Context: an optimization exercise on an open-source flow, tuned for small area and a short achievable clock period. The choices shown serve that exercise and are no tape-out recipe.
Where RTL was checked, it was by simulation tests only, not by an equivalence proof against the original.
Some runs may be left out. An edit can pass the tests and still lose a function that they never use.
No functional check of the RTL was part of runs 4 to 6 and 11.
No driver is modelled on the clock port, so clocking that relies on it looks cheaper here than on a real chip.

[design.v]
module Vedic(
  input             clk,
  input             rst,
  input      [31:0] A_5,
  input      [31:0] B_5,
  output reg [63:0] Q_REG
);
reg  [31:0] A_5_reg;
reg  [15:0] one_reg, two_reg, neg_reg;
reg         b31_reg;
wire [15:0] one_d, two_d, neg_d;
wire [63:0] Q;
assign one_d[0] = B_5[0] ^ 1'b0;
assign two_d[0] = (B_5[1] & ~B_5[0] & ~1'b0) | (~B_5[1] & B_5[0] & 1'b0);
assign neg_d[0] = B_5[1];
assign one_d[1] = B_5[2] ^ B_5[1];
assign two_d[1] = (B_5[3] & ~B_5[2] & ~B_5[1]) | (~B_5[3] & B_5[2] & B_5[1]);
assign neg_d[1] = B_5[3];
assign one_d[2] = B_5[4] ^ B_5[3];
assign two_d[2] = (B_5[5] & ~B_5[4] & ~B_5[3]) | (~B_5[5] & B_5[4] & B_5[3]);
assign neg_d[2] = B_5[5];
assign one_d[3] = B_5[6] ^ B_5[5];
assign two_d[3] = (B_5[7] & ~B_5[6] & ~B_5[5]) | (~B_5[7] & B_5[6] & B_5[5]);
assign neg_d[3] = B_5[7];
assign one_d[4] = B_5[8] ^ B_5[7];
assign two_d[4] = (B_5[9] & ~B_5[8] & ~B_5[7]) | (~B_5[9] & B_5[8] & B_5[7]);
assign neg_d[4] = B_5[9];
assign one_d[5] = B_5[10] ^ B_5[9];
assign two_d[5] = (B_5[11] & ~B_5[10] & ~B_5[9]) | (~B_5[11] & B_5[10] & B_5[9]);
assign neg_d[5] = B_5[11];
assign one_d[6] = B_5[12] ^ B_5[11];
assign two_d[6] = (B_5[13] & ~B_5[12] & ~B_5[11]) | (~B_5[13] & B_5[12] & B_5[11]);
assign neg_d[6] = B_5[13];
assign one_d[7] = B_5[14] ^ B_5[13];
assign two_d[7] = (B_5[15] & ~B_5[14] & ~B_5[13]) | (~B_5[15] & B_5[14] & B_5[13]);
assign neg_d[7] = B_5[15];
assign one_d[8] = B_5[16] ^ B_5[15];
assign two_d[8] = (B_5[17] & ~B_5[16] & ~B_5[15]) | (~B_5[17] & B_5[16] & B_5[15]);
assign neg_d[8] = B_5[17];
assign one_d[9] = B_5[18] ^ B_5[17];
assign two_d[9] = (B_5[19] & ~B_5[18] & ~B_5[17]) | (~B_5[19] & B_5[18] & B_5[17]);
assign neg_d[9] = B_5[19];
assign one_d[10] = B_5[20] ^ B_5[19];
assign two_d[10] = (B_5[21] & ~B_5[20] & ~B_5[19]) | (~B_5[21] & B_5[20] & B_5[19]);
assign neg_d[10] = B_5[21];
assign one_d[11] = B_5[22] ^ B_5[21];
assign two_d[11] = (B_5[23] & ~B_5[22] & ~B_5[21]) | (~B_5[23] & B_5[22] & B_5[21]);
assign neg_d[11] = B_5[23];
assign one_d[12] = B_5[24] ^ B_5[23];
assign two_d[12] = (B_5[25] & ~B_5[24] & ~B_5[23]) | (~B_5[25] & B_5[24] & B_5[23]);
assign neg_d[12] = B_5[25];
assign one_d[13] = B_5[26] ^ B_5[25];
assign two_d[13] = (B_5[27] & ~B_5[26] & ~B_5[25]) | (~B_5[27] & B_5[26] & B_5[25]);
assign neg_d[13] = B_5[27];
assign one_d[14] = B_5[28] ^ B_5[27];
assign two_d[14] = (B_5[29] & ~B_5[28] & ~B_5[27]) | (~B_5[29] & B_5[28] & B_5[27]);
assign neg_d[14] = B_5[29];
assign one_d[15] = B_5[30] ^ B_5[29];
assign two_d[15] = (B_5[31] & ~B_5[30] & ~B_5[29]) | (~B_5[31] & B_5[30] & B_5[29]);
assign neg_d[15] = B_5[31];
always @(posedge clk or negedge rst)
begin
  if (~rst) begin
    Q_REG   <= 0;
    A_5_reg <= 0;
    one_reg <= 0;
    two_reg <= 0;
    neg_reg <= 0;
    b31_reg <= 0;
  end else begin
    Q_REG   <= Q;
    A_5_reg <= A_5;
    one_reg <= one_d;
    two_reg <= two_d;
    neg_reg <= neg_d;
    b31_reg <= B_5[31];
  end
end
mul32 u_mul (.a(A_5_reg), .one(one_reg), .two(two_reg), .neg(neg_reg), .b31(b31_reg), .Q(Q));
endmodule
module mul32(
  input  [31:0] a,
  input  [15:0] one,
  input  [15:0] two,
  input  [15:0] neg,
  input         b31,
  output [63:0] Q
);
wire [63:0] X, Y, xt, yt, g, pr;
wire bp1;
wire bp2;
wire bp4;
wire bp6;
wire bp8;
wire bp10;
wire bp12;
wire bp14;
wire bp16;
wire bp18;
wire bp20;
wire bp22;
wire bp24;
wire bp26;
wire bp28;
wire bp30;
wire bp32;
wire bp34;
wire bp36;
wire bp38;
wire bp40;
wire bp42;
wire bp44;
wire bp46;
wire bp48;
wire bp50;
wire bp52;
wire bp54;
wire bp56;
wire bp58;
wire bp60;
wire bp62;
wire bp64;
wire sn65;
wire bp66;
wire bp67;
wire bp69;
wire bp71;
wire bp73;
wire bp75;
wire bp77;
wire bp79;
wire bp81;
wire bp83;
wire bp85;
wire bp87;
wire bp89;
wire bp91;
wire bp93;
wire bp95;
wire bp97;
wire bp99;
wire bp101;
wire bp103;
wire bp105;
wire bp107;
wire bp109;
wire bp111;
wire bp113;
wire bp115;
wire bp117;
wire bp119;
wire bp121;
wire bp123;
wire bp125;
wire bp127;
wire bp129;
wire sn130;
wire bp131;
wire bp132;
wire bp134;
wire bp136;
wire bp138;
wire bp140;
wire bp142;
wire bp144;
wire bp146;
wire bp148;
wire bp150;
wire bp152;
wire bp154;
wire bp156;
wire bp158;
wire bp160;
wire bp162;
wire bp164;
wire bp166;
wire bp168;
wire bp170;
wire bp172;
wire bp174;
wire bp176;
wire bp178;
wire bp180;
wire bp182;
wire bp184;
wire bp186;
wire bp188;
wire bp190;
wire bp192;
wire bp194;
wire sn195;
wire bp196;
wire bp197;
wire bp199;
wire bp201;
wire bp203;
wire bp205;
wire bp207;
wire bp209;
wire bp211;
wire bp213;
wire bp215;
wire bp217;
wire bp219;
wire bp221;
wire bp223;
wire bp225;
wire bp227;
wire bp229;
wire bp231;
wire bp233;
wire bp235;
wire bp237;
wire bp239;
wire bp241;
wire bp243;
wire bp245;
wire bp247;
wire bp249;
wire bp251;
wire bp253;
wire bp255;
wire bp257;
wire bp259;
wire sn260;
wire bp261;
wire bp262;
wire bp264;
wire bp266;
wire bp268;
wire bp270;
wire bp272;
wire bp274;
wire bp276;
wire bp278;
wire bp280;
wire bp282;
wire bp284;
wire bp286;
wire bp288;
wire bp290;
wire bp292;
wire bp294;
wire bp296;
wire bp298;
wire bp300;
wire bp302;
wire bp304;
wire bp306;
wire bp308;
wire bp310;
wire bp312;
wire bp314;
wire bp316;
wire bp318;
wire bp320;
wire bp322;
wire bp324;
wire sn325;
wire bp326;
wire bp327;
wire bp329;
wire bp331;
wire bp333;
wire bp335;
wire bp337;
wire bp339;
wire bp341;
wire bp343;
wire bp345;
wire bp347;
wire bp349;
wire bp351;
wire bp353;
wire bp355;
wire bp357;
wire bp359;
wire bp361;
wire bp363;
wire bp365;
wire bp367;
wire bp369;
wire bp371;
wire bp373;
wire bp375;
wire bp377;
wire bp379;
wire bp381;
wire bp383;
wire bp385;
wire bp387;
wire bp389;
wire sn390;
wire bp391;
wire bp392;
wire bp394;
wire bp396;
wire bp398;
wire bp400;
wire bp402;
wire bp404;
wire bp406;
wire bp408;
wire bp410;
wire bp412;
wire bp414;
wire bp416;
wire bp418;
wire bp420;
wire bp422;
wire bp424;
wire bp426;
wire bp428;
wire bp430;
wire bp432;
wire bp434;
wire bp436;
wire bp438;
wire bp440;
wire bp442;
wire bp444;
wire bp446;
wire bp448;
wire bp450;
wire bp452;
wire bp454;
wire sn455;
wire bp456;
wire bp457;
wire bp459;
wire bp461;
wire bp463;
wire bp465;
wire bp467;
wire bp469;
wire bp471;
wire bp473;
wire bp475;
wire bp477;
wire bp479;
wire bp481;
wire bp483;
wire bp485;
wire bp487;
wire bp489;
wire bp491;
wire bp493;
wire bp495;
wire bp497;
wire bp499;
wire bp501;
wire bp503;
wire bp505;
wire bp507;
wire bp509;
wire bp511;
wire bp513;
wire bp515;
wire bp517;
wire bp519;
wire sn520;
wire bp521;
wire bp522;
wire bp524;
wire bp526;
wire bp528;
wire bp530;
wire bp532;
wire bp534;
wire bp536;
wire bp538;
wire bp540;
wire bp542;
wire bp544;
wire bp546;
wire bp548;
wire bp550;
wire bp552;
wire bp554;
wire bp556;
wire bp558;
wire bp560;
wire bp562;
wire bp564;
wire bp566;
wire bp568;
wire bp570;
wire bp572;
wire bp574;
wire bp576;
wire bp578;
wire bp580;
wire bp582;
wire bp584;
wire sn585;
wire bp586;
wire bp587;
wire bp589;
wire bp591;
wire bp593;
wire bp595;
wire bp597;
wire bp599;
wire bp601;
wire bp603;
wire bp605;
wire bp607;
wire bp609;
wire bp611;
wire bp613;
wire bp615;
wire bp617;
wire bp619;
wire bp621;
wire bp623;
wire bp625;
wire bp627;
wire bp629;
wire bp631;
wire bp633;
wire bp635;
wire bp637;
wire bp639;
wire bp641;
wire bp643;
wire bp645;
wire bp647;
wire bp649;
wire sn650;
wire bp651;
wire bp652;
wire bp654;
wire bp656;
wire bp658;
wire bp660;
wire bp662;
wire bp664;
wire bp666;
wire bp668;
wire bp670;
wire bp672;
wire bp674;
wire bp676;
wire bp678;
wire bp680;
wire bp682;
wire bp684;
wire bp686;
wire bp688;
wire bp690;
wire bp692;
wire bp694;
wire bp696;
wire bp698;
wire bp700;
wire bp702;
wire bp704;
wire bp706;
wire bp708;
wire bp710;
wire bp712;
wire bp714;
wire sn715;
wire bp716;
wire bp717;
wire bp719;
wire bp721;
wire bp723;
wire bp725;
wire bp727;
wire bp729;
wire bp731;
wire bp733;
wire bp735;
wire bp737;
wire bp739;
wire bp741;
wire bp743;
wire bp745;
wire bp747;
wire bp749;
wire bp751;
wire bp753;
wire bp755;
wire bp757;
wire bp759;
wire bp761;
wire bp763;
wire bp765;
wire bp767;
wire bp769;
wire bp771;
wire bp773;
wire bp775;
wire bp777;
wire bp779;
wire sn780;
wire bp781;
wire bp782;
wire bp784;
wire bp786;
wire bp788;
wire bp790;
wire bp792;
wire bp794;
wire bp796;
wire bp798;
wire bp800;
wire bp802;
wire bp804;
wire bp806;
wire bp808;
wire bp810;
wire bp812;
wire bp814;
wire bp816;
wire bp818;
wire bp820;
wire bp822;
wire bp824;
wire bp826;
wire bp828;
wire bp830;
wire bp832;
wire bp834;
wire bp836;
wire bp838;
wire bp840;
wire bp842;
wire bp844;
wire sn845;
wire bp846;
wire bp847;
wire bp849;
wire bp851;
wire bp853;
wire bp855;
wire bp857;
wire bp859;
wire bp861;
wire bp863;
wire bp865;
wire bp867;
wire bp869;
wire bp871;
wire bp873;
wire bp875;
wire bp877;
wire bp879;
wire bp881;
wire bp883;
wire bp885;
wire bp887;
wire bp889;
wire bp891;
wire bp893;
wire bp895;
wire bp897;
wire bp899;
wire bp901;
wire bp903;
wire bp905;
wire bp907;
wire bp909;
wire sn910;
wire bp911;
wire bp912;
wire bp914;
wire bp916;
wire bp918;
wire bp920;
wire bp922;
wire bp924;
wire bp926;
wire bp928;
wire bp930;
wire bp932;
wire bp934;
wire bp936;
wire bp938;
wire bp940;
wire bp942;
wire bp944;
wire bp946;
wire bp948;
wire bp950;
wire bp952;
wire bp954;
wire bp956;
wire bp958;
wire bp960;
wire bp962;
wire bp964;
wire bp966;
wire bp968;
wire bp970;
wire bp972;
wire bp974;
wire sn975;
wire bp976;
wire bp977;
wire bp979;
wire bp981;
wire bp983;
wire bp985;
wire bp987;
wire bp989;
wire bp991;
wire bp993;
wire bp995;
wire bp997;
wire bp999;
wire bp1001;
wire bp1003;
wire bp1005;
wire bp1007;
wire bp1009;
wire bp1011;
wire bp1013;
wire bp1015;
wire bp1017;
wire bp1019;
wire bp1021;
wire bp1023;
wire bp1025;
wire bp1027;
wire bp1029;
wire bp1031;
wire bp1033;
wire bp1035;
wire bp1037;
wire bp1039;
wire sn1040;
wire pp1041;
wire pp1042;
wire pp1043;
wire pp1044;
wire pp1045;
wire pp1046;
wire pp1047;
wire pp1048;
wire pp1049;
wire pp1050;
wire pp1051;
wire pp1052;
wire pp1053;
wire pp1054;
wire pp1055;
wire pp1056;
wire pp1057;
wire pp1058;
wire pp1059;
wire pp1060;
wire pp1061;
wire pp1062;
wire pp1063;
wire pp1064;
wire pp1065;
wire pp1066;
wire pp1067;
wire pp1068;
wire pp1069;
wire pp1070;
wire pp1071;
wire pp1072;
wire nx1073;
wire nx1074;
wire s1075;
wire c1076;
wire s1078;
wire c1079;
wire s1081;
wire c1082;
wire s1084;
wire c1085;
wire s1087;
wire c1088;
wire s1090;
wire c1091;
wire s1093;
wire c1094;
wire s1096;
wire c1097;
wire s1099;
wire c1100;
wire s1102;
wire c1103;
wire s1105;
wire c1106;
wire s1108;
wire c1109;
wire s1111;
wire c1112;
wire s1114;
wire c1115;
wire s1117;
wire c1118;
wire s1120;
wire c1121;
wire s1123;
wire c1124;
wire s1126;
wire c1127;
wire s1129;
wire c1130;
wire s1132;
wire c1133;
wire s1135;
wire c1136;
wire s1138;
wire c1139;
wire s1141;
wire c1142;
wire s1144;
wire c1145;
wire s1147;
wire c1148;
wire s1150;
wire c1151;
wire s1153;
wire c1154;
wire s1156;
wire c1157;
wire s1159;
wire c1160;
wire s1162;
wire c1163;
wire s1165;
wire c1166;
wire s1168;
wire c1169;
wire s1171;
wire c1172;
wire s1174;
wire c1175;
wire s1177;
wire c1178;
wire s1180;
wire c1181;
wire s1183;
wire c1184;
wire s1186;
wire c1187;
wire s1189;
wire c1190;
wire s1192;
wire c1193;
wire s1195;
wire c1196;
wire s1198;
wire c1199;
wire s1201;
wire c1202;
wire s1204;
wire c1205;
wire s1207;
wire c1208;
wire s1210;
wire c1211;
wire s1213;
wire c1214;
wire s1216;
wire c1217;
wire s1219;
wire c1220;
wire s1222;
wire c1223;
wire s1225;
wire c1226;
wire s1228;
wire c1229;
wire s1231;
wire c1232;
wire s1234;
wire c1235;
wire s1237;
wire c1238;
wire s1240;
wire c1241;
wire s1243;
wire c1244;
wire s1246;
wire c1247;
wire s1249;
wire c1250;
wire s1252;
wire c1253;
wire s1255;
wire c1256;
wire s1258;
wire c1259;
wire s1261;
wire c1262;
wire s1264;
wire c1265;
wire s1267;
wire c1268;
wire s1270;
wire c1271;
wire s1273;
wire c1274;
wire s1276;
wire c1277;
wire s1279;
wire c1280;
wire s1282;
wire c1283;
wire s1285;
wire c1286;
wire s1288;
wire c1289;
wire s1291;
wire c1292;
wire s1294;
wire c1295;
wire s1297;
wire c1298;
wire s1300;
wire c1301;
wire s1303;
wire c1304;
wire s1306;
wire c1307;
wire s1309;
wire c1310;
wire s1312;
wire c1313;
wire s1315;
wire c1316;
wire s1318;
wire c1319;
wire s1321;
wire c1322;
wire s1324;
wire c1325;
wire s1327;
wire c1328;
wire s1330;
wire c1331;
wire s1333;
wire c1334;
wire s1336;
wire c1337;
wire s1339;
wire c1340;
wire s1342;
wire c1343;
wire s1345;
wire c1346;
wire s1348;
wire c1349;
wire s1351;
wire c1352;
wire s1354;
wire c1355;
wire s1357;
wire c1358;
wire s1360;
wire c1361;
wire s1363;
wire c1364;
wire s1366;
wire c1367;
wire s1369;
wire c1370;
wire s1372;
wire c1373;
wire s1375;
wire c1376;
wire s1378;
wire c1379;
wire s1381;
wire c1382;
wire s1384;
wire c1385;
wire s1387;
wire c1388;
wire s1390;
wire c1391;
wire s1393;
wire c1394;
wire s1396;
wire c1397;
wire s1399;
wire c1400;
wire s1402;
wire c1403;
wire s1405;
wire c1406;
wire s1408;
wire c1409;
wire s1411;
wire c1412;
wire s1414;
wire c1415;
wire s1417;
wire c1418;
wire s1420;
wire c1421;
wire s1423;
wire c1424;
wire s1426;
wire c1427;
wire s1429;
wire c1430;
wire s1432;
wire c1433;
wire s1435;
wire c1436;
wire s1438;
wire c1439;
wire s1441;
wire c1442;
wire s1444;
wire c1445;
wire s1447;
wire c1448;
wire s1450;
wire c1451;
wire s1453;
wire c1454;
wire s1456;
wire c1457;
wire s1459;
wire c1460;
wire s1462;
wire c1463;
wire s1465;
wire c1466;
wire s1468;
wire c1469;
wire s1471;
wire c1472;
wire s1474;
wire c1475;
wire s1477;
wire c1478;
wire s1480;
wire c1481;
wire s1483;
wire c1484;
wire s1486;
wire c1487;
wire s1489;
wire c1490;
wire s1492;
wire c1493;
wire s1495;
wire c1496;
wire s1498;
wire c1499;
wire s1501;
wire c1502;
wire s1504;
wire c1505;
wire s1507;
wire c1508;
wire s1510;
wire c1511;
wire s1513;
wire c1514;
wire s1516;
wire c1517;
wire s1519;
wire c1520;
wire s1522;
wire c1523;
wire s1525;
wire c1526;
wire s1528;
wire c1529;
wire s1531;
wire c1532;
wire s1534;
wire c1535;
wire s1537;
wire c1538;
wire s1540;
wire c1541;
wire s1543;
wire c1544;
wire s1546;
wire c1547;
wire s1549;
wire c1550;
wire s1552;
wire c1553;
wire s1555;
wire c1556;
wire s1558;
wire c1559;
wire s1561;
wire c1562;
wire s1564;
wire c1565;
wire s1567;
wire c1568;
wire s1570;
wire c1571;
wire s1573;
wire c1574;
wire s1576;
wire c1577;
wire s1579;
wire c1580;
wire s1582;
wire c1583;
wire s1585;
wire c1586;
wire s1588;
wire c1589;
wire s1591;
wire c1592;
wire s1594;
wire c1595;
wire s1597;
wire c1598;
wire s1600;
wire c1601;
wire s1603;
wire c1604;
wire s1606;
wire c1607;
wire s1609;
wire c1610;
wire s1612;
wire c1613;
wire s1615;
wire c1616;
wire s1618;
wire c1619;
wire s1621;
wire c1622;
wire s1624;
wire c1625;
wire s1627;
wire c1628;
wire s1630;
wire c1631;
wire s1633;
wire c1634;
wire s1636;
wire c1637;
wire s1639;
wire c1640;
wire s1642;
wire c1643;
wire s1645;
wire c1646;
wire s1648;
wire c1649;
wire s1651;
wire c1652;
wire s1654;
wire c1655;
wire s1657;
wire c1658;
wire s1660;
wire c1661;
wire s1663;
wire c1664;
wire s1666;
wire c1667;
wire s1669;
wire c1670;
wire s1672;
wire c1673;
wire s1675;
wire c1676;
wire s1678;
wire c1679;
wire s1681;
wire c1682;
wire s1684;
wire c1685;
wire s1687;
wire c1688;
wire s1690;
wire c1691;
wire s1693;
wire c1694;
wire s1696;
wire c1697;
wire s1699;
wire c1700;
wire s1702;
wire c1703;
wire s1705;
wire c1706;
wire s1708;
wire c1709;
wire s1711;
wire c1712;
wire s1714;
wire c1715;
wire s1717;
wire c1718;
wire s1720;
wire c1721;
wire s1723;
wire c1724;
wire s1726;
wire c1727;
wire s1729;
wire c1730;
wire s1732;
wire c1733;
wire s1735;
wire c1736;
wire s1738;
wire c1739;
wire s1741;
wire c1742;
wire s1744;
wire c1745;
wire s1747;
wire c1748;
wire s1750;
wire c1751;
wire s1753;
wire c1754;
wire s1756;
wire c1757;
wire s1759;
wire c1760;
wire s1762;
wire c1763;
wire s1765;
wire c1766;
wire s1768;
wire c1769;
wire s1771;
wire c1772;
wire s1774;
wire c1775;
wire s1777;
wire c1778;
wire s1780;
wire c1781;
wire s1783;
wire c1784;
wire s1786;
wire c1787;
wire s1789;
wire c1790;
wire s1792;
wire c1793;
wire s1795;
wire c1796;
wire s1798;
wire c1799;
wire s1801;
wire c1802;
wire s1804;
wire c1805;
wire s1807;
wire c1808;
wire s1810;
wire c1811;
wire s1813;
wire c1814;
wire s1816;
wire c1817;
wire s1819;
wire c1820;
wire s1822;
wire c1823;
wire s1825;
wire c1826;
wire s1828;
wire c1829;
wire s1831;
wire c1832;
wire s1834;
wire c1835;
wire s1837;
wire c1838;
wire s1840;
wire c1841;
wire s1843;
wire c1844;
wire s1846;
wire c1847;
wire s1849;
wire c1850;
wire s1852;
wire c1853;
wire s1855;
wire c1856;
wire s1858;
wire c1859;
wire s1861;
wire c1862;
wire s1864;
wire c1865;
wire s1867;
wire c1868;
wire s1870;
wire c1871;
wire s1873;
wire c1874;
wire s1876;
wire c1877;
wire s1879;
wire c1880;
wire s1882;
wire c1883;
wire s1885;
wire c1886;
wire s1888;
wire c1889;
wire s1891;
wire c1892;
wire s1894;
wire c1895;
wire s1897;
wire c1898;
wire s1900;
wire c1901;
wire s1903;
wire c1904;
wire s1906;
wire c1907;
wire s1909;
wire c1910;
wire s1912;
wire c1913;
wire s1915;
wire c1916;
wire s1918;
wire c1919;
wire s1921;
wire c1922;
wire s1924;
wire c1925;
wire s1927;
wire c1928;
wire s1930;
wire c1931;
wire s1933;
wire c1934;
wire s1936;
wire c1937;
wire s1939;
wire c1940;
wire s1942;
wire c1943;
wire s1945;
wire c1946;
wire s1948;
wire c1949;
wire s1951;
wire c1952;
wire s1954;
wire c1955;
wire s1957;
wire c1958;
wire s1960;
wire c1961;
wire s1963;
wire c1964;
wire s1966;
wire c1967;
wire s1969;
wire c1970;
wire s1972;
wire c1973;
wire s1975;
wire c1976;
wire s1978;
wire c1979;
wire s1981;
wire c1982;
wire s1984;
wire c1985;
wire s1987;
wire c1988;
wire s1990;
wire c1991;
wire s1993;
wire c1994;
wire s1996;
wire c1997;
wire s1999;
wire c2000;
wire s2002;
wire c2003;
wire s2005;
wire c2006;
wire s2008;
wire c2009;
wire s2011;
wire c2012;
wire s2014;
wire c2015;
wire s2017;
wire c2018;
wire s2020;
wire c2021;
wire s2023;
wire c2024;
wire s2026;
wire c2027;
wire s2029;
wire c2030;
wire s2032;
wire c2033;
wire s2035;
wire c2036;
wire s2038;
wire c2039;
wire s2041;
wire c2042;
wire s2044;
wire c2045;
wire s2047;
wire c2048;
wire s2050;
wire c2051;
wire s2053;
wire c2054;
wire s2056;
wire c2057;
wire s2059;
wire c2060;
wire s2062;
wire c2063;
wire s2065;
wire c2066;
wire s2068;
wire c2069;
wire s2071;
wire c2072;
wire s2074;
wire c2075;
wire s2077;
wire c2078;
wire s2080;
wire c2081;
wire s2083;
wire c2084;
wire s2086;
wire c2087;
wire s2089;
wire c2090;
wire s2092;
wire c2093;
wire s2095;
wire c2096;
wire s2098;
wire c2099;
wire s2101;
wire c2102;
wire s2104;
wire c2105;
wire s2107;
wire c2108;
wire s2110;
wire c2111;
wire s2113;
wire c2114;
wire s2116;
wire c2117;
wire s2119;
wire c2120;
wire s2122;
wire c2123;
wire s2125;
wire c2126;
wire s2128;
wire c2129;
wire s2131;
wire c2132;
wire s2134;
wire c2135;
wire s2137;
wire c2138;
wire s2140;
wire c2141;
wire s2143;
wire c2144;
wire s2146;
wire c2147;
wire s2149;
wire c2150;
wire s2152;
wire c2153;
wire s2155;
wire c2156;
wire s2158;
wire c2159;
wire s2161;
wire c2162;
wire s2164;
wire c2165;
wire s2167;
wire c2168;
wire s2170;
wire c2171;
wire s2173;
wire c2174;
wire s2176;
wire c2177;
wire s2179;
wire c2180;
wire s2182;
wire c2183;
wire s2185;
wire c2186;
wire s2188;
wire c2189;
wire s2191;
wire c2192;
wire s2194;
wire c2195;
wire s2197;
wire c2198;
wire s2200;
wire c2201;
wire s2203;
wire c2204;
wire s2206;
wire c2207;
wire s2209;
wire c2210;
wire s2212;
wire c2213;
wire s2215;
wire c2216;
wire s2218;
wire c2219;
wire s2221;
wire c2222;
wire s2224;
wire c2225;
wire s2227;
wire c2228;
wire s2230;
wire c2231;
wire s2233;
wire c2234;
wire s2236;
wire c2237;
wire s2239;
wire c2240;
wire s2242;
wire c2243;
wire s2245;
wire c2246;
wire s2248;
wire c2249;
wire s2251;
wire c2252;
wire s2254;
wire c2255;
wire s2257;
wire c2258;
wire s2260;
wire c2261;
wire s2263;
wire c2264;
wire s2266;
wire c2267;
wire s2269;
wire c2270;
wire s2272;
wire c2273;
wire s2275;
wire c2276;
wire s2278;
wire c2279;
wire s2281;
wire c2282;
wire s2284;
wire c2285;
wire s2287;
wire c2288;
wire s2290;
wire c2291;
wire s2293;
wire c2294;
wire s2296;
wire c2297;
wire s2299;
wire c2300;
wire s2302;
wire c2303;
wire s2305;
wire c2306;
wire s2308;
wire c2309;
wire s2311;
wire c2312;
wire s2314;
wire c2315;
wire s2317;
wire c2318;
wire s2320;
wire c2321;
wire s2323;
wire c2324;
wire s2326;
wire c2327;
wire s2329;
wire c2330;
wire s2332;
wire c2333;
wire s2335;
wire c2336;
wire s2338;
wire c2339;
wire s2341;
wire c2342;
wire s2344;
wire c2345;
wire s2347;
wire c2348;
wire s2350;
wire c2351;
wire s2353;
wire c2354;
wire s2356;
wire c2357;
wire s2359;
wire c2360;
wire s2362;
wire c2363;
wire s2365;
wire c2366;
wire s2368;
wire c2369;
wire s2371;
wire c2372;
wire s2374;
wire c2375;
wire s2377;
wire c2378;
wire s2380;
wire c2381;
wire s2383;
wire c2384;
wire s2386;
wire c2387;
wire s2389;
wire c2390;
wire s2392;
wire c2393;
wire s2395;
wire c2396;
wire s2398;
wire c2399;
wire s2401;
wire c2402;
wire s2404;
wire c2405;
wire s2407;
wire c2408;
wire s2410;
wire c2411;
wire s2413;
wire c2414;
wire s2416;
wire c2417;
wire s2419;
wire c2420;
wire s2422;
wire c2423;
wire s2425;
wire c2426;
wire s2428;
wire c2429;
wire s2431;
wire c2432;
wire s2434;
wire c2435;
wire s2437;
wire c2438;
wire s2440;
wire c2441;
wire s2443;
wire c2444;
wire s2446;
wire c2447;
wire s2449;
wire c2450;
wire s2452;
wire c2453;
wire s2455;
wire c2456;
wire s2458;
wire c2459;
wire s2461;
wire c2462;
wire s2464;
wire c2465;
wire s2467;
wire c2468;
wire s2470;
wire c2471;
wire s2473;
wire c2474;
wire s2476;
wire c2477;
wire s2479;
wire c2480;
wire s2482;
wire c2483;
wire s2485;
wire c2486;
wire s2488;
wire c2489;
wire s2491;
wire c2492;
wire s2494;
wire c2495;
wire s2497;
wire c2498;
wire s2500;
wire c2501;
wire s2503;
wire c2504;
wire s2506;
wire c2507;
wire s2509;
wire c2510;
wire s2512;
wire c2513;
wire s2515;
wire c2516;
wire s2518;
wire c2519;
wire s2521;
wire c2522;
wire s2524;
wire c2525;
wire s2527;
wire c2528;
wire s2530;
wire c2531;
wire s2533;
wire c2534;
wire s2536;
wire c2537;
wire s2539;
wire c2540;
wire s2542;
wire c2543;
wire s2545;
wire c2546;
wire s2548;
wire c2549;
wire s2551;
wire c2552;
wire s2554;
wire c2555;
wire s2557;
wire c2558;
wire s2560;
wire c2561;
wire s2563;
wire c2564;
wire s2566;
wire c2567;
wire s2569;
wire c2570;
wire s2572;
wire c2573;
wire s2575;
wire c2576;
wire s2578;
wire c2579;
wire s2581;
wire c2582;
wire s2584;
wire c2585;
wire s2587;
wire c2588;
wire s2590;
wire c2591;
wire s2593;
wire c2594;
wire s2596;
wire c2597;
wire s2599;
wire c2600;
wire s2602;
wire c2603;
wire s2605;
wire c2606;
wire s2608;
wire c2609;
wire s2611;
wire c2612;
wire s2614;
wire c2615;
wire s2617;
wire c2618;
wire s2620;
wire c2621;
wire s2623;
wire c2624;
wire s2626;
wire c2627;
wire s2629;
wire c2630;
wire s2632;
wire c2633;
wire s2635;
wire c2636;
wire s2638;
wire c2639;
wire s2641;
wire c2642;
wire s2644;
wire c2645;
wire G2647;
wire G2649;
wire P2651;
wire G2653;
wire P2655;
wire G2657;
wire P2659;
wire G2661;
wire P2663;
wire G2665;
wire P2667;
wire G2669;
wire P2671;
wire G2673;
wire P2675;
wire G2677;
wire P2679;
wire G2681;
wire P2683;
wire G2685;
wire P2687;
wire G2689;
wire P2691;
wire G2693;
wire P2695;
wire G2697;
wire P2699;
wire G2701;
wire P2703;
wire G2705;
wire P2707;
wire G2709;
wire P2711;
wire G2713;
wire P2715;
wire G2717;
wire P2719;
wire G2721;
wire P2723;
wire G2725;
wire P2727;
wire G2729;
wire P2731;
wire G2733;
wire P2735;
wire G2737;
wire P2739;
wire G2741;
wire P2743;
wire G2745;
wire P2747;
wire G2749;
wire P2751;
wire G2753;
wire P2755;
wire G2757;
wire P2759;
wire G2761;
wire P2763;
wire G2765;
wire P2767;
wire G2769;
wire P2771;
wire G2773;
wire G2775;
wire P2777;
wire G2779;
wire P2781;
wire G2783;
wire P2785;
wire G2787;
wire P2789;
wire G2791;
wire P2793;
wire G2795;
wire P2797;
wire G2799;
wire P2801;
wire G2803;
wire P2805;
wire G2807;
wire P2809;
wire G2811;
wire P2813;
wire G2815;
wire P2817;
wire G2819;
wire P2821;
wire G2823;
wire P2825;
wire G2827;
wire P2829;
wire G2831;
wire P2833;
wire G2835;
wire G2837;
wire P2839;
wire G2841;
wire P2843;
wire G2845;
wire P2847;
wire G2849;
wire P2851;
wire G2853;
wire P2855;
wire G2857;
wire P2859;
wire G2861;
wire P2863;
wire G2865;
wire G2867;
wire P2869;
wire G2871;
wire P2873;
wire G2875;
wire P2877;
wire G2879;
wire G2881;
wire P2883;
wire G2885;
wire n2887;
wire G2889;
wire n2891;
wire G2893;
wire G2895;
wire G2897;
wire n2899;
wire G2901;
wire G2903;
wire G2905;
wire G2907;
wire G2909;
wire n2911;
wire G2913;
wire G2915;
wire n2917;
wire G2919;
wire G2921;
wire G2923;
wire G2925;
wire G2927;
wire n2929;
wire G2931;
wire G2933;
wire G2935;
wire G2937;
wire n2939;
wire G2941;
wire G2943;
wire G2945;
wire G2947;
wire n2949;
wire G2951;
wire G2953;
wire n2955;
wire G2957;
wire G2959;
wire G2961;
wire G2963;
wire G2965;
wire n2967;
wire G2969;
wire G2971;
wire G2973;
wire G2975;
wire n2977;
wire G2979;
wire G2981;
wire G2983;
wire G2985;
wire n2987;
wire G2989;
wire G2991;
wire G2993;
wire G2995;
wire n2997;
wire G2999;
wire G3001;
wire G3003;
wire G3005;
wire n3007;
wire G3009;
wire G3011;
wire G3013;
wire G3015;
wire n3017;
wire G3019;
wire G3021;
wire G3023;
wire G3025;
wire n3027;
wire G3029;
wire G3031;
wire q3033;
wire q3035;
wire q3037;
wire q3039;
wire q3041;
wire q3043;
wire q3045;
wire q3047;
wire q3049;
wire q3051;
wire q3053;
wire q3055;
wire q3057;
wire q3059;
wire q3061;
wire q3063;
wire q3065;
wire q3067;
wire q3069;
wire q3071;
wire q3073;
wire q3075;
wire q3077;
wire q3079;
wire q3081;
wire q3083;
wire q3085;
wire q3087;
wire q3089;
wire q3091;
wire q3093;
wire q3095;
wire q3097;
wire q3099;
wire q3101;
wire q3103;
wire q3105;
wire q3107;
wire q3109;
wire q3111;
wire q3113;
wire q3115;
wire q3117;
wire q3119;
wire q3121;
wire q3123;
wire q3125;
wire q3127;
wire q3129;
wire q3131;
wire q3133;
wire q3135;
wire q3137;
wire q3139;
wire q3141;
wire q3143;
wire q3145;
wire q3147;
wire q3149;
wire q3151;
wire q3153;
wire q3155;
wire q3157;
assign bp1 = ((one[0] & a[0])) ^ neg[0];
bsel u3 (.one(one[0]), .two(two[0]), .neg(neg[0]), .x1(a[1]), .x0(a[0]), .p(bp2));
bsel u5 (.one(one[0]), .two(two[0]), .neg(neg[0]), .x1(a[2]), .x0(a[1]), .p(bp4));
bsel u7 (.one(one[0]), .two(two[0]), .neg(neg[0]), .x1(a[3]), .x0(a[2]), .p(bp6));
bsel u9 (.one(one[0]), .two(two[0]), .neg(neg[0]), .x1(a[4]), .x0(a[3]), .p(bp8));
bsel u11 (.one(one[0]), .two(two[0]), .neg(neg[0]), .x1(a[5]), .x0(a[4]), .p(bp10));
bsel u13 (.one(one[0]), .two(two[0]), .neg(neg[0]), .x1(a[6]), .x0(a[5]), .p(bp12));
bsel u15 (.one(one[0]), .two(two[0]), .neg(neg[0]), .x1(a[7]), .x0(a[6]), .p(bp14));
bsel u17 (.one(one[0]), .two(two[0]), .neg(neg[0]), .x1(a[8]), .x0(a[7]), .p(bp16));
bsel u19 (.one(one[0]), .two(two[0]), .neg(neg[0]), .x1(a[9]), .x0(a[8]), .p(bp18));
bsel u21 (.one(one[0]), .two(two[0]), .neg(neg[0]), .x1(a[10]), .x0(a[9]), .p(bp20));
bsel u23 (.one(one[0]), .two(two[0]), .neg(neg[0]), .x1(a[11]), .x0(a[10]), .p(bp22));
bsel u25 (.one(one[0]), .two(two[0]), .neg(neg[0]), .x1(a[12]), .x0(a[11]), .p(bp24));
bsel u27 (.one(one[0]), .two(two[0]), .neg(neg[0]), .x1(a[13]), .x0(a[12]), .p(bp26));
bsel u29 (.one(one[0]), .two(two[0]), .neg(neg[0]), .x1(a[14]), .x0(a[13]), .p(bp28));
bsel u31 (.one(one[0]), .two(two[0]), .neg(neg[0]), .x1(a[15]), .x0(a[14]), .p(bp30));
bsel u33 (.one(one[0]), .two(two[0]), .neg(neg[0]), .x1(a[16]), .x0(a[15]), .p(bp32));
bsel u35 (.one(one[0]), .two(two[0]), .neg(neg[0]), .x1(a[17]), .x0(a[16]), .p(bp34));
bsel u37 (.one(one[0]), .two(two[0]), .neg(neg[0]), .x1(a[18]), .x0(a[17]), .p(bp36));
bsel u39 (.one(one[0]), .two(two[0]), .neg(neg[0]), .x1(a[19]), .x0(a[18]), .p(bp38));
bsel u41 (.one(one[0]), .two(two[0]), .neg(neg[0]), .x1(a[20]), .x0(a[19]), .p(bp40));
bsel u43 (.one(one[0]), .two(two[0]), .neg(neg[0]), .x1(a[21]), .x0(a[20]), .p(bp42));
bsel u45 (.one(one[0]), .two(two[0]), .neg(neg[0]), .x1(a[22]), .x0(a[21]), .p(bp44));
bsel u47 (.one(one[0]), .two(two[0]), .neg(neg[0]), .x1(a[23]), .x0(a[22]), .p(bp46));
bsel u49 (.one(one[0]), .two(two[0]), .neg(neg[0]), .x1(a[24]), .x0(a[23]), .p(bp48));
bsel u51 (.one(one[0]), .two(two[0]), .neg(neg[0]), .x1(a[25]), .x0(a[24]), .p(bp50));
bsel u53 (.one(one[0]), .two(two[0]), .neg(neg[0]), .x1(a[26]), .x0(a[25]), .p(bp52));
bsel u55 (.one(one[0]), .two(two[0]), .neg(neg[0]), .x1(a[27]), .x0(a[26]), .p(bp54));
bsel u57 (.one(one[0]), .two(two[0]), .neg(neg[0]), .x1(a[28]), .x0(a[27]), .p(bp56));
bsel u59 (.one(one[0]), .two(two[0]), .neg(neg[0]), .x1(a[29]), .x0(a[28]), .p(bp58));
bsel u61 (.one(one[0]), .two(two[0]), .neg(neg[0]), .x1(a[30]), .x0(a[29]), .p(bp60));
bsel u63 (.one(one[0]), .two(two[0]), .neg(neg[0]), .x1(a[31]), .x0(a[30]), .p(bp62));
assign bp64 = ((two[0] & a[31])) ^ neg[0];
assign sn65 = ~neg[0];
assign bp66 = ((one[1] & a[0])) ^ neg[1];
bsel u68 (.one(one[1]), .two(two[1]), .neg(neg[1]), .x1(a[1]), .x0(a[0]), .p(bp67));
bsel u70 (.one(one[1]), .two(two[1]), .neg(neg[1]), .x1(a[2]), .x0(a[1]), .p(bp69));
bsel u72 (.one(one[1]), .two(two[1]), .neg(neg[1]), .x1(a[3]), .x0(a[2]), .p(bp71));
bsel u74 (.one(one[1]), .two(two[1]), .neg(neg[1]), .x1(a[4]), .x0(a[3]), .p(bp73));
bsel u76 (.one(one[1]), .two(two[1]), .neg(neg[1]), .x1(a[5]), .x0(a[4]), .p(bp75));
bsel u78 (.one(one[1]), .two(two[1]), .neg(neg[1]), .x1(a[6]), .x0(a[5]), .p(bp77));
bsel u80 (.one(one[1]), .two(two[1]), .neg(neg[1]), .x1(a[7]), .x0(a[6]), .p(bp79));
bsel u82 (.one(one[1]), .two(two[1]), .neg(neg[1]), .x1(a[8]), .x0(a[7]), .p(bp81));
bsel u84 (.one(one[1]), .two(two[1]), .neg(neg[1]), .x1(a[9]), .x0(a[8]), .p(bp83));
bsel u86 (.one(one[1]), .two(two[1]), .neg(neg[1]), .x1(a[10]), .x0(a[9]), .p(bp85));
bsel u88 (.one(one[1]), .two(two[1]), .neg(neg[1]), .x1(a[11]), .x0(a[10]), .p(bp87));
bsel u90 (.one(one[1]), .two(two[1]), .neg(neg[1]), .x1(a[12]), .x0(a[11]), .p(bp89));
bsel u92 (.one(one[1]), .two(two[1]), .neg(neg[1]), .x1(a[13]), .x0(a[12]), .p(bp91));
bsel u94 (.one(one[1]), .two(two[1]), .neg(neg[1]), .x1(a[14]), .x0(a[13]), .p(bp93));
bsel u96 (.one(one[1]), .two(two[1]), .neg(neg[1]), .x1(a[15]), .x0(a[14]), .p(bp95));
bsel u98 (.one(one[1]), .two(two[1]), .neg(neg[1]), .x1(a[16]), .x0(a[15]), .p(bp97));
bsel u100 (.one(one[1]), .two(two[1]), .neg(neg[1]), .x1(a[17]), .x0(a[16]), .p(bp99));
bsel u102 (.one(one[1]), .two(two[1]), .neg(neg[1]), .x1(a[18]), .x0(a[17]), .p(bp101));
bsel u104 (.one(one[1]), .two(two[1]), .neg(neg[1]), .x1(a[19]), .x0(a[18]), .p(bp103));
bsel u106 (.one(one[1]), .two(two[1]), .neg(neg[1]), .x1(a[20]), .x0(a[19]), .p(bp105));
bsel u108 (.one(one[1]), .two(two[1]), .neg(neg[1]), .x1(a[21]), .x0(a[20]), .p(bp107));
bsel u110 (.one(one[1]), .two(two[1]), .neg(neg[1]), .x1(a[22]), .x0(a[21]), .p(bp109));
bsel u112 (.one(one[1]), .two(two[1]), .neg(neg[1]), .x1(a[23]), .x0(a[22]), .p(bp111));
bsel u114 (.one(one[1]), .two(two[1]), .neg(neg[1]), .x1(a[24]), .x0(a[23]), .p(bp113));
bsel u116 (.one(one[1]), .two(two[1]), .neg(neg[1]), .x1(a[25]), .x0(a[24]), .p(bp115));
bsel u118 (.one(one[1]), .two(two[1]), .neg(neg[1]), .x1(a[26]), .x0(a[25]), .p(bp117));
bsel u120 (.one(one[1]), .two(two[1]), .neg(neg[1]), .x1(a[27]), .x0(a[26]), .p(bp119));
bsel u122 (.one(one[1]), .two(two[1]), .neg(neg[1]), .x1(a[28]), .x0(a[27]), .p(bp121));
bsel u124 (.one(one[1]), .two(two[1]), .neg(neg[1]), .x1(a[29]), .x0(a[28]), .p(bp123));
bsel u126 (.one(one[1]), .two(two[1]), .neg(neg[1]), .x1(a[30]), .x0(a[29]), .p(bp125));
bsel u128 (.one(one[1]), .two(two[1]), .neg(neg[1]), .x1(a[31]), .x0(a[30]), .p(bp127));
assign bp129 = ((two[1] & a[31])) ^ neg[1];
assign sn130 = ~neg[1];
assign bp131 = ((one[2] & a[0])) ^ neg[2];
bsel u133 (.one(one[2]), .two(two[2]), .neg(neg[2]), .x1(a[1]), .x0(a[0]), .p(bp132));
bsel u135 (.one(one[2]), .two(two[2]), .neg(neg[2]), .x1(a[2]), .x0(a[1]), .p(bp134));
bsel u137 (.one(one[2]), .two(two[2]), .neg(neg[2]), .x1(a[3]), .x0(a[2]), .p(bp136));
bsel u139 (.one(one[2]), .two(two[2]), .neg(neg[2]), .x1(a[4]), .x0(a[3]), .p(bp138));
bsel u141 (.one(one[2]), .two(two[2]), .neg(neg[2]), .x1(a[5]), .x0(a[4]), .p(bp140));
bsel u143 (.one(one[2]), .two(two[2]), .neg(neg[2]), .x1(a[6]), .x0(a[5]), .p(bp142));
bsel u145 (.one(one[2]), .two(two[2]), .neg(neg[2]), .x1(a[7]), .x0(a[6]), .p(bp144));
bsel u147 (.one(one[2]), .two(two[2]), .neg(neg[2]), .x1(a[8]), .x0(a[7]), .p(bp146));
bsel u149 (.one(one[2]), .two(two[2]), .neg(neg[2]), .x1(a[9]), .x0(a[8]), .p(bp148));
bsel u151 (.one(one[2]), .two(two[2]), .neg(neg[2]), .x1(a[10]), .x0(a[9]), .p(bp150));
bsel u153 (.one(one[2]), .two(two[2]), .neg(neg[2]), .x1(a[11]), .x0(a[10]), .p(bp152));
bsel u155 (.one(one[2]), .two(two[2]), .neg(neg[2]), .x1(a[12]), .x0(a[11]), .p(bp154));
bsel u157 (.one(one[2]), .two(two[2]), .neg(neg[2]), .x1(a[13]), .x0(a[12]), .p(bp156));
bsel u159 (.one(one[2]), .two(two[2]), .neg(neg[2]), .x1(a[14]), .x0(a[13]), .p(bp158));
bsel u161 (.one(one[2]), .two(two[2]), .neg(neg[2]), .x1(a[15]), .x0(a[14]), .p(bp160));
bsel u163 (.one(one[2]), .two(two[2]), .neg(neg[2]), .x1(a[16]), .x0(a[15]), .p(bp162));
bsel u165 (.one(one[2]), .two(two[2]), .neg(neg[2]), .x1(a[17]), .x0(a[16]), .p(bp164));
bsel u167 (.one(one[2]), .two(two[2]), .neg(neg[2]), .x1(a[18]), .x0(a[17]), .p(bp166));
bsel u169 (.one(one[2]), .two(two[2]), .neg(neg[2]), .x1(a[19]), .x0(a[18]), .p(bp168));
bsel u171 (.one(one[2]), .two(two[2]), .neg(neg[2]), .x1(a[20]), .x0(a[19]), .p(bp170));
bsel u173 (.one(one[2]), .two(two[2]), .neg(neg[2]), .x1(a[21]), .x0(a[20]), .p(bp172));
bsel u175 (.one(one[2]), .two(two[2]), .neg(neg[2]), .x1(a[22]), .x0(a[21]), .p(bp174));
bsel u177 (.one(one[2]), .two(two[2]), .neg(neg[2]), .x1(a[23]), .x0(a[22]), .p(bp176));
bsel u179 (.one(one[2]), .two(two[2]), .neg(neg[2]), .x1(a[24]), .x0(a[23]), .p(bp178));
bsel u181 (.one(one[2]), .two(two[2]), .neg(neg[2]), .x1(a[25]), .x0(a[24]), .p(bp180));
bsel u183 (.one(one[2]), .two(two[2]), .neg(neg[2]), .x1(a[26]), .x0(a[25]), .p(bp182));
bsel u185 (.one(one[2]), .two(two[2]), .neg(neg[2]), .x1(a[27]), .x0(a[26]), .p(bp184));
bsel u187 (.one(one[2]), .two(two[2]), .neg(neg[2]), .x1(a[28]), .x0(a[27]), .p(bp186));
bsel u189 (.one(one[2]), .two(two[2]), .neg(neg[2]), .x1(a[29]), .x0(a[28]), .p(bp188));
bsel u191 (.one(one[2]), .two(two[2]), .neg(neg[2]), .x1(a[30]), .x0(a[29]), .p(bp190));
bsel u193 (.one(one[2]), .two(two[2]), .neg(neg[2]), .x1(a[31]), .x0(a[30]), .p(bp192));
assign bp194 = ((two[2] & a[31])) ^ neg[2];
assign sn195 = ~neg[2];
assign bp196 = ((one[3] & a[0])) ^ neg[3];
bsel u198 (.one(one[3]), .two(two[3]), .neg(neg[3]), .x1(a[1]), .x0(a[0]), .p(bp197));
bsel u200 (.one(one[3]), .two(two[3]), .neg(neg[3]), .x1(a[2]), .x0(a[1]), .p(bp199));
bsel u202 (.one(one[3]), .two(two[3]), .neg(neg[3]), .x1(a[3]), .x0(a[2]), .p(bp201));
bsel u204 (.one(one[3]), .two(two[3]), .neg(neg[3]), .x1(a[4]), .x0(a[3]), .p(bp203));
bsel u206 (.one(one[3]), .two(two[3]), .neg(neg[3]), .x1(a[5]), .x0(a[4]), .p(bp205));
bsel u208 (.one(one[3]), .two(two[3]), .neg(neg[3]), .x1(a[6]), .x0(a[5]), .p(bp207));
bsel u210 (.one(one[3]), .two(two[3]), .neg(neg[3]), .x1(a[7]), .x0(a[6]), .p(bp209));
bsel u212 (.one(one[3]), .two(two[3]), .neg(neg[3]), .x1(a[8]), .x0(a[7]), .p(bp211));
bsel u214 (.one(one[3]), .two(two[3]), .neg(neg[3]), .x1(a[9]), .x0(a[8]), .p(bp213));
bsel u216 (.one(one[3]), .two(two[3]), .neg(neg[3]), .x1(a[10]), .x0(a[9]), .p(bp215));
bsel u218 (.one(one[3]), .two(two[3]), .neg(neg[3]), .x1(a[11]), .x0(a[10]), .p(bp217));
bsel u220 (.one(one[3]), .two(two[3]), .neg(neg[3]), .x1(a[12]), .x0(a[11]), .p(bp219));
bsel u222 (.one(one[3]), .two(two[3]), .neg(neg[3]), .x1(a[13]), .x0(a[12]), .p(bp221));
bsel u224 (.one(one[3]), .two(two[3]), .neg(neg[3]), .x1(a[14]), .x0(a[13]), .p(bp223));
bsel u226 (.one(one[3]), .two(two[3]), .neg(neg[3]), .x1(a[15]), .x0(a[14]), .p(bp225));
bsel u228 (.one(one[3]), .two(two[3]), .neg(neg[3]), .x1(a[16]), .x0(a[15]), .p(bp227));
bsel u230 (.one(one[3]), .two(two[3]), .neg(neg[3]), .x1(a[17]), .x0(a[16]), .p(bp229));
bsel u232 (.one(one[3]), .two(two[3]), .neg(neg[3]), .x1(a[18]), .x0(a[17]), .p(bp231));
bsel u234 (.one(one[3]), .two(two[3]), .neg(neg[3]), .x1(a[19]), .x0(a[18]), .p(bp233));
bsel u236 (.one(one[3]), .two(two[3]), .neg(neg[3]), .x1(a[20]), .x0(a[19]), .p(bp235));
bsel u238 (.one(one[3]), .two(two[3]), .neg(neg[3]), .x1(a[21]), .x0(a[20]), .p(bp237));
bsel u240 (.one(one[3]), .two(two[3]), .neg(neg[3]), .x1(a[22]), .x0(a[21]), .p(bp239));
bsel u242 (.one(one[3]), .two(two[3]), .neg(neg[3]), .x1(a[23]), .x0(a[22]), .p(bp241));
bsel u244 (.one(one[3]), .two(two[3]), .neg(neg[3]), .x1(a[24]), .x0(a[23]), .p(bp243));
bsel u246 (.one(one[3]), .two(two[3]), .neg(neg[3]), .x1(a[25]), .x0(a[24]), .p(bp245));
bsel u248 (.one(one[3]), .two(two[3]), .neg(neg[3]), .x1(a[26]), .x0(a[25]), .p(bp247));
bsel u250 (.one(one[3]), .two(two[3]), .neg(neg[3]), .x1(a[27]), .x0(a[26]), .p(bp249));
bsel u252 (.one(one[3]), .two(two[3]), .neg(neg[3]), .x1(a[28]), .x0(a[27]), .p(bp251));
bsel u254 (.one(one[3]), .two(two[3]), .neg(neg[3]), .x1(a[29]), .x0(a[28]), .p(bp253));
bsel u256 (.one(one[3]), .two(two[3]), .neg(neg[3]), .x1(a[30]), .x0(a[29]), .p(bp255));
bsel u258 (.one(one[3]), .two(two[3]), .neg(neg[3]), .x1(a[31]), .x0(a[30]), .p(bp257));
assign bp259 = ((two[3] & a[31])) ^ neg[3];
assign sn260 = ~neg[3];
assign bp261 = ((one[4] & a[0])) ^ neg[4];
bsel u263 (.one(one[4]), .two(two[4]), .neg(neg[4]), .x1(a[1]), .x0(a[0]), .p(bp262));
bsel u265 (.one(one[4]), .two(two[4]), .neg(neg[4]), .x1(a[2]), .x0(a[1]), .p(bp264));
bsel u267 (.one(one[4]), .two(two[4]), .neg(neg[4]), .x1(a[3]), .x0(a[2]), .p(bp266));
bsel u269 (.one(one[4]), .two(two[4]), .neg(neg[4]), .x1(a[4]), .x0(a[3]), .p(bp268));
bsel u271 (.one(one[4]), .two(two[4]), .neg(neg[4]), .x1(a[5]), .x0(a[4]), .p(bp270));
bsel u273 (.one(one[4]), .two(two[4]), .neg(neg[4]), .x1(a[6]), .x0(a[5]), .p(bp272));
bsel u275 (.one(one[4]), .two(two[4]), .neg(neg[4]), .x1(a[7]), .x0(a[6]), .p(bp274));
bsel u277 (.one(one[4]), .two(two[4]), .neg(neg[4]), .x1(a[8]), .x0(a[7]), .p(bp276));
bsel u279 (.one(one[4]), .two(two[4]), .neg(neg[4]), .x1(a[9]), .x0(a[8]), .p(bp278));
bsel u281 (.one(one[4]), .two(two[4]), .neg(neg[4]), .x1(a[10]), .x0(a[9]), .p(bp280));
bsel u283 (.one(one[4]), .two(two[4]), .neg(neg[4]), .x1(a[11]), .x0(a[10]), .p(bp282));
bsel u285 (.one(one[4]), .two(two[4]), .neg(neg[4]), .x1(a[12]), .x0(a[11]), .p(bp284));
bsel u287 (.one(one[4]), .two(two[4]), .neg(neg[4]), .x1(a[13]), .x0(a[12]), .p(bp286));
bsel u289 (.one(one[4]), .two(two[4]), .neg(neg[4]), .x1(a[14]), .x0(a[13]), .p(bp288));
bsel u291 (.one(one[4]), .two(two[4]), .neg(neg[4]), .x1(a[15]), .x0(a[14]), .p(bp290));
bsel u293 (.one(one[4]), .two(two[4]), .neg(neg[4]), .x1(a[16]), .x0(a[15]), .p(bp292));
bsel u295 (.one(one[4]), .two(two[4]), .neg(neg[4]), .x1(a[17]), .x0(a[16]), .p(bp294));
bsel u297 (.one(one[4]), .two(two[4]), .neg(neg[4]), .x1(a[18]), .x0(a[17]), .p(bp296));
bsel u299 (.one(one[4]), .two(two[4]), .neg(neg[4]), .x1(a[19]), .x0(a[18]), .p(bp298));
bsel u301 (.one(one[4]), .two(two[4]), .neg(neg[4]), .x1(a[20]), .x0(a[19]), .p(bp300));
bsel u303 (.one(one[4]), .two(two[4]), .neg(neg[4]), .x1(a[21]), .x0(a[20]), .p(bp302));
bsel u305 (.one(one[4]), .two(two[4]), .neg(neg[4]), .x1(a[22]), .x0(a[21]), .p(bp304));
bsel u307 (.one(one[4]), .two(two[4]), .neg(neg[4]), .x1(a[23]), .x0(a[22]), .p(bp306));
bsel u309 (.one(one[4]), .two(two[4]), .neg(neg[4]), .x1(a[24]), .x0(a[23]), .p(bp308));
bsel u311 (.one(one[4]), .two(two[4]), .neg(neg[4]), .x1(a[25]), .x0(a[24]), .p(bp310));
bsel u313 (.one(one[4]), .two(two[4]), .neg(neg[4]), .x1(a[26]), .x0(a[25]), .p(bp312));
bsel u315 (.one(one[4]), .two(two[4]), .neg(neg[4]), .x1(a[27]), .x0(a[26]), .p(bp314));
bsel u317 (.one(one[4]), .two(two[4]), .neg(neg[4]), .x1(a[28]), .x0(a[27]), .p(bp316));
bsel u319 (.one(one[4]), .two(two[4]), .neg(neg[4]), .x1(a[29]), .x0(a[28]), .p(bp318));
bsel u321 (.one(one[4]), .two(two[4]), .neg(neg[4]), .x1(a[30]), .x0(a[29]), .p(bp320));
bsel u323 (.one(one[4]), .two(two[4]), .neg(neg[4]), .x1(a[31]), .x0(a[30]), .p(bp322));
assign bp324 = ((two[4] & a[31])) ^ neg[4];
assign sn325 = ~neg[4];
assign bp326 = ((one[5] & a[0])) ^ neg[5];
bsel u328 (.one(one[5]), .two(two[5]), .neg(neg[5]), .x1(a[1]), .x0(a[0]), .p(bp327));
bsel u330 (.one(one[5]), .two(two[5]), .neg(neg[5]), .x1(a[2]), .x0(a[1]), .p(bp329));
bsel u332 (.one(one[5]), .two(two[5]), .neg(neg[5]), .x1(a[3]), .x0(a[2]), .p(bp331));
bsel u334 (.one(one[5]), .two(two[5]), .neg(neg[5]), .x1(a[4]), .x0(a[3]), .p(bp333));
bsel u336 (.one(one[5]), .two(two[5]), .neg(neg[5]), .x1(a[5]), .x0(a[4]), .p(bp335));
bsel u338 (.one(one[5]), .two(two[5]), .neg(neg[5]), .x1(a[6]), .x0(a[5]), .p(bp337));
bsel u340 (.one(one[5]), .two(two[5]), .neg(neg[5]), .x1(a[7]), .x0(a[6]), .p(bp339));
bsel u342 (.one(one[5]), .two(two[5]), .neg(neg[5]), .x1(a[8]), .x0(a[7]), .p(bp341));
bsel u344 (.one(one[5]), .two(two[5]), .neg(neg[5]), .x1(a[9]), .x0(a[8]), .p(bp343));
bsel u346 (.one(one[5]), .two(two[5]), .neg(neg[5]), .x1(a[10]), .x0(a[9]), .p(bp345));
bsel u348 (.one(one[5]), .two(two[5]), .neg(neg[5]), .x1(a[11]), .x0(a[10]), .p(bp347));
bsel u350 (.one(one[5]), .two(two[5]), .neg(neg[5]), .x1(a[12]), .x0(a[11]), .p(bp349));
bsel u352 (.one(one[5]), .two(two[5]), .neg(neg[5]), .x1(a[13]), .x0(a[12]), .p(bp351));
bsel u354 (.one(one[5]), .two(two[5]), .neg(neg[5]), .x1(a[14]), .x0(a[13]), .p(bp353));
bsel u356 (.one(one[5]), .two(two[5]), .neg(neg[5]), .x1(a[15]), .x0(a[14]), .p(bp355));
bsel u358 (.one(one[5]), .two(two[5]), .neg(neg[5]), .x1(a[16]), .x0(a[15]), .p(bp357));
bsel u360 (.one(one[5]), .two(two[5]), .neg(neg[5]), .x1(a[17]), .x0(a[16]), .p(bp359));
bsel u362 (.one(one[5]), .two(two[5]), .neg(neg[5]), .x1(a[18]), .x0(a[17]), .p(bp361));
bsel u364 (.one(one[5]), .two(two[5]), .neg(neg[5]), .x1(a[19]), .x0(a[18]), .p(bp363));
bsel u366 (.one(one[5]), .two(two[5]), .neg(neg[5]), .x1(a[20]), .x0(a[19]), .p(bp365));
bsel u368 (.one(one[5]), .two(two[5]), .neg(neg[5]), .x1(a[21]), .x0(a[20]), .p(bp367));
bsel u370 (.one(one[5]), .two(two[5]), .neg(neg[5]), .x1(a[22]), .x0(a[21]), .p(bp369));
bsel u372 (.one(one[5]), .two(two[5]), .neg(neg[5]), .x1(a[23]), .x0(a[22]), .p(bp371));
bsel u374 (.one(one[5]), .two(two[5]), .neg(neg[5]), .x1(a[24]), .x0(a[23]), .p(bp373));
bsel u376 (.one(one[5]), .two(two[5]), .neg(neg[5]), .x1(a[25]), .x0(a[24]), .p(bp375));
bsel u378 (.one(one[5]), .two(two[5]), .neg(neg[5]), .x1(a[26]), .x0(a[25]), .p(bp377));
bsel u380 (.one(one[5]), .two(two[5]), .neg(neg[5]), .x1(a[27]), .x0(a[26]), .p(bp379));
bsel u382 (.one(one[5]), .two(two[5]), .neg(neg[5]), .x1(a[28]), .x0(a[27]), .p(bp381));
bsel u384 (.one(one[5]), .two(two[5]), .neg(neg[5]), .x1(a[29]), .x0(a[28]), .p(bp383));
bsel u386 (.one(one[5]), .two(two[5]), .neg(neg[5]), .x1(a[30]), .x0(a[29]), .p(bp385));
bsel u388 (.one(one[5]), .two(two[5]), .neg(neg[5]), .x1(a[31]), .x0(a[30]), .p(bp387));
assign bp389 = ((two[5] & a[31])) ^ neg[5];
assign sn390 = ~neg[5];
assign bp391 = ((one[6] & a[0])) ^ neg[6];
bsel u393 (.one(one[6]), .two(two[6]), .neg(neg[6]), .x1(a[1]), .x0(a[0]), .p(bp392));
bsel u395 (.one(one[6]), .two(two[6]), .neg(neg[6]), .x1(a[2]), .x0(a[1]), .p(bp394));
bsel u397 (.one(one[6]), .two(two[6]), .neg(neg[6]), .x1(a[3]), .x0(a[2]), .p(bp396));
bsel u399 (.one(one[6]), .two(two[6]), .neg(neg[6]), .x1(a[4]), .x0(a[3]), .p(bp398));
bsel u401 (.one(one[6]), .two(two[6]), .neg(neg[6]), .x1(a[5]), .x0(a[4]), .p(bp400));
bsel u403 (.one(one[6]), .two(two[6]), .neg(neg[6]), .x1(a[6]), .x0(a[5]), .p(bp402));
bsel u405 (.one(one[6]), .two(two[6]), .neg(neg[6]), .x1(a[7]), .x0(a[6]), .p(bp404));
bsel u407 (.one(one[6]), .two(two[6]), .neg(neg[6]), .x1(a[8]), .x0(a[7]), .p(bp406));
bsel u409 (.one(one[6]), .two(two[6]), .neg(neg[6]), .x1(a[9]), .x0(a[8]), .p(bp408));
bsel u411 (.one(one[6]), .two(two[6]), .neg(neg[6]), .x1(a[10]), .x0(a[9]), .p(bp410));
bsel u413 (.one(one[6]), .two(two[6]), .neg(neg[6]), .x1(a[11]), .x0(a[10]), .p(bp412));
bsel u415 (.one(one[6]), .two(two[6]), .neg(neg[6]), .x1(a[12]), .x0(a[11]), .p(bp414));
bsel u417 (.one(one[6]), .two(two[6]), .neg(neg[6]), .x1(a[13]), .x0(a[12]), .p(bp416));
bsel u419 (.one(one[6]), .two(two[6]), .neg(neg[6]), .x1(a[14]), .x0(a[13]), .p(bp418));
bsel u421 (.one(one[6]), .two(two[6]), .neg(neg[6]), .x1(a[15]), .x0(a[14]), .p(bp420));
bsel u423 (.one(one[6]), .two(two[6]), .neg(neg[6]), .x1(a[16]), .x0(a[15]), .p(bp422));
bsel u425 (.one(one[6]), .two(two[6]), .neg(neg[6]), .x1(a[17]), .x0(a[16]), .p(bp424));
bsel u427 (.one(one[6]), .two(two[6]), .neg(neg[6]), .x1(a[18]), .x0(a[17]), .p(bp426));
bsel u429 (.one(one[6]), .two(two[6]), .neg(neg[6]), .x1(a[19]), .x0(a[18]), .p(bp428));
bsel u431 (.one(one[6]), .two(two[6]), .neg(neg[6]), .x1(a[20]), .x0(a[19]), .p(bp430));
bsel u433 (.one(one[6]), .two(two[6]), .neg(neg[6]), .x1(a[21]), .x0(a[20]), .p(bp432));
bsel u435 (.one(one[6]), .two(two[6]), .neg(neg[6]), .x1(a[22]), .x0(a[21]), .p(bp434));
bsel u437 (.one(one[6]), .two(two[6]), .neg(neg[6]), .x1(a[23]), .x0(a[22]), .p(bp436));
bsel u439 (.one(one[6]), .two(two[6]), .neg(neg[6]), .x1(a[24]), .x0(a[23]), .p(bp438));
bsel u441 (.one(one[6]), .two(two[6]), .neg(neg[6]), .x1(a[25]), .x0(a[24]), .p(bp440));
bsel u443 (.one(one[6]), .two(two[6]), .neg(neg[6]), .x1(a[26]), .x0(a[25]), .p(bp442));
bsel u445 (.one(one[6]), .two(two[6]), .neg(neg[6]), .x1(a[27]), .x0(a[26]), .p(bp444));
bsel u447 (.one(one[6]), .two(two[6]), .neg(neg[6]), .x1(a[28]), .x0(a[27]), .p(bp446));
bsel u449 (.one(one[6]), .two(two[6]), .neg(neg[6]), .x1(a[29]), .x0(a[28]), .p(bp448));
bsel u451 (.one(one[6]), .two(two[6]), .neg(neg[6]), .x1(a[30]), .x0(a[29]), .p(bp450));
bsel u453 (.one(one[6]), .two(two[6]), .neg(neg[6]), .x1(a[31]), .x0(a[30]), .p(bp452));
assign bp454 = ((two[6] & a[31])) ^ neg[6];
assign sn455 = ~neg[6];
assign bp456 = ((one[7] & a[0])) ^ neg[7];
bsel u458 (.one(one[7]), .two(two[7]), .neg(neg[7]), .x1(a[1]), .x0(a[0]), .p(bp457));
bsel u460 (.one(one[7]), .two(two[7]), .neg(neg[7]), .x1(a[2]), .x0(a[1]), .p(bp459));
bsel u462 (.one(one[7]), .two(two[7]), .neg(neg[7]), .x1(a[3]), .x0(a[2]), .p(bp461));
bsel u464 (.one(one[7]), .two(two[7]), .neg(neg[7]), .x1(a[4]), .x0(a[3]), .p(bp463));
bsel u466 (.one(one[7]), .two(two[7]), .neg(neg[7]), .x1(a[5]), .x0(a[4]), .p(bp465));
bsel u468 (.one(one[7]), .two(two[7]), .neg(neg[7]), .x1(a[6]), .x0(a[5]), .p(bp467));
bsel u470 (.one(one[7]), .two(two[7]), .neg(neg[7]), .x1(a[7]), .x0(a[6]), .p(bp469));
bsel u472 (.one(one[7]), .two(two[7]), .neg(neg[7]), .x1(a[8]), .x0(a[7]), .p(bp471));
bsel u474 (.one(one[7]), .two(two[7]), .neg(neg[7]), .x1(a[9]), .x0(a[8]), .p(bp473));
bsel u476 (.one(one[7]), .two(two[7]), .neg(neg[7]), .x1(a[10]), .x0(a[9]), .p(bp475));
bsel u478 (.one(one[7]), .two(two[7]), .neg(neg[7]), .x1(a[11]), .x0(a[10]), .p(bp477));
bsel u480 (.one(one[7]), .two(two[7]), .neg(neg[7]), .x1(a[12]), .x0(a[11]), .p(bp479));
bsel u482 (.one(one[7]), .two(two[7]), .neg(neg[7]), .x1(a[13]), .x0(a[12]), .p(bp481));
bsel u484 (.one(one[7]), .two(two[7]), .neg(neg[7]), .x1(a[14]), .x0(a[13]), .p(bp483));
bsel u486 (.one(one[7]), .two(two[7]), .neg(neg[7]), .x1(a[15]), .x0(a[14]), .p(bp485));
bsel u488 (.one(one[7]), .two(two[7]), .neg(neg[7]), .x1(a[16]), .x0(a[15]), .p(bp487));
bsel u490 (.one(one[7]), .two(two[7]), .neg(neg[7]), .x1(a[17]), .x0(a[16]), .p(bp489));
bsel u492 (.one(one[7]), .two(two[7]), .neg(neg[7]), .x1(a[18]), .x0(a[17]), .p(bp491));
bsel u494 (.one(one[7]), .two(two[7]), .neg(neg[7]), .x1(a[19]), .x0(a[18]), .p(bp493));
bsel u496 (.one(one[7]), .two(two[7]), .neg(neg[7]), .x1(a[20]), .x0(a[19]), .p(bp495));
bsel u498 (.one(one[7]), .two(two[7]), .neg(neg[7]), .x1(a[21]), .x0(a[20]), .p(bp497));
bsel u500 (.one(one[7]), .two(two[7]), .neg(neg[7]), .x1(a[22]), .x0(a[21]), .p(bp499));
bsel u502 (.one(one[7]), .two(two[7]), .neg(neg[7]), .x1(a[23]), .x0(a[22]), .p(bp501));
bsel u504 (.one(one[7]), .two(two[7]), .neg(neg[7]), .x1(a[24]), .x0(a[23]), .p(bp503));
bsel u506 (.one(one[7]), .two(two[7]), .neg(neg[7]), .x1(a[25]), .x0(a[24]), .p(bp505));
bsel u508 (.one(one[7]), .two(two[7]), .neg(neg[7]), .x1(a[26]), .x0(a[25]), .p(bp507));
bsel u510 (.one(one[7]), .two(two[7]), .neg(neg[7]), .x1(a[27]), .x0(a[26]), .p(bp509));
bsel u512 (.one(one[7]), .two(two[7]), .neg(neg[7]), .x1(a[28]), .x0(a[27]), .p(bp511));
bsel u514 (.one(one[7]), .two(two[7]), .neg(neg[7]), .x1(a[29]), .x0(a[28]), .p(bp513));
bsel u516 (.one(one[7]), .two(two[7]), .neg(neg[7]), .x1(a[30]), .x0(a[29]), .p(bp515));
bsel u518 (.one(one[7]), .two(two[7]), .neg(neg[7]), .x1(a[31]), .x0(a[30]), .p(bp517));
assign bp519 = ((two[7] & a[31])) ^ neg[7];
assign sn520 = ~neg[7];
assign bp521 = ((one[8] & a[0])) ^ neg[8];
bsel u523 (.one(one[8]), .two(two[8]), .neg(neg[8]), .x1(a[1]), .x0(a[0]), .p(bp522));
bsel u525 (.one(one[8]), .two(two[8]), .neg(neg[8]), .x1(a[2]), .x0(a[1]), .p(bp524));
bsel u527 (.one(one[8]), .two(two[8]), .neg(neg[8]), .x1(a[3]), .x0(a[2]), .p(bp526));
bsel u529 (.one(one[8]), .two(two[8]), .neg(neg[8]), .x1(a[4]), .x0(a[3]), .p(bp528));
bsel u531 (.one(one[8]), .two(two[8]), .neg(neg[8]), .x1(a[5]), .x0(a[4]), .p(bp530));
bsel u533 (.one(one[8]), .two(two[8]), .neg(neg[8]), .x1(a[6]), .x0(a[5]), .p(bp532));
bsel u535 (.one(one[8]), .two(two[8]), .neg(neg[8]), .x1(a[7]), .x0(a[6]), .p(bp534));
bsel u537 (.one(one[8]), .two(two[8]), .neg(neg[8]), .x1(a[8]), .x0(a[7]), .p(bp536));
bsel u539 (.one(one[8]), .two(two[8]), .neg(neg[8]), .x1(a[9]), .x0(a[8]), .p(bp538));
bsel u541 (.one(one[8]), .two(two[8]), .neg(neg[8]), .x1(a[10]), .x0(a[9]), .p(bp540));
bsel u543 (.one(one[8]), .two(two[8]), .neg(neg[8]), .x1(a[11]), .x0(a[10]), .p(bp542));
bsel u545 (.one(one[8]), .two(two[8]), .neg(neg[8]), .x1(a[12]), .x0(a[11]), .p(bp544));
bsel u547 (.one(one[8]), .two(two[8]), .neg(neg[8]), .x1(a[13]), .x0(a[12]), .p(bp546));
bsel u549 (.one(one[8]), .two(two[8]), .neg(neg[8]), .x1(a[14]), .x0(a[13]), .p(bp548));
bsel u551 (.one(one[8]), .two(two[8]), .neg(neg[8]), .x1(a[15]), .x0(a[14]), .p(bp550));
bsel u553 (.one(one[8]), .two(two[8]), .neg(neg[8]), .x1(a[16]), .x0(a[15]), .p(bp552));
bsel u555 (.one(one[8]), .two(two[8]), .neg(neg[8]), .x1(a[17]), .x0(a[16]), .p(bp554));
bsel u557 (.one(one[8]), .two(two[8]), .neg(neg[8]), .x1(a[18]), .x0(a[17]), .p(bp556));
bsel u559 (.one(one[8]), .two(two[8]), .neg(neg[8]), .x1(a[19]), .x0(a[18]), .p(bp558));
bsel u561 (.one(one[8]), .two(two[8]), .neg(neg[8]), .x1(a[20]), .x0(a[19]), .p(bp560));
bsel u563 (.one(one[8]), .two(two[8]), .neg(neg[8]), .x1(a[21]), .x0(a[20]), .p(bp562));
bsel u565 (.one(one[8]), .two(two[8]), .neg(neg[8]), .x1(a[22]), .x0(a[21]), .p(bp564));
bsel u567 (.one(one[8]), .two(two[8]), .neg(neg[8]), .x1(a[23]), .x0(a[22]), .p(bp566));
bsel u569 (.one(one[8]), .two(two[8]), .neg(neg[8]), .x1(a[24]), .x0(a[23]), .p(bp568));
bsel u571 (.one(one[8]), .two(two[8]), .neg(neg[8]), .x1(a[25]), .x0(a[24]), .p(bp570));
bsel u573 (.one(one[8]), .two(two[8]), .neg(neg[8]), .x1(a[26]), .x0(a[25]), .p(bp572));
bsel u575 (.one(one[8]), .two(two[8]), .neg(neg[8]), .x1(a[27]), .x0(a[26]), .p(bp574));
bsel u577 (.one(one[8]), .two(two[8]), .neg(neg[8]), .x1(a[28]), .x0(a[27]), .p(bp576));
bsel u579 (.one(one[8]), .two(two[8]), .neg(neg[8]), .x1(a[29]), .x0(a[28]), .p(bp578));
bsel u581 (.one(one[8]), .two(two[8]), .neg(neg[8]), .x1(a[30]), .x0(a[29]), .p(bp580));
bsel u583 (.one(one[8]), .two(two[8]), .neg(neg[8]), .x1(a[31]), .x0(a[30]), .p(bp582));
assign bp584 = ((two[8] & a[31])) ^ neg[8];
assign sn585 = ~neg[8];
assign bp586 = ((one[9] & a[0])) ^ neg[9];
bsel u588 (.one(one[9]), .two(two[9]), .neg(neg[9]), .x1(a[1]), .x0(a[0]), .p(bp587));
bsel u590 (.one(one[9]), .two(two[9]), .neg(neg[9]), .x1(a[2]), .x0(a[1]), .p(bp589));
bsel u592 (.one(one[9]), .two(two[9]), .neg(neg[9]), .x1(a[3]), .x0(a[2]), .p(bp591));
bsel u594 (.one(one[9]), .two(two[9]), .neg(neg[9]), .x1(a[4]), .x0(a[3]), .p(bp593));
bsel u596 (.one(one[9]), .two(two[9]), .neg(neg[9]), .x1(a[5]), .x0(a[4]), .p(bp595));
bsel u598 (.one(one[9]), .two(two[9]), .neg(neg[9]), .x1(a[6]), .x0(a[5]), .p(bp597));
bsel u600 (.one(one[9]), .two(two[9]), .neg(neg[9]), .x1(a[7]), .x0(a[6]), .p(bp599));
bsel u602 (.one(one[9]), .two(two[9]), .neg(neg[9]), .x1(a[8]), .x0(a[7]), .p(bp601));
bsel u604 (.one(one[9]), .two(two[9]), .neg(neg[9]), .x1(a[9]), .x0(a[8]), .p(bp603));
bsel u606 (.one(one[9]), .two(two[9]), .neg(neg[9]), .x1(a[10]), .x0(a[9]), .p(bp605));
bsel u608 (.one(one[9]), .two(two[9]), .neg(neg[9]), .x1(a[11]), .x0(a[10]), .p(bp607));
bsel u610 (.one(one[9]), .two(two[9]), .neg(neg[9]), .x1(a[12]), .x0(a[11]), .p(bp609));
bsel u612 (.one(one[9]), .two(two[9]), .neg(neg[9]), .x1(a[13]), .x0(a[12]), .p(bp611));
bsel u614 (.one(one[9]), .two(two[9]), .neg(neg[9]), .x1(a[14]), .x0(a[13]), .p(bp613));
bsel u616 (.one(one[9]), .two(two[9]), .neg(neg[9]), .x1(a[15]), .x0(a[14]), .p(bp615));
bsel u618 (.one(one[9]), .two(two[9]), .neg(neg[9]), .x1(a[16]), .x0(a[15]), .p(bp617));
bsel u620 (.one(one[9]), .two(two[9]), .neg(neg[9]), .x1(a[17]), .x0(a[16]), .p(bp619));
bsel u622 (.one(one[9]), .two(two[9]), .neg(neg[9]), .x1(a[18]), .x0(a[17]), .p(bp621));
bsel u624 (.one(one[9]), .two(two[9]), .neg(neg[9]), .x1(a[19]), .x0(a[18]), .p(bp623));
bsel u626 (.one(one[9]), .two(two[9]), .neg(neg[9]), .x1(a[20]), .x0(a[19]), .p(bp625));
bsel u628 (.one(one[9]), .two(two[9]), .neg(neg[9]), .x1(a[21]), .x0(a[20]), .p(bp627));
bsel u630 (.one(one[9]), .two(two[9]), .neg(neg[9]), .x1(a[22]), .x0(a[21]), .p(bp629));
bsel u632 (.one(one[9]), .two(two[9]), .neg(neg[9]), .x1(a[23]), .x0(a[22]), .p(bp631));
bsel u634 (.one(one[9]), .two(two[9]), .neg(neg[9]), .x1(a[24]), .x0(a[23]), .p(bp633));
bsel u636 (.one(one[9]), .two(two[9]), .neg(neg[9]), .x1(a[25]), .x0(a[24]), .p(bp635));
bsel u638 (.one(one[9]), .two(two[9]), .neg(neg[9]), .x1(a[26]), .x0(a[25]), .p(bp637));
bsel u640 (.one(one[9]), .two(two[9]), .neg(neg[9]), .x1(a[27]), .x0(a[26]), .p(bp639));
bsel u642 (.one(one[9]), .two(two[9]), .neg(neg[9]), .x1(a[28]), .x0(a[27]), .p(bp641));
bsel u644 (.one(one[9]), .two(two[9]), .neg(neg[9]), .x1(a[29]), .x0(a[28]), .p(bp643));
bsel u646 (.one(one[9]), .two(two[9]), .neg(neg[9]), .x1(a[30]), .x0(a[29]), .p(bp645));
bsel u648 (.one(one[9]), .two(two[9]), .neg(neg[9]), .x1(a[31]), .x0(a[30]), .p(bp647));
assign bp649 = ((two[9] & a[31])) ^ neg[9];
assign sn650 = ~neg[9];
assign bp651 = ((one[10] & a[0])) ^ neg[10];
bsel u653 (.one(one[10]), .two(two[10]), .neg(neg[10]), .x1(a[1]), .x0(a[0]), .p(bp652));
bsel u655 (.one(one[10]), .two(two[10]), .neg(neg[10]), .x1(a[2]), .x0(a[1]), .p(bp654));
bsel u657 (.one(one[10]), .two(two[10]), .neg(neg[10]), .x1(a[3]), .x0(a[2]), .p(bp656));
bsel u659 (.one(one[10]), .two(two[10]), .neg(neg[10]), .x1(a[4]), .x0(a[3]), .p(bp658));
bsel u661 (.one(one[10]), .two(two[10]), .neg(neg[10]), .x1(a[5]), .x0(a[4]), .p(bp660));
bsel u663 (.one(one[10]), .two(two[10]), .neg(neg[10]), .x1(a[6]), .x0(a[5]), .p(bp662));
bsel u665 (.one(one[10]), .two(two[10]), .neg(neg[10]), .x1(a[7]), .x0(a[6]), .p(bp664));
bsel u667 (.one(one[10]), .two(two[10]), .neg(neg[10]), .x1(a[8]), .x0(a[7]), .p(bp666));
bsel u669 (.one(one[10]), .two(two[10]), .neg(neg[10]), .x1(a[9]), .x0(a[8]), .p(bp668));
bsel u671 (.one(one[10]), .two(two[10]), .neg(neg[10]), .x1(a[10]), .x0(a[9]), .p(bp670));
bsel u673 (.one(one[10]), .two(two[10]), .neg(neg[10]), .x1(a[11]), .x0(a[10]), .p(bp672));
bsel u675 (.one(one[10]), .two(two[10]), .neg(neg[10]), .x1(a[12]), .x0(a[11]), .p(bp674));
bsel u677 (.one(one[10]), .two(two[10]), .neg(neg[10]), .x1(a[13]), .x0(a[12]), .p(bp676));
bsel u679 (.one(one[10]), .two(two[10]), .neg(neg[10]), .x1(a[14]), .x0(a[13]), .p(bp678));
bsel u681 (.one(one[10]), .two(two[10]), .neg(neg[10]), .x1(a[15]), .x0(a[14]), .p(bp680));
bsel u683 (.one(one[10]), .two(two[10]), .neg(neg[10]), .x1(a[16]), .x0(a[15]), .p(bp682));
bsel u685 (.one(one[10]), .two(two[10]), .neg(neg[10]), .x1(a[17]), .x0(a[16]), .p(bp684));
bsel u687 (.one(one[10]), .two(two[10]), .neg(neg[10]), .x1(a[18]), .x0(a[17]), .p(bp686));
bsel u689 (.one(one[10]), .two(two[10]), .neg(neg[10]), .x1(a[19]), .x0(a[18]), .p(bp688));
bsel u691 (.one(one[10]), .two(two[10]), .neg(neg[10]), .x1(a[20]), .x0(a[19]), .p(bp690));
bsel u693 (.one(one[10]), .two(two[10]), .neg(neg[10]), .x1(a[21]), .x0(a[20]), .p(bp692));
bsel u695 (.one(one[10]), .two(two[10]), .neg(neg[10]), .x1(a[22]), .x0(a[21]), .p(bp694));
bsel u697 (.one(one[10]), .two(two[10]), .neg(neg[10]), .x1(a[23]), .x0(a[22]), .p(bp696));
bsel u699 (.one(one[10]), .two(two[10]), .neg(neg[10]), .x1(a[24]), .x0(a[23]), .p(bp698));
bsel u701 (.one(one[10]), .two(two[10]), .neg(neg[10]), .x1(a[25]), .x0(a[24]), .p(bp700));
bsel u703 (.one(one[10]), .two(two[10]), .neg(neg[10]), .x1(a[26]), .x0(a[25]), .p(bp702));
bsel u705 (.one(one[10]), .two(two[10]), .neg(neg[10]), .x1(a[27]), .x0(a[26]), .p(bp704));
bsel u707 (.one(one[10]), .two(two[10]), .neg(neg[10]), .x1(a[28]), .x0(a[27]), .p(bp706));
bsel u709 (.one(one[10]), .two(two[10]), .neg(neg[10]), .x1(a[29]), .x0(a[28]), .p(bp708));
bsel u711 (.one(one[10]), .two(two[10]), .neg(neg[10]), .x1(a[30]), .x0(a[29]), .p(bp710));
bsel u713 (.one(one[10]), .two(two[10]), .neg(neg[10]), .x1(a[31]), .x0(a[30]), .p(bp712));
assign bp714 = ((two[10] & a[31])) ^ neg[10];
assign sn715 = ~neg[10];
assign bp716 = ((one[11] & a[0])) ^ neg[11];
bsel u718 (.one(one[11]), .two(two[11]), .neg(neg[11]), .x1(a[1]), .x0(a[0]), .p(bp717));
bsel u720 (.one(one[11]), .two(two[11]), .neg(neg[11]), .x1(a[2]), .x0(a[1]), .p(bp719));
bsel u722 (.one(one[11]), .two(two[11]), .neg(neg[11]), .x1(a[3]), .x0(a[2]), .p(bp721));
bsel u724 (.one(one[11]), .two(two[11]), .neg(neg[11]), .x1(a[4]), .x0(a[3]), .p(bp723));
bsel u726 (.one(one[11]), .two(two[11]), .neg(neg[11]), .x1(a[5]), .x0(a[4]), .p(bp725));
bsel u728 (.one(one[11]), .two(two[11]), .neg(neg[11]), .x1(a[6]), .x0(a[5]), .p(bp727));
bsel u730 (.one(one[11]), .two(two[11]), .neg(neg[11]), .x1(a[7]), .x0(a[6]), .p(bp729));
bsel u732 (.one(one[11]), .two(two[11]), .neg(neg[11]), .x1(a[8]), .x0(a[7]), .p(bp731));
bsel u734 (.one(one[11]), .two(two[11]), .neg(neg[11]), .x1(a[9]), .x0(a[8]), .p(bp733));
bsel u736 (.one(one[11]), .two(two[11]), .neg(neg[11]), .x1(a[10]), .x0(a[9]), .p(bp735));
bsel u738 (.one(one[11]), .two(two[11]), .neg(neg[11]), .x1(a[11]), .x0(a[10]), .p(bp737));
bsel u740 (.one(one[11]), .two(two[11]), .neg(neg[11]), .x1(a[12]), .x0(a[11]), .p(bp739));
bsel u742 (.one(one[11]), .two(two[11]), .neg(neg[11]), .x1(a[13]), .x0(a[12]), .p(bp741));
bsel u744 (.one(one[11]), .two(two[11]), .neg(neg[11]), .x1(a[14]), .x0(a[13]), .p(bp743));
bsel u746 (.one(one[11]), .two(two[11]), .neg(neg[11]), .x1(a[15]), .x0(a[14]), .p(bp745));
bsel u748 (.one(one[11]), .two(two[11]), .neg(neg[11]), .x1(a[16]), .x0(a[15]), .p(bp747));
bsel u750 (.one(one[11]), .two(two[11]), .neg(neg[11]), .x1(a[17]), .x0(a[16]), .p(bp749));
bsel u752 (.one(one[11]), .two(two[11]), .neg(neg[11]), .x1(a[18]), .x0(a[17]), .p(bp751));
bsel u754 (.one(one[11]), .two(two[11]), .neg(neg[11]), .x1(a[19]), .x0(a[18]), .p(bp753));
bsel u756 (.one(one[11]), .two(two[11]), .neg(neg[11]), .x1(a[20]), .x0(a[19]), .p(bp755));
bsel u758 (.one(one[11]), .two(two[11]), .neg(neg[11]), .x1(a[21]), .x0(a[20]), .p(bp757));
bsel u760 (.one(one[11]), .two(two[11]), .neg(neg[11]), .x1(a[22]), .x0(a[21]), .p(bp759));
bsel u762 (.one(one[11]), .two(two[11]), .neg(neg[11]), .x1(a[23]), .x0(a[22]), .p(bp761));
bsel u764 (.one(one[11]), .two(two[11]), .neg(neg[11]), .x1(a[24]), .x0(a[23]), .p(bp763));
bsel u766 (.one(one[11]), .two(two[11]), .neg(neg[11]), .x1(a[25]), .x0(a[24]), .p(bp765));
bsel u768 (.one(one[11]), .two(two[11]), .neg(neg[11]), .x1(a[26]), .x0(a[25]), .p(bp767));
bsel u770 (.one(one[11]), .two(two[11]), .neg(neg[11]), .x1(a[27]), .x0(a[26]), .p(bp769));
bsel u772 (.one(one[11]), .two(two[11]), .neg(neg[11]), .x1(a[28]), .x0(a[27]), .p(bp771));
bsel u774 (.one(one[11]), .two(two[11]), .neg(neg[11]), .x1(a[29]), .x0(a[28]), .p(bp773));
bsel u776 (.one(one[11]), .two(two[11]), .neg(neg[11]), .x1(a[30]), .x0(a[29]), .p(bp775));
bsel u778 (.one(one[11]), .two(two[11]), .neg(neg[11]), .x1(a[31]), .x0(a[30]), .p(bp777));
assign bp779 = ((two[11] & a[31])) ^ neg[11];
assign sn780 = ~neg[11];
assign bp781 = ((one[12] & a[0])) ^ neg[12];
bsel u783 (.one(one[12]), .two(two[12]), .neg(neg[12]), .x1(a[1]), .x0(a[0]), .p(bp782));
bsel u785 (.one(one[12]), .two(two[12]), .neg(neg[12]), .x1(a[2]), .x0(a[1]), .p(bp784));
bsel u787 (.one(one[12]), .two(two[12]), .neg(neg[12]), .x1(a[3]), .x0(a[2]), .p(bp786));
bsel u789 (.one(one[12]), .two(two[12]), .neg(neg[12]), .x1(a[4]), .x0(a[3]), .p(bp788));
bsel u791 (.one(one[12]), .two(two[12]), .neg(neg[12]), .x1(a[5]), .x0(a[4]), .p(bp790));
bsel u793 (.one(one[12]), .two(two[12]), .neg(neg[12]), .x1(a[6]), .x0(a[5]), .p(bp792));
bsel u795 (.one(one[12]), .two(two[12]), .neg(neg[12]), .x1(a[7]), .x0(a[6]), .p(bp794));
bsel u797 (.one(one[12]), .two(two[12]), .neg(neg[12]), .x1(a[8]), .x0(a[7]), .p(bp796));
bsel u799 (.one(one[12]), .two(two[12]), .neg(neg[12]), .x1(a[9]), .x0(a[8]), .p(bp798));
bsel u801 (.one(one[12]), .two(two[12]), .neg(neg[12]), .x1(a[10]), .x0(a[9]), .p(bp800));
bsel u803 (.one(one[12]), .two(two[12]), .neg(neg[12]), .x1(a[11]), .x0(a[10]), .p(bp802));
bsel u805 (.one(one[12]), .two(two[12]), .neg(neg[12]), .x1(a[12]), .x0(a[11]), .p(bp804));
bsel u807 (.one(one[12]), .two(two[12]), .neg(neg[12]), .x1(a[13]), .x0(a[12]), .p(bp806));
bsel u809 (.one(one[12]), .two(two[12]), .neg(neg[12]), .x1(a[14]), .x0(a[13]), .p(bp808));
bsel u811 (.one(one[12]), .two(two[12]), .neg(neg[12]), .x1(a[15]), .x0(a[14]), .p(bp810));
bsel u813 (.one(one[12]), .two(two[12]), .neg(neg[12]), .x1(a[16]), .x0(a[15]), .p(bp812));
bsel u815 (.one(one[12]), .two(two[12]), .neg(neg[12]), .x1(a[17]), .x0(a[16]), .p(bp814));
bsel u817 (.one(one[12]), .two(two[12]), .neg(neg[12]), .x1(a[18]), .x0(a[17]), .p(bp816));
bsel u819 (.one(one[12]), .two(two[12]), .neg(neg[12]), .x1(a[19]), .x0(a[18]), .p(bp818));
bsel u821 (.one(one[12]), .two(two[12]), .neg(neg[12]), .x1(a[20]), .x0(a[19]), .p(bp820));
bsel u823 (.one(one[12]), .two(two[12]), .neg(neg[12]), .x1(a[21]), .x0(a[20]), .p(bp822));
bsel u825 (.one(one[12]), .two(two[12]), .neg(neg[12]), .x1(a[22]), .x0(a[21]), .p(bp824));
bsel u827 (.one(one[12]), .two(two[12]), .neg(neg[12]), .x1(a[23]), .x0(a[22]), .p(bp826));
bsel u829 (.one(one[12]), .two(two[12]), .neg(neg[12]), .x1(a[24]), .x0(a[23]), .p(bp828));
bsel u831 (.one(one[12]), .two(two[12]), .neg(neg[12]), .x1(a[25]), .x0(a[24]), .p(bp830));
bsel u833 (.one(one[12]), .two(two[12]), .neg(neg[12]), .x1(a[26]), .x0(a[25]), .p(bp832));
bsel u835 (.one(one[12]), .two(two[12]), .neg(neg[12]), .x1(a[27]), .x0(a[26]), .p(bp834));
bsel u837 (.one(one[12]), .two(two[12]), .neg(neg[12]), .x1(a[28]), .x0(a[27]), .p(bp836));
bsel u839 (.one(one[12]), .two(two[12]), .neg(neg[12]), .x1(a[29]), .x0(a[28]), .p(bp838));
bsel u841 (.one(one[12]), .two(two[12]), .neg(neg[12]), .x1(a[30]), .x0(a[29]), .p(bp840));
bsel u843 (.one(one[12]), .two(two[12]), .neg(neg[12]), .x1(a[31]), .x0(a[30]), .p(bp842));
assign bp844 = ((two[12] & a[31])) ^ neg[12];
assign sn845 = ~neg[12];
assign bp846 = ((one[13] & a[0])) ^ neg[13];
bsel u848 (.one(one[13]), .two(two[13]), .neg(neg[13]), .x1(a[1]), .x0(a[0]), .p(bp847));
bsel u850 (.one(one[13]), .two(two[13]), .neg(neg[13]), .x1(a[2]), .x0(a[1]), .p(bp849));
bsel u852 (.one(one[13]), .two(two[13]), .neg(neg[13]), .x1(a[3]), .x0(a[2]), .p(bp851));
bsel u854 (.one(one[13]), .two(two[13]), .neg(neg[13]), .x1(a[4]), .x0(a[3]), .p(bp853));
bsel u856 (.one(one[13]), .two(two[13]), .neg(neg[13]), .x1(a[5]), .x0(a[4]), .p(bp855));
bsel u858 (.one(one[13]), .two(two[13]), .neg(neg[13]), .x1(a[6]), .x0(a[5]), .p(bp857));
bsel u860 (.one(one[13]), .two(two[13]), .neg(neg[13]), .x1(a[7]), .x0(a[6]), .p(bp859));
bsel u862 (.one(one[13]), .two(two[13]), .neg(neg[13]), .x1(a[8]), .x0(a[7]), .p(bp861));
bsel u864 (.one(one[13]), .two(two[13]), .neg(neg[13]), .x1(a[9]), .x0(a[8]), .p(bp863));
bsel u866 (.one(one[13]), .two(two[13]), .neg(neg[13]), .x1(a[10]), .x0(a[9]), .p(bp865));
bsel u868 (.one(one[13]), .two(two[13]), .neg(neg[13]), .x1(a[11]), .x0(a[10]), .p(bp867));
bsel u870 (.one(one[13]), .two(two[13]), .neg(neg[13]), .x1(a[12]), .x0(a[11]), .p(bp869));
bsel u872 (.one(one[13]), .two(two[13]), .neg(neg[13]), .x1(a[13]), .x0(a[12]), .p(bp871));
bsel u874 (.one(one[13]), .two(two[13]), .neg(neg[13]), .x1(a[14]), .x0(a[13]), .p(bp873));
bsel u876 (.one(one[13]), .two(two[13]), .neg(neg[13]), .x1(a[15]), .x0(a[14]), .p(bp875));
bsel u878 (.one(one[13]), .two(two[13]), .neg(neg[13]), .x1(a[16]), .x0(a[15]), .p(bp877));
bsel u880 (.one(one[13]), .two(two[13]), .neg(neg[13]), .x1(a[17]), .x0(a[16]), .p(bp879));
bsel u882 (.one(one[13]), .two(two[13]), .neg(neg[13]), .x1(a[18]), .x0(a[17]), .p(bp881));
bsel u884 (.one(one[13]), .two(two[13]), .neg(neg[13]), .x1(a[19]), .x0(a[18]), .p(bp883));
bsel u886 (.one(one[13]), .two(two[13]), .neg(neg[13]), .x1(a[20]), .x0(a[19]), .p(bp885));
bsel u888 (.one(one[13]), .two(two[13]), .neg(neg[13]), .x1(a[21]), .x0(a[20]), .p(bp887));
bsel u890 (.one(one[13]), .two(two[13]), .neg(neg[13]), .x1(a[22]), .x0(a[21]), .p(bp889));
bsel u892 (.one(one[13]), .two(two[13]), .neg(neg[13]), .x1(a[23]), .x0(a[22]), .p(bp891));
bsel u894 (.one(one[13]), .two(two[13]), .neg(neg[13]), .x1(a[24]), .x0(a[23]), .p(bp893));
bsel u896 (.one(one[13]), .two(two[13]), .neg(neg[13]), .x1(a[25]), .x0(a[24]), .p(bp895));
bsel u898 (.one(one[13]), .two(two[13]), .neg(neg[13]), .x1(a[26]), .x0(a[25]), .p(bp897));
bsel u900 (.one(one[13]), .two(two[13]), .neg(neg[13]), .x1(a[27]), .x0(a[26]), .p(bp899));
bsel u902 (.one(one[13]), .two(two[13]), .neg(neg[13]), .x1(a[28]), .x0(a[27]), .p(bp901));
bsel u904 (.one(one[13]), .two(two[13]), .neg(neg[13]), .x1(a[29]), .x0(a[28]), .p(bp903));
bsel u906 (.one(one[13]), .two(two[13]), .neg(neg[13]), .x1(a[30]), .x0(a[29]), .p(bp905));
bsel u908 (.one(one[13]), .two(two[13]), .neg(neg[13]), .x1(a[31]), .x0(a[30]), .p(bp907));
assign bp909 = ((two[13] & a[31])) ^ neg[13];
assign sn910 = ~neg[13];
assign bp911 = ((one[14] & a[0])) ^ neg[14];
bsel u913 (.one(one[14]), .two(two[14]), .neg(neg[14]), .x1(a[1]), .x0(a[0]), .p(bp912));
bsel u915 (.one(one[14]), .two(two[14]), .neg(neg[14]), .x1(a[2]), .x0(a[1]), .p(bp914));
bsel u917 (.one(one[14]), .two(two[14]), .neg(neg[14]), .x1(a[3]), .x0(a[2]), .p(bp916));
bsel u919 (.one(one[14]), .two(two[14]), .neg(neg[14]), .x1(a[4]), .x0(a[3]), .p(bp918));
bsel u921 (.one(one[14]), .two(two[14]), .neg(neg[14]), .x1(a[5]), .x0(a[4]), .p(bp920));
bsel u923 (.one(one[14]), .two(two[14]), .neg(neg[14]), .x1(a[6]), .x0(a[5]), .p(bp922));
bsel u925 (.one(one[14]), .two(two[14]), .neg(neg[14]), .x1(a[7]), .x0(a[6]), .p(bp924));
bsel u927 (.one(one[14]), .two(two[14]), .neg(neg[14]), .x1(a[8]), .x0(a[7]), .p(bp926));
bsel u929 (.one(one[14]), .two(two[14]), .neg(neg[14]), .x1(a[9]), .x0(a[8]), .p(bp928));
bsel u931 (.one(one[14]), .two(two[14]), .neg(neg[14]), .x1(a[10]), .x0(a[9]), .p(bp930));
bsel u933 (.one(one[14]), .two(two[14]), .neg(neg[14]), .x1(a[11]), .x0(a[10]), .p(bp932));
bsel u935 (.one(one[14]), .two(two[14]), .neg(neg[14]), .x1(a[12]), .x0(a[11]), .p(bp934));
bsel u937 (.one(one[14]), .two(two[14]), .neg(neg[14]), .x1(a[13]), .x0(a[12]), .p(bp936));
bsel u939 (.one(one[14]), .two(two[14]), .neg(neg[14]), .x1(a[14]), .x0(a[13]), .p(bp938));
bsel u941 (.one(one[14]), .two(two[14]), .neg(neg[14]), .x1(a[15]), .x0(a[14]), .p(bp940));
bsel u943 (.one(one[14]), .two(two[14]), .neg(neg[14]), .x1(a[16]), .x0(a[15]), .p(bp942));
bsel u945 (.one(one[14]), .two(two[14]), .neg(neg[14]), .x1(a[17]), .x0(a[16]), .p(bp944));
bsel u947 (.one(one[14]), .two(two[14]), .neg(neg[14]), .x1(a[18]), .x0(a[17]), .p(bp946));
bsel u949 (.one(one[14]), .two(two[14]), .neg(neg[14]), .x1(a[19]), .x0(a[18]), .p(bp948));
bsel u951 (.one(one[14]), .two(two[14]), .neg(neg[14]), .x1(a[20]), .x0(a[19]), .p(bp950));
bsel u953 (.one(one[14]), .two(two[14]), .neg(neg[14]), .x1(a[21]), .x0(a[20]), .p(bp952));
bsel u955 (.one(one[14]), .two(two[14]), .neg(neg[14]), .x1(a[22]), .x0(a[21]), .p(bp954));
bsel u957 (.one(one[14]), .two(two[14]), .neg(neg[14]), .x1(a[23]), .x0(a[22]), .p(bp956));
bsel u959 (.one(one[14]), .two(two[14]), .neg(neg[14]), .x1(a[24]), .x0(a[23]), .p(bp958));
bsel u961 (.one(one[14]), .two(two[14]), .neg(neg[14]), .x1(a[25]), .x0(a[24]), .p(bp960));
bsel u963 (.one(one[14]), .two(two[14]), .neg(neg[14]), .x1(a[26]), .x0(a[25]), .p(bp962));
bsel u965 (.one(one[14]), .two(two[14]), .neg(neg[14]), .x1(a[27]), .x0(a[26]), .p(bp964));
bsel u967 (.one(one[14]), .two(two[14]), .neg(neg[14]), .x1(a[28]), .x0(a[27]), .p(bp966));
bsel u969 (.one(one[14]), .two(two[14]), .neg(neg[14]), .x1(a[29]), .x0(a[28]), .p(bp968));
bsel u971 (.one(one[14]), .two(two[14]), .neg(neg[14]), .x1(a[30]), .x0(a[29]), .p(bp970));
bsel u973 (.one(one[14]), .two(two[14]), .neg(neg[14]), .x1(a[31]), .x0(a[30]), .p(bp972));
assign bp974 = ((two[14] & a[31])) ^ neg[14];
assign sn975 = ~neg[14];
assign bp976 = ((one[15] & a[0])) ^ neg[15];
bsel u978 (.one(one[15]), .two(two[15]), .neg(neg[15]), .x1(a[1]), .x0(a[0]), .p(bp977));
bsel u980 (.one(one[15]), .two(two[15]), .neg(neg[15]), .x1(a[2]), .x0(a[1]), .p(bp979));
bsel u982 (.one(one[15]), .two(two[15]), .neg(neg[15]), .x1(a[3]), .x0(a[2]), .p(bp981));
bsel u984 (.one(one[15]), .two(two[15]), .neg(neg[15]), .x1(a[4]), .x0(a[3]), .p(bp983));
bsel u986 (.one(one[15]), .two(two[15]), .neg(neg[15]), .x1(a[5]), .x0(a[4]), .p(bp985));
bsel u988 (.one(one[15]), .two(two[15]), .neg(neg[15]), .x1(a[6]), .x0(a[5]), .p(bp987));
bsel u990 (.one(one[15]), .two(two[15]), .neg(neg[15]), .x1(a[7]), .x0(a[6]), .p(bp989));
bsel u992 (.one(one[15]), .two(two[15]), .neg(neg[15]), .x1(a[8]), .x0(a[7]), .p(bp991));
bsel u994 (.one(one[15]), .two(two[15]), .neg(neg[15]), .x1(a[9]), .x0(a[8]), .p(bp993));
bsel u996 (.one(one[15]), .two(two[15]), .neg(neg[15]), .x1(a[10]), .x0(a[9]), .p(bp995));
bsel u998 (.one(one[15]), .two(two[15]), .neg(neg[15]), .x1(a[11]), .x0(a[10]), .p(bp997));
bsel u1000 (.one(one[15]), .two(two[15]), .neg(neg[15]), .x1(a[12]), .x0(a[11]), .p(bp999));
bsel u1002 (.one(one[15]), .two(two[15]), .neg(neg[15]), .x1(a[13]), .x0(a[12]), .p(bp1001));
bsel u1004 (.one(one[15]), .two(two[15]), .neg(neg[15]), .x1(a[14]), .x0(a[13]), .p(bp1003));
bsel u1006 (.one(one[15]), .two(two[15]), .neg(neg[15]), .x1(a[15]), .x0(a[14]), .p(bp1005));
bsel u1008 (.one(one[15]), .two(two[15]), .neg(neg[15]), .x1(a[16]), .x0(a[15]), .p(bp1007));
bsel u1010 (.one(one[15]), .two(two[15]), .neg(neg[15]), .x1(a[17]), .x0(a[16]), .p(bp1009));
bsel u1012 (.one(one[15]), .two(two[15]), .neg(neg[15]), .x1(a[18]), .x0(a[17]), .p(bp1011));
bsel u1014 (.one(one[15]), .two(two[15]), .neg(neg[15]), .x1(a[19]), .x0(a[18]), .p(bp1013));
bsel u1016 (.one(one[15]), .two(two[15]), .neg(neg[15]), .x1(a[20]), .x0(a[19]), .p(bp1015));
bsel u1018 (.one(one[15]), .two(two[15]), .neg(neg[15]), .x1(a[21]), .x0(a[20]), .p(bp1017));
bsel u1020 (.one(one[15]), .two(two[15]), .neg(neg[15]), .x1(a[22]), .x0(a[21]), .p(bp1019));
bsel u1022 (.one(one[15]), .two(two[15]), .neg(neg[15]), .x1(a[23]), .x0(a[22]), .p(bp1021));
bsel u1024 (.one(one[15]), .two(two[15]), .neg(neg[15]), .x1(a[24]), .x0(a[23]), .p(bp1023));
bsel u1026 (.one(one[15]), .two(two[15]), .neg(neg[15]), .x1(a[25]), .x0(a[24]), .p(bp1025));
bsel u1028 (.one(one[15]), .two(two[15]), .neg(neg[15]), .x1(a[26]), .x0(a[25]), .p(bp1027));
bsel u1030 (.one(one[15]), .two(two[15]), .neg(neg[15]), .x1(a[27]), .x0(a[26]), .p(bp1029));
bsel u1032 (.one(one[15]), .two(two[15]), .neg(neg[15]), .x1(a[28]), .x0(a[27]), .p(bp1031));
bsel u1034 (.one(one[15]), .two(two[15]), .neg(neg[15]), .x1(a[29]), .x0(a[28]), .p(bp1033));
bsel u1036 (.one(one[15]), .two(two[15]), .neg(neg[15]), .x1(a[30]), .x0(a[29]), .p(bp1035));
bsel u1038 (.one(one[15]), .two(two[15]), .neg(neg[15]), .x1(a[31]), .x0(a[30]), .p(bp1037));
assign bp1039 = ((two[15] & a[31])) ^ neg[15];
assign sn1040 = ~neg[15];
assign pp1041 = a[0] & b31;
assign pp1042 = a[1] & b31;
assign pp1043 = a[2] & b31;
assign pp1044 = a[3] & b31;
assign pp1045 = a[4] & b31;
assign pp1046 = a[5] & b31;
assign pp1047 = a[6] & b31;
assign pp1048 = a[7] & b31;
assign pp1049 = a[8] & b31;
assign pp1050 = a[9] & b31;
assign pp1051 = a[10] & b31;
assign pp1052 = a[11] & b31;
assign pp1053 = a[12] & b31;
assign pp1054 = a[13] & b31;
assign pp1055 = a[14] & b31;
assign pp1056 = a[15] & b31;
assign pp1057 = a[16] & b31;
assign pp1058 = a[17] & b31;
assign pp1059 = a[18] & b31;
assign pp1060 = a[19] & b31;
assign pp1061 = a[20] & b31;
assign pp1062 = a[21] & b31;
assign pp1063 = a[22] & b31;
assign pp1064 = a[23] & b31;
assign pp1065 = a[24] & b31;
assign pp1066 = a[25] & b31;
assign pp1067 = a[26] & b31;
assign pp1068 = a[27] & b31;
assign pp1069 = a[28] & b31;
assign pp1070 = a[29] & b31;
assign pp1071 = a[30] & b31;
assign pp1072 = a[31] & b31;
assign nx1073 = ~sn65;
assign nx1074 = ~sn65;
ha1 u1077 (.a(neg[12]), .b(bp48), .s(s1075), .co(c1076));
ha1 u1080 (.a(bp50), .b(bp111), .s(s1078), .co(c1079));
fa1 u1083 (.a(neg[13]), .b(bp52), .ci(bp113), .s(s1081), .co(c1082));
ha1 u1086 (.a(bp174), .b(bp235), .s(s1084), .co(c1085));
fa1 u1089 (.a(bp54), .b(bp115), .ci(bp176), .s(s1087), .co(c1088));
ha1 u1092 (.a(bp237), .b(bp298), .s(s1090), .co(c1091));
fa1 u1095 (.a(neg[14]), .b(bp56), .ci(bp117), .s(s1093), .co(c1094));
fa1 u1098 (.a(bp178), .b(bp239), .ci(bp300), .s(s1096), .co(c1097));
ha1 u1101 (.a(bp361), .b(bp422), .s(s1099), .co(c1100));
fa1 u1104 (.a(bp58), .b(bp119), .ci(bp180), .s(s1102), .co(c1103));
fa1 u1107 (.a(bp241), .b(bp302), .ci(bp363), .s(s1105), .co(c1106));
ha1 u1110 (.a(bp424), .b(bp485), .s(s1108), .co(c1109));
fa1 u1113 (.a(neg[15]), .b(bp60), .ci(bp121), .s(s1111), .co(c1112));
fa1 u1116 (.a(bp182), .b(bp243), .ci(bp304), .s(s1114), .co(c1115));
fa1 u1119 (.a(bp365), .b(bp426), .ci(bp487), .s(s1117), .co(c1118));
ha1 u1122 (.a(bp548), .b(bp609), .s(s1120), .co(c1121));
fa1 u1125 (.a(bp62), .b(bp123), .ci(bp184), .s(s1123), .co(c1124));
fa1 u1128 (.a(bp245), .b(bp306), .ci(bp367), .s(s1126), .co(c1127));
fa1 u1131 (.a(bp428), .b(bp489), .ci(bp550), .s(s1129), .co(c1130));
ha1 u1134 (.a(bp611), .b(bp672), .s(s1132), .co(c1133));
fa1 u1137 (.a(pp1041), .b(bp64), .ci(bp125), .s(s1135), .co(c1136));
fa1 u1140 (.a(bp186), .b(bp247), .ci(bp308), .s(s1138), .co(c1139));
fa1 u1143 (.a(bp369), .b(bp430), .ci(bp491), .s(s1141), .co(c1142));
fa1 u1146 (.a(bp552), .b(bp613), .ci(bp674), .s(s1144), .co(c1145));
fa1 u1149 (.a(pp1042), .b(nx1073), .ci(bp127), .s(s1147), .co(c1148));
fa1 u1152 (.a(bp188), .b(bp249), .ci(bp310), .s(s1150), .co(c1151));
fa1 u1155 (.a(bp371), .b(bp432), .ci(bp493), .s(s1153), .co(c1154));
fa1 u1158 (.a(bp554), .b(bp615), .ci(bp676), .s(s1156), .co(c1157));
fa1 u1161 (.a(pp1043), .b(nx1074), .ci(bp129), .s(s1159), .co(c1160));
fa1 u1164 (.a(bp190), .b(bp251), .ci(bp312), .s(s1162), .co(c1163));
fa1 u1167 (.a(bp373), .b(bp434), .ci(bp495), .s(s1165), .co(c1166));
fa1 u1170 (.a(bp556), .b(bp617), .ci(bp678), .s(s1168), .co(c1169));
fa1 u1173 (.a(sn130), .b(pp1044), .ci(sn65), .s(s1171), .co(c1172));
fa1 u1176 (.a(bp192), .b(bp253), .ci(bp314), .s(s1174), .co(c1175));
fa1 u1179 (.a(bp375), .b(bp436), .ci(bp497), .s(s1177), .co(c1178));
fa1 u1182 (.a(bp558), .b(bp619), .ci(bp680), .s(s1180), .co(c1181));
fa1 u1185 (.a(1'b1), .b(pp1045), .ci(bp194), .s(s1183), .co(c1184));
fa1 u1188 (.a(bp255), .b(bp316), .ci(bp377), .s(s1186), .co(c1187));
fa1 u1191 (.a(bp438), .b(bp499), .ci(bp560), .s(s1189), .co(c1190));
ha1 u1194 (.a(bp621), .b(bp682), .s(s1192), .co(c1193));
fa1 u1197 (.a(sn195), .b(pp1046), .ci(bp257), .s(s1195), .co(c1196));
fa1 u1200 (.a(bp318), .b(bp379), .ci(bp440), .s(s1198), .co(c1199));
fa1 u1203 (.a(bp501), .b(bp562), .ci(bp623), .s(s1201), .co(c1202));
fa1 u1206 (.a(1'b1), .b(pp1047), .ci(bp259), .s(s1204), .co(c1205));
fa1 u1209 (.a(bp320), .b(bp381), .ci(bp442), .s(s1207), .co(c1208));
ha1 u1212 (.a(bp503), .b(bp564), .s(s1210), .co(c1211));
fa1 u1215 (.a(sn260), .b(pp1048), .ci(bp322), .s(s1213), .co(c1214));
fa1 u1218 (.a(bp383), .b(bp444), .ci(bp505), .s(s1216), .co(c1217));
fa1 u1221 (.a(1'b1), .b(pp1049), .ci(bp324), .s(s1219), .co(c1220));
ha1 u1224 (.a(bp385), .b(bp446), .s(s1222), .co(c1223));
fa1 u1227 (.a(sn325), .b(pp1050), .ci(bp387), .s(s1225), .co(c1226));
ha1 u1230 (.a(1'b1), .b(pp1051), .s(s1228), .co(c1229));
ha1 u1233 (.a(neg[8]), .b(bp32), .s(s1231), .co(c1232));
ha1 u1236 (.a(bp34), .b(bp95), .s(s1234), .co(c1235));
fa1 u1239 (.a(neg[9]), .b(bp36), .ci(bp97), .s(s1237), .co(c1238));
ha1 u1242 (.a(bp158), .b(bp219), .s(s1240), .co(c1241));
fa1 u1245 (.a(bp38), .b(bp99), .ci(bp160), .s(s1243), .co(c1244));
ha1 u1248 (.a(bp221), .b(bp282), .s(s1246), .co(c1247));
fa1 u1251 (.a(neg[10]), .b(bp40), .ci(bp101), .s(s1249), .co(c1250));
fa1 u1254 (.a(bp162), .b(bp223), .ci(bp284), .s(s1252), .co(c1253));
ha1 u1257 (.a(bp345), .b(bp406), .s(s1255), .co(c1256));
fa1 u1260 (.a(bp42), .b(bp103), .ci(bp164), .s(s1258), .co(c1259));
fa1 u1263 (.a(bp225), .b(bp286), .ci(bp347), .s(s1261), .co(c1262));
ha1 u1266 (.a(bp408), .b(bp469), .s(s1264), .co(c1265));
fa1 u1269 (.a(neg[11]), .b(bp44), .ci(bp105), .s(s1267), .co(c1268));
fa1 u1272 (.a(bp166), .b(bp227), .ci(bp288), .s(s1270), .co(c1271));
fa1 u1275 (.a(bp349), .b(bp410), .ci(bp471), .s(s1273), .co(c1274));
ha1 u1278 (.a(bp532), .b(bp593), .s(s1276), .co(c1277));
fa1 u1281 (.a(bp46), .b(bp107), .ci(bp168), .s(s1279), .co(c1280));
fa1 u1284 (.a(bp229), .b(bp290), .ci(bp351), .s(s1282), .co(c1283));
fa1 u1287 (.a(bp412), .b(bp473), .ci(bp534), .s(s1285), .co(c1286));
ha1 u1290 (.a(bp595), .b(bp656), .s(s1288), .co(c1289));
fa1 u1293 (.a(bp109), .b(bp170), .ci(bp231), .s(s1291), .co(c1292));
fa1 u1296 (.a(bp292), .b(bp353), .ci(bp414), .s(s1294), .co(c1295));
fa1 u1299 (.a(bp475), .b(bp536), .ci(bp597), .s(s1297), .co(c1298));
fa1 u1302 (.a(bp658), .b(bp719), .ci(bp781), .s(s1300), .co(c1301));
fa1 u1305 (.a(bp172), .b(bp233), .ci(bp294), .s(s1303), .co(c1304));
fa1 u1308 (.a(bp355), .b(bp416), .ci(bp477), .s(s1306), .co(c1307));
fa1 u1311 (.a(bp538), .b(bp599), .ci(bp660), .s(s1309), .co(c1310));
fa1 u1314 (.a(bp721), .b(bp782), .ci(c1076), .s(s1312), .co(c1313));
fa1 u1317 (.a(bp296), .b(bp357), .ci(bp418), .s(s1315), .co(c1316));
fa1 u1320 (.a(bp479), .b(bp540), .ci(bp601), .s(s1318), .co(c1319));
fa1 u1323 (.a(bp662), .b(bp723), .ci(bp784), .s(s1321), .co(c1322));
fa1 u1326 (.a(bp846), .b(c1079), .ci(s1084), .s(s1324), .co(c1325));
fa1 u1329 (.a(bp359), .b(bp420), .ci(bp481), .s(s1327), .co(c1328));
fa1 u1332 (.a(bp542), .b(bp603), .ci(bp664), .s(s1330), .co(c1331));
fa1 u1335 (.a(bp725), .b(bp786), .ci(bp847), .s(s1333), .co(c1334));
fa1 u1338 (.a(c1085), .b(s1090), .ci(c1082), .s(s1336), .co(c1337));
fa1 u1341 (.a(bp483), .b(bp544), .ci(bp605), .s(s1339), .co(c1340));
fa1 u1344 (.a(bp666), .b(bp727), .ci(bp788), .s(s1342), .co(c1343));
fa1 u1347 (.a(bp849), .b(bp911), .ci(c1091), .s(s1345), .co(c1346));
fa1 u1350 (.a(s1099), .b(c1088), .ci(s1093), .s(s1348), .co(c1349));
fa1 u1353 (.a(bp546), .b(bp607), .ci(bp668), .s(s1351), .co(c1352));
fa1 u1356 (.a(bp729), .b(bp790), .ci(bp851), .s(s1354), .co(c1355));
fa1 u1359 (.a(bp912), .b(c1100), .ci(s1108), .s(s1357), .co(c1358));
fa1 u1362 (.a(c1094), .b(c1097), .ci(s1102), .s(s1360), .co(c1361));
fa1 u1365 (.a(bp670), .b(bp731), .ci(bp792), .s(s1363), .co(c1364));
fa1 u1368 (.a(bp853), .b(bp914), .ci(bp976), .s(s1366), .co(c1367));
fa1 u1371 (.a(c1109), .b(s1120), .ci(c1103), .s(s1369), .co(c1370));
fa1 u1374 (.a(c1106), .b(s1111), .ci(s1114), .s(s1372), .co(c1373));
fa1 u1377 (.a(bp733), .b(bp794), .ci(bp855), .s(s1375), .co(c1376));
fa1 u1380 (.a(bp916), .b(bp977), .ci(c1121), .s(s1378), .co(c1379));
fa1 u1383 (.a(s1132), .b(c1112), .ci(c1115), .s(s1381), .co(c1382));
fa1 u1386 (.a(c1118), .b(s1123), .ci(s1126), .s(s1384), .co(c1385));
fa1 u1389 (.a(bp735), .b(bp796), .ci(bp857), .s(s1387), .co(c1388));
fa1 u1392 (.a(bp918), .b(bp979), .ci(c1133), .s(s1390), .co(c1391));
fa1 u1395 (.a(c1124), .b(c1127), .ci(c1130), .s(s1393), .co(c1394));
fa1 u1398 (.a(s1135), .b(s1138), .ci(s1141), .s(s1396), .co(c1397));
fa1 u1401 (.a(bp737), .b(bp798), .ci(bp859), .s(s1399), .co(c1400));
fa1 u1404 (.a(bp920), .b(bp981), .ci(c1136), .s(s1402), .co(c1403));
fa1 u1407 (.a(c1139), .b(c1142), .ci(c1145), .s(s1405), .co(c1406));
fa1 u1410 (.a(s1147), .b(s1150), .ci(s1153), .s(s1408), .co(c1409));
fa1 u1413 (.a(bp739), .b(bp800), .ci(bp861), .s(s1411), .co(c1412));
fa1 u1416 (.a(bp922), .b(bp983), .ci(c1148), .s(s1414), .co(c1415));
fa1 u1419 (.a(c1151), .b(c1154), .ci(c1157), .s(s1417), .co(c1418));
fa1 u1422 (.a(s1159), .b(s1162), .ci(s1165), .s(s1420), .co(c1421));
fa1 u1425 (.a(s1171), .b(bp741), .ci(bp802), .s(s1423), .co(c1424));
fa1 u1428 (.a(bp863), .b(bp924), .ci(bp985), .s(s1426), .co(c1427));
fa1 u1431 (.a(c1160), .b(c1163), .ci(c1166), .s(s1429), .co(c1430));
fa1 u1434 (.a(c1169), .b(s1174), .ci(s1177), .s(s1432), .co(c1433));
fa1 u1437 (.a(c1172), .b(bp743), .ci(bp804), .s(s1435), .co(c1436));
fa1 u1440 (.a(bp865), .b(bp926), .ci(bp987), .s(s1438), .co(c1439));
fa1 u1443 (.a(s1192), .b(c1175), .ci(c1178), .s(s1441), .co(c1442));
fa1 u1446 (.a(c1181), .b(s1183), .ci(s1186), .s(s1444), .co(c1445));
fa1 u1449 (.a(bp684), .b(bp745), .ci(bp806), .s(s1447), .co(c1448));
fa1 u1452 (.a(bp867), .b(bp928), .ci(bp989), .s(s1450), .co(c1451));
fa1 u1455 (.a(c1193), .b(c1184), .ci(c1187), .s(s1453), .co(c1454));
fa1 u1458 (.a(c1190), .b(s1195), .ci(s1198), .s(s1456), .co(c1457));
fa1 u1461 (.a(bp625), .b(bp686), .ci(bp747), .s(s1459), .co(c1460));
fa1 u1464 (.a(bp808), .b(bp869), .ci(bp930), .s(s1462), .co(c1463));
fa1 u1467 (.a(bp991), .b(s1210), .ci(c1196), .s(s1465), .co(c1466));
fa1 u1470 (.a(c1199), .b(c1202), .ci(s1204), .s(s1468), .co(c1469));
fa1 u1473 (.a(bp566), .b(bp627), .ci(bp688), .s(s1471), .co(c1472));
fa1 u1476 (.a(bp749), .b(bp810), .ci(bp871), .s(s1474), .co(c1475));
fa1 u1479 (.a(bp932), .b(bp993), .ci(c1211), .s(s1477), .co(c1478));
fa1 u1482 (.a(c1205), .b(c1208), .ci(s1213), .s(s1480), .co(c1481));
fa1 u1485 (.a(bp507), .b(bp568), .ci(bp629), .s(s1483), .co(c1484));
fa1 u1488 (.a(bp690), .b(bp751), .ci(bp812), .s(s1486), .co(c1487));
fa1 u1491 (.a(bp873), .b(bp934), .ci(bp995), .s(s1489), .co(c1490));
fa1 u1494 (.a(s1222), .b(c1214), .ci(c1217), .s(s1492), .co(c1493));
fa1 u1497 (.a(bp448), .b(bp509), .ci(bp570), .s(s1495), .co(c1496));
fa1 u1500 (.a(bp631), .b(bp692), .ci(bp753), .s(s1498), .co(c1499));
fa1 u1503 (.a(bp814), .b(bp875), .ci(bp936), .s(s1501), .co(c1502));
fa1 u1506 (.a(bp997), .b(c1223), .ci(c1220), .s(s1504), .co(c1505));
fa1 u1509 (.a(s1228), .b(bp389), .ci(bp450), .s(s1507), .co(c1508));
fa1 u1512 (.a(bp511), .b(bp572), .ci(bp633), .s(s1510), .co(c1511));
fa1 u1515 (.a(bp694), .b(bp755), .ci(bp816), .s(s1513), .co(c1514));
fa1 u1518 (.a(bp877), .b(bp938), .ci(bp999), .s(s1516), .co(c1517));
fa1 u1521 (.a(sn390), .b(pp1052), .ci(c1229), .s(s1519), .co(c1520));
fa1 u1524 (.a(bp452), .b(bp513), .ci(bp574), .s(s1522), .co(c1523));
fa1 u1527 (.a(bp635), .b(bp696), .ci(bp757), .s(s1525), .co(c1526));
fa1 u1530 (.a(bp818), .b(bp879), .ci(bp940), .s(s1528), .co(c1529));
fa1 u1533 (.a(1'b1), .b(pp1053), .ci(bp454), .s(s1531), .co(c1532));
fa1 u1536 (.a(bp515), .b(bp576), .ci(bp637), .s(s1534), .co(c1535));
fa1 u1539 (.a(bp698), .b(bp759), .ci(bp820), .s(s1537), .co(c1538));
ha1 u1542 (.a(bp881), .b(bp942), .s(s1540), .co(c1541));
fa1 u1545 (.a(sn455), .b(pp1054), .ci(bp517), .s(s1543), .co(c1544));
fa1 u1548 (.a(bp578), .b(bp639), .ci(bp700), .s(s1546), .co(c1547));
fa1 u1551 (.a(bp761), .b(bp822), .ci(bp883), .s(s1549), .co(c1550));
fa1 u1554 (.a(1'b1), .b(pp1055), .ci(bp519), .s(s1552), .co(c1553));
fa1 u1557 (.a(bp580), .b(bp641), .ci(bp702), .s(s1555), .co(c1556));
ha1 u1560 (.a(bp763), .b(bp824), .s(s1558), .co(c1559));
fa1 u1563 (.a(sn520), .b(pp1056), .ci(bp582), .s(s1561), .co(c1562));
fa1 u1566 (.a(bp643), .b(bp704), .ci(bp765), .s(s1564), .co(c1565));
fa1 u1569 (.a(1'b1), .b(pp1057), .ci(bp584), .s(s1567), .co(c1568));
ha1 u1572 (.a(bp645), .b(bp706), .s(s1570), .co(c1571));
fa1 u1575 (.a(sn585), .b(pp1058), .ci(bp647), .s(s1573), .co(c1574));
ha1 u1578 (.a(1'b1), .b(pp1059), .s(s1576), .co(c1577));
ha1 u1581 (.a(neg[5]), .b(bp20), .s(s1579), .co(c1580));
ha1 u1584 (.a(bp22), .b(bp83), .s(s1582), .co(c1583));
fa1 u1587 (.a(neg[6]), .b(bp24), .ci(bp85), .s(s1585), .co(c1586));
ha1 u1590 (.a(bp146), .b(bp207), .s(s1588), .co(c1589));
fa1 u1593 (.a(bp26), .b(bp87), .ci(bp148), .s(s1591), .co(c1592));
ha1 u1596 (.a(bp209), .b(bp270), .s(s1594), .co(c1595));
fa1 u1599 (.a(neg[7]), .b(bp28), .ci(bp89), .s(s1597), .co(c1598));
fa1 u1602 (.a(bp150), .b(bp211), .ci(bp272), .s(s1600), .co(c1601));
ha1 u1605 (.a(bp333), .b(bp394), .s(s1603), .co(c1604));
fa1 u1608 (.a(bp30), .b(bp91), .ci(bp152), .s(s1606), .co(c1607));
fa1 u1611 (.a(bp213), .b(bp274), .ci(bp335), .s(s1609), .co(c1610));
ha1 u1614 (.a(bp396), .b(bp457), .s(s1612), .co(c1613));
fa1 u1617 (.a(bp93), .b(bp154), .ci(bp215), .s(s1615), .co(c1616));
fa1 u1620 (.a(bp276), .b(bp337), .ci(bp398), .s(s1618), .co(c1619));
fa1 u1623 (.a(bp459), .b(bp521), .ci(s1231), .s(s1621), .co(c1622));
fa1 u1626 (.a(bp156), .b(bp217), .ci(bp278), .s(s1624), .co(c1625));
fa1 u1629 (.a(bp339), .b(bp400), .ci(bp461), .s(s1627), .co(c1628));
fa1 u1632 (.a(bp522), .b(c1232), .ci(s1234), .s(s1630), .co(c1631));
fa1 u1635 (.a(bp280), .b(bp341), .ci(bp402), .s(s1633), .co(c1634));
fa1 u1638 (.a(bp463), .b(bp524), .ci(bp586), .s(s1636), .co(c1637));
fa1 u1641 (.a(c1235), .b(s1240), .ci(s1237), .s(s1639), .co(c1640));
fa1 u1644 (.a(bp343), .b(bp404), .ci(bp465), .s(s1642), .co(c1643));
fa1 u1647 (.a(bp526), .b(bp587), .ci(c1241), .s(s1645), .co(c1646));
fa1 u1650 (.a(s1246), .b(c1238), .ci(s1243), .s(s1648), .co(c1649));
fa1 u1653 (.a(bp467), .b(bp528), .ci(bp589), .s(s1651), .co(c1652));
fa1 u1656 (.a(bp651), .b(c1247), .ci(s1255), .s(s1654), .co(c1655));
fa1 u1659 (.a(c1244), .b(s1249), .ci(s1252), .s(s1657), .co(c1658));
fa1 u1662 (.a(bp530), .b(bp591), .ci(bp652), .s(s1660), .co(c1661));
fa1 u1665 (.a(c1256), .b(s1264), .ci(c1250), .s(s1663), .co(c1664));
fa1 u1668 (.a(c1253), .b(s1258), .ci(s1261), .s(s1666), .co(c1667));
fa1 u1671 (.a(bp654), .b(bp716), .ci(c1265), .s(s1669), .co(c1670));
fa1 u1674 (.a(s1276), .b(c1259), .ci(c1262), .s(s1672), .co(c1673));
fa1 u1677 (.a(s1267), .b(s1270), .ci(s1273), .s(s1675), .co(c1676));
fa1 u1680 (.a(bp717), .b(c1277), .ci(s1288), .s(s1678), .co(c1679));
fa1 u1683 (.a(c1268), .b(c1271), .ci(c1274), .s(s1681), .co(c1682));
fa1 u1686 (.a(s1279), .b(s1282), .ci(s1285), .s(s1684), .co(c1685));
fa1 u1689 (.a(c1289), .b(s1075), .ci(c1280), .s(s1687), .co(c1688));
fa1 u1692 (.a(c1283), .b(c1286), .ci(s1291), .s(s1690), .co(c1691));
fa1 u1695 (.a(s1294), .b(s1297), .ci(s1300), .s(s1693), .co(c1694));
fa1 u1698 (.a(s1078), .b(c1292), .ci(c1295), .s(s1696), .co(c1697));
fa1 u1701 (.a(c1298), .b(c1301), .ci(s1303), .s(s1699), .co(c1700));
fa1 u1704 (.a(s1306), .b(s1309), .ci(s1312), .s(s1702), .co(c1703));
fa1 u1707 (.a(c1304), .b(c1307), .ci(c1310), .s(s1705), .co(c1706));
fa1 u1710 (.a(s1315), .b(s1318), .ci(s1321), .s(s1708), .co(c1709));
fa1 u1713 (.a(s1081), .b(c1313), .ci(s1324), .s(s1711), .co(c1712));
fa1 u1716 (.a(c1316), .b(c1319), .ci(c1322), .s(s1714), .co(c1715));
fa1 u1719 (.a(s1327), .b(s1330), .ci(s1333), .s(s1717), .co(c1718));
fa1 u1722 (.a(s1087), .b(c1325), .ci(s1336), .s(s1720), .co(c1721));
fa1 u1725 (.a(c1328), .b(c1331), .ci(c1334), .s(s1723), .co(c1724));
fa1 u1728 (.a(s1339), .b(s1342), .ci(s1096), .s(s1726), .co(c1727));
fa1 u1731 (.a(s1345), .b(c1337), .ci(s1348), .s(s1729), .co(c1730));
fa1 u1734 (.a(c1340), .b(c1343), .ci(s1351), .s(s1732), .co(c1733));
fa1 u1737 (.a(s1354), .b(s1105), .ci(c1346), .s(s1735), .co(c1736));
fa1 u1740 (.a(s1357), .b(c1349), .ci(s1360), .s(s1738), .co(c1739));
fa1 u1743 (.a(c1352), .b(c1355), .ci(s1363), .s(s1741), .co(c1742));
fa1 u1746 (.a(s1366), .b(s1117), .ci(c1358), .s(s1744), .co(c1745));
fa1 u1749 (.a(c1361), .b(s1369), .ci(s1372), .s(s1747), .co(c1748));
fa1 u1752 (.a(c1364), .b(c1367), .ci(s1375), .s(s1750), .co(c1751));
fa1 u1755 (.a(s1129), .b(s1378), .ci(c1370), .s(s1753), .co(c1754));
fa1 u1758 (.a(c1373), .b(s1381), .ci(s1384), .s(s1756), .co(c1757));
fa1 u1761 (.a(c1376), .b(s1387), .ci(s1144), .s(s1759), .co(c1760));
fa1 u1764 (.a(c1379), .b(s1390), .ci(c1382), .s(s1762), .co(c1763));
fa1 u1767 (.a(c1385), .b(s1393), .ci(s1396), .s(s1765), .co(c1766));
fa1 u1770 (.a(c1388), .b(s1399), .ci(s1156), .s(s1768), .co(c1769));
fa1 u1773 (.a(c1391), .b(c1394), .ci(c1397), .s(s1771), .co(c1772));
fa1 u1776 (.a(s1402), .b(s1405), .ci(s1408), .s(s1774), .co(c1775));
fa1 u1779 (.a(c1400), .b(s1411), .ci(s1168), .s(s1777), .co(c1778));
fa1 u1782 (.a(c1403), .b(c1406), .ci(c1409), .s(s1780), .co(c1781));
fa1 u1785 (.a(s1414), .b(s1417), .ci(s1420), .s(s1783), .co(c1784));
fa1 u1788 (.a(c1412), .b(s1423), .ci(s1426), .s(s1786), .co(c1787));
fa1 u1791 (.a(s1180), .b(c1415), .ci(c1418), .s(s1789), .co(c1790));
fa1 u1794 (.a(c1421), .b(s1429), .ci(s1432), .s(s1792), .co(c1793));
fa1 u1797 (.a(c1424), .b(c1427), .ci(s1435), .s(s1795), .co(c1796));
fa1 u1800 (.a(s1438), .b(s1189), .ci(c1430), .s(s1798), .co(c1799));
fa1 u1803 (.a(c1433), .b(s1441), .ci(s1444), .s(s1801), .co(c1802));
fa1 u1806 (.a(c1436), .b(c1439), .ci(s1447), .s(s1804), .co(c1805));
fa1 u1809 (.a(s1450), .b(s1201), .ci(c1442), .s(s1807), .co(c1808));
fa1 u1812 (.a(c1445), .b(s1453), .ci(s1456), .s(s1810), .co(c1811));
fa1 u1815 (.a(c1448), .b(c1451), .ci(s1459), .s(s1813), .co(c1814));
fa1 u1818 (.a(s1462), .b(s1207), .ci(c1454), .s(s1816), .co(c1817));
fa1 u1821 (.a(c1457), .b(s1465), .ci(s1468), .s(s1819), .co(c1820));
fa1 u1824 (.a(c1460), .b(c1463), .ci(s1471), .s(s1822), .co(c1823));
fa1 u1827 (.a(s1474), .b(s1216), .ci(s1477), .s(s1825), .co(c1826));
fa1 u1830 (.a(c1466), .b(c1469), .ci(s1480), .s(s1828), .co(c1829));
fa1 u1833 (.a(c1472), .b(c1475), .ci(s1483), .s(s1831), .co(c1832));
fa1 u1836 (.a(s1486), .b(s1489), .ci(s1219), .s(s1834), .co(c1835));
fa1 u1839 (.a(c1478), .b(c1481), .ci(s1492), .s(s1837), .co(c1838));
fa1 u1842 (.a(c1484), .b(c1487), .ci(c1490), .s(s1840), .co(c1841));
fa1 u1845 (.a(s1495), .b(s1498), .ci(s1501), .s(s1843), .co(c1844));
fa1 u1848 (.a(s1225), .b(c1493), .ci(s1504), .s(s1846), .co(c1847));
fa1 u1851 (.a(c1496), .b(c1499), .ci(c1502), .s(s1849), .co(c1850));
fa1 u1854 (.a(c1226), .b(s1507), .ci(s1510), .s(s1852), .co(c1853));
fa1 u1857 (.a(s1513), .b(s1516), .ci(c1505), .s(s1855), .co(c1856));
fa1 u1860 (.a(bp1001), .b(s1519), .ci(c1508), .s(s1858), .co(c1859));
fa1 u1863 (.a(c1511), .b(c1514), .ci(c1517), .s(s1861), .co(c1862));
fa1 u1866 (.a(s1522), .b(s1525), .ci(s1528), .s(s1864), .co(c1865));
fa1 u1869 (.a(bp1003), .b(c1520), .ci(s1540), .s(s1867), .co(c1868));
fa1 u1872 (.a(c1523), .b(c1526), .ci(c1529), .s(s1870), .co(c1871));
fa1 u1875 (.a(s1531), .b(s1534), .ci(s1537), .s(s1873), .co(c1874));
fa1 u1878 (.a(bp944), .b(bp1005), .ci(c1541), .s(s1876), .co(c1877));
fa1 u1881 (.a(c1532), .b(c1535), .ci(c1538), .s(s1879), .co(c1880));
fa1 u1884 (.a(s1543), .b(s1546), .ci(s1549), .s(s1882), .co(c1883));
fa1 u1887 (.a(bp885), .b(bp946), .ci(bp1007), .s(s1885), .co(c1886));
fa1 u1890 (.a(s1558), .b(c1544), .ci(c1547), .s(s1888), .co(c1889));
fa1 u1893 (.a(c1550), .b(s1552), .ci(s1555), .s(s1891), .co(c1892));
fa1 u1896 (.a(bp826), .b(bp887), .ci(bp948), .s(s1894), .co(c1895));
fa1 u1899 (.a(bp1009), .b(c1559), .ci(c1553), .s(s1897), .co(c1898));
fa1 u1902 (.a(c1556), .b(s1561), .ci(s1564), .s(s1900), .co(c1901));
fa1 u1905 (.a(bp767), .b(bp828), .ci(bp889), .s(s1903), .co(c1904));
fa1 u1908 (.a(bp950), .b(bp1011), .ci(s1570), .s(s1906), .co(c1907));
fa1 u1911 (.a(c1562), .b(c1565), .ci(s1567), .s(s1909), .co(c1910));
fa1 u1914 (.a(bp708), .b(bp769), .ci(bp830), .s(s1912), .co(c1913));
fa1 u1917 (.a(bp891), .b(bp952), .ci(bp1013), .s(s1915), .co(c1916));
fa1 u1920 (.a(c1571), .b(c1568), .ci(s1573), .s(s1918), .co(c1919));
fa1 u1923 (.a(s1576), .b(bp649), .ci(bp710), .s(s1921), .co(c1922));
fa1 u1926 (.a(bp771), .b(bp832), .ci(bp893), .s(s1924), .co(c1925));
fa1 u1929 (.a(bp954), .b(bp1015), .ci(c1574), .s(s1927), .co(c1928));
fa1 u1932 (.a(sn650), .b(pp1060), .ci(c1577), .s(s1930), .co(c1931));
fa1 u1935 (.a(bp712), .b(bp773), .ci(bp834), .s(s1933), .co(c1934));
fa1 u1938 (.a(bp895), .b(bp956), .ci(bp1017), .s(s1936), .co(c1937));
fa1 u1941 (.a(1'b1), .b(pp1061), .ci(bp714), .s(s1939), .co(c1940));
fa1 u1944 (.a(bp775), .b(bp836), .ci(bp897), .s(s1942), .co(c1943));
ha1 u1947 (.a(bp958), .b(bp1019), .s(s1945), .co(c1946));
fa1 u1950 (.a(sn715), .b(pp1062), .ci(bp777), .s(s1948), .co(c1949));
fa1 u1953 (.a(bp838), .b(bp899), .ci(bp960), .s(s1951), .co(c1952));
fa1 u1956 (.a(1'b1), .b(pp1063), .ci(bp779), .s(s1954), .co(c1955));
ha1 u1959 (.a(bp840), .b(bp901), .s(s1957), .co(c1958));
fa1 u1962 (.a(sn780), .b(pp1064), .ci(bp842), .s(s1960), .co(c1961));
ha1 u1965 (.a(1'b1), .b(pp1065), .s(s1963), .co(c1964));
ha1 u1968 (.a(neg[3]), .b(bp12), .s(s1966), .co(c1967));
ha1 u1971 (.a(bp14), .b(bp75), .s(s1969), .co(c1970));
fa1 u1974 (.a(neg[4]), .b(bp16), .ci(bp77), .s(s1972), .co(c1973));
ha1 u1977 (.a(bp138), .b(bp199), .s(s1975), .co(c1976));
fa1 u1980 (.a(bp18), .b(bp79), .ci(bp140), .s(s1978), .co(c1979));
ha1 u1983 (.a(bp201), .b(bp262), .s(s1981), .co(c1982));
fa1 u1986 (.a(bp81), .b(bp142), .ci(bp203), .s(s1984), .co(c1985));
fa1 u1989 (.a(bp264), .b(bp326), .ci(s1579), .s(s1987), .co(c1988));
fa1 u1992 (.a(bp144), .b(bp205), .ci(bp266), .s(s1990), .co(c1991));
fa1 u1995 (.a(bp327), .b(c1580), .ci(s1582), .s(s1993), .co(c1994));
fa1 u1998 (.a(bp268), .b(bp329), .ci(bp391), .s(s1996), .co(c1997));
fa1 u2001 (.a(c1583), .b(s1588), .ci(s1585), .s(s1999), .co(c2000));
fa1 u2004 (.a(bp331), .b(bp392), .ci(c1589), .s(s2002), .co(c2003));
fa1 u2007 (.a(s1594), .b(c1586), .ci(s1591), .s(s2005), .co(c2006));
fa1 u2010 (.a(bp456), .b(c1595), .ci(s1603), .s(s2008), .co(c2009));
fa1 u2013 (.a(c1592), .b(s1597), .ci(s1600), .s(s2011), .co(c2012));
fa1 u2016 (.a(c1604), .b(s1612), .ci(c1598), .s(s2014), .co(c2015));
fa1 u2019 (.a(c1601), .b(s1606), .ci(s1609), .s(s2017), .co(c2018));
fa1 u2022 (.a(c1613), .b(c1607), .ci(c1610), .s(s2020), .co(c2021));
fa1 u2025 (.a(s1615), .b(s1618), .ci(s1621), .s(s2023), .co(c2024));
fa1 u2028 (.a(c1616), .b(c1619), .ci(s1624), .s(s2026), .co(c2027));
fa1 u2031 (.a(s1627), .b(c1622), .ci(s1630), .s(s2029), .co(c2030));
fa1 u2034 (.a(c1625), .b(c1628), .ci(s1633), .s(s2032), .co(c2033));
fa1 u2037 (.a(s1636), .b(c1631), .ci(s1639), .s(s2035), .co(c2036));
fa1 u2040 (.a(c1634), .b(c1637), .ci(s1642), .s(s2038), .co(c2039));
fa1 u2043 (.a(s1645), .b(c1640), .ci(s1648), .s(s2041), .co(c2042));
fa1 u2046 (.a(c1643), .b(s1651), .ci(c1646), .s(s2044), .co(c2045));
fa1 u2049 (.a(s1654), .b(c1649), .ci(s1657), .s(s2047), .co(c2048));
fa1 u2052 (.a(c1652), .b(s1660), .ci(c1655), .s(s2050), .co(c2051));
fa1 u2055 (.a(c1658), .b(s1663), .ci(s1666), .s(s2053), .co(c2054));
fa1 u2058 (.a(c1661), .b(s1669), .ci(c1664), .s(s2056), .co(c2057));
fa1 u2061 (.a(c1667), .b(s1672), .ci(s1675), .s(s2059), .co(c2060));
fa1 u2064 (.a(c1670), .b(c1673), .ci(s1678), .s(s2062), .co(c2063));
fa1 u2067 (.a(c1676), .b(s1681), .ci(s1684), .s(s2065), .co(c2066));
fa1 u2070 (.a(c1679), .b(c1682), .ci(c1685), .s(s2068), .co(c2069));
fa1 u2073 (.a(s1687), .b(s1690), .ci(s1693), .s(s2071), .co(c2072));
fa1 u2076 (.a(c1688), .b(c1691), .ci(c1694), .s(s2074), .co(c2075));
fa1 u2079 (.a(s1696), .b(s1699), .ci(s1702), .s(s2077), .co(c2078));
fa1 u2082 (.a(c1697), .b(c1700), .ci(s1705), .s(s2080), .co(c2081));
fa1 u2085 (.a(s1708), .b(c1703), .ci(s1711), .s(s2083), .co(c2084));
fa1 u2088 (.a(c1706), .b(c1709), .ci(s1714), .s(s2086), .co(c2087));
fa1 u2091 (.a(s1717), .b(c1712), .ci(s1720), .s(s2089), .co(c2090));
fa1 u2094 (.a(c1715), .b(c1718), .ci(s1723), .s(s2092), .co(c2093));
fa1 u2097 (.a(s1726), .b(c1721), .ci(s1729), .s(s2095), .co(c2096));
fa1 u2100 (.a(c1724), .b(c1727), .ci(s1732), .s(s2098), .co(c2099));
fa1 u2103 (.a(s1735), .b(c1730), .ci(s1738), .s(s2101), .co(c2102));
fa1 u2106 (.a(c1733), .b(s1741), .ci(c1736), .s(s2104), .co(c2105));
fa1 u2109 (.a(s1744), .b(c1739), .ci(s1747), .s(s2107), .co(c2108));
fa1 u2112 (.a(c1742), .b(s1750), .ci(c1745), .s(s2110), .co(c2111));
fa1 u2115 (.a(s1753), .b(c1748), .ci(s1756), .s(s2113), .co(c2114));
fa1 u2118 (.a(c1751), .b(s1759), .ci(c1754), .s(s2116), .co(c2117));
fa1 u2121 (.a(s1762), .b(c1757), .ci(s1765), .s(s2119), .co(c2120));
fa1 u2124 (.a(c1760), .b(s1768), .ci(c1763), .s(s2122), .co(c2123));
fa1 u2127 (.a(c1766), .b(s1771), .ci(s1774), .s(s2125), .co(c2126));
fa1 u2130 (.a(c1769), .b(s1777), .ci(c1772), .s(s2128), .co(c2129));
fa1 u2133 (.a(c1775), .b(s1780), .ci(s1783), .s(s2131), .co(c2132));
fa1 u2136 (.a(c1778), .b(s1786), .ci(s1789), .s(s2134), .co(c2135));
fa1 u2139 (.a(c1781), .b(c1784), .ci(s1792), .s(s2137), .co(c2138));
fa1 u2142 (.a(c1787), .b(s1795), .ci(c1790), .s(s2140), .co(c2141));
fa1 u2145 (.a(s1798), .b(c1793), .ci(s1801), .s(s2143), .co(c2144));
fa1 u2148 (.a(c1796), .b(s1804), .ci(c1799), .s(s2146), .co(c2147));
fa1 u2151 (.a(s1807), .b(c1802), .ci(s1810), .s(s2149), .co(c2150));
fa1 u2154 (.a(c1805), .b(s1813), .ci(c1808), .s(s2152), .co(c2153));
fa1 u2157 (.a(s1816), .b(c1811), .ci(s1819), .s(s2155), .co(c2156));
fa1 u2160 (.a(c1814), .b(s1822), .ci(s1825), .s(s2158), .co(c2159));
fa1 u2163 (.a(c1817), .b(c1820), .ci(s1828), .s(s2161), .co(c2162));
fa1 u2166 (.a(c1823), .b(s1831), .ci(s1834), .s(s2164), .co(c2165));
fa1 u2169 (.a(c1826), .b(c1829), .ci(s1837), .s(s2167), .co(c2168));
fa1 u2172 (.a(c1832), .b(c1835), .ci(s1840), .s(s2170), .co(c2171));
fa1 u2175 (.a(s1843), .b(c1838), .ci(s1846), .s(s2173), .co(c2174));
fa1 u2178 (.a(c1841), .b(c1844), .ci(s1849), .s(s2176), .co(c2177));
fa1 u2181 (.a(s1852), .b(s1855), .ci(c1847), .s(s2179), .co(c2180));
fa1 u2184 (.a(c1850), .b(c1853), .ci(s1858), .s(s2182), .co(c2183));
fa1 u2187 (.a(s1861), .b(s1864), .ci(c1856), .s(s2185), .co(c2186));
fa1 u2190 (.a(c1859), .b(c1862), .ci(s1867), .s(s2188), .co(c2189));
fa1 u2193 (.a(c1865), .b(s1870), .ci(s1873), .s(s2191), .co(c2192));
fa1 u2196 (.a(s1876), .b(c1868), .ci(c1871), .s(s2194), .co(c2195));
fa1 u2199 (.a(c1874), .b(s1879), .ci(s1882), .s(s2197), .co(c2198));
fa1 u2202 (.a(s1885), .b(c1877), .ci(c1880), .s(s2200), .co(c2201));
fa1 u2205 (.a(c1883), .b(s1888), .ci(s1891), .s(s2203), .co(c2204));
fa1 u2208 (.a(c1886), .b(s1894), .ci(c1889), .s(s2206), .co(c2207));
fa1 u2211 (.a(c1892), .b(s1897), .ci(s1900), .s(s2209), .co(c2210));
fa1 u2214 (.a(c1895), .b(s1903), .ci(c1898), .s(s2212), .co(c2213));
fa1 u2217 (.a(s1906), .b(c1901), .ci(s1909), .s(s2215), .co(c2216));
fa1 u2220 (.a(c1904), .b(s1912), .ci(s1915), .s(s2218), .co(c2219));
fa1 u2223 (.a(c1907), .b(c1910), .ci(s1918), .s(s2221), .co(c2222));
fa1 u2226 (.a(c1913), .b(c1916), .ci(s1921), .s(s2224), .co(c2225));
fa1 u2229 (.a(s1924), .b(c1919), .ci(s1927), .s(s2227), .co(c2228));
fa1 u2232 (.a(s1930), .b(c1922), .ci(c1925), .s(s2230), .co(c2231));
fa1 u2235 (.a(s1933), .b(s1936), .ci(c1928), .s(s2233), .co(c2234));
fa1 u2238 (.a(c1931), .b(s1945), .ci(c1934), .s(s2236), .co(c2237));
fa1 u2241 (.a(c1937), .b(s1939), .ci(s1942), .s(s2239), .co(c2240));
fa1 u2244 (.a(bp1021), .b(c1946), .ci(c1940), .s(s2242), .co(c2243));
fa1 u2247 (.a(c1943), .b(s1948), .ci(s1951), .s(s2245), .co(c2246));
fa1 u2250 (.a(bp962), .b(bp1023), .ci(s1957), .s(s2248), .co(c2249));
fa1 u2253 (.a(c1949), .b(c1952), .ci(s1954), .s(s2251), .co(c2252));
fa1 u2256 (.a(bp903), .b(bp964), .ci(bp1025), .s(s2254), .co(c2255));
fa1 u2259 (.a(c1958), .b(c1955), .ci(s1960), .s(s2257), .co(c2258));
fa1 u2262 (.a(s1963), .b(bp844), .ci(bp905), .s(s2260), .co(c2261));
fa1 u2265 (.a(bp966), .b(bp1027), .ci(c1961), .s(s2263), .co(c2264));
fa1 u2268 (.a(sn845), .b(pp1066), .ci(c1964), .s(s2266), .co(c2267));
fa1 u2271 (.a(bp907), .b(bp968), .ci(bp1029), .s(s2269), .co(c2270));
fa1 u2274 (.a(1'b1), .b(pp1067), .ci(bp909), .s(s2272), .co(c2273));
ha1 u2277 (.a(bp970), .b(bp1031), .s(s2275), .co(c2276));
fa1 u2280 (.a(sn910), .b(pp1068), .ci(bp972), .s(s2278), .co(c2279));
ha1 u2283 (.a(1'b1), .b(pp1069), .s(s2281), .co(c2282));
ha1 u2286 (.a(neg[2]), .b(bp8), .s(s2284), .co(c2285));
ha1 u2289 (.a(bp10), .b(bp71), .s(s2287), .co(c2288));
fa1 u2292 (.a(bp73), .b(bp134), .ci(bp196), .s(s2290), .co(c2291));
fa1 u2295 (.a(bp136), .b(bp197), .ci(c1967), .s(s2293), .co(c2294));
fa1 u2298 (.a(bp261), .b(c1970), .ci(s1975), .s(s2296), .co(c2297));
fa1 u2301 (.a(c1976), .b(s1981), .ci(c1973), .s(s2299), .co(c2300));
fa1 u2304 (.a(c1982), .b(c1979), .ci(s1984), .s(s2302), .co(c2303));
fa1 u2307 (.a(c1985), .b(s1990), .ci(c1988), .s(s2305), .co(c2306));
fa1 u2310 (.a(c1991), .b(s1996), .ci(c1994), .s(s2308), .co(c2309));
fa1 u2313 (.a(c1997), .b(s2002), .ci(c2000), .s(s2311), .co(c2312));
fa1 u2316 (.a(c2003), .b(s2008), .ci(c2006), .s(s2314), .co(c2315));
fa1 u2319 (.a(c2009), .b(c2012), .ci(s2014), .s(s2317), .co(c2318));
fa1 u2322 (.a(c2015), .b(c2018), .ci(s2020), .s(s2320), .co(c2321));
fa1 u2325 (.a(c2021), .b(s2026), .ci(c2024), .s(s2323), .co(c2324));
fa1 u2328 (.a(c2027), .b(s2032), .ci(c2030), .s(s2326), .co(c2327));
fa1 u2331 (.a(c2033), .b(s2038), .ci(c2036), .s(s2329), .co(c2330));
fa1 u2334 (.a(c2039), .b(s2044), .ci(c2042), .s(s2332), .co(c2333));
fa1 u2337 (.a(c2045), .b(s2050), .ci(c2048), .s(s2335), .co(c2336));
fa1 u2340 (.a(c2051), .b(s2056), .ci(c2054), .s(s2338), .co(c2339));
fa1 u2343 (.a(c2057), .b(s2062), .ci(c2060), .s(s2341), .co(c2342));
fa1 u2346 (.a(c2063), .b(c2066), .ci(s2068), .s(s2344), .co(c2345));
fa1 u2349 (.a(c2069), .b(c2072), .ci(s2074), .s(s2347), .co(c2348));
fa1 u2352 (.a(c2075), .b(s2080), .ci(c2078), .s(s2350), .co(c2351));
fa1 u2355 (.a(c2081), .b(s2086), .ci(c2084), .s(s2353), .co(c2354));
fa1 u2358 (.a(c2087), .b(s2092), .ci(c2090), .s(s2356), .co(c2357));
fa1 u2361 (.a(c2093), .b(s2098), .ci(c2096), .s(s2359), .co(c2360));
fa1 u2364 (.a(c2099), .b(s2104), .ci(c2102), .s(s2362), .co(c2363));
fa1 u2367 (.a(c2105), .b(s2110), .ci(c2108), .s(s2365), .co(c2366));
fa1 u2370 (.a(c2111), .b(s2116), .ci(c2114), .s(s2368), .co(c2369));
fa1 u2373 (.a(c2117), .b(s2122), .ci(c2120), .s(s2371), .co(c2372));
fa1 u2376 (.a(c2123), .b(s2128), .ci(c2126), .s(s2374), .co(c2375));
fa1 u2379 (.a(c2129), .b(s2134), .ci(c2132), .s(s2377), .co(c2378));
fa1 u2382 (.a(c2135), .b(s2140), .ci(c2138), .s(s2380), .co(c2381));
fa1 u2385 (.a(c2141), .b(s2146), .ci(c2144), .s(s2383), .co(c2384));
fa1 u2388 (.a(c2147), .b(s2152), .ci(c2150), .s(s2386), .co(c2387));
fa1 u2391 (.a(c2153), .b(s2158), .ci(c2156), .s(s2389), .co(c2390));
fa1 u2394 (.a(s2164), .b(c2159), .ci(c2162), .s(s2392), .co(c2393));
fa1 u2397 (.a(c2165), .b(s2170), .ci(c2168), .s(s2395), .co(c2396));
fa1 u2400 (.a(c2171), .b(s2176), .ci(c2174), .s(s2398), .co(c2399));
fa1 u2403 (.a(c2177), .b(s2182), .ci(s2185), .s(s2401), .co(c2402));
fa1 u2406 (.a(c2183), .b(s2188), .ci(s2191), .s(s2404), .co(c2405));
fa1 u2409 (.a(c2189), .b(s2194), .ci(c2192), .s(s2407), .co(c2408));
fa1 u2412 (.a(c2195), .b(s2200), .ci(c2198), .s(s2410), .co(c2411));
fa1 u2415 (.a(c2201), .b(s2206), .ci(c2204), .s(s2413), .co(c2414));
fa1 u2418 (.a(c2207), .b(s2212), .ci(c2210), .s(s2416), .co(c2417));
fa1 u2421 (.a(s2218), .b(c2213), .ci(c2216), .s(s2419), .co(c2420));
fa1 u2424 (.a(c2219), .b(s2224), .ci(c2222), .s(s2422), .co(c2423));
fa1 u2427 (.a(c2225), .b(s2230), .ci(s2233), .s(s2425), .co(c2426));
fa1 u2430 (.a(c2231), .b(s2236), .ci(s2239), .s(s2428), .co(c2429));
fa1 u2433 (.a(c2237), .b(c2240), .ci(s2242), .s(s2431), .co(c2432));
fa1 u2436 (.a(c2243), .b(s2248), .ci(c2246), .s(s2434), .co(c2435));
fa1 u2439 (.a(s2254), .b(c2249), .ci(c2252), .s(s2437), .co(c2438));
fa1 u2442 (.a(c2255), .b(s2260), .ci(c2258), .s(s2440), .co(c2441));
fa1 u2445 (.a(s2266), .b(c2261), .ci(s2269), .s(s2443), .co(c2444));
fa1 u2448 (.a(c2267), .b(s2275), .ci(c2270), .s(s2446), .co(c2447));
fa1 u2451 (.a(bp1033), .b(c2276), .ci(c2273), .s(s2449), .co(c2450));
fa1 u2454 (.a(s2281), .b(bp974), .ci(bp1035), .s(s2452), .co(c2453));
fa1 u2457 (.a(sn975), .b(pp1070), .ci(c2282), .s(s2455), .co(c2456));
ha1 u2460 (.a(1'b1), .b(pp1071), .s(s2458), .co(c2459));
ha1 u2463 (.a(neg[1]), .b(bp4), .s(s2461), .co(c2462));
ha1 u2466 (.a(bp6), .b(bp67), .s(s2464), .co(c2465));
fa1 u2469 (.a(bp69), .b(bp131), .ci(s2284), .s(s2467), .co(c2468));
fa1 u2472 (.a(bp132), .b(c2285), .ci(s2287), .s(s2470), .co(c2471));
fa1 u2475 (.a(c2288), .b(s1966), .ci(s2290), .s(s2473), .co(c2474));
fa1 u2478 (.a(s1969), .b(c2291), .ci(s2293), .s(s2476), .co(c2477));
fa1 u2481 (.a(s1972), .b(c2294), .ci(s2296), .s(s2479), .co(c2480));
fa1 u2484 (.a(s1978), .b(c2297), .ci(s2299), .s(s2482), .co(c2483));
fa1 u2487 (.a(c2300), .b(s1987), .ci(s2302), .s(s2485), .co(c2486));
fa1 u2490 (.a(s1993), .b(c2303), .ci(s2305), .s(s2488), .co(c2489));
fa1 u2493 (.a(s1999), .b(c2306), .ci(s2308), .s(s2491), .co(c2492));
fa1 u2496 (.a(s2005), .b(c2309), .ci(s2311), .s(s2494), .co(c2495));
fa1 u2499 (.a(s2011), .b(c2312), .ci(s2314), .s(s2497), .co(c2498));
fa1 u2502 (.a(s2017), .b(c2315), .ci(s2317), .s(s2500), .co(c2501));
fa1 u2505 (.a(c2318), .b(s2023), .ci(s2320), .s(s2503), .co(c2504));
fa1 u2508 (.a(c2321), .b(s2029), .ci(s2323), .s(s2506), .co(c2507));
fa1 u2511 (.a(s2035), .b(c2324), .ci(s2326), .s(s2509), .co(c2510));
fa1 u2514 (.a(s2041), .b(c2327), .ci(s2329), .s(s2512), .co(c2513));
fa1 u2517 (.a(s2047), .b(c2330), .ci(s2332), .s(s2515), .co(c2516));
fa1 u2520 (.a(s2053), .b(c2333), .ci(s2335), .s(s2518), .co(c2519));
fa1 u2523 (.a(s2059), .b(c2336), .ci(s2338), .s(s2521), .co(c2522));
fa1 u2526 (.a(s2065), .b(c2339), .ci(s2341), .s(s2524), .co(c2525));
fa1 u2529 (.a(s2071), .b(c2342), .ci(s2344), .s(s2527), .co(c2528));
fa1 u2532 (.a(s2077), .b(c2345), .ci(s2347), .s(s2530), .co(c2531));
fa1 u2535 (.a(c2348), .b(s2083), .ci(s2350), .s(s2533), .co(c2534));
fa1 u2538 (.a(s2089), .b(c2351), .ci(s2353), .s(s2536), .co(c2537));
fa1 u2541 (.a(s2095), .b(c2354), .ci(s2356), .s(s2539), .co(c2540));
fa1 u2544 (.a(s2101), .b(c2357), .ci(s2359), .s(s2542), .co(c2543));
fa1 u2547 (.a(s2107), .b(c2360), .ci(s2362), .s(s2545), .co(c2546));
fa1 u2550 (.a(s2113), .b(c2363), .ci(s2365), .s(s2548), .co(c2549));
fa1 u2553 (.a(s2119), .b(c2366), .ci(s2368), .s(s2551), .co(c2552));
fa1 u2556 (.a(s2125), .b(c2369), .ci(s2371), .s(s2554), .co(c2555));
fa1 u2559 (.a(s2131), .b(c2372), .ci(s2374), .s(s2557), .co(c2558));
fa1 u2562 (.a(s2137), .b(c2375), .ci(s2377), .s(s2560), .co(c2561));
fa1 u2565 (.a(s2143), .b(c2378), .ci(s2380), .s(s2563), .co(c2564));
fa1 u2568 (.a(s2149), .b(c2381), .ci(s2383), .s(s2566), .co(c2567));
fa1 u2571 (.a(s2155), .b(c2384), .ci(s2386), .s(s2569), .co(c2570));
fa1 u2574 (.a(s2161), .b(c2387), .ci(s2389), .s(s2572), .co(c2573));
fa1 u2577 (.a(s2167), .b(c2390), .ci(s2392), .s(s2575), .co(c2576));
fa1 u2580 (.a(s2173), .b(c2393), .ci(s2395), .s(s2578), .co(c2579));
fa1 u2583 (.a(s2179), .b(c2396), .ci(s2398), .s(s2581), .co(c2582));
fa1 u2586 (.a(c2180), .b(s2401), .ci(c2399), .s(s2584), .co(c2585));
fa1 u2589 (.a(c2186), .b(s2404), .ci(c2402), .s(s2587), .co(c2588));
fa1 u2592 (.a(s2197), .b(c2405), .ci(s2407), .s(s2590), .co(c2591));
fa1 u2595 (.a(s2203), .b(c2408), .ci(s2410), .s(s2593), .co(c2594));
fa1 u2598 (.a(s2209), .b(c2411), .ci(s2413), .s(s2596), .co(c2597));
fa1 u2601 (.a(s2215), .b(c2414), .ci(s2416), .s(s2599), .co(c2600));
fa1 u2604 (.a(s2221), .b(c2417), .ci(s2419), .s(s2602), .co(c2603));
fa1 u2607 (.a(s2227), .b(c2420), .ci(s2422), .s(s2605), .co(c2606));
fa1 u2610 (.a(c2228), .b(s2425), .ci(c2423), .s(s2608), .co(c2609));
fa1 u2613 (.a(c2234), .b(s2428), .ci(c2426), .s(s2611), .co(c2612));
fa1 u2616 (.a(s2245), .b(c2429), .ci(s2431), .s(s2614), .co(c2615));
fa1 u2619 (.a(s2251), .b(c2432), .ci(s2434), .s(s2617), .co(c2618));
fa1 u2622 (.a(s2257), .b(c2435), .ci(s2437), .s(s2620), .co(c2621));
fa1 u2625 (.a(s2263), .b(c2438), .ci(s2440), .s(s2623), .co(c2624));
fa1 u2628 (.a(c2264), .b(s2443), .ci(c2441), .s(s2626), .co(c2627));
fa1 u2631 (.a(s2272), .b(c2444), .ci(s2446), .s(s2629), .co(c2630));
fa1 u2634 (.a(s2278), .b(c2447), .ci(s2449), .s(s2632), .co(c2633));
fa1 u2637 (.a(c2279), .b(s2452), .ci(c2450), .s(s2635), .co(c2636));
fa1 u2640 (.a(bp1037), .b(s2455), .ci(c2453), .s(s2638), .co(c2639));
fa1 u2643 (.a(s2458), .b(bp1039), .ci(c2456), .s(s2641), .co(c2642));
fa1 u2646 (.a(sn1040), .b(pp1072), .ci(c2459), .s(s2644), .co(c2645));
assign X = {s2644, s2641, s2638, s2635, c2630, s2629, c2624, c2621, c2618, c2615, s2614, s2611, c2606, c2603, c2600, c2597, c2594, c2591, s2590, s2587, c2582, c2579, c2576, c2573, c2570, c2567, c2564, c2561, c2558, c2555, c2552, c2549, c2546, c2543, c2540, c2537, c2534, c2531, c2528, c2525, c2522, c2519, c2516, c2513, c2510, c2507, c2504, c2501, c2498, c2495, c2492, c2489, c2486, c2483, c2480, c2477, c2474, c2471, c2468, c2465, c2462, bp66, bp2, neg[0]};
assign Y = {c2642, c2639, c2636, c2633, s2632, c2627, s2626, s2623, s2620, s2617, c2612, c2609, s2608, s2605, s2602, s2599, s2596, s2593, c2588, c2585, s2584, s2581, s2578, s2575, s2572, s2569, s2566, s2563, s2560, s2557, s2554, s2551, s2548, s2545, s2542, s2539, s2536, s2533, s2530, s2527, s2524, s2521, s2518, s2515, s2512, s2509, s2506, s2503, s2500, s2497, s2494, s2491, s2488, s2485, s2482, s2479, s2476, s2473, s2470, s2467, s2464, s2461, 1'b0, bp1};
assign xt = X;
assign yt = Y;
assign g = xt & yt;
assign pr = xt ^ yt;
pc_aoi21 u2648 (.a1(pr[1]), .a2(g[0]), .b1(g[1]), .y(G2647));
pc_aoi21 u2650 (.a1(pr[3]), .a2(g[2]), .b1(g[3]), .y(G2649));
pc_nand2 u2652 (.a(pr[3]), .b(pr[2]), .y(P2651));
pc_aoi21 u2654 (.a1(pr[5]), .a2(g[4]), .b1(g[5]), .y(G2653));
pc_nand2 u2656 (.a(pr[5]), .b(pr[4]), .y(P2655));
pc_aoi21 u2658 (.a1(pr[7]), .a2(g[6]), .b1(g[7]), .y(G2657));
pc_nand2 u2660 (.a(pr[7]), .b(pr[6]), .y(P2659));
pc_aoi21 u2662 (.a1(pr[9]), .a2(g[8]), .b1(g[9]), .y(G2661));
pc_nand2 u2664 (.a(pr[9]), .b(pr[8]), .y(P2663));
pc_aoi21 u2666 (.a1(pr[11]), .a2(g[10]), .b1(g[11]), .y(G2665));
pc_nand2 u2668 (.a(pr[11]), .b(pr[10]), .y(P2667));
pc_aoi21 u2670 (.a1(pr[13]), .a2(g[12]), .b1(g[13]), .y(G2669));
pc_nand2 u2672 (.a(pr[13]), .b(pr[12]), .y(P2671));
pc_aoi21 u2674 (.a1(pr[15]), .a2(g[14]), .b1(g[15]), .y(G2673));
pc_nand2 u2676 (.a(pr[15]), .b(pr[14]), .y(P2675));
pc_aoi21 u2678 (.a1(pr[17]), .a2(g[16]), .b1(g[17]), .y(G2677));
pc_nand2 u2680 (.a(pr[17]), .b(pr[16]), .y(P2679));
pc_aoi21 u2682 (.a1(pr[19]), .a2(g[18]), .b1(g[19]), .y(G2681));
pc_nand2 u2684 (.a(pr[19]), .b(pr[18]), .y(P2683));
pc_aoi21 u2686 (.a1(pr[21]), .a2(g[20]), .b1(g[21]), .y(G2685));
pc_nand2 u2688 (.a(pr[21]), .b(pr[20]), .y(P2687));
pc_aoi21 u2690 (.a1(pr[23]), .a2(g[22]), .b1(g[23]), .y(G2689));
pc_nand2 u2692 (.a(pr[23]), .b(pr[22]), .y(P2691));
pc_aoi21 u2694 (.a1(pr[25]), .a2(g[24]), .b1(g[25]), .y(G2693));
pc_nand2 u2696 (.a(pr[25]), .b(pr[24]), .y(P2695));
pc_aoi21 u2698 (.a1(pr[27]), .a2(g[26]), .b1(g[27]), .y(G2697));
pc_nand2 u2700 (.a(pr[27]), .b(pr[26]), .y(P2699));
pc_aoi21 u2702 (.a1(pr[29]), .a2(g[28]), .b1(g[29]), .y(G2701));
pc_nand2 u2704 (.a(pr[29]), .b(pr[28]), .y(P2703));
pc_aoi21 u2706 (.a1(pr[31]), .a2(g[30]), .b1(g[31]), .y(G2705));
pc_nand2 u2708 (.a(pr[31]), .b(pr[30]), .y(P2707));
pc_aoi21 u2710 (.a1(pr[33]), .a2(g[32]), .b1(g[33]), .y(G2709));
pc_nand2 u2712 (.a(pr[33]), .b(pr[32]), .y(P2711));
pc_aoi21 u2714 (.a1(pr[35]), .a2(g[34]), .b1(g[35]), .y(G2713));
pc_nand2 u2716 (.a(pr[35]), .b(pr[34]), .y(P2715));
pc_aoi21 u2718 (.a1(pr[37]), .a2(g[36]), .b1(g[37]), .y(G2717));
pc_nand2 u2720 (.a(pr[37]), .b(pr[36]), .y(P2719));
pc_aoi21 u2722 (.a1(pr[39]), .a2(g[38]), .b1(g[39]), .y(G2721));
pc_nand2 u2724 (.a(pr[39]), .b(pr[38]), .y(P2723));
pc_aoi21 u2726 (.a1(pr[41]), .a2(g[40]), .b1(g[41]), .y(G2725));
pc_nand2 u2728 (.a(pr[41]), .b(pr[40]), .y(P2727));
pc_aoi21 u2730 (.a1(pr[43]), .a2(g[42]), .b1(g[43]), .y(G2729));
pc_nand2 u2732 (.a(pr[43]), .b(pr[42]), .y(P2731));
pc_aoi21 u2734 (.a1(pr[45]), .a2(g[44]), .b1(g[45]), .y(G2733));
pc_nand2 u2736 (.a(pr[45]), .b(pr[44]), .y(P2735));
pc_aoi21 u2738 (.a1(pr[47]), .a2(g[46]), .b1(g[47]), .y(G2737));
pc_nand2 u2740 (.a(pr[47]), .b(pr[46]), .y(P2739));
pc_aoi21 u2742 (.a1(pr[49]), .a2(g[48]), .b1(g[49]), .y(G2741));
pc_nand2 u2744 (.a(pr[49]), .b(pr[48]), .y(P2743));
pc_aoi21 u2746 (.a1(pr[51]), .a2(g[50]), .b1(g[51]), .y(G2745));
pc_nand2 u2748 (.a(pr[51]), .b(pr[50]), .y(P2747));
pc_aoi21 u2750 (.a1(pr[53]), .a2(g[52]), .b1(g[53]), .y(G2749));
pc_nand2 u2752 (.a(pr[53]), .b(pr[52]), .y(P2751));
pc_aoi21 u2754 (.a1(pr[55]), .a2(g[54]), .b1(g[55]), .y(G2753));
pc_nand2 u2756 (.a(pr[55]), .b(pr[54]), .y(P2755));
pc_aoi21 u2758 (.a1(pr[57]), .a2(g[56]), .b1(g[57]), .y(G2757));
pc_nand2 u2760 (.a(pr[57]), .b(pr[56]), .y(P2759));
pc_aoi21 u2762 (.a1(pr[59]), .a2(g[58]), .b1(g[59]), .y(G2761));
pc_nand2 u2764 (.a(pr[59]), .b(pr[58]), .y(P2763));
pc_aoi21 u2766 (.a1(pr[61]), .a2(g[60]), .b1(g[61]), .y(G2765));
pc_nand2 u2768 (.a(pr[61]), .b(pr[60]), .y(P2767));
pc_aoi21 u2770 (.a1(pr[63]), .a2(g[62]), .b1(g[63]), .y(G2769));
pc_nand2 u2772 (.a(pr[63]), .b(pr[62]), .y(P2771));
pc_oai21 u2774 (.a1(P2651), .a2(G2647), .b1(G2649), .y(G2773));
pc_oai21 u2776 (.a1(P2659), .a2(G2653), .b1(G2657), .y(G2775));
pc_nor2 u2778 (.a(P2659), .b(P2655), .y(P2777));
pc_oai21 u2780 (.a1(P2667), .a2(G2661), .b1(G2665), .y(G2779));
pc_nor2 u2782 (.a(P2667), .b(P2663), .y(P2781));
pc_oai21 u2784 (.a1(P2675), .a2(G2669), .b1(G2673), .y(G2783));
pc_nor2 u2786 (.a(P2675), .b(P2671), .y(P2785));
pc_oai21 u2788 (.a1(P2683), .a2(G2677), .b1(G2681), .y(G2787));
pc_nor2 u2790 (.a(P2683), .b(P2679), .y(P2789));
pc_oai21 u2792 (.a1(P2691), .a2(G2685), .b1(G2689), .y(G2791));
pc_nor2 u2794 (.a(P2691), .b(P2687), .y(P2793));
pc_oai21 u2796 (.a1(P2699), .a2(G2693), .b1(G2697), .y(G2795));
pc_nor2 u2798 (.a(P2699), .b(P2695), .y(P2797));
pc_oai21 u2800 (.a1(P2707), .a2(G2701), .b1(G2705), .y(G2799));
pc_nor2 u2802 (.a(P2707), .b(P2703), .y(P2801));
pc_oai21 u2804 (.a1(P2715), .a2(G2709), .b1(G2713), .y(G2803));
pc_nor2 u2806 (.a(P2715), .b(P2711), .y(P2805));
pc_oai21 u2808 (.a1(P2723), .a2(G2717), .b1(G2721), .y(G2807));
pc_nor2 u2810 (.a(P2723), .b(P2719), .y(P2809));
pc_oai21 u2812 (.a1(P2731), .a2(G2725), .b1(G2729), .y(G2811));
pc_nor2 u2814 (.a(P2731), .b(P2727), .y(P2813));
pc_oai21 u2816 (.a1(P2739), .a2(G2733), .b1(G2737), .y(G2815));
pc_nor2 u2818 (.a(P2739), .b(P2735), .y(P2817));
pc_oai21 u2820 (.a1(P2747), .a2(G2741), .b1(G2745), .y(G2819));
pc_nor2 u2822 (.a(P2747), .b(P2743), .y(P2821));
pc_oai21 u2824 (.a1(P2755), .a2(G2749), .b1(G2753), .y(G2823));
pc_nor2 u2826 (.a(P2755), .b(P2751), .y(P2825));
pc_oai21 u2828 (.a1(P2763), .a2(G2757), .b1(G2761), .y(G2827));
pc_nor2 u2830 (.a(P2763), .b(P2759), .y(P2829));
pc_oai21 u2832 (.a1(P2771), .a2(G2765), .b1(G2769), .y(G2831));
pc_nor2 u2834 (.a(P2771), .b(P2767), .y(P2833));
pc_aoi21 u2836 (.a1(P2777), .a2(G2773), .b1(G2775), .y(G2835));
pc_aoi21 u2838 (.a1(P2785), .a2(G2779), .b1(G2783), .y(G2837));
pc_nand2 u2840 (.a(P2785), .b(P2781), .y(P2839));
pc_aoi21 u2842 (.a1(P2793), .a2(G2787), .b1(G2791), .y(G2841));
pc_nand2 u2844 (.a(P2793), .b(P2789), .y(P2843));
pc_aoi21 u2846 (.a1(P2801), .a2(G2795), .b1(G2799), .y(G2845));
pc_nand2 u2848 (.a(P2801), .b(P2797), .y(P2847));
pc_aoi21 u2850 (.a1(P2809), .a2(G2803), .b1(G2807), .y(G2849));
pc_nand2 u2852 (.a(P2809), .b(P2805), .y(P2851));
pc_aoi21 u2854 (.a1(P2817), .a2(G2811), .b1(G2815), .y(G2853));
pc_nand2 u2856 (.a(P2817), .b(P2813), .y(P2855));
pc_aoi21 u2858 (.a1(P2825), .a2(G2819), .b1(G2823), .y(G2857));
pc_nand2 u2860 (.a(P2825), .b(P2821), .y(P2859));
pc_aoi21 u2862 (.a1(P2833), .a2(G2827), .b1(G2831), .y(G2861));
pc_nand2 u2864 (.a(P2833), .b(P2829), .y(P2863));
pc_oai21 u2866 (.a1(P2839), .a2(G2835), .b1(G2837), .y(G2865));
pc_oai21 u2868 (.a1(P2847), .a2(G2841), .b1(G2845), .y(G2867));
pc_nor2 u2870 (.a(P2847), .b(P2843), .y(P2869));
pc_oai21 u2872 (.a1(P2855), .a2(G2849), .b1(G2853), .y(G2871));
pc_nor2 u2874 (.a(P2855), .b(P2851), .y(P2873));
pc_oai21 u2876 (.a1(P2863), .a2(G2857), .b1(G2861), .y(G2875));
pc_nor2 u2878 (.a(P2863), .b(P2859), .y(P2877));
pc_aoi21 u2880 (.a1(P2869), .a2(G2865), .b1(G2867), .y(G2879));
pc_aoi21 u2882 (.a1(P2877), .a2(G2871), .b1(G2875), .y(G2881));
pc_nand2 u2884 (.a(P2877), .b(P2873), .y(P2883));
pc_oai21 u2886 (.a1(P2883), .a2(G2879), .b1(G2881), .y(G2885));
pc_inv u2888 (.a(G2879), .y(n2887));
pc_aoi21 u2890 (.a1(P2873), .a2(n2887), .b1(G2871), .y(G2889));
pc_inv u2892 (.a(G2865), .y(n2891));
pc_oai21 u2894 (.a1(P2843), .a2(n2891), .b1(G2841), .y(G2893));
pc_oai21 u2896 (.a1(P2851), .a2(G2879), .b1(G2849), .y(G2895));
pc_oai21 u2898 (.a1(P2859), .a2(G2889), .b1(G2857), .y(G2897));
pc_inv u2900 (.a(G2835), .y(n2899));
pc_aoi21 u2902 (.a1(P2781), .a2(n2899), .b1(G2779), .y(G2901));
pc_aoi21 u2904 (.a1(P2789), .a2(G2865), .b1(G2787), .y(G2903));
pc_aoi21 u2906 (.a1(P2797), .a2(G2893), .b1(G2795), .y(G2905));
pc_aoi21 u2908 (.a1(P2805), .a2(n2887), .b1(G2803), .y(G2907));
pc_aoi21 u2910 (.a1(P2813), .a2(G2895), .b1(G2811), .y(G2909));
pc_inv u2912 (.a(G2889), .y(n2911));
pc_aoi21 u2914 (.a1(P2821), .a2(n2911), .b1(G2819), .y(G2913));
pc_aoi21 u2916 (.a1(P2829), .a2(G2897), .b1(G2827), .y(G2915));
pc_inv u2918 (.a(G2773), .y(n2917));
pc_oai21 u2920 (.a1(P2655), .a2(n2917), .b1(G2653), .y(G2919));
pc_oai21 u2922 (.a1(P2663), .a2(G2835), .b1(G2661), .y(G2921));
pc_oai21 u2924 (.a1(P2671), .a2(G2901), .b1(G2669), .y(G2923));
pc_oai21 u2926 (.a1(P2679), .a2(n2891), .b1(G2677), .y(G2925));
pc_oai21 u2928 (.a1(P2687), .a2(G2903), .b1(G2685), .y(G2927));
pc_inv u2930 (.a(G2893), .y(n2929));
pc_oai21 u2932 (.a1(P2695), .a2(n2929), .b1(G2693), .y(G2931));
pc_oai21 u2934 (.a1(P2703), .a2(G2905), .b1(G2701), .y(G2933));
pc_oai21 u2936 (.a1(P2711), .a2(G2879), .b1(G2709), .y(G2935));
pc_oai21 u2938 (.a1(P2719), .a2(G2907), .b1(G2717), .y(G2937));
pc_inv u2940 (.a(G2895), .y(n2939));
pc_oai21 u2942 (.a1(P2727), .a2(n2939), .b1(G2725), .y(G2941));
pc_oai21 u2944 (.a1(P2735), .a2(G2909), .b1(G2733), .y(G2943));
pc_oai21 u2946 (.a1(P2743), .a2(G2889), .b1(G2741), .y(G2945));
pc_oai21 u2948 (.a1(P2751), .a2(G2913), .b1(G2749), .y(G2947));
pc_inv u2950 (.a(G2897), .y(n2949));
pc_oai21 u2952 (.a1(P2759), .a2(n2949), .b1(G2757), .y(G2951));
pc_oai21 u2954 (.a1(P2767), .a2(G2915), .b1(G2765), .y(G2953));
pc_inv u2956 (.a(G2647), .y(n2955));
pc_aoi21 u2958 (.a1(pr[2]), .a2(n2955), .b1(g[2]), .y(G2957));
pc_aoi21 u2960 (.a1(pr[4]), .a2(G2773), .b1(g[4]), .y(G2959));
pc_aoi21 u2962 (.a1(pr[6]), .a2(G2919), .b1(g[6]), .y(G2961));
pc_aoi21 u2964 (.a1(pr[8]), .a2(n2899), .b1(g[8]), .y(G2963));
pc_aoi21 u2966 (.a1(pr[10]), .a2(G2921), .b1(g[10]), .y(G2965));
pc_inv u2968 (.a(G2901), .y(n2967));
pc_aoi21 u2970 (.a1(pr[12]), .a2(n2967), .b1(g[12]), .y(G2969));
pc_aoi21 u2972 (.a1(pr[14]), .a2(G2923), .b1(g[14]), .y(G2971));
pc_aoi21 u2974 (.a1(pr[16]), .a2(G2865), .b1(g[16]), .y(G2973));
pc_aoi21 u2976 (.a1(pr[18]), .a2(G2925), .b1(g[18]), .y(G2975));
pc_inv u2978 (.a(G2903), .y(n2977));
pc_aoi21 u2980 (.a1(pr[20]), .a2(n2977), .b1(g[20]), .y(G2979));
pc_aoi21 u2982 (.a1(pr[22]), .a2(G2927), .b1(g[22]), .y(G2981));
pc_aoi21 u2984 (.a1(pr[24]), .a2(G2893), .b1(g[24]), .y(G2983));
pc_aoi21 u2986 (.a1(pr[26]), .a2(G2931), .b1(g[26]), .y(G2985));
pc_inv u2988 (.a(G2905), .y(n2987));
pc_aoi21 u2990 (.a1(pr[28]), .a2(n2987), .b1(g[28]), .y(G2989));
pc_aoi21 u2992 (.a1(pr[30]), .a2(G2933), .b1(g[30]), .y(G2991));
pc_aoi21 u2994 (.a1(pr[32]), .a2(n2887), .b1(g[32]), .y(G2993));
pc_aoi21 u2996 (.a1(pr[34]), .a2(G2935), .b1(g[34]), .y(G2995));
pc_inv u2998 (.a(G2907), .y(n2997));
pc_aoi21 u3000 (.a1(pr[36]), .a2(n2997), .b1(g[36]), .y(G2999));
pc_aoi21 u3002 (.a1(pr[38]), .a2(G2937), .b1(g[38]), .y(G3001));
pc_aoi21 u3004 (.a1(pr[40]), .a2(G2895), .b1(g[40]), .y(G3003));
pc_aoi21 u3006 (.a1(pr[42]), .a2(G2941), .b1(g[42]), .y(G3005));
pc_inv u3008 (.a(G2909), .y(n3007));
pc_aoi21 u3010 (.a1(pr[44]), .a2(n3007), .b1(g[44]), .y(G3009));
pc_aoi21 u3012 (.a1(pr[46]), .a2(G2943), .b1(g[46]), .y(G3011));
pc_aoi21 u3014 (.a1(pr[48]), .a2(n2911), .b1(g[48]), .y(G3013));
pc_aoi21 u3016 (.a1(pr[50]), .a2(G2945), .b1(g[50]), .y(G3015));
pc_inv u3018 (.a(G2913), .y(n3017));
pc_aoi21 u3020 (.a1(pr[52]), .a2(n3017), .b1(g[52]), .y(G3019));
pc_aoi21 u3022 (.a1(pr[54]), .a2(G2947), .b1(g[54]), .y(G3021));
pc_aoi21 u3024 (.a1(pr[56]), .a2(G2897), .b1(g[56]), .y(G3023));
pc_aoi21 u3026 (.a1(pr[58]), .a2(G2951), .b1(g[58]), .y(G3025));
pc_inv u3028 (.a(G2915), .y(n3027));
pc_aoi21 u3030 (.a1(pr[60]), .a2(n3027), .b1(g[60]), .y(G3029));
pc_aoi21 u3032 (.a1(pr[62]), .a2(G2953), .b1(g[62]), .y(G3031));
pc_xor2 u3034 (.a(pr[1]), .b(g[0]), .y(q3033));
pc_xnor2 u3036 (.a(pr[2]), .b(G2647), .y(q3035));
pc_xnor2 u3038 (.a(pr[3]), .b(G2957), .y(q3037));
pc_xor2 u3040 (.a(pr[4]), .b(G2773), .y(q3039));
pc_xnor2 u3042 (.a(pr[5]), .b(G2959), .y(q3041));
pc_xor2 u3044 (.a(pr[6]), .b(G2919), .y(q3043));
pc_xnor2 u3046 (.a(pr[7]), .b(G2961), .y(q3045));
pc_xnor2 u3048 (.a(pr[8]), .b(G2835), .y(q3047));
pc_xnor2 u3050 (.a(pr[9]), .b(G2963), .y(q3049));
pc_xor2 u3052 (.a(pr[10]), .b(G2921), .y(q3051));
pc_xnor2 u3054 (.a(pr[11]), .b(G2965), .y(q3053));
pc_xnor2 u3056 (.a(pr[12]), .b(G2901), .y(q3055));
pc_xnor2 u3058 (.a(pr[13]), .b(G2969), .y(q3057));
pc_xor2 u3060 (.a(pr[14]), .b(G2923), .y(q3059));
pc_xnor2 u3062 (.a(pr[15]), .b(G2971), .y(q3061));
pc_xor2 u3064 (.a(pr[16]), .b(G2865), .y(q3063));
pc_xnor2 u3066 (.a(pr[17]), .b(G2973), .y(q3065));
pc_xor2 u3068 (.a(pr[18]), .b(G2925), .y(q3067));
pc_xnor2 u3070 (.a(pr[19]), .b(G2975), .y(q3069));
pc_xnor2 u3072 (.a(pr[20]), .b(G2903), .y(q3071));
pc_xnor2 u3074 (.a(pr[21]), .b(G2979), .y(q3073));
pc_xor2 u3076 (.a(pr[22]), .b(G2927), .y(q3075));
pc_xnor2 u3078 (.a(pr[23]), .b(G2981), .y(q3077));
pc_xor2 u3080 (.a(pr[24]), .b(G2893), .y(q3079));
pc_xnor2 u3082 (.a(pr[25]), .b(G2983), .y(q3081));
pc_xor2 u3084 (.a(pr[26]), .b(G2931), .y(q3083));
pc_xnor2 u3086 (.a(pr[27]), .b(G2985), .y(q3085));
pc_xnor2 u3088 (.a(pr[28]), .b(G2905), .y(q3087));
pc_xnor2 u3090 (.a(pr[29]), .b(G2989), .y(q3089));
pc_xor2 u3092 (.a(pr[30]), .b(G2933), .y(q3091));
pc_xnor2 u3094 (.a(pr[31]), .b(G2991), .y(q3093));
pc_xnor2 u3096 (.a(pr[32]), .b(G2879), .y(q3095));
pc_xnor2 u3098 (.a(pr[33]), .b(G2993), .y(q3097));
pc_xor2 u3100 (.a(pr[34]), .b(G2935), .y(q3099));
pc_xnor2 u3102 (.a(pr[35]), .b(G2995), .y(q3101));
pc_xnor2 u3104 (.a(pr[36]), .b(G2907), .y(q3103));
pc_xnor2 u3106 (.a(pr[37]), .b(G2999), .y(q3105));
pc_xor2 u3108 (.a(pr[38]), .b(G2937), .y(q3107));
pc_xnor2 u3110 (.a(pr[39]), .b(G3001), .y(q3109));
pc_xor2 u3112 (.a(pr[40]), .b(G2895), .y(q3111));
pc_xnor2 u3114 (.a(pr[41]), .b(G3003), .y(q3113));
pc_xor2 u3116 (.a(pr[42]), .b(G2941), .y(q3115));
pc_xnor2 u3118 (.a(pr[43]), .b(G3005), .y(q3117));
pc_xnor2 u3120 (.a(pr[44]), .b(G2909), .y(q3119));
pc_xnor2 u3122 (.a(pr[45]), .b(G3009), .y(q3121));
pc_xor2 u3124 (.a(pr[46]), .b(G2943), .y(q3123));
pc_xnor2 u3126 (.a(pr[47]), .b(G3011), .y(q3125));
pc_xnor2 u3128 (.a(pr[48]), .b(G2889), .y(q3127));
pc_xnor2 u3130 (.a(pr[49]), .b(G3013), .y(q3129));
pc_xor2 u3132 (.a(pr[50]), .b(G2945), .y(q3131));
pc_xnor2 u3134 (.a(pr[51]), .b(G3015), .y(q3133));
pc_xnor2 u3136 (.a(pr[52]), .b(G2913), .y(q3135));
pc_xnor2 u3138 (.a(pr[53]), .b(G3019), .y(q3137));
pc_xor2 u3140 (.a(pr[54]), .b(G2947), .y(q3139));
pc_xnor2 u3142 (.a(pr[55]), .b(G3021), .y(q3141));
pc_xor2 u3144 (.a(pr[56]), .b(G2897), .y(q3143));
pc_xnor2 u3146 (.a(pr[57]), .b(G3023), .y(q3145));
pc_xor2 u3148 (.a(pr[58]), .b(G2951), .y(q3147));
pc_xnor2 u3150 (.a(pr[59]), .b(G3025), .y(q3149));
pc_xnor2 u3152 (.a(pr[60]), .b(G2915), .y(q3151));
pc_xnor2 u3154 (.a(pr[61]), .b(G3029), .y(q3153));
pc_xor2 u3156 (.a(pr[62]), .b(G2953), .y(q3155));
pc_xnor2 u3158 (.a(pr[63]), .b(G3031), .y(q3157));
assign Q = {q3157, q3155, q3153, q3151, q3149, q3147, q3145, q3143, q3141, q3139, q3137, q3135, q3133, q3131, q3129, q3127, q3125, q3123, q3121, q3119, q3117, q3115, q3113, q3111, q3109, q3107, q3105, q3103, q3101, q3099, q3097, q3095, q3093, q3091, q3089, q3087, q3085, q3083, q3081, q3079, q3077, q3075, q3073, q3071, q3069, q3067, q3065, q3063, q3061, q3059, q3057, q3055, q3053, q3051, q3049, q3047, q3045, q3043, q3041, q3039, q3037, q3035, q3033, pr[0]};
endmodule
module fa1(input a, input b, input ci, output s, output co);
assign s = a ^ b ^ ci;
assign co = (a & b) | (a & ci) | (b & ci);
endmodule
module ha1(input a, input b, output s, output co);
assign s = a ^ b;
assign co = a & b;
endmodule
module pc_aoi21(input a1, input a2, input b1, output y);
assign y = ~((a1 & a2) | b1);
endmodule
module pc_oai21(input a1, input a2, input b1, output y);
assign y = ~((a1 | a2) & b1);
endmodule
module pc_nand2(input a, input b, output y);
assign y = ~(a & b);
endmodule
module pc_nor2(input a, input b, output y);
assign y = ~(a | b);
endmodule
module pc_inv(input a, output y);
assign y = ~a;
endmodule
module pc_xor2(input a, input b, output y);
assign y = a ^ b;
endmodule
module pc_xnor2(input a, input b, output y);
assign y = ~(a ^ b);
endmodule
module bsel(input one, input two, input neg, input x1, input x0, output p);
assign p = ((one & x1) | (two & x0)) ^ neg;
endmodule
module hai1(input a, input b, output s, output co);
assign s = ~(a ^ b);
assign co = a | b;
endmodule
[flow/run.sh]
#!/bin/bash
# The standard layout (standard.sh, unchanged synthesis) with these changes:
#  - the port buffers are buf_1 (ORFS picks a larger delay buffer by default);
#  - after floorplan, ABC's buffers are removed and every combinational cell
#    is set to its smallest size (flow/downsize.tcl);
#  - CTS's setup repair runs after that skew (in flow/skew.tcl), and it and
#    the later repairs aim at 8.6 ns of setup slack on the 14 ns clock,
#    working on the worst paths (TNS_END_PERCENT=0), so they size up only
#    the cells that the critical paths need; the hold repair fixes the short
#    paths into Q_REG that the skew leaves too fast, with 0.1 ns to spare.
# The make output goes to make_finish.log; each ORFS step keeps its own log
# under orfs/logs.
set -euo pipefail
HERE=$(pwd)
export SKEW_CELLS="dlygate4sd3_1 dlygate4sd3_1 clkdlybuf4s25_1"
bash standard.sh \
  "BUFFER_PORTS_ARGS=-buffer_cell sky130_fd_sc_hd__buf_1" \
  REMOVE_ABC_BUFFERS=1 \
  POST_FLOORPLAN_TCL=$HERE/flow/downsize.tcl \
  POST_CTS_TCL=$HERE/flow/skew.tcl \
  SETUP_SLACK_MARGIN=8.6 TNS_END_PERCENT=0 HOLD_SLACK_MARGIN=0.1 SKIP_CTS_REPAIR_TIMING=1 \
  finish > make_finish.log 2>&1
[flow/downsize.tcl]
# Set every combinational cell to the smallest-area cell of the same function
# (same footprint family, e.g. a22oi_2 -> a22oi_1); the timing repair that
# follows sizes up only what the clock period needs.  Registers, clock cells,
# tie cells, tap cells and port buffers are left alone.
set ds_count 0
set ds_saved 0.0
foreach inst [get_cells *] {
  set ref [get_full_name [get_lib_cells -of_objects $inst]]
  set cell [get_property [get_lib_cells -of_objects $inst] name]
  if { ![regexp {^(sky130_fd_sc_hd__)([a-z0-9]+)_([0-9]+)$} $cell -> pre base drive] } { continue }
  if { [regexp {^(df|dl|sdf|edf|clk|conb|tap|fill|decap|diode|buf$|probe|lpflow)} $base] } { continue }
  set name [get_full_name $inst]
  if { [regexp {^(input|output)[0-9]+$} $name] } { continue }
  set best $cell
  set best_area [get_property [get_lib_cells $cell] area]
  foreach d {0 1 2} {
    set cand "${pre}${base}_$d"
    if { $cand eq $cell } { continue }
    set lc [get_lib_cells -quiet $cand]
    if { $lc eq "" } { continue }
    if { [get_property $lc dont_use] } { continue }
    set a [get_property $lc area]
    if { $a < $best_area } { set best $cand; set best_area $a }
  }
  if { $best ne $cell } {
    set ds_saved [expr { $ds_saved + [get_property [get_lib_cells $cell] area] - $best_area }]
    replace_cell $name $best
    incr ds_count
  }
}
puts "downsize: $ds_count cells set to their smallest size, [format %.1f $ds_saved] um2 saved"
[flow/skew.tcl]
set skew_cells [expr { [info exists ::env(SKEW_CELLS)] ? $::env(SKEW_CELLS) : "dlygate4sd3_1 dlygate4sd3_1 clkdlybuf4s25_1" }]
set skew_n [llength $skew_cells]
set skew_buf sky130_fd_sc_hd__clkbuf_4
set block [ord::get_db_block]
set groups [dict create]
foreach inst [$block getInsts] {
  if { ![string match "Q_REG*" [$inst getName]] } { continue }
  set it [$inst findITerm CLK]
  set net [$it getNet]
  dict lappend groups [$net getName] $inst
}
set k 0
dict for {netname insts} $groups {
  # centroid of the group
  set sx 0; set sy 0
  set pins {}
  foreach inst $insts {
    set bb [$inst getBBox]
    set sx [expr { $sx + ([$bb xMin] + [$bb xMax]) / 2 }]
    set sy [expr { $sy + ([$bb yMin] + [$bb yMax]) / 2 }]
    lappend pins [get_pins -of_objects [get_cells [$inst getName]] -filter "name == CLK"]
  }
  set n [llength $insts]
  set dbu [$block getDbUnitsPerMicron]
  set cx [expr { double($sx) / $n / $dbu }]
  set cy [expr { double($sy) / $n / $dbu }]
  set order [lsort -real -index 0 [lmap inst $insts p $pins {
    set bb [$inst getBBox]
    list [expr { ([$bb xMin] + [$bb xMax]) / 2.0 }] $p [expr { ([$bb yMin] + [$bb yMax]) / 2.0 }]
  }]]
  set nchunk [expr { ($n + 3) / 4 }]
  set load {}
  for {set c 0} {$c < $nchunk} {incr c} {
    set lo [expr { $c * $n / $nchunk }]
    set hi [expr { ($c + 1) * $n / $nchunk - 1 }]
    set chunk [lrange $order $lo $hi]
    set cp [lmap e $chunk { lindex $e 1 }]
    set bx [expr { [tcl::mathop::+ {*}[lmap e $chunk { lindex $e 0 }]] / [llength $chunk] / $dbu }]
    set by [expr { [tcl::mathop::+ {*}[lmap e $chunk { lindex $e 2 }]] / [llength $chunk] / $dbu }]
    set b [insert_buffer -buffer_cell $skew_buf -net [get_nets $netname] -load_pins $cp \
             -location [list $bx $by] -buffer_name skewbuf_${k}_$c -net_name skewnet_${k}_0_$c]
    lappend load [get_pins [get_full_name $b]/A]
  }
  for {set i 1} {$i <= $skew_n} {incr i} {
    set d [insert_buffer -buffer_cell sky130_fd_sc_hd__[lindex $skew_cells [expr { $i - 1 }]] -net [get_nets $netname] -load_pins $load \
             -location [list $cx $cy] -buffer_name skewdly_${k}_$i -net_name skewnet_${k}_$i]
    set load [get_pins [get_full_name $d]/A]
  }
  incr k
}
puts "skew: delayed the clock of [dict size $groups] Q_REG groups by $skew_cells"
foreach net [$block getNets] {
  if { [string match "skewnet_*" [$net getName]] } { $net setSigType CLOCK }
}
detailed_placement
estimate_parasitics -placement

# With SKIP_CTS_REPAIR_TIMING set, the setup repair that CTS would have run
# before this hook runs here instead, after the skew, so that it sees the
# clock the layout will have.
if { [info exists ::env(SKIP_CTS_REPAIR_TIMING)] && $::env(SKIP_CTS_REPAIR_TIMING) } {
  repair_timing_helper -setup
  detailed_placement
  check_placement -verbose
  estimate_parasitics -placement
}
[standard.sh]
#!/bin/bash
# synth_recipe.tcl (not shown) runs the flow's synth.tcl, then flattens the netlist and writes it again
# the make line also repeats each setting of config.mk as NAME=value (left out here)
make -C /OpenROAD-flow-scripts/flow DESIGN_CONFIG=/design/flow/config.mk WORK_HOME=/design/flow/orfs CLKGATE_MAP_FILE= SYNTH_SCRIPT=/design/flow/synth_recipe.tcl "${@:-finish}"
[config.mk]
export PLATFORM = sky130hd
export DESIGN_NAME = Vedic
export DESIGN_NICKNAME = Vedic
export VERILOG_FILES = /design/flow/design.v
export SDC_FILE = /design/flow/constraint.sdc
export NUM_CORES = 4
export LEC_CHECK = 0
export CAP_MARGIN = 20
export CORE_MARGIN = 2
export CORE_UTILIZATION = 40
export SLEW_MARGIN = 20
export SYNTH_HIERARCHICAL = 1
export SYNTH_MINIMUM_KEEP_SIZE = 0
[constraint.sdc]
create_clock -name core_clock -period 14.0 [get_ports {clk}]
set_input_delay 2.8000 -clock core_clock [delete_from_list [all_inputs] [get_ports {clk}]]
set_output_delay 2.8000 -clock core_clock [all_outputs]
set_load 0.01 [all_outputs]
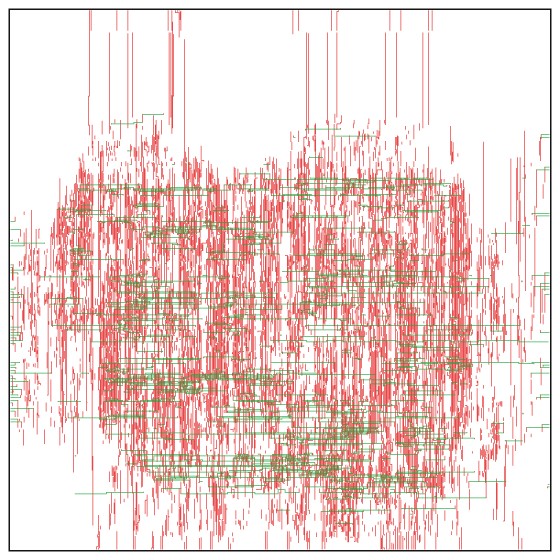
**Above:** run 1 (signal wires by layer).
Only two layers are drawn.
| layer | colour | wire length |
|---|---|---|
| met2 | red | 42.9 mm |
| met3 | green | 9280 um |

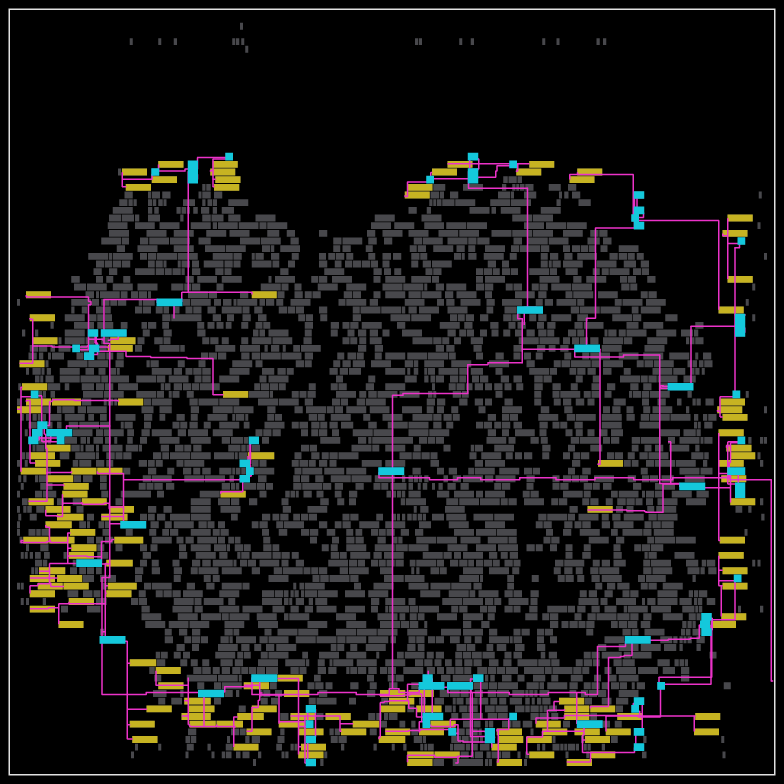
**Above:** run 1 (clock distribution).
[cells driving clock nets] cyan | count: 76
[flip-flops] yellow | count: 144
[clock wires] magenta | length: 3750 um
routed clock nets: 77

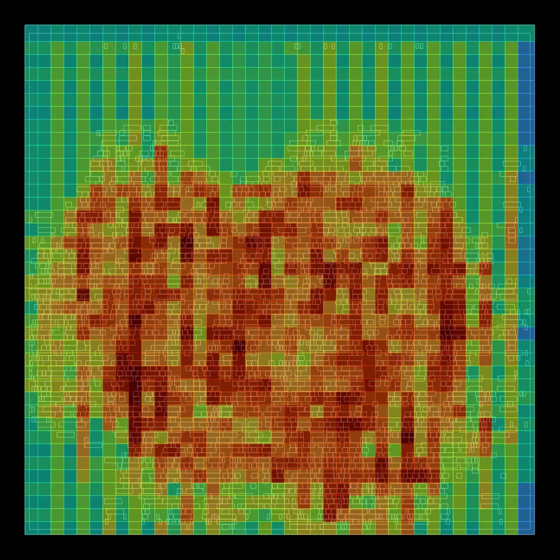
**Above:** run 1 (congestion heat map).
detailed-route wire length per cell: 26.6 um
GR peak layer: met2

==> summary.txt, run 1 <==
The flow ran to the end and the layout has no timing, DRC or antenna violations. After layout, the worst setup slack is 8560 ps. The worst hold path was traced through 5 stages.

Counting tap cells, the placed design contains a total of 3305 instances. The fraction of the cycle the final worst path needs is 0.389, and the via count of the first global-routing pass is 23400. For the total routing resource utilization after global routing, the log shows 0.249.

Once detail routing completed, the nets flagged for antenna violations numbered 0. Startpoint of the most critical setup path: Q_REG[39]$_DFF_PN0_. The tools report the critical path capture point type as a primary output. CTS saw 144 sinks.

The met3 layer usage reported by global route came out at 0.0645. By count the netlist is led by xnor2_1, a22oi_2, fa_1. Across the run, the number of max-cap violations was 0. The net count of the finished layout is 3132. The tools report the worst-skew pair later-pin latency as 2110 ps. For the remaining design rule violation count, the log shows 0. The terminus of the critical flop-to-flop path was Q_REG[63]$_DFF_PN0_. The repair_antennas step left the layout with diodes totalling 0. The logs give 71 for the largest net degree at the start of global routing and 0 for the count of final max-slew check failures. Of all cell types, the one taking the most synthesized area is fa_1. During I/O placement, the number of pins put on the boundary was 130. The run gives 0 as the final hold violation count. The max-slew headroom at the worst pin is 0.362. Grouping stages by cell kind, the critical path spends the most delay in flip-flops. STA puts the critical path data required time at 11200 ps.

Leaving out fill and tap cells, the most frequent cell in the layout is xnor2_1. The number of vias per cell after detailed routing works out to 6.07. The number of multi-input logic gates is 1980.

The adder and majority cell fraction of the synthesized area was 0.384; the worst setup slack after placement was 6530 ps. The per-instance average area after synthesis is 12.9 um2. Setup slack on the worst reg-to-reg path comes out at 8810 ps.
**Run 1: pin map**

Pins as bars across the die edge, other pins in grey.
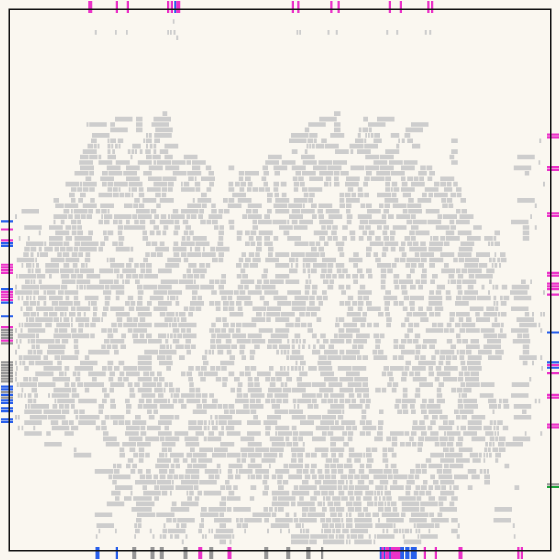

==> inputs of run 2 (changes only) <==
==> flow/run.sh (replaced) <==
#!/bin/bash
# The standard layout (standard.sh, unchanged synthesis) with these changes:
#  - the port buffers are buf_1 (ORFS picks a larger delay buffer by default);
#  - after floorplan, ABC's buffers are removed and every combinational cell
#    is set to its smallest size (flow/downsize.tcl);
#  - CTS's setup repair runs after that skew (in flow/skew.tcl), and it and
#    the later repairs aim at 8.75 ns of setup slack on the 14 ns clock,
#    working on the worst paths (TNS_END_PERCENT=0), so they size up only
#    the cells that the critical paths need; the hold repair fixes the short
#    paths into Q_REG that the skew leaves too fast, with 0.1 ns to spare.
# The make output goes to make_finish.log; each ORFS step keeps its own log
# under orfs/logs.
set -euo pipefail
HERE=$(pwd)
export SKEW_CELLS="dlygate4sd3_1 dlygate4sd3_1"
bash standard.sh \
  "BUFFER_PORTS_ARGS=-buffer_cell sky130_fd_sc_hd__buf_1" \
  REMOVE_ABC_BUFFERS=1 \
  POST_FLOORPLAN_TCL=$HERE/flow/downsize.tcl \
  POST_CTS_TCL=$HERE/flow/skew.tcl \
  SETUP_SLACK_MARGIN=8.75 TNS_END_PERCENT=0 HOLD_SLACK_MARGIN=0.1 SKIP_CTS_REPAIR_TIMING=1 \
  finish > make_finish.log 2>&1
--- a/flow/skew.tcl
+++ b/flow/skew.tcl
@@ -1,10 +1,17 @@
-set skew_cells [expr { [info exists ::env(SKEW_CELLS)] ? $::env(SKEW_CELLS) : "dlygate4sd3_1 dlygate4sd3_1 clkdlybuf4s25_1" }]
+set skew_cells [expr { [info exists ::env(SKEW_CELLS)] ? $::env(SKEW_CELLS) : "dlygate4sd3_1 dlygate4sd3_1" }]
 set skew_n [llength $skew_cells]
 set skew_buf sky130_fd_sc_hd__clkbuf_4
 set block [ord::get_db_block]
 set groups [dict create]
+estimate_parasitics -placement
+set skew_thr [expr { [info exists ::env(SETUP_SLACK_MARGIN)] ? $::env(SETUP_SLACK_MARGIN) : 1e9 }]
+set skew_skipped 0
 foreach inst [$block getInsts] {
   if { ![string match "Q_REG*" [$inst getName]] } { continue }
+  if { [get_property [get_pins -of_objects [get_cells [$inst getName]] -filter "name == D"] slack_max] >= $skew_thr } {
+    incr skew_skipped
+    continue
+  }
   set it [$inst findITerm CLK]
   set net [$it getNet]
   dict lappend groups [$net getName] $inst
@@ -48,7 +55,7 @@
   }
   incr k
 }
-puts "skew: delayed the clock of [dict size $groups] Q_REG groups by $skew_cells"
+puts "skew: delayed the clock of [dict size $groups] Q_REG groups by $skew_cells; $skew_skipped Q_REG flip-flops left as they were"
 foreach net [$block getNets] {
   if { [string match "skewnet_*" [$net getName]] } { $net setSigType CLOCK }
 }
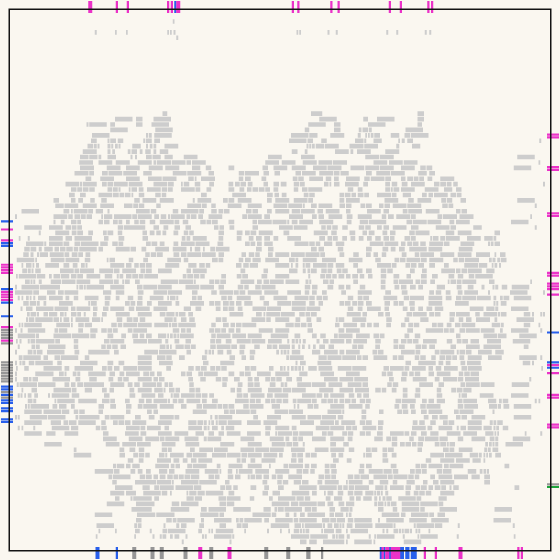
**Above:** run 2 (pin map).
Pins as bars across the die edge, other pins in grey.
| port | colour | pins | direction | edge |
|---|---|---|---|---|
| `rst` | green | 1 | input | right |
| `A_5` | blue | 32 | input | 15 left, 13 bottom, 3 right, 1 top |
| `Q_REG` | magenta | 64 | output | 18 bottom, 18 right, 16 top, 12 left |

==> summary.txt, run 2 <==
The final hold violation count came out at 0 (unchanged). The number of sinks handled by clock tree synthesis was 144 (unchanged). The flop-to-flop setup slack is 8940 ps (was 8810 ps).

The run finished with no timing, DRC or antenna violations. The largest net degree at the start of global routing was 71 (unchanged). The number of vias per cell after detailed routing came out at 6.10 (was 6.07).

The max-slew headroom at the worst pin is 0.363 (was 0.362), and the max-capacitance violation count is 0 (unchanged). The commonest non-fill, non-tap cell in the layout was xnor2_1 (unchanged). The number of antenna-violating nets in the routed design is 0 (unchanged). The post-layout net count is 3074 (was 3132). Terminus of the critical flop-to-flop path: Q_REG[55]$_DFF_PN0_ (was Q_REG[63]$_DFF_PN0_). The via count of the first global-routing pass was 23200 (was 23400). Commonest cells in the netlist: xnor2_1, a22oi_2, fa_1 (unchanged). Count of final max-slew check failures: 0 (unchanged). The run gives 0 (unchanged) as the remaining design rule violation count. The tools report the number of placed instances, taps included as 3305 (unchanged). The library cell occupying the most area in the post-synthesis netlist was fa_1 (unchanged). The number of diodes added for antenna fixing came out at 0 (unchanged). The worst-skew pair later-pin latency was 1760 ps (was 2110 ps); the per-instance average area after synthesis was 12.9 um2 (unchanged). Number of stages on the worst hold path: 6 (was 5).
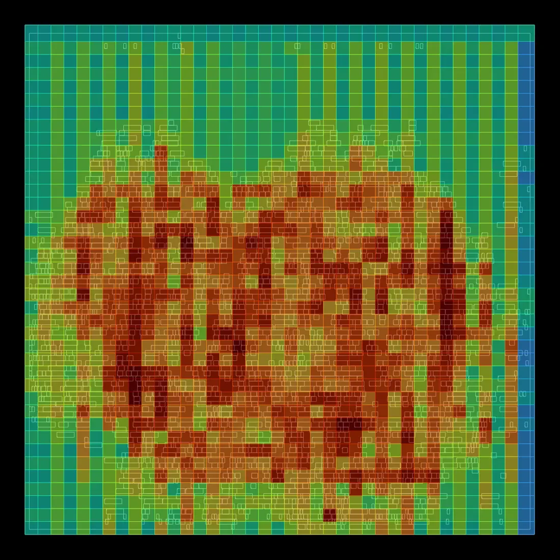
**Above:** run 2 (congestion heat map).
met2 track utilization from global routing: 0.397
final core utilization: 0.407
Total Routing Usage GR: 0.247
met1 routing resource usage after global routing: 0.309
detailed-route wire length per cell: 26.6 um

**Run 2: signal wires by layer**

Only two layers are drawn.
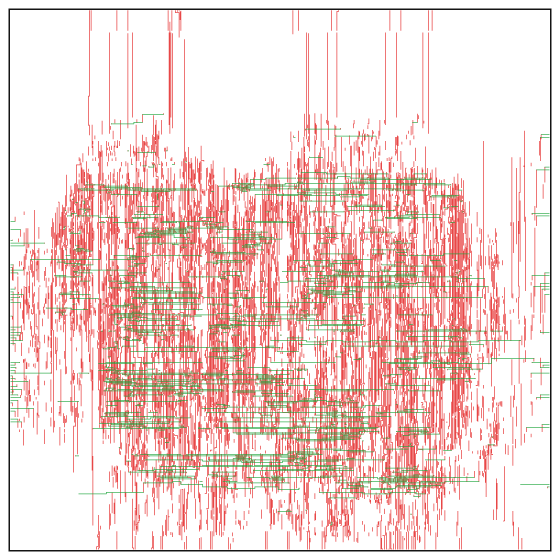

==> inputs of run 3 (changes only) <==
--- a/config.mk
+++ b/config.mk
@@ -7,7 +7,8 @@
 export LEC_CHECK = 0
 export CAP_MARGIN = 20
 export CORE_MARGIN = 2
-export CORE_UTILIZATION = 40
+export CORE_UTILIZATION = 65
+export PLACE_DENSITY = 0.75
 export SLEW_MARGIN = 20
 export SYNTH_HIERARCHICAL = 1
 export SYNTH_MINIMUM_KEEP_SIZE = 0
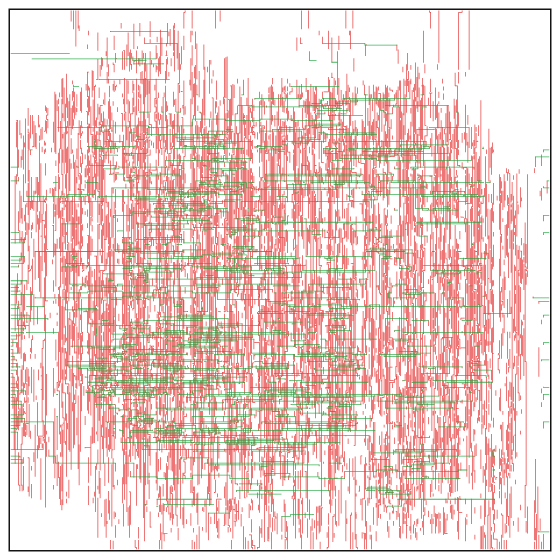
**Above:** run 3 (signal wires by layer).
Only two layers are drawn.
| layer | colour | wire length |
|---|---|---|
| met3 | green | 8950 um |
| met2 | red | 38.3 mm |

==> summary.txt, run 3 <==
The number of antenna violations at the first check in global routing was 3 (was 0). The number of vias per cell after detailed routing came out at 6.85 (was 6.10). Critical path capture point type: a flip-flop (was a primary output). The number of multi-input logic gates was 1980 (unchanged). The topmost layer with routed signal wires is met5 (was met4).

The flop-to-flop setup slack is 8680 ps (was 8940 ps). The total routing resource utilization after global routing was 0.373 (was 0.247); the max-slew headroom at the worst pin was 0.369 (was 0.363). Final hold violation count: 0 (unchanged).

The fraction of the core area covered by cells at the end of the flow came out at 0.652 (was 0.407). For the number of placed instances, taps included, the log shows 2953 (was 3305). The run gives 6850 ps (was 6530 ps) as the worst setup slack after placement. Worst-skew pair later-pin latency: 1850 ps (was 1760 ps).

Most area-consuming cells after synthesis: fa_1, a22oi_2, xnor2_1, dfrtp_1, ha_1 (unchanged). The run finished with no timing, DRC or antenna violations. The number of placed I/O pins was 130 (unchanged). The fraction of the cycle the final worst path needs is 0.380 (was 0.370). TritonCTS built the clock tree. For the met3 layer usage reported by global route, the log shows 0.0924 (was 0.0603).

The number of antenna-violating nets in the routed design is 0 (unchanged), and the routed wirelength normalized by instance count is 26.9 um (was 26.6 um). The aggregate global routing overflow is 0 (unchanged). The library cell occupying the most area in the post-synthesis netlist is fa_1 (unchanged).

The run gives 22700 (was 23200) as the via count of the first global-routing pass. The count of buffer and inverter cells on the critical path works out to 2 (was 1). The count of final max-slew check failures is 0 (unchanged).

The post-synthesis compound-gate area fraction works out to 0.251 (unchanged). For the global-route track usage on met2, the log shows 0.589 (was 0.397). Commonest non-fill, non-tap cell in the layout: xnor2_1 (unchanged). For the final setup slack of the worst path, the log shows 8680 ps (was 8820 ps).

Commonest cells in the netlist: xnor2_1, a22oi_2, fa_1 (unchanged). The layout overhead on the synthesized area was -1.22% (was 0.430%); the remaining design rule violation count was 0 (unchanged). The proportion of layout cells with a drive suffix above 1 works out to 0.0652 (was 0.0637). The number of sinks handled by clock tree synthesis came out at 144 (unchanged). The number of diodes added for antenna fixing is 2 (was 0).

The data required time at the worst endpoint was 15530 ps (was 11200 ps); the well tap count was 585 (was 940). Busiest metal layer after global routing: met2 (unchanged).

The family of cells with the greatest summed delay on the critical path is adder cells (was flip-flops). The number of stages on the worst hold path is 6 (unchanged). The max-capacitance violation count is 0 (unchanged). The tools report the terminus of the critical flop-to-flop path as Q_REG[43]$_DFF_PN0_ (was Q_REG[55]$_DFF_PN0_).
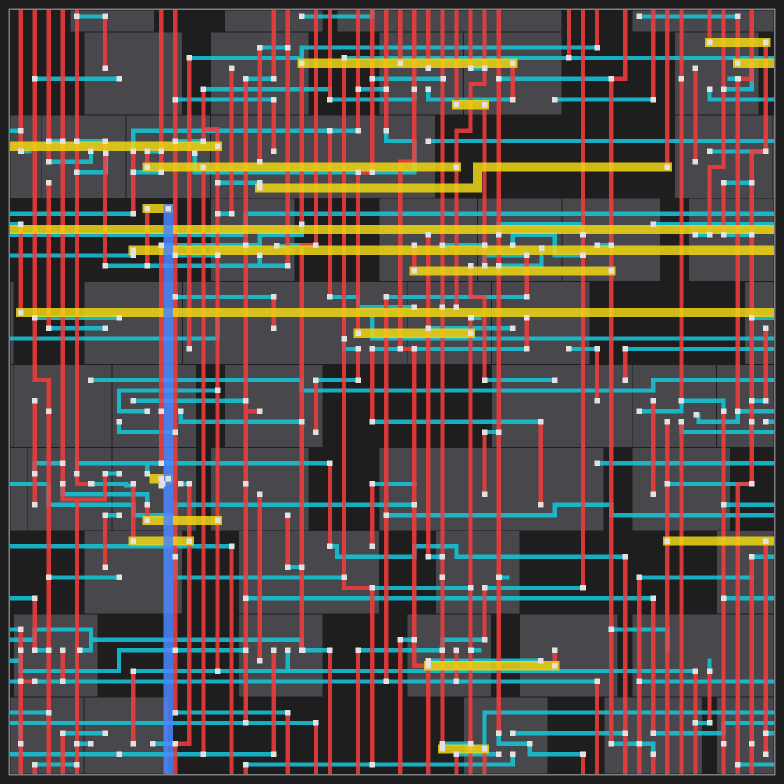
**Above:** run 3 (a small window of the routed layout).
Region (148, 41) to (173, 66) um. Cells in grey, sequential cells in the stronger grey; small squares are vias.
| layer | colour |
|---|---|
| met2 | red |
| met4 | blue |
| met3 | yellow |
| met1 | cyan |
most frequent: a22oi_1 (19), xnor2_1 (16), fa_1 (4)
cells with their middle in the window: 42
sequential cells in the window: 0

**Run 3: clock distribution**

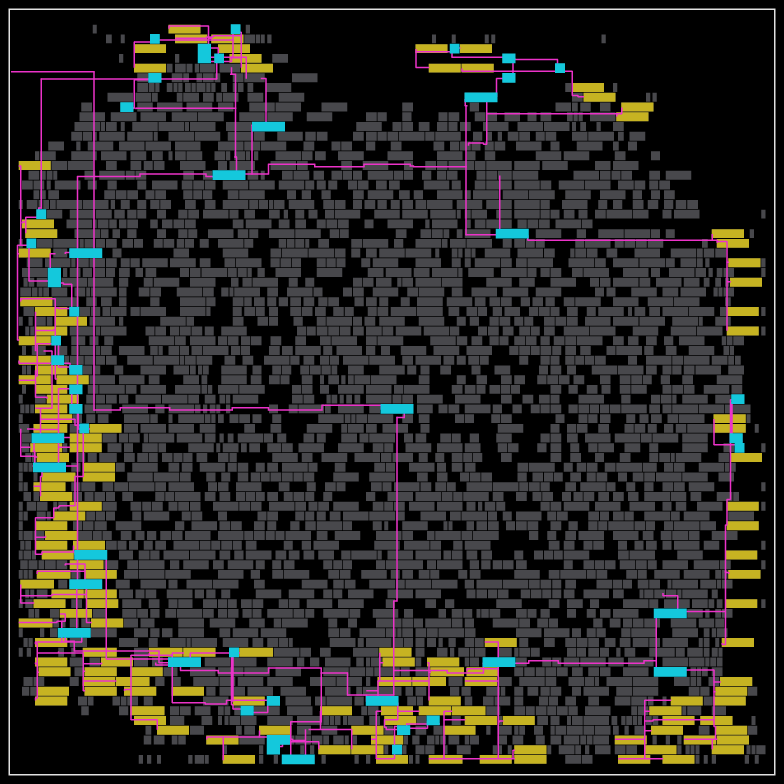

==> inputs of run 4 (changes only) <==
--- a/design.v
+++ b/design.v
@@ -63,19 +63,18 @@
   if (~rst) begin
     Q_REG   <= 0;
     A_5_reg <= 0;
-    one_reg <= 0;
-    two_reg <= 0;
-    neg_reg <= 0;
-    b31_reg <= 0;
   end else begin
     Q_REG   <= Q;
     A_5_reg <= A_5;
-    one_reg <= one_d;
-    two_reg <= two_d;
-    neg_reg <= neg_d;
-    b31_reg <= B_5[31];
   end
 end
+always @(posedge clk)
+begin
+  one_reg <= one_d;
+  two_reg <= two_d;
+  neg_reg <= neg_d;
+  b31_reg <= B_5[31];
+end
 mul32 u_mul (.a(A_5_reg), .one(one_reg), .two(two_reg), .neg(neg_reg), .b31(b31_reg), .Q(Q));
 endmodule
 module mul32(
--- a/config.mk
+++ b/config.mk
@@ -7,8 +7,7 @@
 export LEC_CHECK = 0
 export CAP_MARGIN = 20
 export CORE_MARGIN = 2
-export CORE_UTILIZATION = 65
-export PLACE_DENSITY = 0.75
+export CORE_UTILIZATION = 40
 export SLEW_MARGIN = 20
 export SYNTH_HIERARCHICAL = 1
 export SYNTH_MINIMUM_KEEP_SIZE = 0
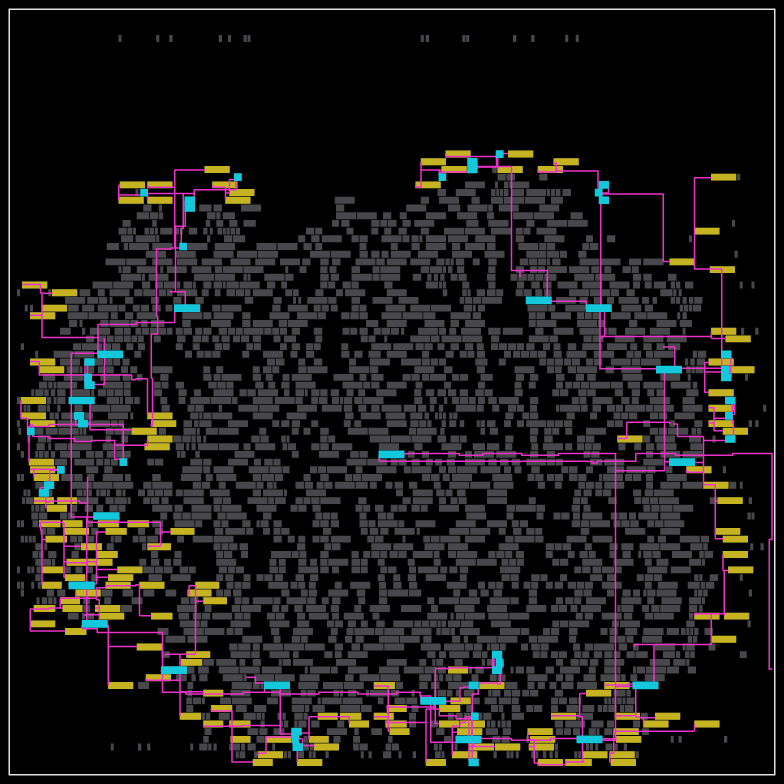
**Above:** run 4 (clock distribution).
[clock wires] magenta | length: 3350 um
[flip-flops] yellow | count: 144
[cells driving clock nets] cyan | count: 54
flops lie: all over the die
routed clock nets: 55

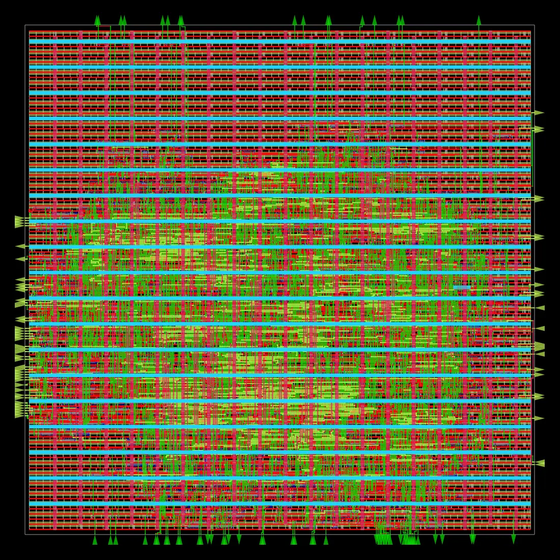
**Above:** run 4 (the whole layout, all layers).
fin area: 0.0282 mm2
chip width: 270 um
placement row count: 97
Total Wirelength: 88.8 mm
IO Count: 130

==> summary.txt, run 4 <==
The fraction of the cycle the final worst path needs was 0.374 (was 0.380); the data required time at the worst endpoint was 15650 ps (was 15530 ps). Critical path capture point type: a flip-flop (unchanged). The number of stages on the worst hold path was 6 (unchanged); the number of antenna-violating nets in the routed design was 0 (unchanged). Largest net degree at the start of global routing: 61 (was 79). The commonest non-fill, non-tap cell in the layout is xnor2_1 (unchanged). The tools report the max-slew headroom at the worst pin as 0.399 (was 0.369). The well tap count is 940 (was 585).

The post-layout net count was 3070 (was 3077); the post-synthesis compound-gate area fraction was 0.253 (was 0.251). The met3 layer usage reported by global route came out at 0.0621 (was 0.0924). TritonCTS built the clock tree. The met1 demand-to-capacity share in global routing was 0.295 (was 0.455). Terminus of the critical flop-to-flop path: Q_REG[46]$_DFF_PN0_ (was Q_REG[43]$_DFF_PN0_). The startpoint of the most critical setup path was A_5_reg[12]$_DFF_PN0_ (was two_reg[10]$_DFF_PN0_). Aggregate global routing overflow: 0 (unchanged).

Commonest cells in the netlist: xnor2_1, a22oi_2, fa_1 (unchanged). Global-route track usage on met2: 0.409 (was 0.589). The count of buffer and inverter cells on the critical path is 1 (was 2), and the number of multi-input logic gates is 1980 (unchanged). The family of cells with the greatest summed delay on the critical path is adder cells (unchanged).

For the number of antenna violations at the first check in global routing, the log shows 1 (was 3). The run finished with no timing, DRC or antenna violations. The total routing resource utilization after global routing is 0.244 (was 0.373).

The worst setup slack after placement is 6800 ps (was 6850 ps). The flop-to-flop setup slack is 8760 ps (was 8680 ps). For the number of diodes added for antenna fixing, the log shows 1 (was 2).

The library cell occupying the most area in the post-synthesis netlist was fa_1 (unchanged). The routed wirelength normalized by instance count was 26.3 um (was 26.9 um). The tools report the number of placed instances, taps included as 3300 (was 2953). Most area-consuming cells after synthesis: fa_1, a22oi_2, xnor2_1, dfrtp_1, ha_1 (unchanged).
**Run 4: pin map**

Pins as bars across the die edge, other pins in grey.
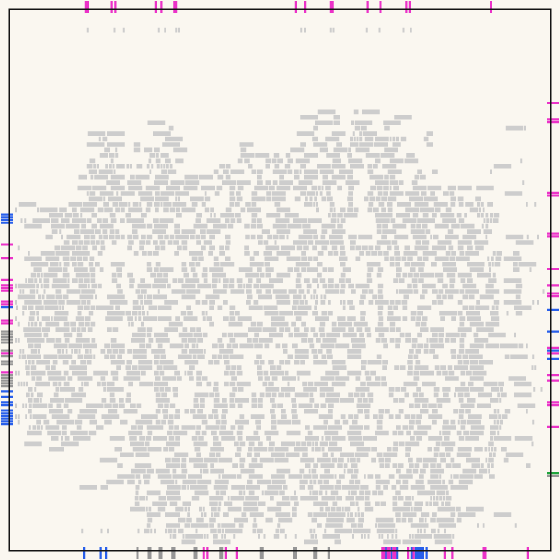

==> inputs of run 5 (changes only) <==
--- a/flow/run.sh
+++ b/flow/run.sh
@@ -4,7 +4,7 @@
 #  - after floorplan, ABC's buffers are removed and every combinational cell
 #    is set to its smallest size (flow/downsize.tcl);
 #  - CTS's setup repair runs after that skew (in flow/skew.tcl), and it and
-#    the later repairs aim at 8.75 ns of setup slack on the 14 ns clock,
+#    the later repairs aim at 8.7 ns of setup slack on the 14 ns clock,
 #    working on the worst paths (TNS_END_PERCENT=0), so they size up only
 #    the cells that the critical paths need; the hold repair fixes the short
 #    paths into Q_REG that the skew leaves too fast, with 0.1 ns to spare.
@@ -18,5 +18,5 @@
   REMOVE_ABC_BUFFERS=1 \
   POST_FLOORPLAN_TCL=$HERE/flow/downsize.tcl \
   POST_CTS_TCL=$HERE/flow/skew.tcl \
-  SETUP_SLACK_MARGIN=8.75 TNS_END_PERCENT=0 HOLD_SLACK_MARGIN=0.1 SKIP_CTS_REPAIR_TIMING=1 \
+  SETUP_SLACK_MARGIN=8.7 TNS_END_PERCENT=0 HOLD_SLACK_MARGIN=0.1 SKIP_CTS_REPAIR_TIMING=1 \
   finish > make_finish.log 2>&1
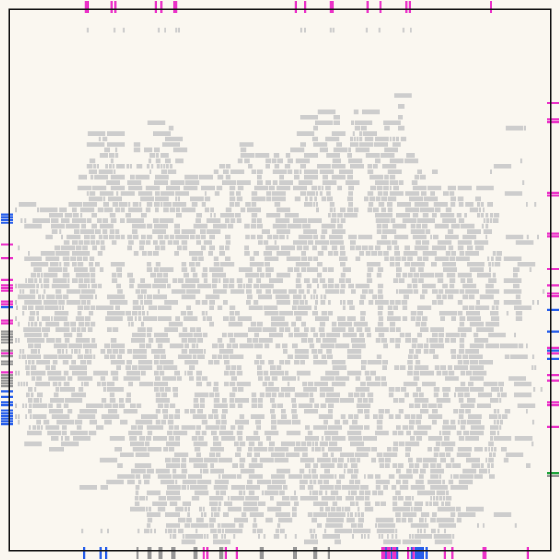
**Above:** run 5 (pin map).
Pins as bars across the die edge, other pins in grey.
| port | colour | pins | direction | edge |
|---|---|---|---|---|
| `rst` | green | 1 | input | right |
| `A_5` | blue | 32 | input | 15 left, 13 bottom, 4 right |
| `Q_REG` | magenta | 64 | output | 18 right, 17 bottom, 17 top, 12 left |

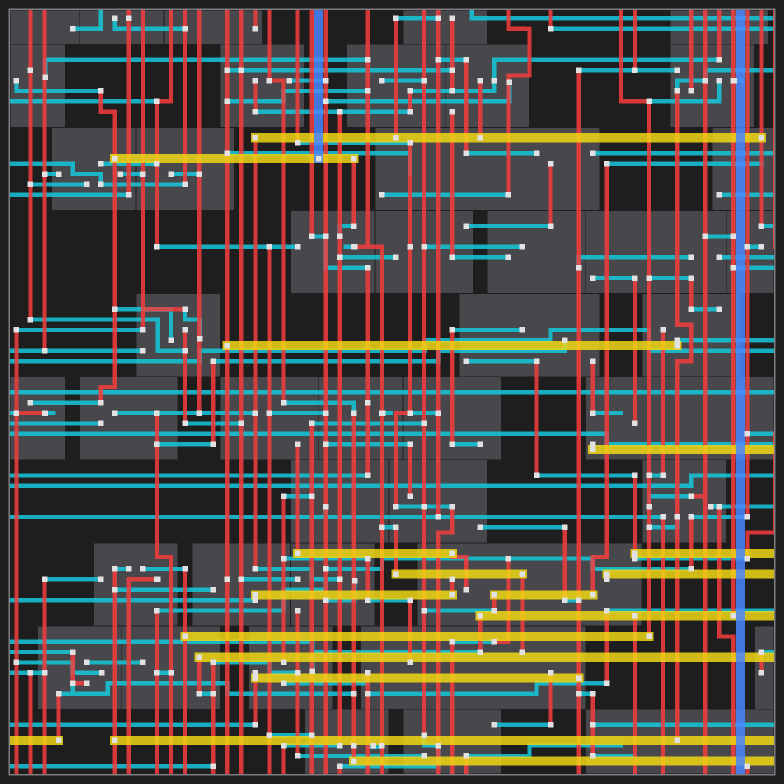
**Above:** run 5 (a small window of the routed layout).
Region (190, 55) to (215, 80) um. Cells in grey, sequential cells in the stronger grey; small squares are vias.
| layer | colour |
|---|---|
| met4 | blue |
| met2 | red |
| met3 | yellow |
| met1 | cyan |
sequential cells in the window: 0
cells with their middle in the window: 36
most frequent: a22oi_1 (16), xnor2_1 (13), fa_1 (5)

==> summary.txt, run 5 <==
The flow ran to the end and the layout has no timing, DRC or antenna violations. The worst setup slack after placement was 6800 ps (unchanged); the count of final max-slew check failures was 0 (unchanged). The met1 demand-to-capacity share in global routing is 0.295 (about the same), and the layout overhead on the synthesized area is -0.230% (unchanged).

The terminus of the critical flop-to-flop path was Q_REG[46]$_DFF_PN0_ (unchanged). The total routing resource utilization after global routing is 0.244 (about the same), and the met3 layer usage reported by global route is 0.0621 (unchanged).

The number of multi-input logic gates is 1980 (unchanged). The startpoint of the most critical setup path is neg_reg[1]$_DFF_P_ (was A_5_reg[12]$_DFF_PN0_). The routed wirelength normalized by instance count was 26.4 um (was 26.3 um). The number of antenna violations at the first check in global routing came out at 1 (unchanged). The largest net degree at the start of global routing was 61 (unchanged).

The critical path capture point type is a flip-flop (unchanged). Post-layout net count: 3070 (unchanged). Most area-consuming cells after synthesis: fa_1, a22oi_2, xnor2_1, dfrtp_1, ha_1 (unchanged). The tools report the remaining design rule violation count as 0 (unchanged). The busiest metal layer after global routing is met2 (unchanged).

TritonCTS built the clock tree. The logs give 0 (unchanged) for the number of antenna-violating nets in the routed design and 8730 ps (was 8760 ps) for the final setup slack of the worst path. The library cell occupying the most area in the post-synthesis netlist is fa_1 (unchanged). The well tap count came out at 940 (unchanged).

Commonest cells in the netlist: xnor2_1, a22oi_2, fa_1 (unchanged). The number of placed instances, taps included is 3300 (unchanged), and the fraction of the core area covered by cells at the end of the flow is 0.403 (unchanged). Topmost layer with routed signal wires: met5 (unchanged). The number of placed I/O pins is 130 (unchanged), and the proportion of layout cells with a drive suffix above 1 is 0.0633 (unchanged).
**Run 5: the whole layout, all layers**

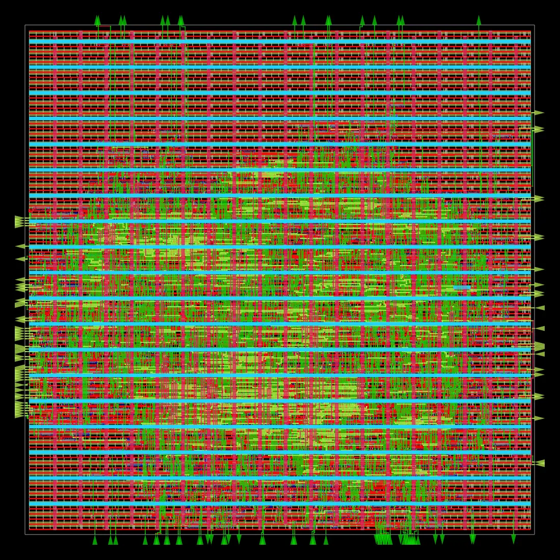

==> inputs of run 6 (changes only) <==
--- a/flow/run.sh
+++ b/flow/run.sh
@@ -4,8 +4,8 @@
 #  - after floorplan, ABC's buffers are removed and every combinational cell
 #    is set to its smallest size (flow/downsize.tcl);
 #  - CTS's setup repair runs after that skew (in flow/skew.tcl), and it and
-#    the later repairs aim at 8.7 ns of setup slack on the 14 ns clock,
-#    working on the worst paths (TNS_END_PERCENT=0), so they size up only
+#    the later repairs aim at 8.75 ns of setup slack on the 14 ns clock,
+#    working on the worst paths (TNS_END_PERCENT=100), so they size up only
 #    the cells that the critical paths need; the hold repair fixes the short
 #    paths into Q_REG that the skew leaves too fast, with 0.1 ns to spare.
 # The make output goes to make_finish.log; each ORFS step keeps its own log
@@ -18,5 +18,5 @@
   REMOVE_ABC_BUFFERS=1 \
   POST_FLOORPLAN_TCL=$HERE/flow/downsize.tcl \
   POST_CTS_TCL=$HERE/flow/skew.tcl \
-  SETUP_SLACK_MARGIN=8.7 TNS_END_PERCENT=0 HOLD_SLACK_MARGIN=0.1 SKIP_CTS_REPAIR_TIMING=1 \
+  SETUP_SLACK_MARGIN=8.75 TNS_END_PERCENT=100 HOLD_SLACK_MARGIN=0.1 SKIP_CTS_REPAIR_TIMING=1 \
   finish > make_finish.log 2>&1
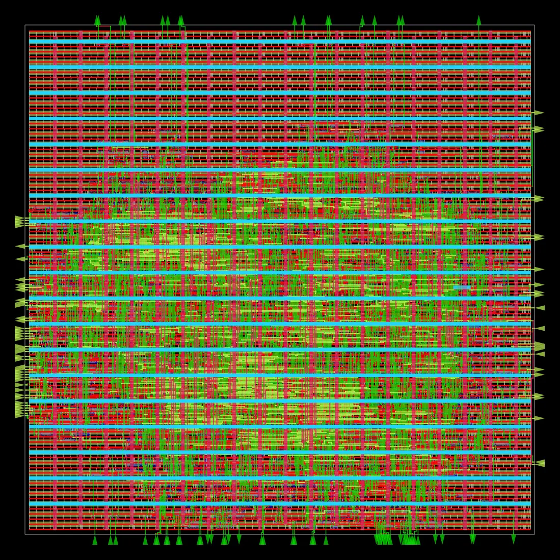
**Above:** run 6 (the whole layout, all layers).
final core utilization: 0.404
Vert. Die Dim: 270 um
final cell count without fillers: 3373

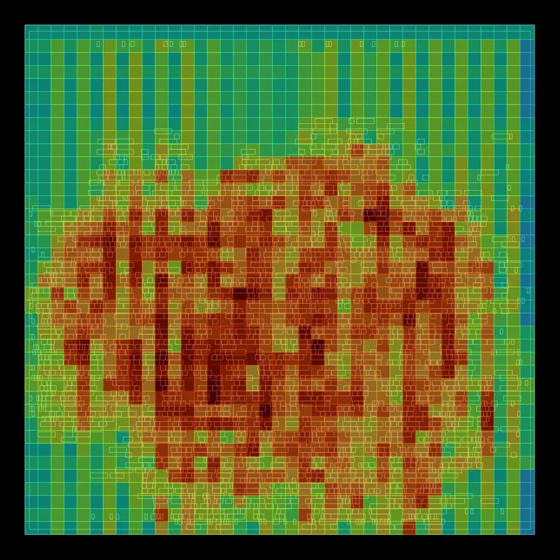
**Above:** run 6 (congestion heat map).
met2 track utilization from global routing: 0.409
Total Routing Usage GR: 0.244
detailed-route wire length per cell: 26.3 um

==> summary.txt, run 6 <==
The run finished with no timing, DRC or antenna violations. The proportion of layout cells with a drive suffix above 1 came out at 0.0678 (was 0.0633). The layout overhead on the synthesized area came out at 0.0442% (was -0.230%). The post-synthesis compound-gate area fraction was 0.253 (unchanged). The tools report the terminus of the critical flop-to-flop path as Q_REG[63]$_DFF_PN0_ (was Q_REG[46]$_DFF_PN0_). The sum of routed wire length over all layers is 88.8 mm (was 88.9 mm), and the largest net degree at the start of global routing is 61 (unchanged).

The max-capacitance violation count came out at 0 (unchanged). Commonest cells in the netlist: xnor2_1, a22oi_2, fa_1 (unchanged). Startpoint of the most critical setup path: A_5_reg[24]$_DFF_PN0_ (was neg_reg[1]$_DFF_P_). The tools report the aggregate global routing overflow as 0 (unchanged).

Family of cells with the greatest summed delay on the critical path: adder cells (unchanged). The max-slew headroom at the worst pin is 0.393 (was 0.382).

The well tap count is 940 (unchanged). The adder and majority cell fraction of the synthesized area works out to 0.387 (unchanged). The remaining design rule violation count was 0 (unchanged). The number of placed instances, taps included is 3300 (unchanged), and the number of antenna-violating nets in the routed design is 0 (unchanged). For the number of placed I/O pins, the log shows 130 (unchanged).

The run gives 6800 ps (unchanged) as the worst setup slack after placement. The commonest non-fill, non-tap cell in the layout was xnor2_1 (unchanged). The fraction of the cycle the final worst path needs is 0.371 (was 0.376). The topmost layer with routed signal wires is met5 (unchanged). The count of buffer and inverter cells on the critical path came out at 2 (unchanged). Critical path capture point type: a flip-flop (unchanged). The worst-skew pair later-pin latency is 1830 ps (was 1840 ps), and the number of diodes added for antenna fixing is 1 (unchanged).

The run gives 0 (unchanged) as the count of final max-slew check failures.
**Run 6: a small window of the routed layout**

Region (190, 55) to (215, 80) um. Cells in grey, sequential cells in the stronger grey; small squares are vias.
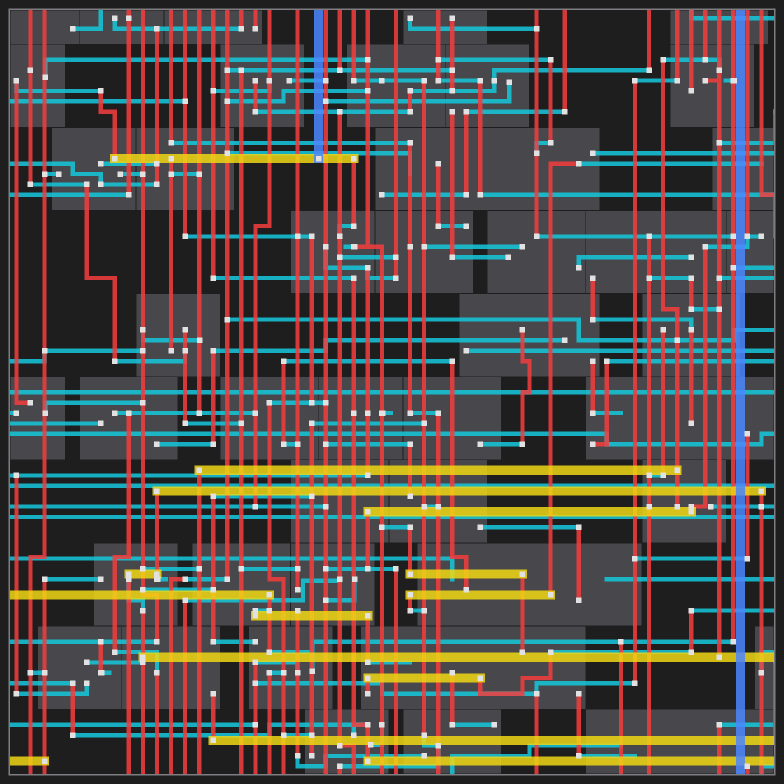

==> inputs of run 7 (changes only) <==
--- a/design.v
+++ b/design.v
@@ -63,18 +63,19 @@
   if (~rst) begin
     Q_REG   <= 0;
     A_5_reg <= 0;
+    one_reg <= 0;
+    two_reg <= 0;
+    neg_reg <= 0;
+    b31_reg <= 0;
   end else begin
     Q_REG   <= Q;
     A_5_reg <= A_5;
+    one_reg <= one_d;
+    two_reg <= two_d;
+    neg_reg <= neg_d;
+    b31_reg <= B_5[31];
   end
 end
-always @(posedge clk)
-begin
-  one_reg <= one_d;
-  two_reg <= two_d;
-  neg_reg <= neg_d;
-  b31_reg <= B_5[31];
-end
 mul32 u_mul (.a(A_5_reg), .one(one_reg), .two(two_reg), .neg(neg_reg), .b31(b31_reg), .Q(Q));
 endmodule
 module mul32(
--- a/flow/run.sh
+++ b/flow/run.sh
@@ -5,7 +5,7 @@
 #    is set to its smallest size (flow/downsize.tcl);
 #  - CTS's setup repair runs after that skew (in flow/skew.tcl), and it and
 #    the later repairs aim at 8.75 ns of setup slack on the 14 ns clock,
-#    working on the worst paths (TNS_END_PERCENT=100), so they size up only
+#    working on the worst paths (TNS_END_PERCENT=10), so they size up only
 #    the cells that the critical paths need; the hold repair fixes the short
 #    paths into Q_REG that the skew leaves too fast, with 0.1 ns to spare.
 # The make output goes to make_finish.log; each ORFS step keeps its own log
@@ -18,5 +18,5 @@
   REMOVE_ABC_BUFFERS=1 \
   POST_FLOORPLAN_TCL=$HERE/flow/downsize.tcl \
   POST_CTS_TCL=$HERE/flow/skew.tcl \
-  SETUP_SLACK_MARGIN=8.75 TNS_END_PERCENT=100 HOLD_SLACK_MARGIN=0.1 SKIP_CTS_REPAIR_TIMING=1 \
+  SETUP_SLACK_MARGIN=8.75 TNS_END_PERCENT=10 HOLD_SLACK_MARGIN=0.1 SKIP_CTS_REPAIR_TIMING=1 \
   finish > make_finish.log 2>&1
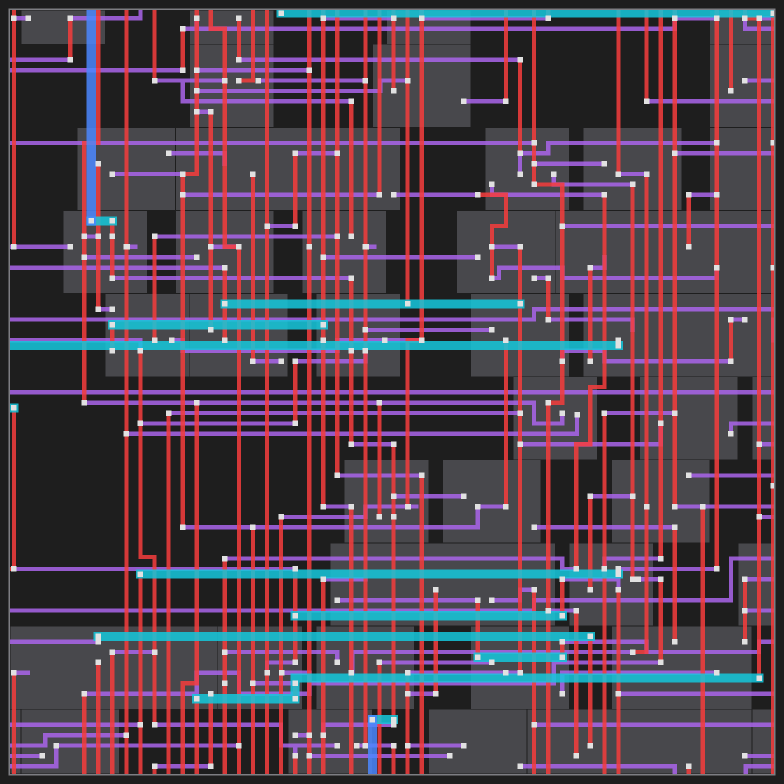
**Above:** run 7 (a small window of the routed layout).
Region (191, 55) to (216, 80) um. Cells in grey, sequential cells in the stronger grey; small squares are vias.
| layer | colour |
|---|---|
| met1 | purple |
| met3 | cyan |
| met2 | red |
| met4 | blue |
sequential cells in the window: 0
most frequent: xnor2_1 (15), a22oi_1 (11), fa_1 (6)
cells with their middle in the window: 33

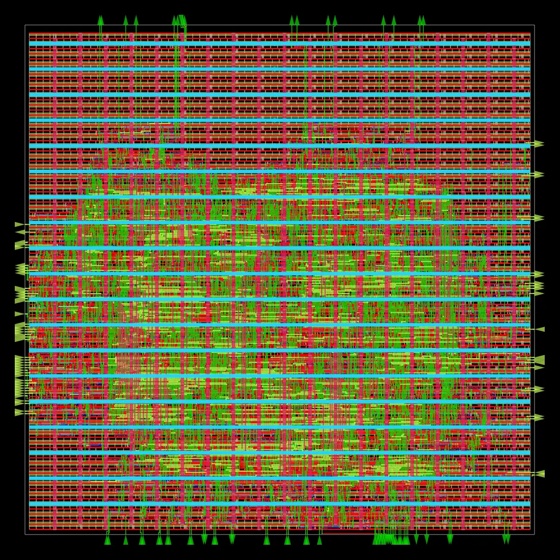
**Above:** run 7 (the whole layout, all layers).
Vert. Die Dim: 271 um
Total Die Area: 0.0734 mm2

==> summary.txt, run 7 <==
The critical path capture point type was a primary output (was a flip-flop). The met1 demand-to-capacity share in global routing was 0.309 (was 0.295). Commonest cells in the netlist: xnor2_1, a22oi_2, fa_1 (unchanged). The via count of the first global-routing pass came out at 23200 (was 23000).

The number of multi-input logic gates came out at 1980 (unchanged). For the met3 layer usage reported by global route, the log shows 0.0603 (was 0.0621). The die span in x is 271 um (was 270 um), and the fraction of the cycle the final worst path needs is 0.370 (was 0.371). The layout overhead on the synthesized area is 0.430% (was 0.0442%). The number of sinks handled by clock tree synthesis is 144 (unchanged).

Commonest non-fill, non-tap cell in the layout: xnor2_1 (unchanged). The number of diodes added for antenna fixing is 0 (was 1), and the post-layout net count is 3074 (was 3071).

The run gives 11200 ps (was 15620 ps) as the data required time at the worst endpoint. Per-instance average area after synthesis: 12.9 um2 (was 12.8 um2). The run finished with no timing, DRC or antenna violations.

Library cell occupying the most area in the post-synthesis netlist: fa_1 (unchanged). The max-capacitance violation count was 0 (unchanged). The terminus of the critical flop-to-flop path is Q_REG[55]$_DFF_PN0_ (was Q_REG[63]$_DFF_PN0_). TritonCTS built the clock tree. The number of stages on the worst hold path came out at 6 (unchanged). The post-synthesis compound-gate area fraction came out at 0.251 (was 0.253).

The tools report the startpoint of the most critical setup path as Q_REG[46]$_DFF_PN0_ (was A_5_reg[24]$_DFF_PN0_).
**Run 7: clock distribution**

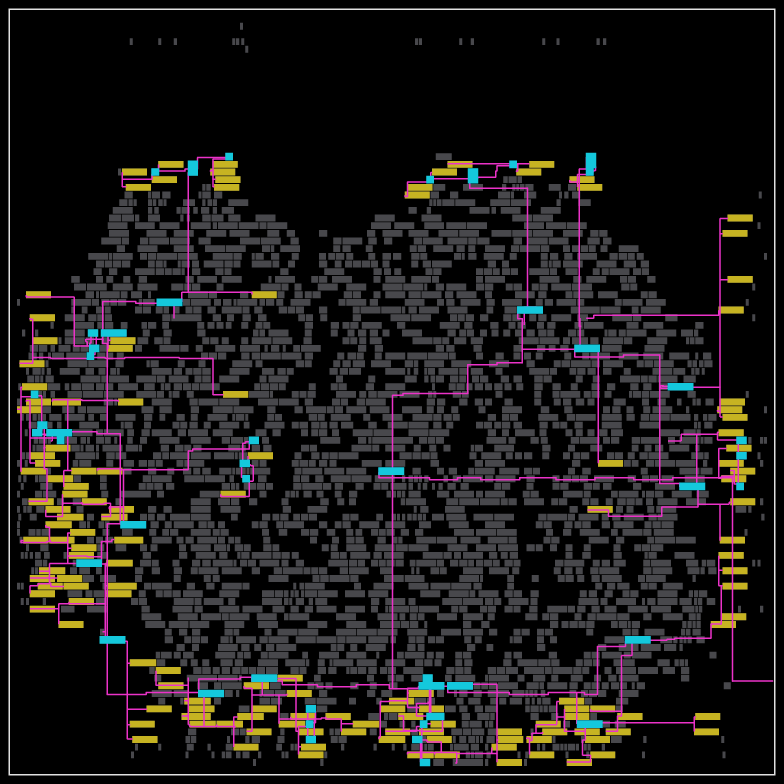

==> inputs of run 8 (changes only) <==
==> flow/run.sh (replaced) <==
#!/bin/bash
# The standard layout (standard.sh, unchanged synthesis) with these changes:
#  - the port buffers are buf_1 (ORFS picks a larger delay buffer by default);
#  - after floorplan, ABC's buffers are removed and every combinational cell
#    is set to its smallest size (flow/downsize.tcl);
#  - CTS's setup repair runs after that skew (in flow/skew.tcl), and it and
#    the later repairs aim at 8.75 ns of setup slack on the 14 ns clock,
#    working on the worst paths (TNS_END_PERCENT=0), so they size up only
#    the cells that the critical paths need; the hold repair fixes the short
#    paths into Q_REG that the skew leaves too fast, with 0.1 ns to spare.
# The make output goes to make_finish.log; each ORFS step keeps its own log
# under orfs/logs.
set -euo pipefail
HERE=$(pwd)
export SKEW_CELLS="dlygate4sd3_1 dlygate4sd3_1 clkdlybuf4s15_1"
bash standard.sh \
  "BUFFER_PORTS_ARGS=-buffer_cell sky130_fd_sc_hd__buf_1" \
  REMOVE_ABC_BUFFERS=1 \
  POST_FLOORPLAN_TCL=$HERE/flow/downsize.tcl \
  POST_CTS_TCL=$HERE/flow/skew.tcl \
  SETUP_SLACK_MARGIN=8.75 TNS_END_PERCENT=0 HOLD_SLACK_MARGIN=0.1 SKIP_CTS_REPAIR_TIMING=1 \
  finish > make_finish.log 2>&1
--- a/flow/skew.tcl
+++ b/flow/skew.tcl
@@ -1,4 +1,4 @@
-set skew_cells [expr { [info exists ::env(SKEW_CELLS)] ? $::env(SKEW_CELLS) : "dlygate4sd3_1 dlygate4sd3_1" }]
+set skew_cells [expr { [info exists ::env(SKEW_CELLS)] ? $::env(SKEW_CELLS) : "dlygate4sd3_1 dlygate4sd3_1 clkdlybuf4s15_1" }]
 set skew_n [llength $skew_cells]
 set skew_buf sky130_fd_sc_hd__clkbuf_4
 set block [ord::get_db_block]
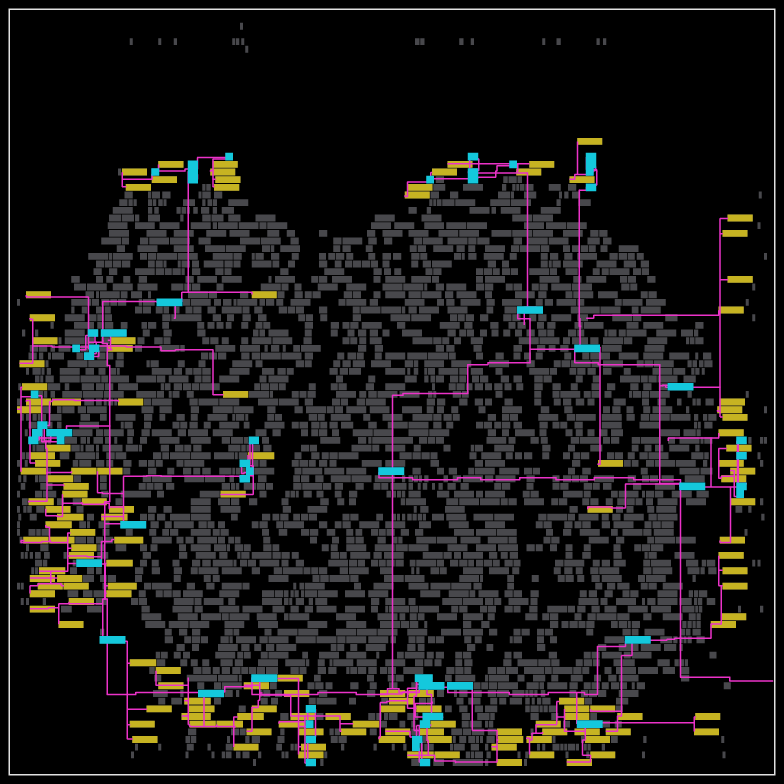
**Above:** run 8 (clock distribution).
[clock wires] magenta | length: 3380 um
[cells driving clock nets] cyan | count: 60
[flip-flops] yellow | count: 144
routed clock nets: 61
flops lie: all over the die

==> summary.txt, run 8 <==
The max-slew headroom at the worst pin is 0.372 (was 0.363). The final setup slack of the worst path is 8660 ps (was 8820 ps). Remaining design rule violation count: 0 (unchanged).

The run finished with no timing, DRC or antenna violations. The library cell occupying the most area in the post-synthesis netlist is fa_1 (unchanged). The number of vias per cell after detailed routing works out to 6.07 (was 6.10). The count of buffer and inverter cells on the critical path is 1 (unchanged). The tools report the final hold violation count as 0 (unchanged). The die span in x was 271 um (unchanged). The number of placed I/O pins was 130 (unchanged); the data required time at the worst endpoint was 11200 ps (about the same). The fraction of the cycle the final worst path needs was 0.381 (was 0.370); the aggregate global routing overflow was 0 (unchanged). The tools report the worst setup slack after placement as 6530 ps (unchanged). Topmost layer with routed signal wires: met4 (unchanged). Post-layout net count: 3084 (was 3074). The tools report the max-capacitance violation count as 0 (unchanged).

The startpoint of the most critical setup path was Q_REG[47]$_DFF_PN0_ (was Q_REG[46]$_DFF_PN0_). The run gives 71 (unchanged) as the largest net degree at the start of global routing. The met1 demand-to-capacity share in global routing is 0.309 (about the same). Number of sinks handled by clock tree synthesis: 144 (unchanged). The layout overhead on the synthesized area is 0.338% (was 0.430%).

Well tap count: 940 (unchanged). Routed wirelength normalized by instance count: 26.5 um (was 26.6 um). Commonest cells in the netlist: xnor2_1, a22oi_2, fa_1 (unchanged). Proportion of layout cells with a drive suffix above 1: 0.0630 (was 0.0637). The family of cells with the greatest summed delay on the critical path was flip-flops (unchanged).

The run gives 3305 (unchanged) as the number of placed instances, taps included. Most area-consuming cells after synthesis: fa_1, a22oi_2, xnor2_1, dfrtp_1, ha_1 (unchanged). The number of stages on the worst hold path is 6 (unchanged), and the sum of routed wire length over all layers is 89.8 mm (about the same).

TritonCTS built the clock tree. The full die area came out at 0.0734 mm2 (unchanged). Row count: 97 (unchanged). The logs give 0 (unchanged) for the number of antenna violations at the first check in global routing and 3385 (was 3375) for the final non-filler cell total.
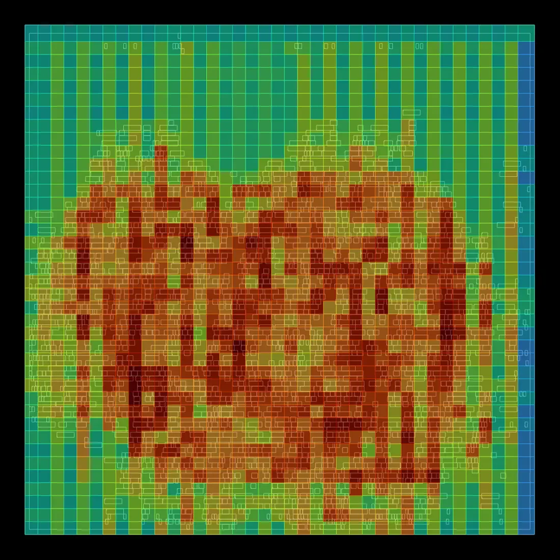
**Above:** run 8 (congestion heat map).
met2 track utilization from global routing: 0.397
met3 Use GR: 0.0627
Total Routing Usage GR: 0.248

**Run 8: a small window of the routed layout**

Region (191, 55) to (216, 80) um. Cells in grey, sequential cells in the stronger grey; small squares are vias.
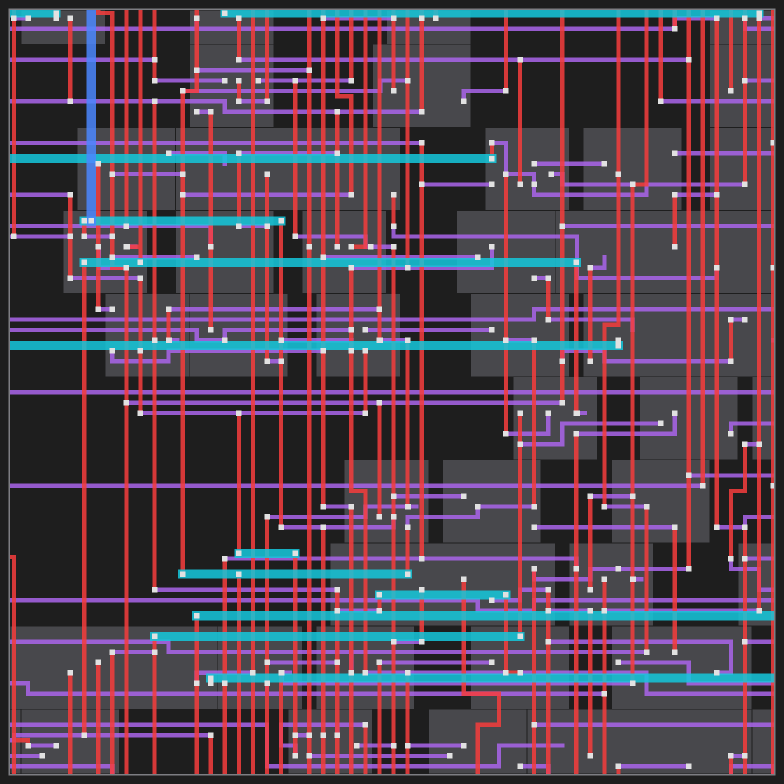

==> inputs of run 9 (changes only) <==
==> flow/run.sh (replaced) <==
#!/bin/bash
# The standard layout (standard.sh, unchanged synthesis) with these changes:
#  - the port buffers are buf_1 (ORFS picks a larger delay buffer by default);
#  - after floorplan, ABC's buffers are removed and every combinational cell
#    is set to its smallest size (flow/downsize.tcl);
#  - CTS's setup repair runs after that skew (in flow/skew.tcl), and it and
#    the later repairs aim at 9.0 ns of setup slack on the 14 ns clock,
#    working on the worst paths (TNS_END_PERCENT=0), so they size up only
#    the cells that the critical paths need; the hold repair fixes the short
#    paths into Q_REG that the skew leaves too fast, with 0.1 ns to spare.
# The make output goes to make_finish.log; each ORFS step keeps its own log
# under orfs/logs.
set -euo pipefail
HERE=$(pwd)
export SKEW_CELLS="dlygate4sd3_1 clkdlybuf4s50_1"
bash standard.sh \
  "BUFFER_PORTS_ARGS=-buffer_cell sky130_fd_sc_hd__buf_1" \
  REMOVE_ABC_BUFFERS=1 \
  POST_FLOORPLAN_TCL=$HERE/flow/downsize.tcl \
  POST_CTS_TCL=$HERE/flow/skew.tcl \
  SETUP_SLACK_MARGIN=9.0 TNS_END_PERCENT=0 HOLD_SLACK_MARGIN=0.1 SKIP_CTS_REPAIR_TIMING=1 \
  finish > make_finish.log 2>&1
--- a/flow/skew.tcl
+++ b/flow/skew.tcl
@@ -1,4 +1,4 @@
-set skew_cells [expr { [info exists ::env(SKEW_CELLS)] ? $::env(SKEW_CELLS) : "dlygate4sd3_1 dlygate4sd3_1 clkdlybuf4s15_1" }]
+set skew_cells [expr { [info exists ::env(SKEW_CELLS)] ? $::env(SKEW_CELLS) : "dlygate4sd3_1 clkdlybuf4s50_1" }]
 set skew_n [llength $skew_cells]
 set skew_buf sky130_fd_sc_hd__clkbuf_4
 set block [ord::get_db_block]
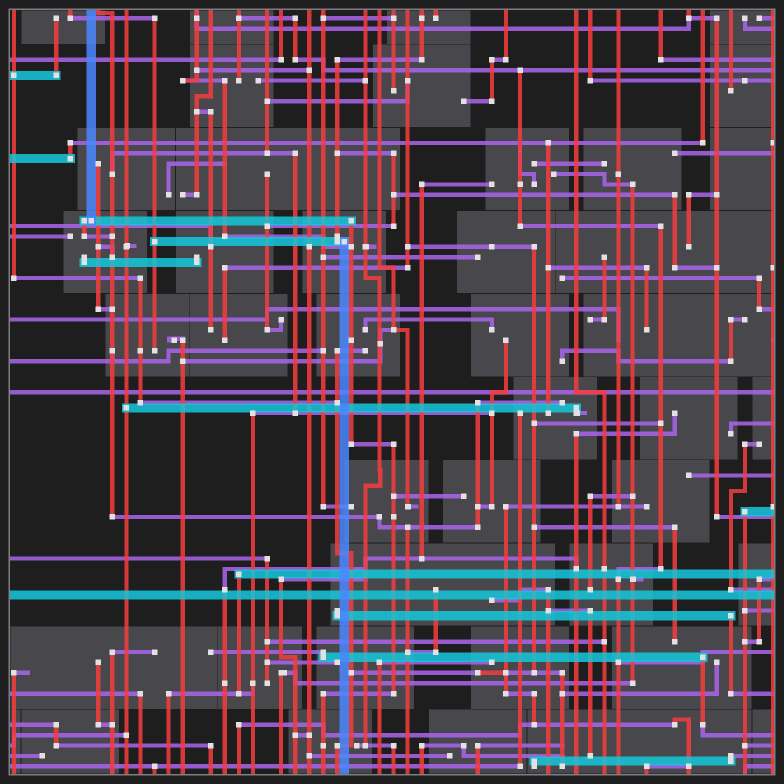
**Above:** run 9 (a small window of the routed layout).
Region (191, 55) to (216, 80) um. Cells in grey, sequential cells in the stronger grey; small squares are vias.
| layer | colour |
|---|---|
| met1 | purple |
| met4 | blue |
| met2 | red |
| met3 | cyan |
cells with their middle in the window: 33
sequential cells in the window: 0
most frequent: xnor2_1 (15), a22oi_1 (11), fa_1 (6)

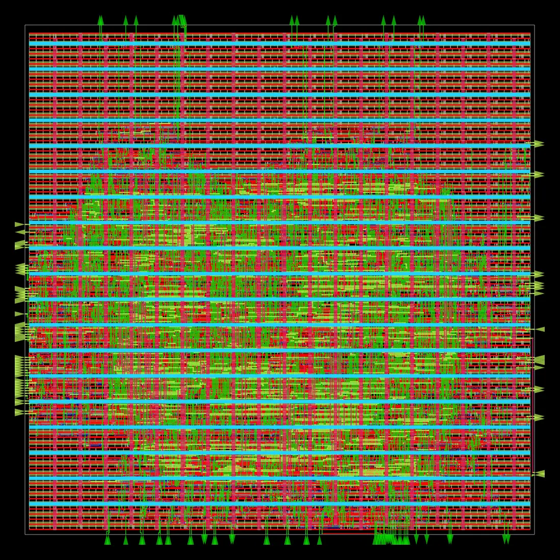
**Above:** run 9 (the whole layout, all layers).
Total Wirelength: 89.9 mm
final cell count without fillers: 3378
fin area: 0.0286 mm2
final core utilization: 0.408
chip width: 271 um

==> summary.txt, run 9 <==
The total routing resource utilization after global routing is 0.248 (about the same), and the number of stages on the worst hold path is 6 (unchanged). Worst-skew pair later-pin latency: 1700 ps (was 1940 ps). The tools report the met1 demand-to-capacity share in global routing as 0.311 (was 0.309). For the number of placed I/O pins, the log shows 130 (unchanged). Commonest non-fill, non-tap cell in the layout: xnor2_1 (unchanged).

Commonest cells in the netlist: xnor2_1, a22oi_2, fa_1 (unchanged). The critical path capture point type is a primary output (unchanged). The adder and majority cell fraction of the synthesized area is 0.384 (unchanged), and the row count is 97 (unchanged). Fraction of the cycle the final worst path needs: 0.364 (was 0.381). Startpoint of the most critical setup path: Q_REG[47]$_DFF_PN0_ (unchanged). Proportion of layout cells with a drive suffix above 1: 0.0664 (was 0.0630). The largest net degree at the start of global routing was 71 (unchanged). TritonCTS built the clock tree. The run gives 0 (unchanged) as the remaining design rule violation count. The terminus of the critical flop-to-flop path was Q_REG[55]$_DFF_PN0_ (was Q_REG[63]$_DFF_PN0_).

The flow ran to the end and the layout has no timing, DRC or antenna violations. The tools report the number of placed instances, taps included as 3305 (unchanged).

The met3 layer usage reported by global route was 0.0607 (was 0.0627); the flop-to-flop setup slack was 8910 ps (was 8840 ps). The run gives 0 (unchanged) as the count of final max-slew check failures. The library cell occupying the most area in the post-synthesis netlist was fa_1 (unchanged). The tools report the well tap count as 940 (unchanged).

The number of antenna violations at the first check in global routing is 0 (unchanged), and the number of vias per cell after detailed routing is 6.09 (was 6.07). The number of antenna-violating nets in the routed design was 0 (unchanged); the per-instance average area after synthesis was 12.9 um2 (unchanged). The max-slew headroom at the worst pin was 0.367 (was 0.372); the via count of the first global-routing pass was 23200 (about the same). Most area-consuming cells after synthesis: fa_1, a22oi_2, xnor2_1, dfrtp_1, ha_1 (unchanged). For the max-capacitance violation count, the log shows 0 (unchanged). The topmost layer with routed signal wires was met4 (unchanged). The tools report the full die area as 0.0734 mm2 (unchanged). The run gives 6530 ps (unchanged) as the worst setup slack after placement. The tools report the aggregate global routing overflow as 0 (unchanged).

For the global-route track usage on met2, the log shows 0.397 (about the same). The count of buffer and inverter cells on the critical path came out at 1 (unchanged). The busiest metal layer after global routing is met2 (unchanged). For the number of diodes added for antenna fixing, the log shows 0 (unchanged).
**Run 9: pin map**

Pins as bars across the die edge, other pins in grey.
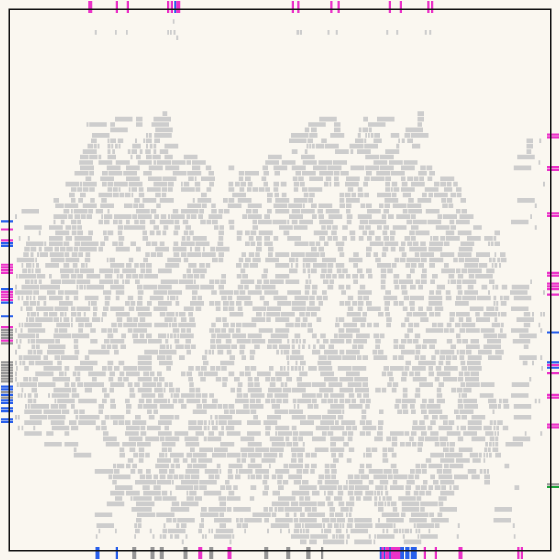

==> inputs of run 10 (changes only) <==
==> flow/run.sh (replaced) <==
#!/bin/bash
# The standard layout (standard.sh, unchanged synthesis) with these changes:
#  - the port buffers are buf_1 (ORFS picks a larger delay buffer by default);
#  - after floorplan, ABC's buffers are removed and every combinational cell
#    is set to its smallest size (flow/downsize.tcl);
#  - CTS's setup repair runs after that skew (in flow/skew.tcl), and it and
#    the later repairs aim at 9.25 ns of setup slack on the 14 ns clock,
#    working on the worst paths (TNS_END_PERCENT=0), so they size up only
#    the cells that the critical paths need; the hold repair fixes the short
#    paths into Q_REG that the skew leaves too fast, with 0.1 ns to spare.
# The make output goes to make_finish.log; each ORFS step keeps its own log
# under orfs/logs.
set -euo pipefail
HERE=$(pwd)
export SKEW_CELLS="dlygate4sd3_1 clkdlybuf4s25_1"
bash standard.sh \
  "BUFFER_PORTS_ARGS=-buffer_cell sky130_fd_sc_hd__buf_1" \
  REMOVE_ABC_BUFFERS=1 \
  POST_FLOORPLAN_TCL=$HERE/flow/downsize.tcl \
  POST_CTS_TCL=$HERE/flow/skew.tcl \
  SETUP_SLACK_MARGIN=9.25 TNS_END_PERCENT=0 HOLD_SLACK_MARGIN=0.1 SKIP_CTS_REPAIR_TIMING=1 \
  finish > make_finish.log 2>&1
--- a/flow/skew.tcl
+++ b/flow/skew.tcl
@@ -1,4 +1,4 @@
-set skew_cells [expr { [info exists ::env(SKEW_CELLS)] ? $::env(SKEW_CELLS) : "dlygate4sd3_1 clkdlybuf4s50_1" }]
+set skew_cells [expr { [info exists ::env(SKEW_CELLS)] ? $::env(SKEW_CELLS) : "dlygate4sd3_1 clkdlybuf4s25_1" }]
 set skew_n [llength $skew_cells]
 set skew_buf sky130_fd_sc_hd__clkbuf_4
 set block [ord::get_db_block]
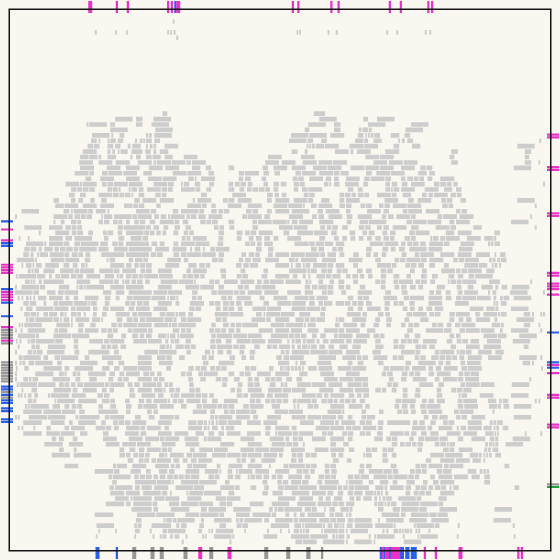
**Above:** run 10 (pin map).
Pins as bars across the die edge, other pins in grey.
| port | colour | pins | direction | edge |
|---|---|---|---|---|
| `rst` | green | 1 | input | right |
| `Q_REG` | magenta | 64 | output | 18 bottom, 18 right, 16 top, 12 left |
| `A_5` | blue | 32 | input | 15 left, 13 bottom, 3 right, 1 top |
all pins by edge: 48 bottom, 42 left, 23 right, 17 top

==> summary.txt, run 10 <==
The flow ran to the end and the layout has no timing, DRC or antenna violations. The busiest metal layer after global routing is met2 (unchanged). The fraction of the cycle the final worst path needs is 0.354 (was 0.364). Fraction of the core area covered by cells at the end of the flow: 0.429 (was 0.408).

The library cell occupying the most area in the post-synthesis netlist is fa_1 (unchanged). The number of antenna violations at the first check in global routing was 1 (was 0).

The number of multi-input logic gates is 1980 (unchanged), and the final setup slack of the worst path is 9040 ps (was 8900 ps). The number of antenna-violating nets in the routed design was 0 (unchanged); the routed wirelength normalized by instance count was 27.2 um (was 26.6 um). The run gives 1470 ps (was 1700 ps) as the worst-skew pair later-pin latency. The finished layout cell area came out at 0.0301 mm2 (was 0.0286 mm2). The number of vias per cell after detailed routing is 6.10 (was 6.09). Die span in x: 271 um (unchanged).

For the final non-filler cell total, the log shows 3431 (was 3378). The tools report the aggregate global routing overflow as 0 (unchanged). The tools report the full die area as 0.0734 mm2 (unchanged).

The final hold violation count came out at 0 (unchanged). The startpoint of the most critical setup path was one_reg[3]$_DFF_PN0_ (was Q_REG[47]$_DFF_PN0_). The overall die height came out at 271 um (unchanged).

The data required time at the worst endpoint is 15370 ps (was 11200 ps). The max-capacitance violation count was 0 (unchanged); the post-layout net count was 3129 (was 3077). The terminus of the critical flop-to-flop path is Q_REG[53]$_DFF_PN0_ (was Q_REG[55]$_DFF_PN0_). The count of buffer and inverter cells on the critical path was 7 (was 1). For the number of sinks handled by clock tree synthesis, the log shows 144 (unchanged).

The adder and majority cell fraction of the synthesized area works out to 0.384 (unchanged). For the total routing resource utilization after global routing, the log shows 0.255 (was 0.248). The number of stages on the worst hold path came out at 5 (was 6). The family of cells with the greatest summed delay on the critical path is adder cells (was flip-flops).

The per-instance average area after synthesis is 12.9 um2 (unchanged), and the via count of the first global-routing pass is 23300 (was 23200). Count of final max-slew check failures: 0 (unchanged). The well tap count was 940 (unchanged); the layout overhead on the synthesized area was 5.75% (was 0.465%).

Remaining design rule violation count: 0 (unchanged). The sum of routed wire length over all layers is 93.4 mm (was 89.9 mm). The flop-to-flop setup slack came out at 9040 ps (was 8910 ps).
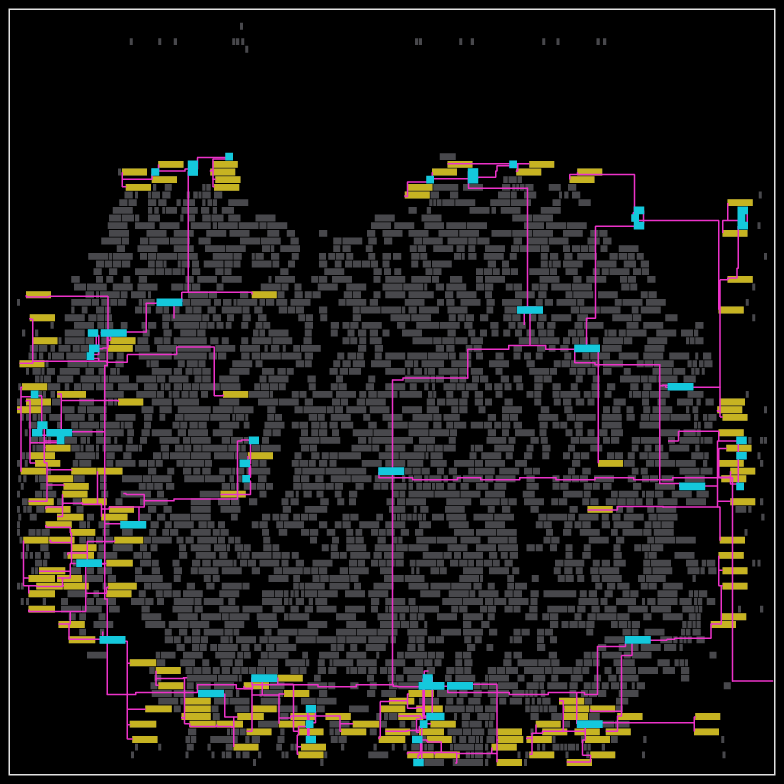
**Above:** run 10 (clock distribution).
[clock wires] magenta | length: 3320 um
[flip-flops] yellow | count: 144
[cells driving clock nets] cyan | count: 53
routed clock nets: 54

**Run 10: congestion heat map**

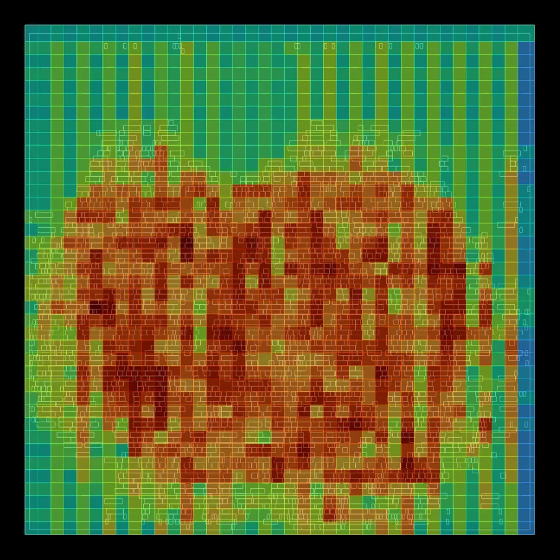

==> run 11: too many edits to list; what changed since run 10 <==
design.v: 3373 -> 3372 lines; modules unchanged: 11
  Vedic: edited, 80 -> 79 lines
  mul32: edited, 3257 -> 3257 lines
==> module Vedic as of run 11 <==
module Vedic(
  input             clk,
  input             rst,
  input      [31:0] A_5,
  input      [31:0] B_5,
  output reg [63:0] Q_REG
);
reg  [31:0] A_5_reg;
reg  [15:0] one_reg, two_reg, neg_reg;
reg         b31_reg;
wire [15:0] one_d, two_d, neg_d;
wire [63:0] Q;
assign one_d[0] = B_5[0] ^ 1'b0;
assign two_d[0] = (B_5[1] & ~B_5[0] & ~1'b0) | (~B_5[1] & B_5[0] & 1'b0);
assign neg_d[0] = B_5[1];
assign one_d[1] = B_5[2] ^ B_5[1];
assign two_d[1] = (B_5[3] & ~B_5[2] & ~B_5[1]) | (~B_5[3] & B_5[2] & B_5[1]);
assign neg_d[1] = B_5[3];
assign one_d[2] = B_5[4] ^ B_5[3];
assign two_d[2] = (B_5[5] & ~B_5[4] & ~B_5[3]) | (~B_5[5] & B_5[4] & B_5[3]);
assign neg_d[2] = B_5[5];
assign one_d[3] = B_5[6] ^ B_5[5];
assign two_d[3] = (B_5[7] & ~B_5[6] & ~B_5[5]) | (~B_5[7] & B_5[6] & B_5[5]);
assign neg_d[3] = B_5[7];
assign one_d[4] = B_5[8] ^ B_5[7];
assign two_d[4] = (B_5[9] & ~B_5[8] & ~B_5[7]) | (~B_5[9] & B_5[8] & B_5[7]);
assign neg_d[4] = B_5[9];
assign one_d[5] = B_5[10] ^ B_5[9];
assign two_d[5] = (B_5[11] & ~B_5[10] & ~B_5[9]) | (~B_5[11] & B_5[10] & B_5[9]);
assign neg_d[5] = B_5[11];
assign one_d[6] = B_5[12] ^ B_5[11];
assign two_d[6] = (B_5[13] & ~B_5[12] & ~B_5[11]) | (~B_5[13] & B_5[12] & B_5[11]);
assign neg_d[6] = B_5[13];
assign one_d[7] = B_5[14] ^ B_5[13];
assign two_d[7] = (B_5[15] & ~B_5[14] & ~B_5[13]) | (~B_5[15] & B_5[14] & B_5[13]);
assign neg_d[7] = B_5[15];
assign one_d[8] = B_5[16] ^ B_5[15];
assign two_d[8] = (B_5[17] & ~B_5[16] & ~B_5[15]) | (~B_5[17] & B_5[16] & B_5[15]);
assign neg_d[8] = B_5[17];
assign one_d[9] = B_5[18] ^ B_5[17];
assign two_d[9] = (B_5[19] & ~B_5[18] & ~B_5[17]) | (~B_5[19] & B_5[18] & B_5[17]);
assign neg_d[9] = B_5[19];
assign one_d[10] = B_5[20] ^ B_5[19];
assign two_d[10] = (B_5[21] & ~B_5[20] & ~B_5[19]) | (~B_5[21] & B_5[20] & B_5[19]);
assign neg_d[10] = B_5[21];
assign one_d[11] = B_5[22] ^ B_5[21];
assign two_d[11] = (B_5[23] & ~B_5[22] & ~B_5[21]) | (~B_5[23] & B_5[22] & B_5[21]);
assign neg_d[11] = B_5[23];
assign one_d[12] = B_5[24] ^ B_5[23];
assign two_d[12] = (B_5[25] & ~B_5[24] & ~B_5[23]) | (~B_5[25] & B_5[24] & B_5[23]);
assign neg_d[12] = B_5[25];
assign one_d[13] = B_5[26] ^ B_5[25];
assign two_d[13] = (B_5[27] & ~B_5[26] & ~B_5[25]) | (~B_5[27] & B_5[26] & B_5[25]);
assign neg_d[13] = B_5[27];
assign one_d[14] = B_5[28] ^ B_5[27];
assign two_d[14] = (B_5[29] & ~B_5[28] & ~B_5[27]) | (~B_5[29] & B_5[28] & B_5[27]);
assign neg_d[14] = B_5[29];
assign one_d[15] = B_5[30] ^ B_5[29];
assign two_d[15] = (B_5[31] & ~B_5[30] & ~B_5[29]) | (~B_5[31] & B_5[30] & B_5[29]);
assign neg_d[15] = B_5[31];
always @(posedge clk or negedge rst)
begin
  if (~rst) begin
    Q_REG   <= 0;
    A_5_reg <= 0;
  end else begin
    Q_REG   <= Q;
    A_5_reg <= A_5;
  end
end
always @(posedge clk)
begin
  one_reg <= one_d;
  two_reg <= two_d;
  neg_reg <= neg_d;
  b31_reg <= B_5[31];
end
mul32 u_mul (.a(A_5_reg), .one(one_reg), .two(two_reg), .neg(neg_reg), .b31(b31_reg), .Q(Q));
endmodule
--- a/flow/run.sh
+++ b/flow/run.sh
@@ -5,5 +5,5 @@
 #    is set to its smallest size (flow/downsize.tcl);
 #  - CTS's setup repair runs after that skew (in flow/skew.tcl), and it and
-#    the later repairs aim at 9.25 ns of setup slack on the 14 ns clock,
+#    the later repairs aim at 8.75 ns of setup slack on the 14 ns clock,
 #    working on the worst paths (TNS_END_PERCENT=0), so they size up only
 #    the cells that the critical paths need; the hold repair fixes the short
@@ -13,5 +13,5 @@
 set -euo pipefail
 HERE=$(pwd)
-export SKEW_CELLS="dlygate4sd3_1 clkdlybuf4s25_1"
+export SKEW_CELLS="dlygate4sd3_1 dlygate4sd3_1"
 bash standard.sh \
   "BUFFER_PORTS_ARGS=-buffer_cell sky130_fd_sc_hd__buf_1" \
@@ -19,4 +19,4 @@
   POST_FLOORPLAN_TCL=$HERE/flow/downsize.tcl \
   POST_CTS_TCL=$HERE/flow/skew.tcl \
-  SETUP_SLACK_MARGIN=9.25 TNS_END_PERCENT=0 HOLD_SLACK_MARGIN=0.1 SKIP_CTS_REPAIR_TIMING=1 \
+  SETUP_SLACK_MARGIN=8.75 TNS_END_PERCENT=0 HOLD_SLACK_MARGIN=0.1 SKIP_CTS_REPAIR_TIMING=1 \
   finish > make_finish.log 2>&1
--- a/flow/skew.tcl
+++ b/flow/skew.tcl
@@ -1,3 +1,3 @@
-set skew_cells [expr { [info exists ::env(SKEW_CELLS)] ? $::env(SKEW_CELLS) : "dlygate4sd3_1 clkdlybuf4s25_1" }]
+set skew_cells [expr { [info exists ::env(SKEW_CELLS)] ? $::env(SKEW_CELLS) : "dlygate4sd3_1 dlygate4sd3_1" }]
 set skew_n [llength $skew_cells]
 set skew_buf sky130_fd_sc_hd__clkbuf_4
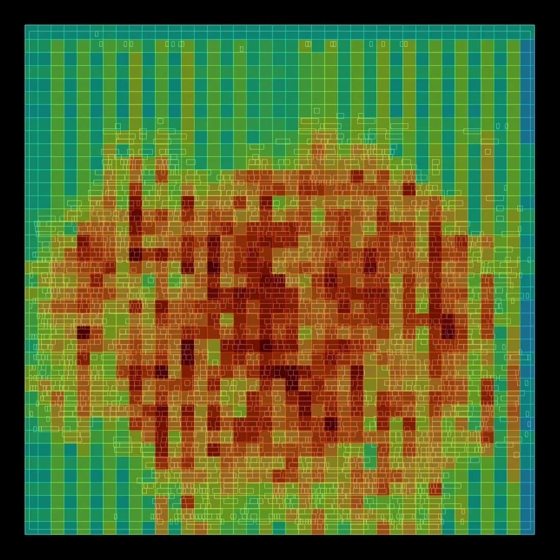
**Above:** run 11 (congestion heat map).
final core utilization: 0.404
met2 track utilization from global routing: 0.391
met3 Use GR: 0.0581
detailed-route wire length per cell: 25.6 um

==> summary.txt, run 11 <==
Commonest non-fill, non-tap cell in the layout: xnor2_1 (unchanged). The via count of the first global-routing pass was 22600 (was 23300). Busiest metal layer after global routing: met2 (unchanged).

The well tap count is 940 (unchanged), and the data required time at the worst endpoint is 15660 ps (was 15370 ps). The post-synthesis compound-gate area fraction was 0.253 (was 0.251); the post-layout net count was 3072 (was 3129). The finished layout cell area is 0.0283 mm2 (was 0.0301 mm2).

For the number of sinks handled by clock tree synthesis, the log shows 144 (unchanged). The aggregate global routing overflow was 0 (unchanged). The final hold violation count is 0 (unchanged). For the worst-skew pair later-pin latency, the log shows 1800 ps (was 1470 ps). For the max-slew headroom at the worst pin, the log shows 0.382 (was 0.364). The proportion of layout cells with a drive suffix above 1 is 0.0649 (was 0.116), and the worst setup slack after placement is 6770 ps (was 6530 ps). Critical path capture point type: a flip-flop (unchanged). The flop-to-flop setup slack was 8810 ps (was 9040 ps). The tools report the number of antenna violations at the first check in global routing as 0 (was 1). Most area-consuming cells after synthesis: fa_1, a22oi_2, xnor2_1, dfrtp_1, ha_1 (unchanged). The number of vias per cell after detailed routing was 5.96 (was 6.10); the full die area was 0.0728 mm2 (was 0.0734 mm2). The number of ordinary inverters in the final layout is 32 (unchanged). The count of final max-slew check failures is 0 (unchanged). The run finished with no timing, DRC or antenna violations. The largest net degree at the start of global routing is 57 (was 71), and the die span in x is 270 um (was 271 um). The remaining design rule violation count came out at 0 (unchanged). Number of placed I/O pins: 130 (unchanged).

The number of diodes added for antenna fixing was 0 (was 1); the final setup slack of the worst path was 8810 ps (was 9040 ps). The count of vias placed by the detailed router was 20100 (was 20900); the layout overhead on the synthesized area was -0.0397% (was 5.75%). The tools report the total routing resource utilization after global routing as 0.240 (was 0.255).

Commonest cells in the netlist: xnor2_1, a22oi_2, fa_1 (unchanged). The run gives 0 (unchanged) as the number of antenna-violating nets in the routed design. The sum of routed wire length over all layers came out at 86.3 mm (was 93.4 mm). The adder and majority cell fraction of the synthesized area is 0.387 (was 0.384). Classification of the worst setup path: flip-flop to flip-flop (unchanged). The max-capacitance violation count was 0 (unchanged); the number of placed instances, taps included was 3300 (was 3305). Library cell occupying the most area in the post-synthesis netlist: fa_1 (unchanged). The number of multi-input logic gates was 1980 (unchanged). The per-instance average area after synthesis came out at 12.8 um2 (was 12.9 um2). The final non-filler cell total was 3373 (was 3431).

The family of cells with the greatest summed delay on the critical path is adder cells (unchanged). The overall die height was 270 um (was 271 um); the met1 demand-to-capacity share in global routing was 0.298 (was 0.314). Startpoint of the most critical setup path: A_5_reg[13]$_DFF_PN0_ (was one_reg[3]$_DFF_PN0_).
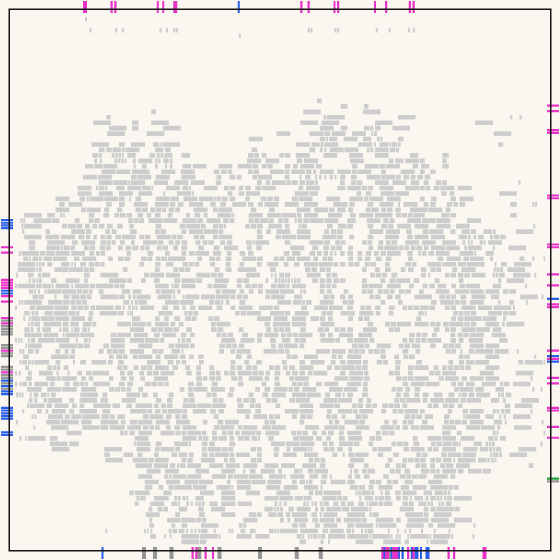
**Above:** run 11 (pin map).
Pins as bars across the die edge, other pins in grey.
| port | colour | pins | direction | edge |
|---|---|---|---|---|
| `A_5` | blue | 32 | input | 17 left, 11 bottom, 3 right, 1 top |
| `Q_REG` | magenta | 64 | output | 20 right, 16 bottom, 16 top, 12 left |
| `rst` | green | 1 | input | right |

==> port drivers added, routing unchanged <==
The results above use ideal ports. As a check the final layouts listed here were re-extracted and re-timed, cells and wires unchanged.
Step 1: set_driving_cell puts a clkbuf_16 on clk and a buf_2 on each other input, an assumption about the parent block.
Step 2, shift: input delay + t, output delay - t, t = (earliest + latest rising clock arrival at the registers) / 2. This alone moves slack from input paths to output paths.
Three values: no drivers, after step 1, after step 2; two values: the first two.
| run | t (ns) | setup slack, ns | hold slack, ns | clock arrival spread, ns | pins driven straight from the clock port |
|---|---|---|---|---|---|
| run 1 | 1.347 | 8.560 / 8.503 / 8.812 | 0.047 / 0.047 / 0.047 | 1.637 / 1.637 | 1 |
| run 2 | 1.179 | 8.821 / 8.762 / 8.940 | 0.096 / 0.096 / 0.096 | 1.287 / 1.286 | 1 |
| run 3 | 1.219 | 8.683 / 8.683 / 8.683 | 0.165 / 0.165 / 0.165 | 1.386 / 1.386 | 1 |
| run 4 | 1.214 | 8.761 / 8.744 / 8.761 | 0.128 / 0.128 / 0.128 | 1.364 / 1.364 | 1 |
| run 5 | 1.217 | 8.730 / 8.730 / 8.730 | 0.123 / 0.123 / 0.123 | 1.369 / 1.368 | 1 |
| run 6 | 1.212 | 8.801 / 8.746 / 8.801 | 0.125 / 0.125 / 0.125 | 1.357 / 1.357 | 1 |
| run 7 | 1.179 | 8.821 / 8.762 / 8.940 | 0.096 / 0.096 / 0.096 | 1.287 / 1.286 | 1 |
| run 8 | 1.268 | 8.663 / 8.603 / 8.838 | 0.052 / 0.052 / 0.052 | 1.460 / 1.461 | 1 |
| run 9 | 1.145 | 8.902 / 8.845 / 8.911 | 0.120 / 0.120 / 0.120 | 1.220 / 1.220 | 1 |
| run 10 | 1.034 | 9.042 / 9.042 / 9.042 | 0.309 / 0.309 / 0.309 | 0.995 / 0.995 | 1 |
| run 11 | 1.198 | 8.808 / 8.794 / 8.808 | 0.064 / 0.064 / 0.064 | 1.328 / 1.327 | 1 |
Clock arrivals are far apart in every run listed, so t is only a midpoint there and step 2 fits no single register.
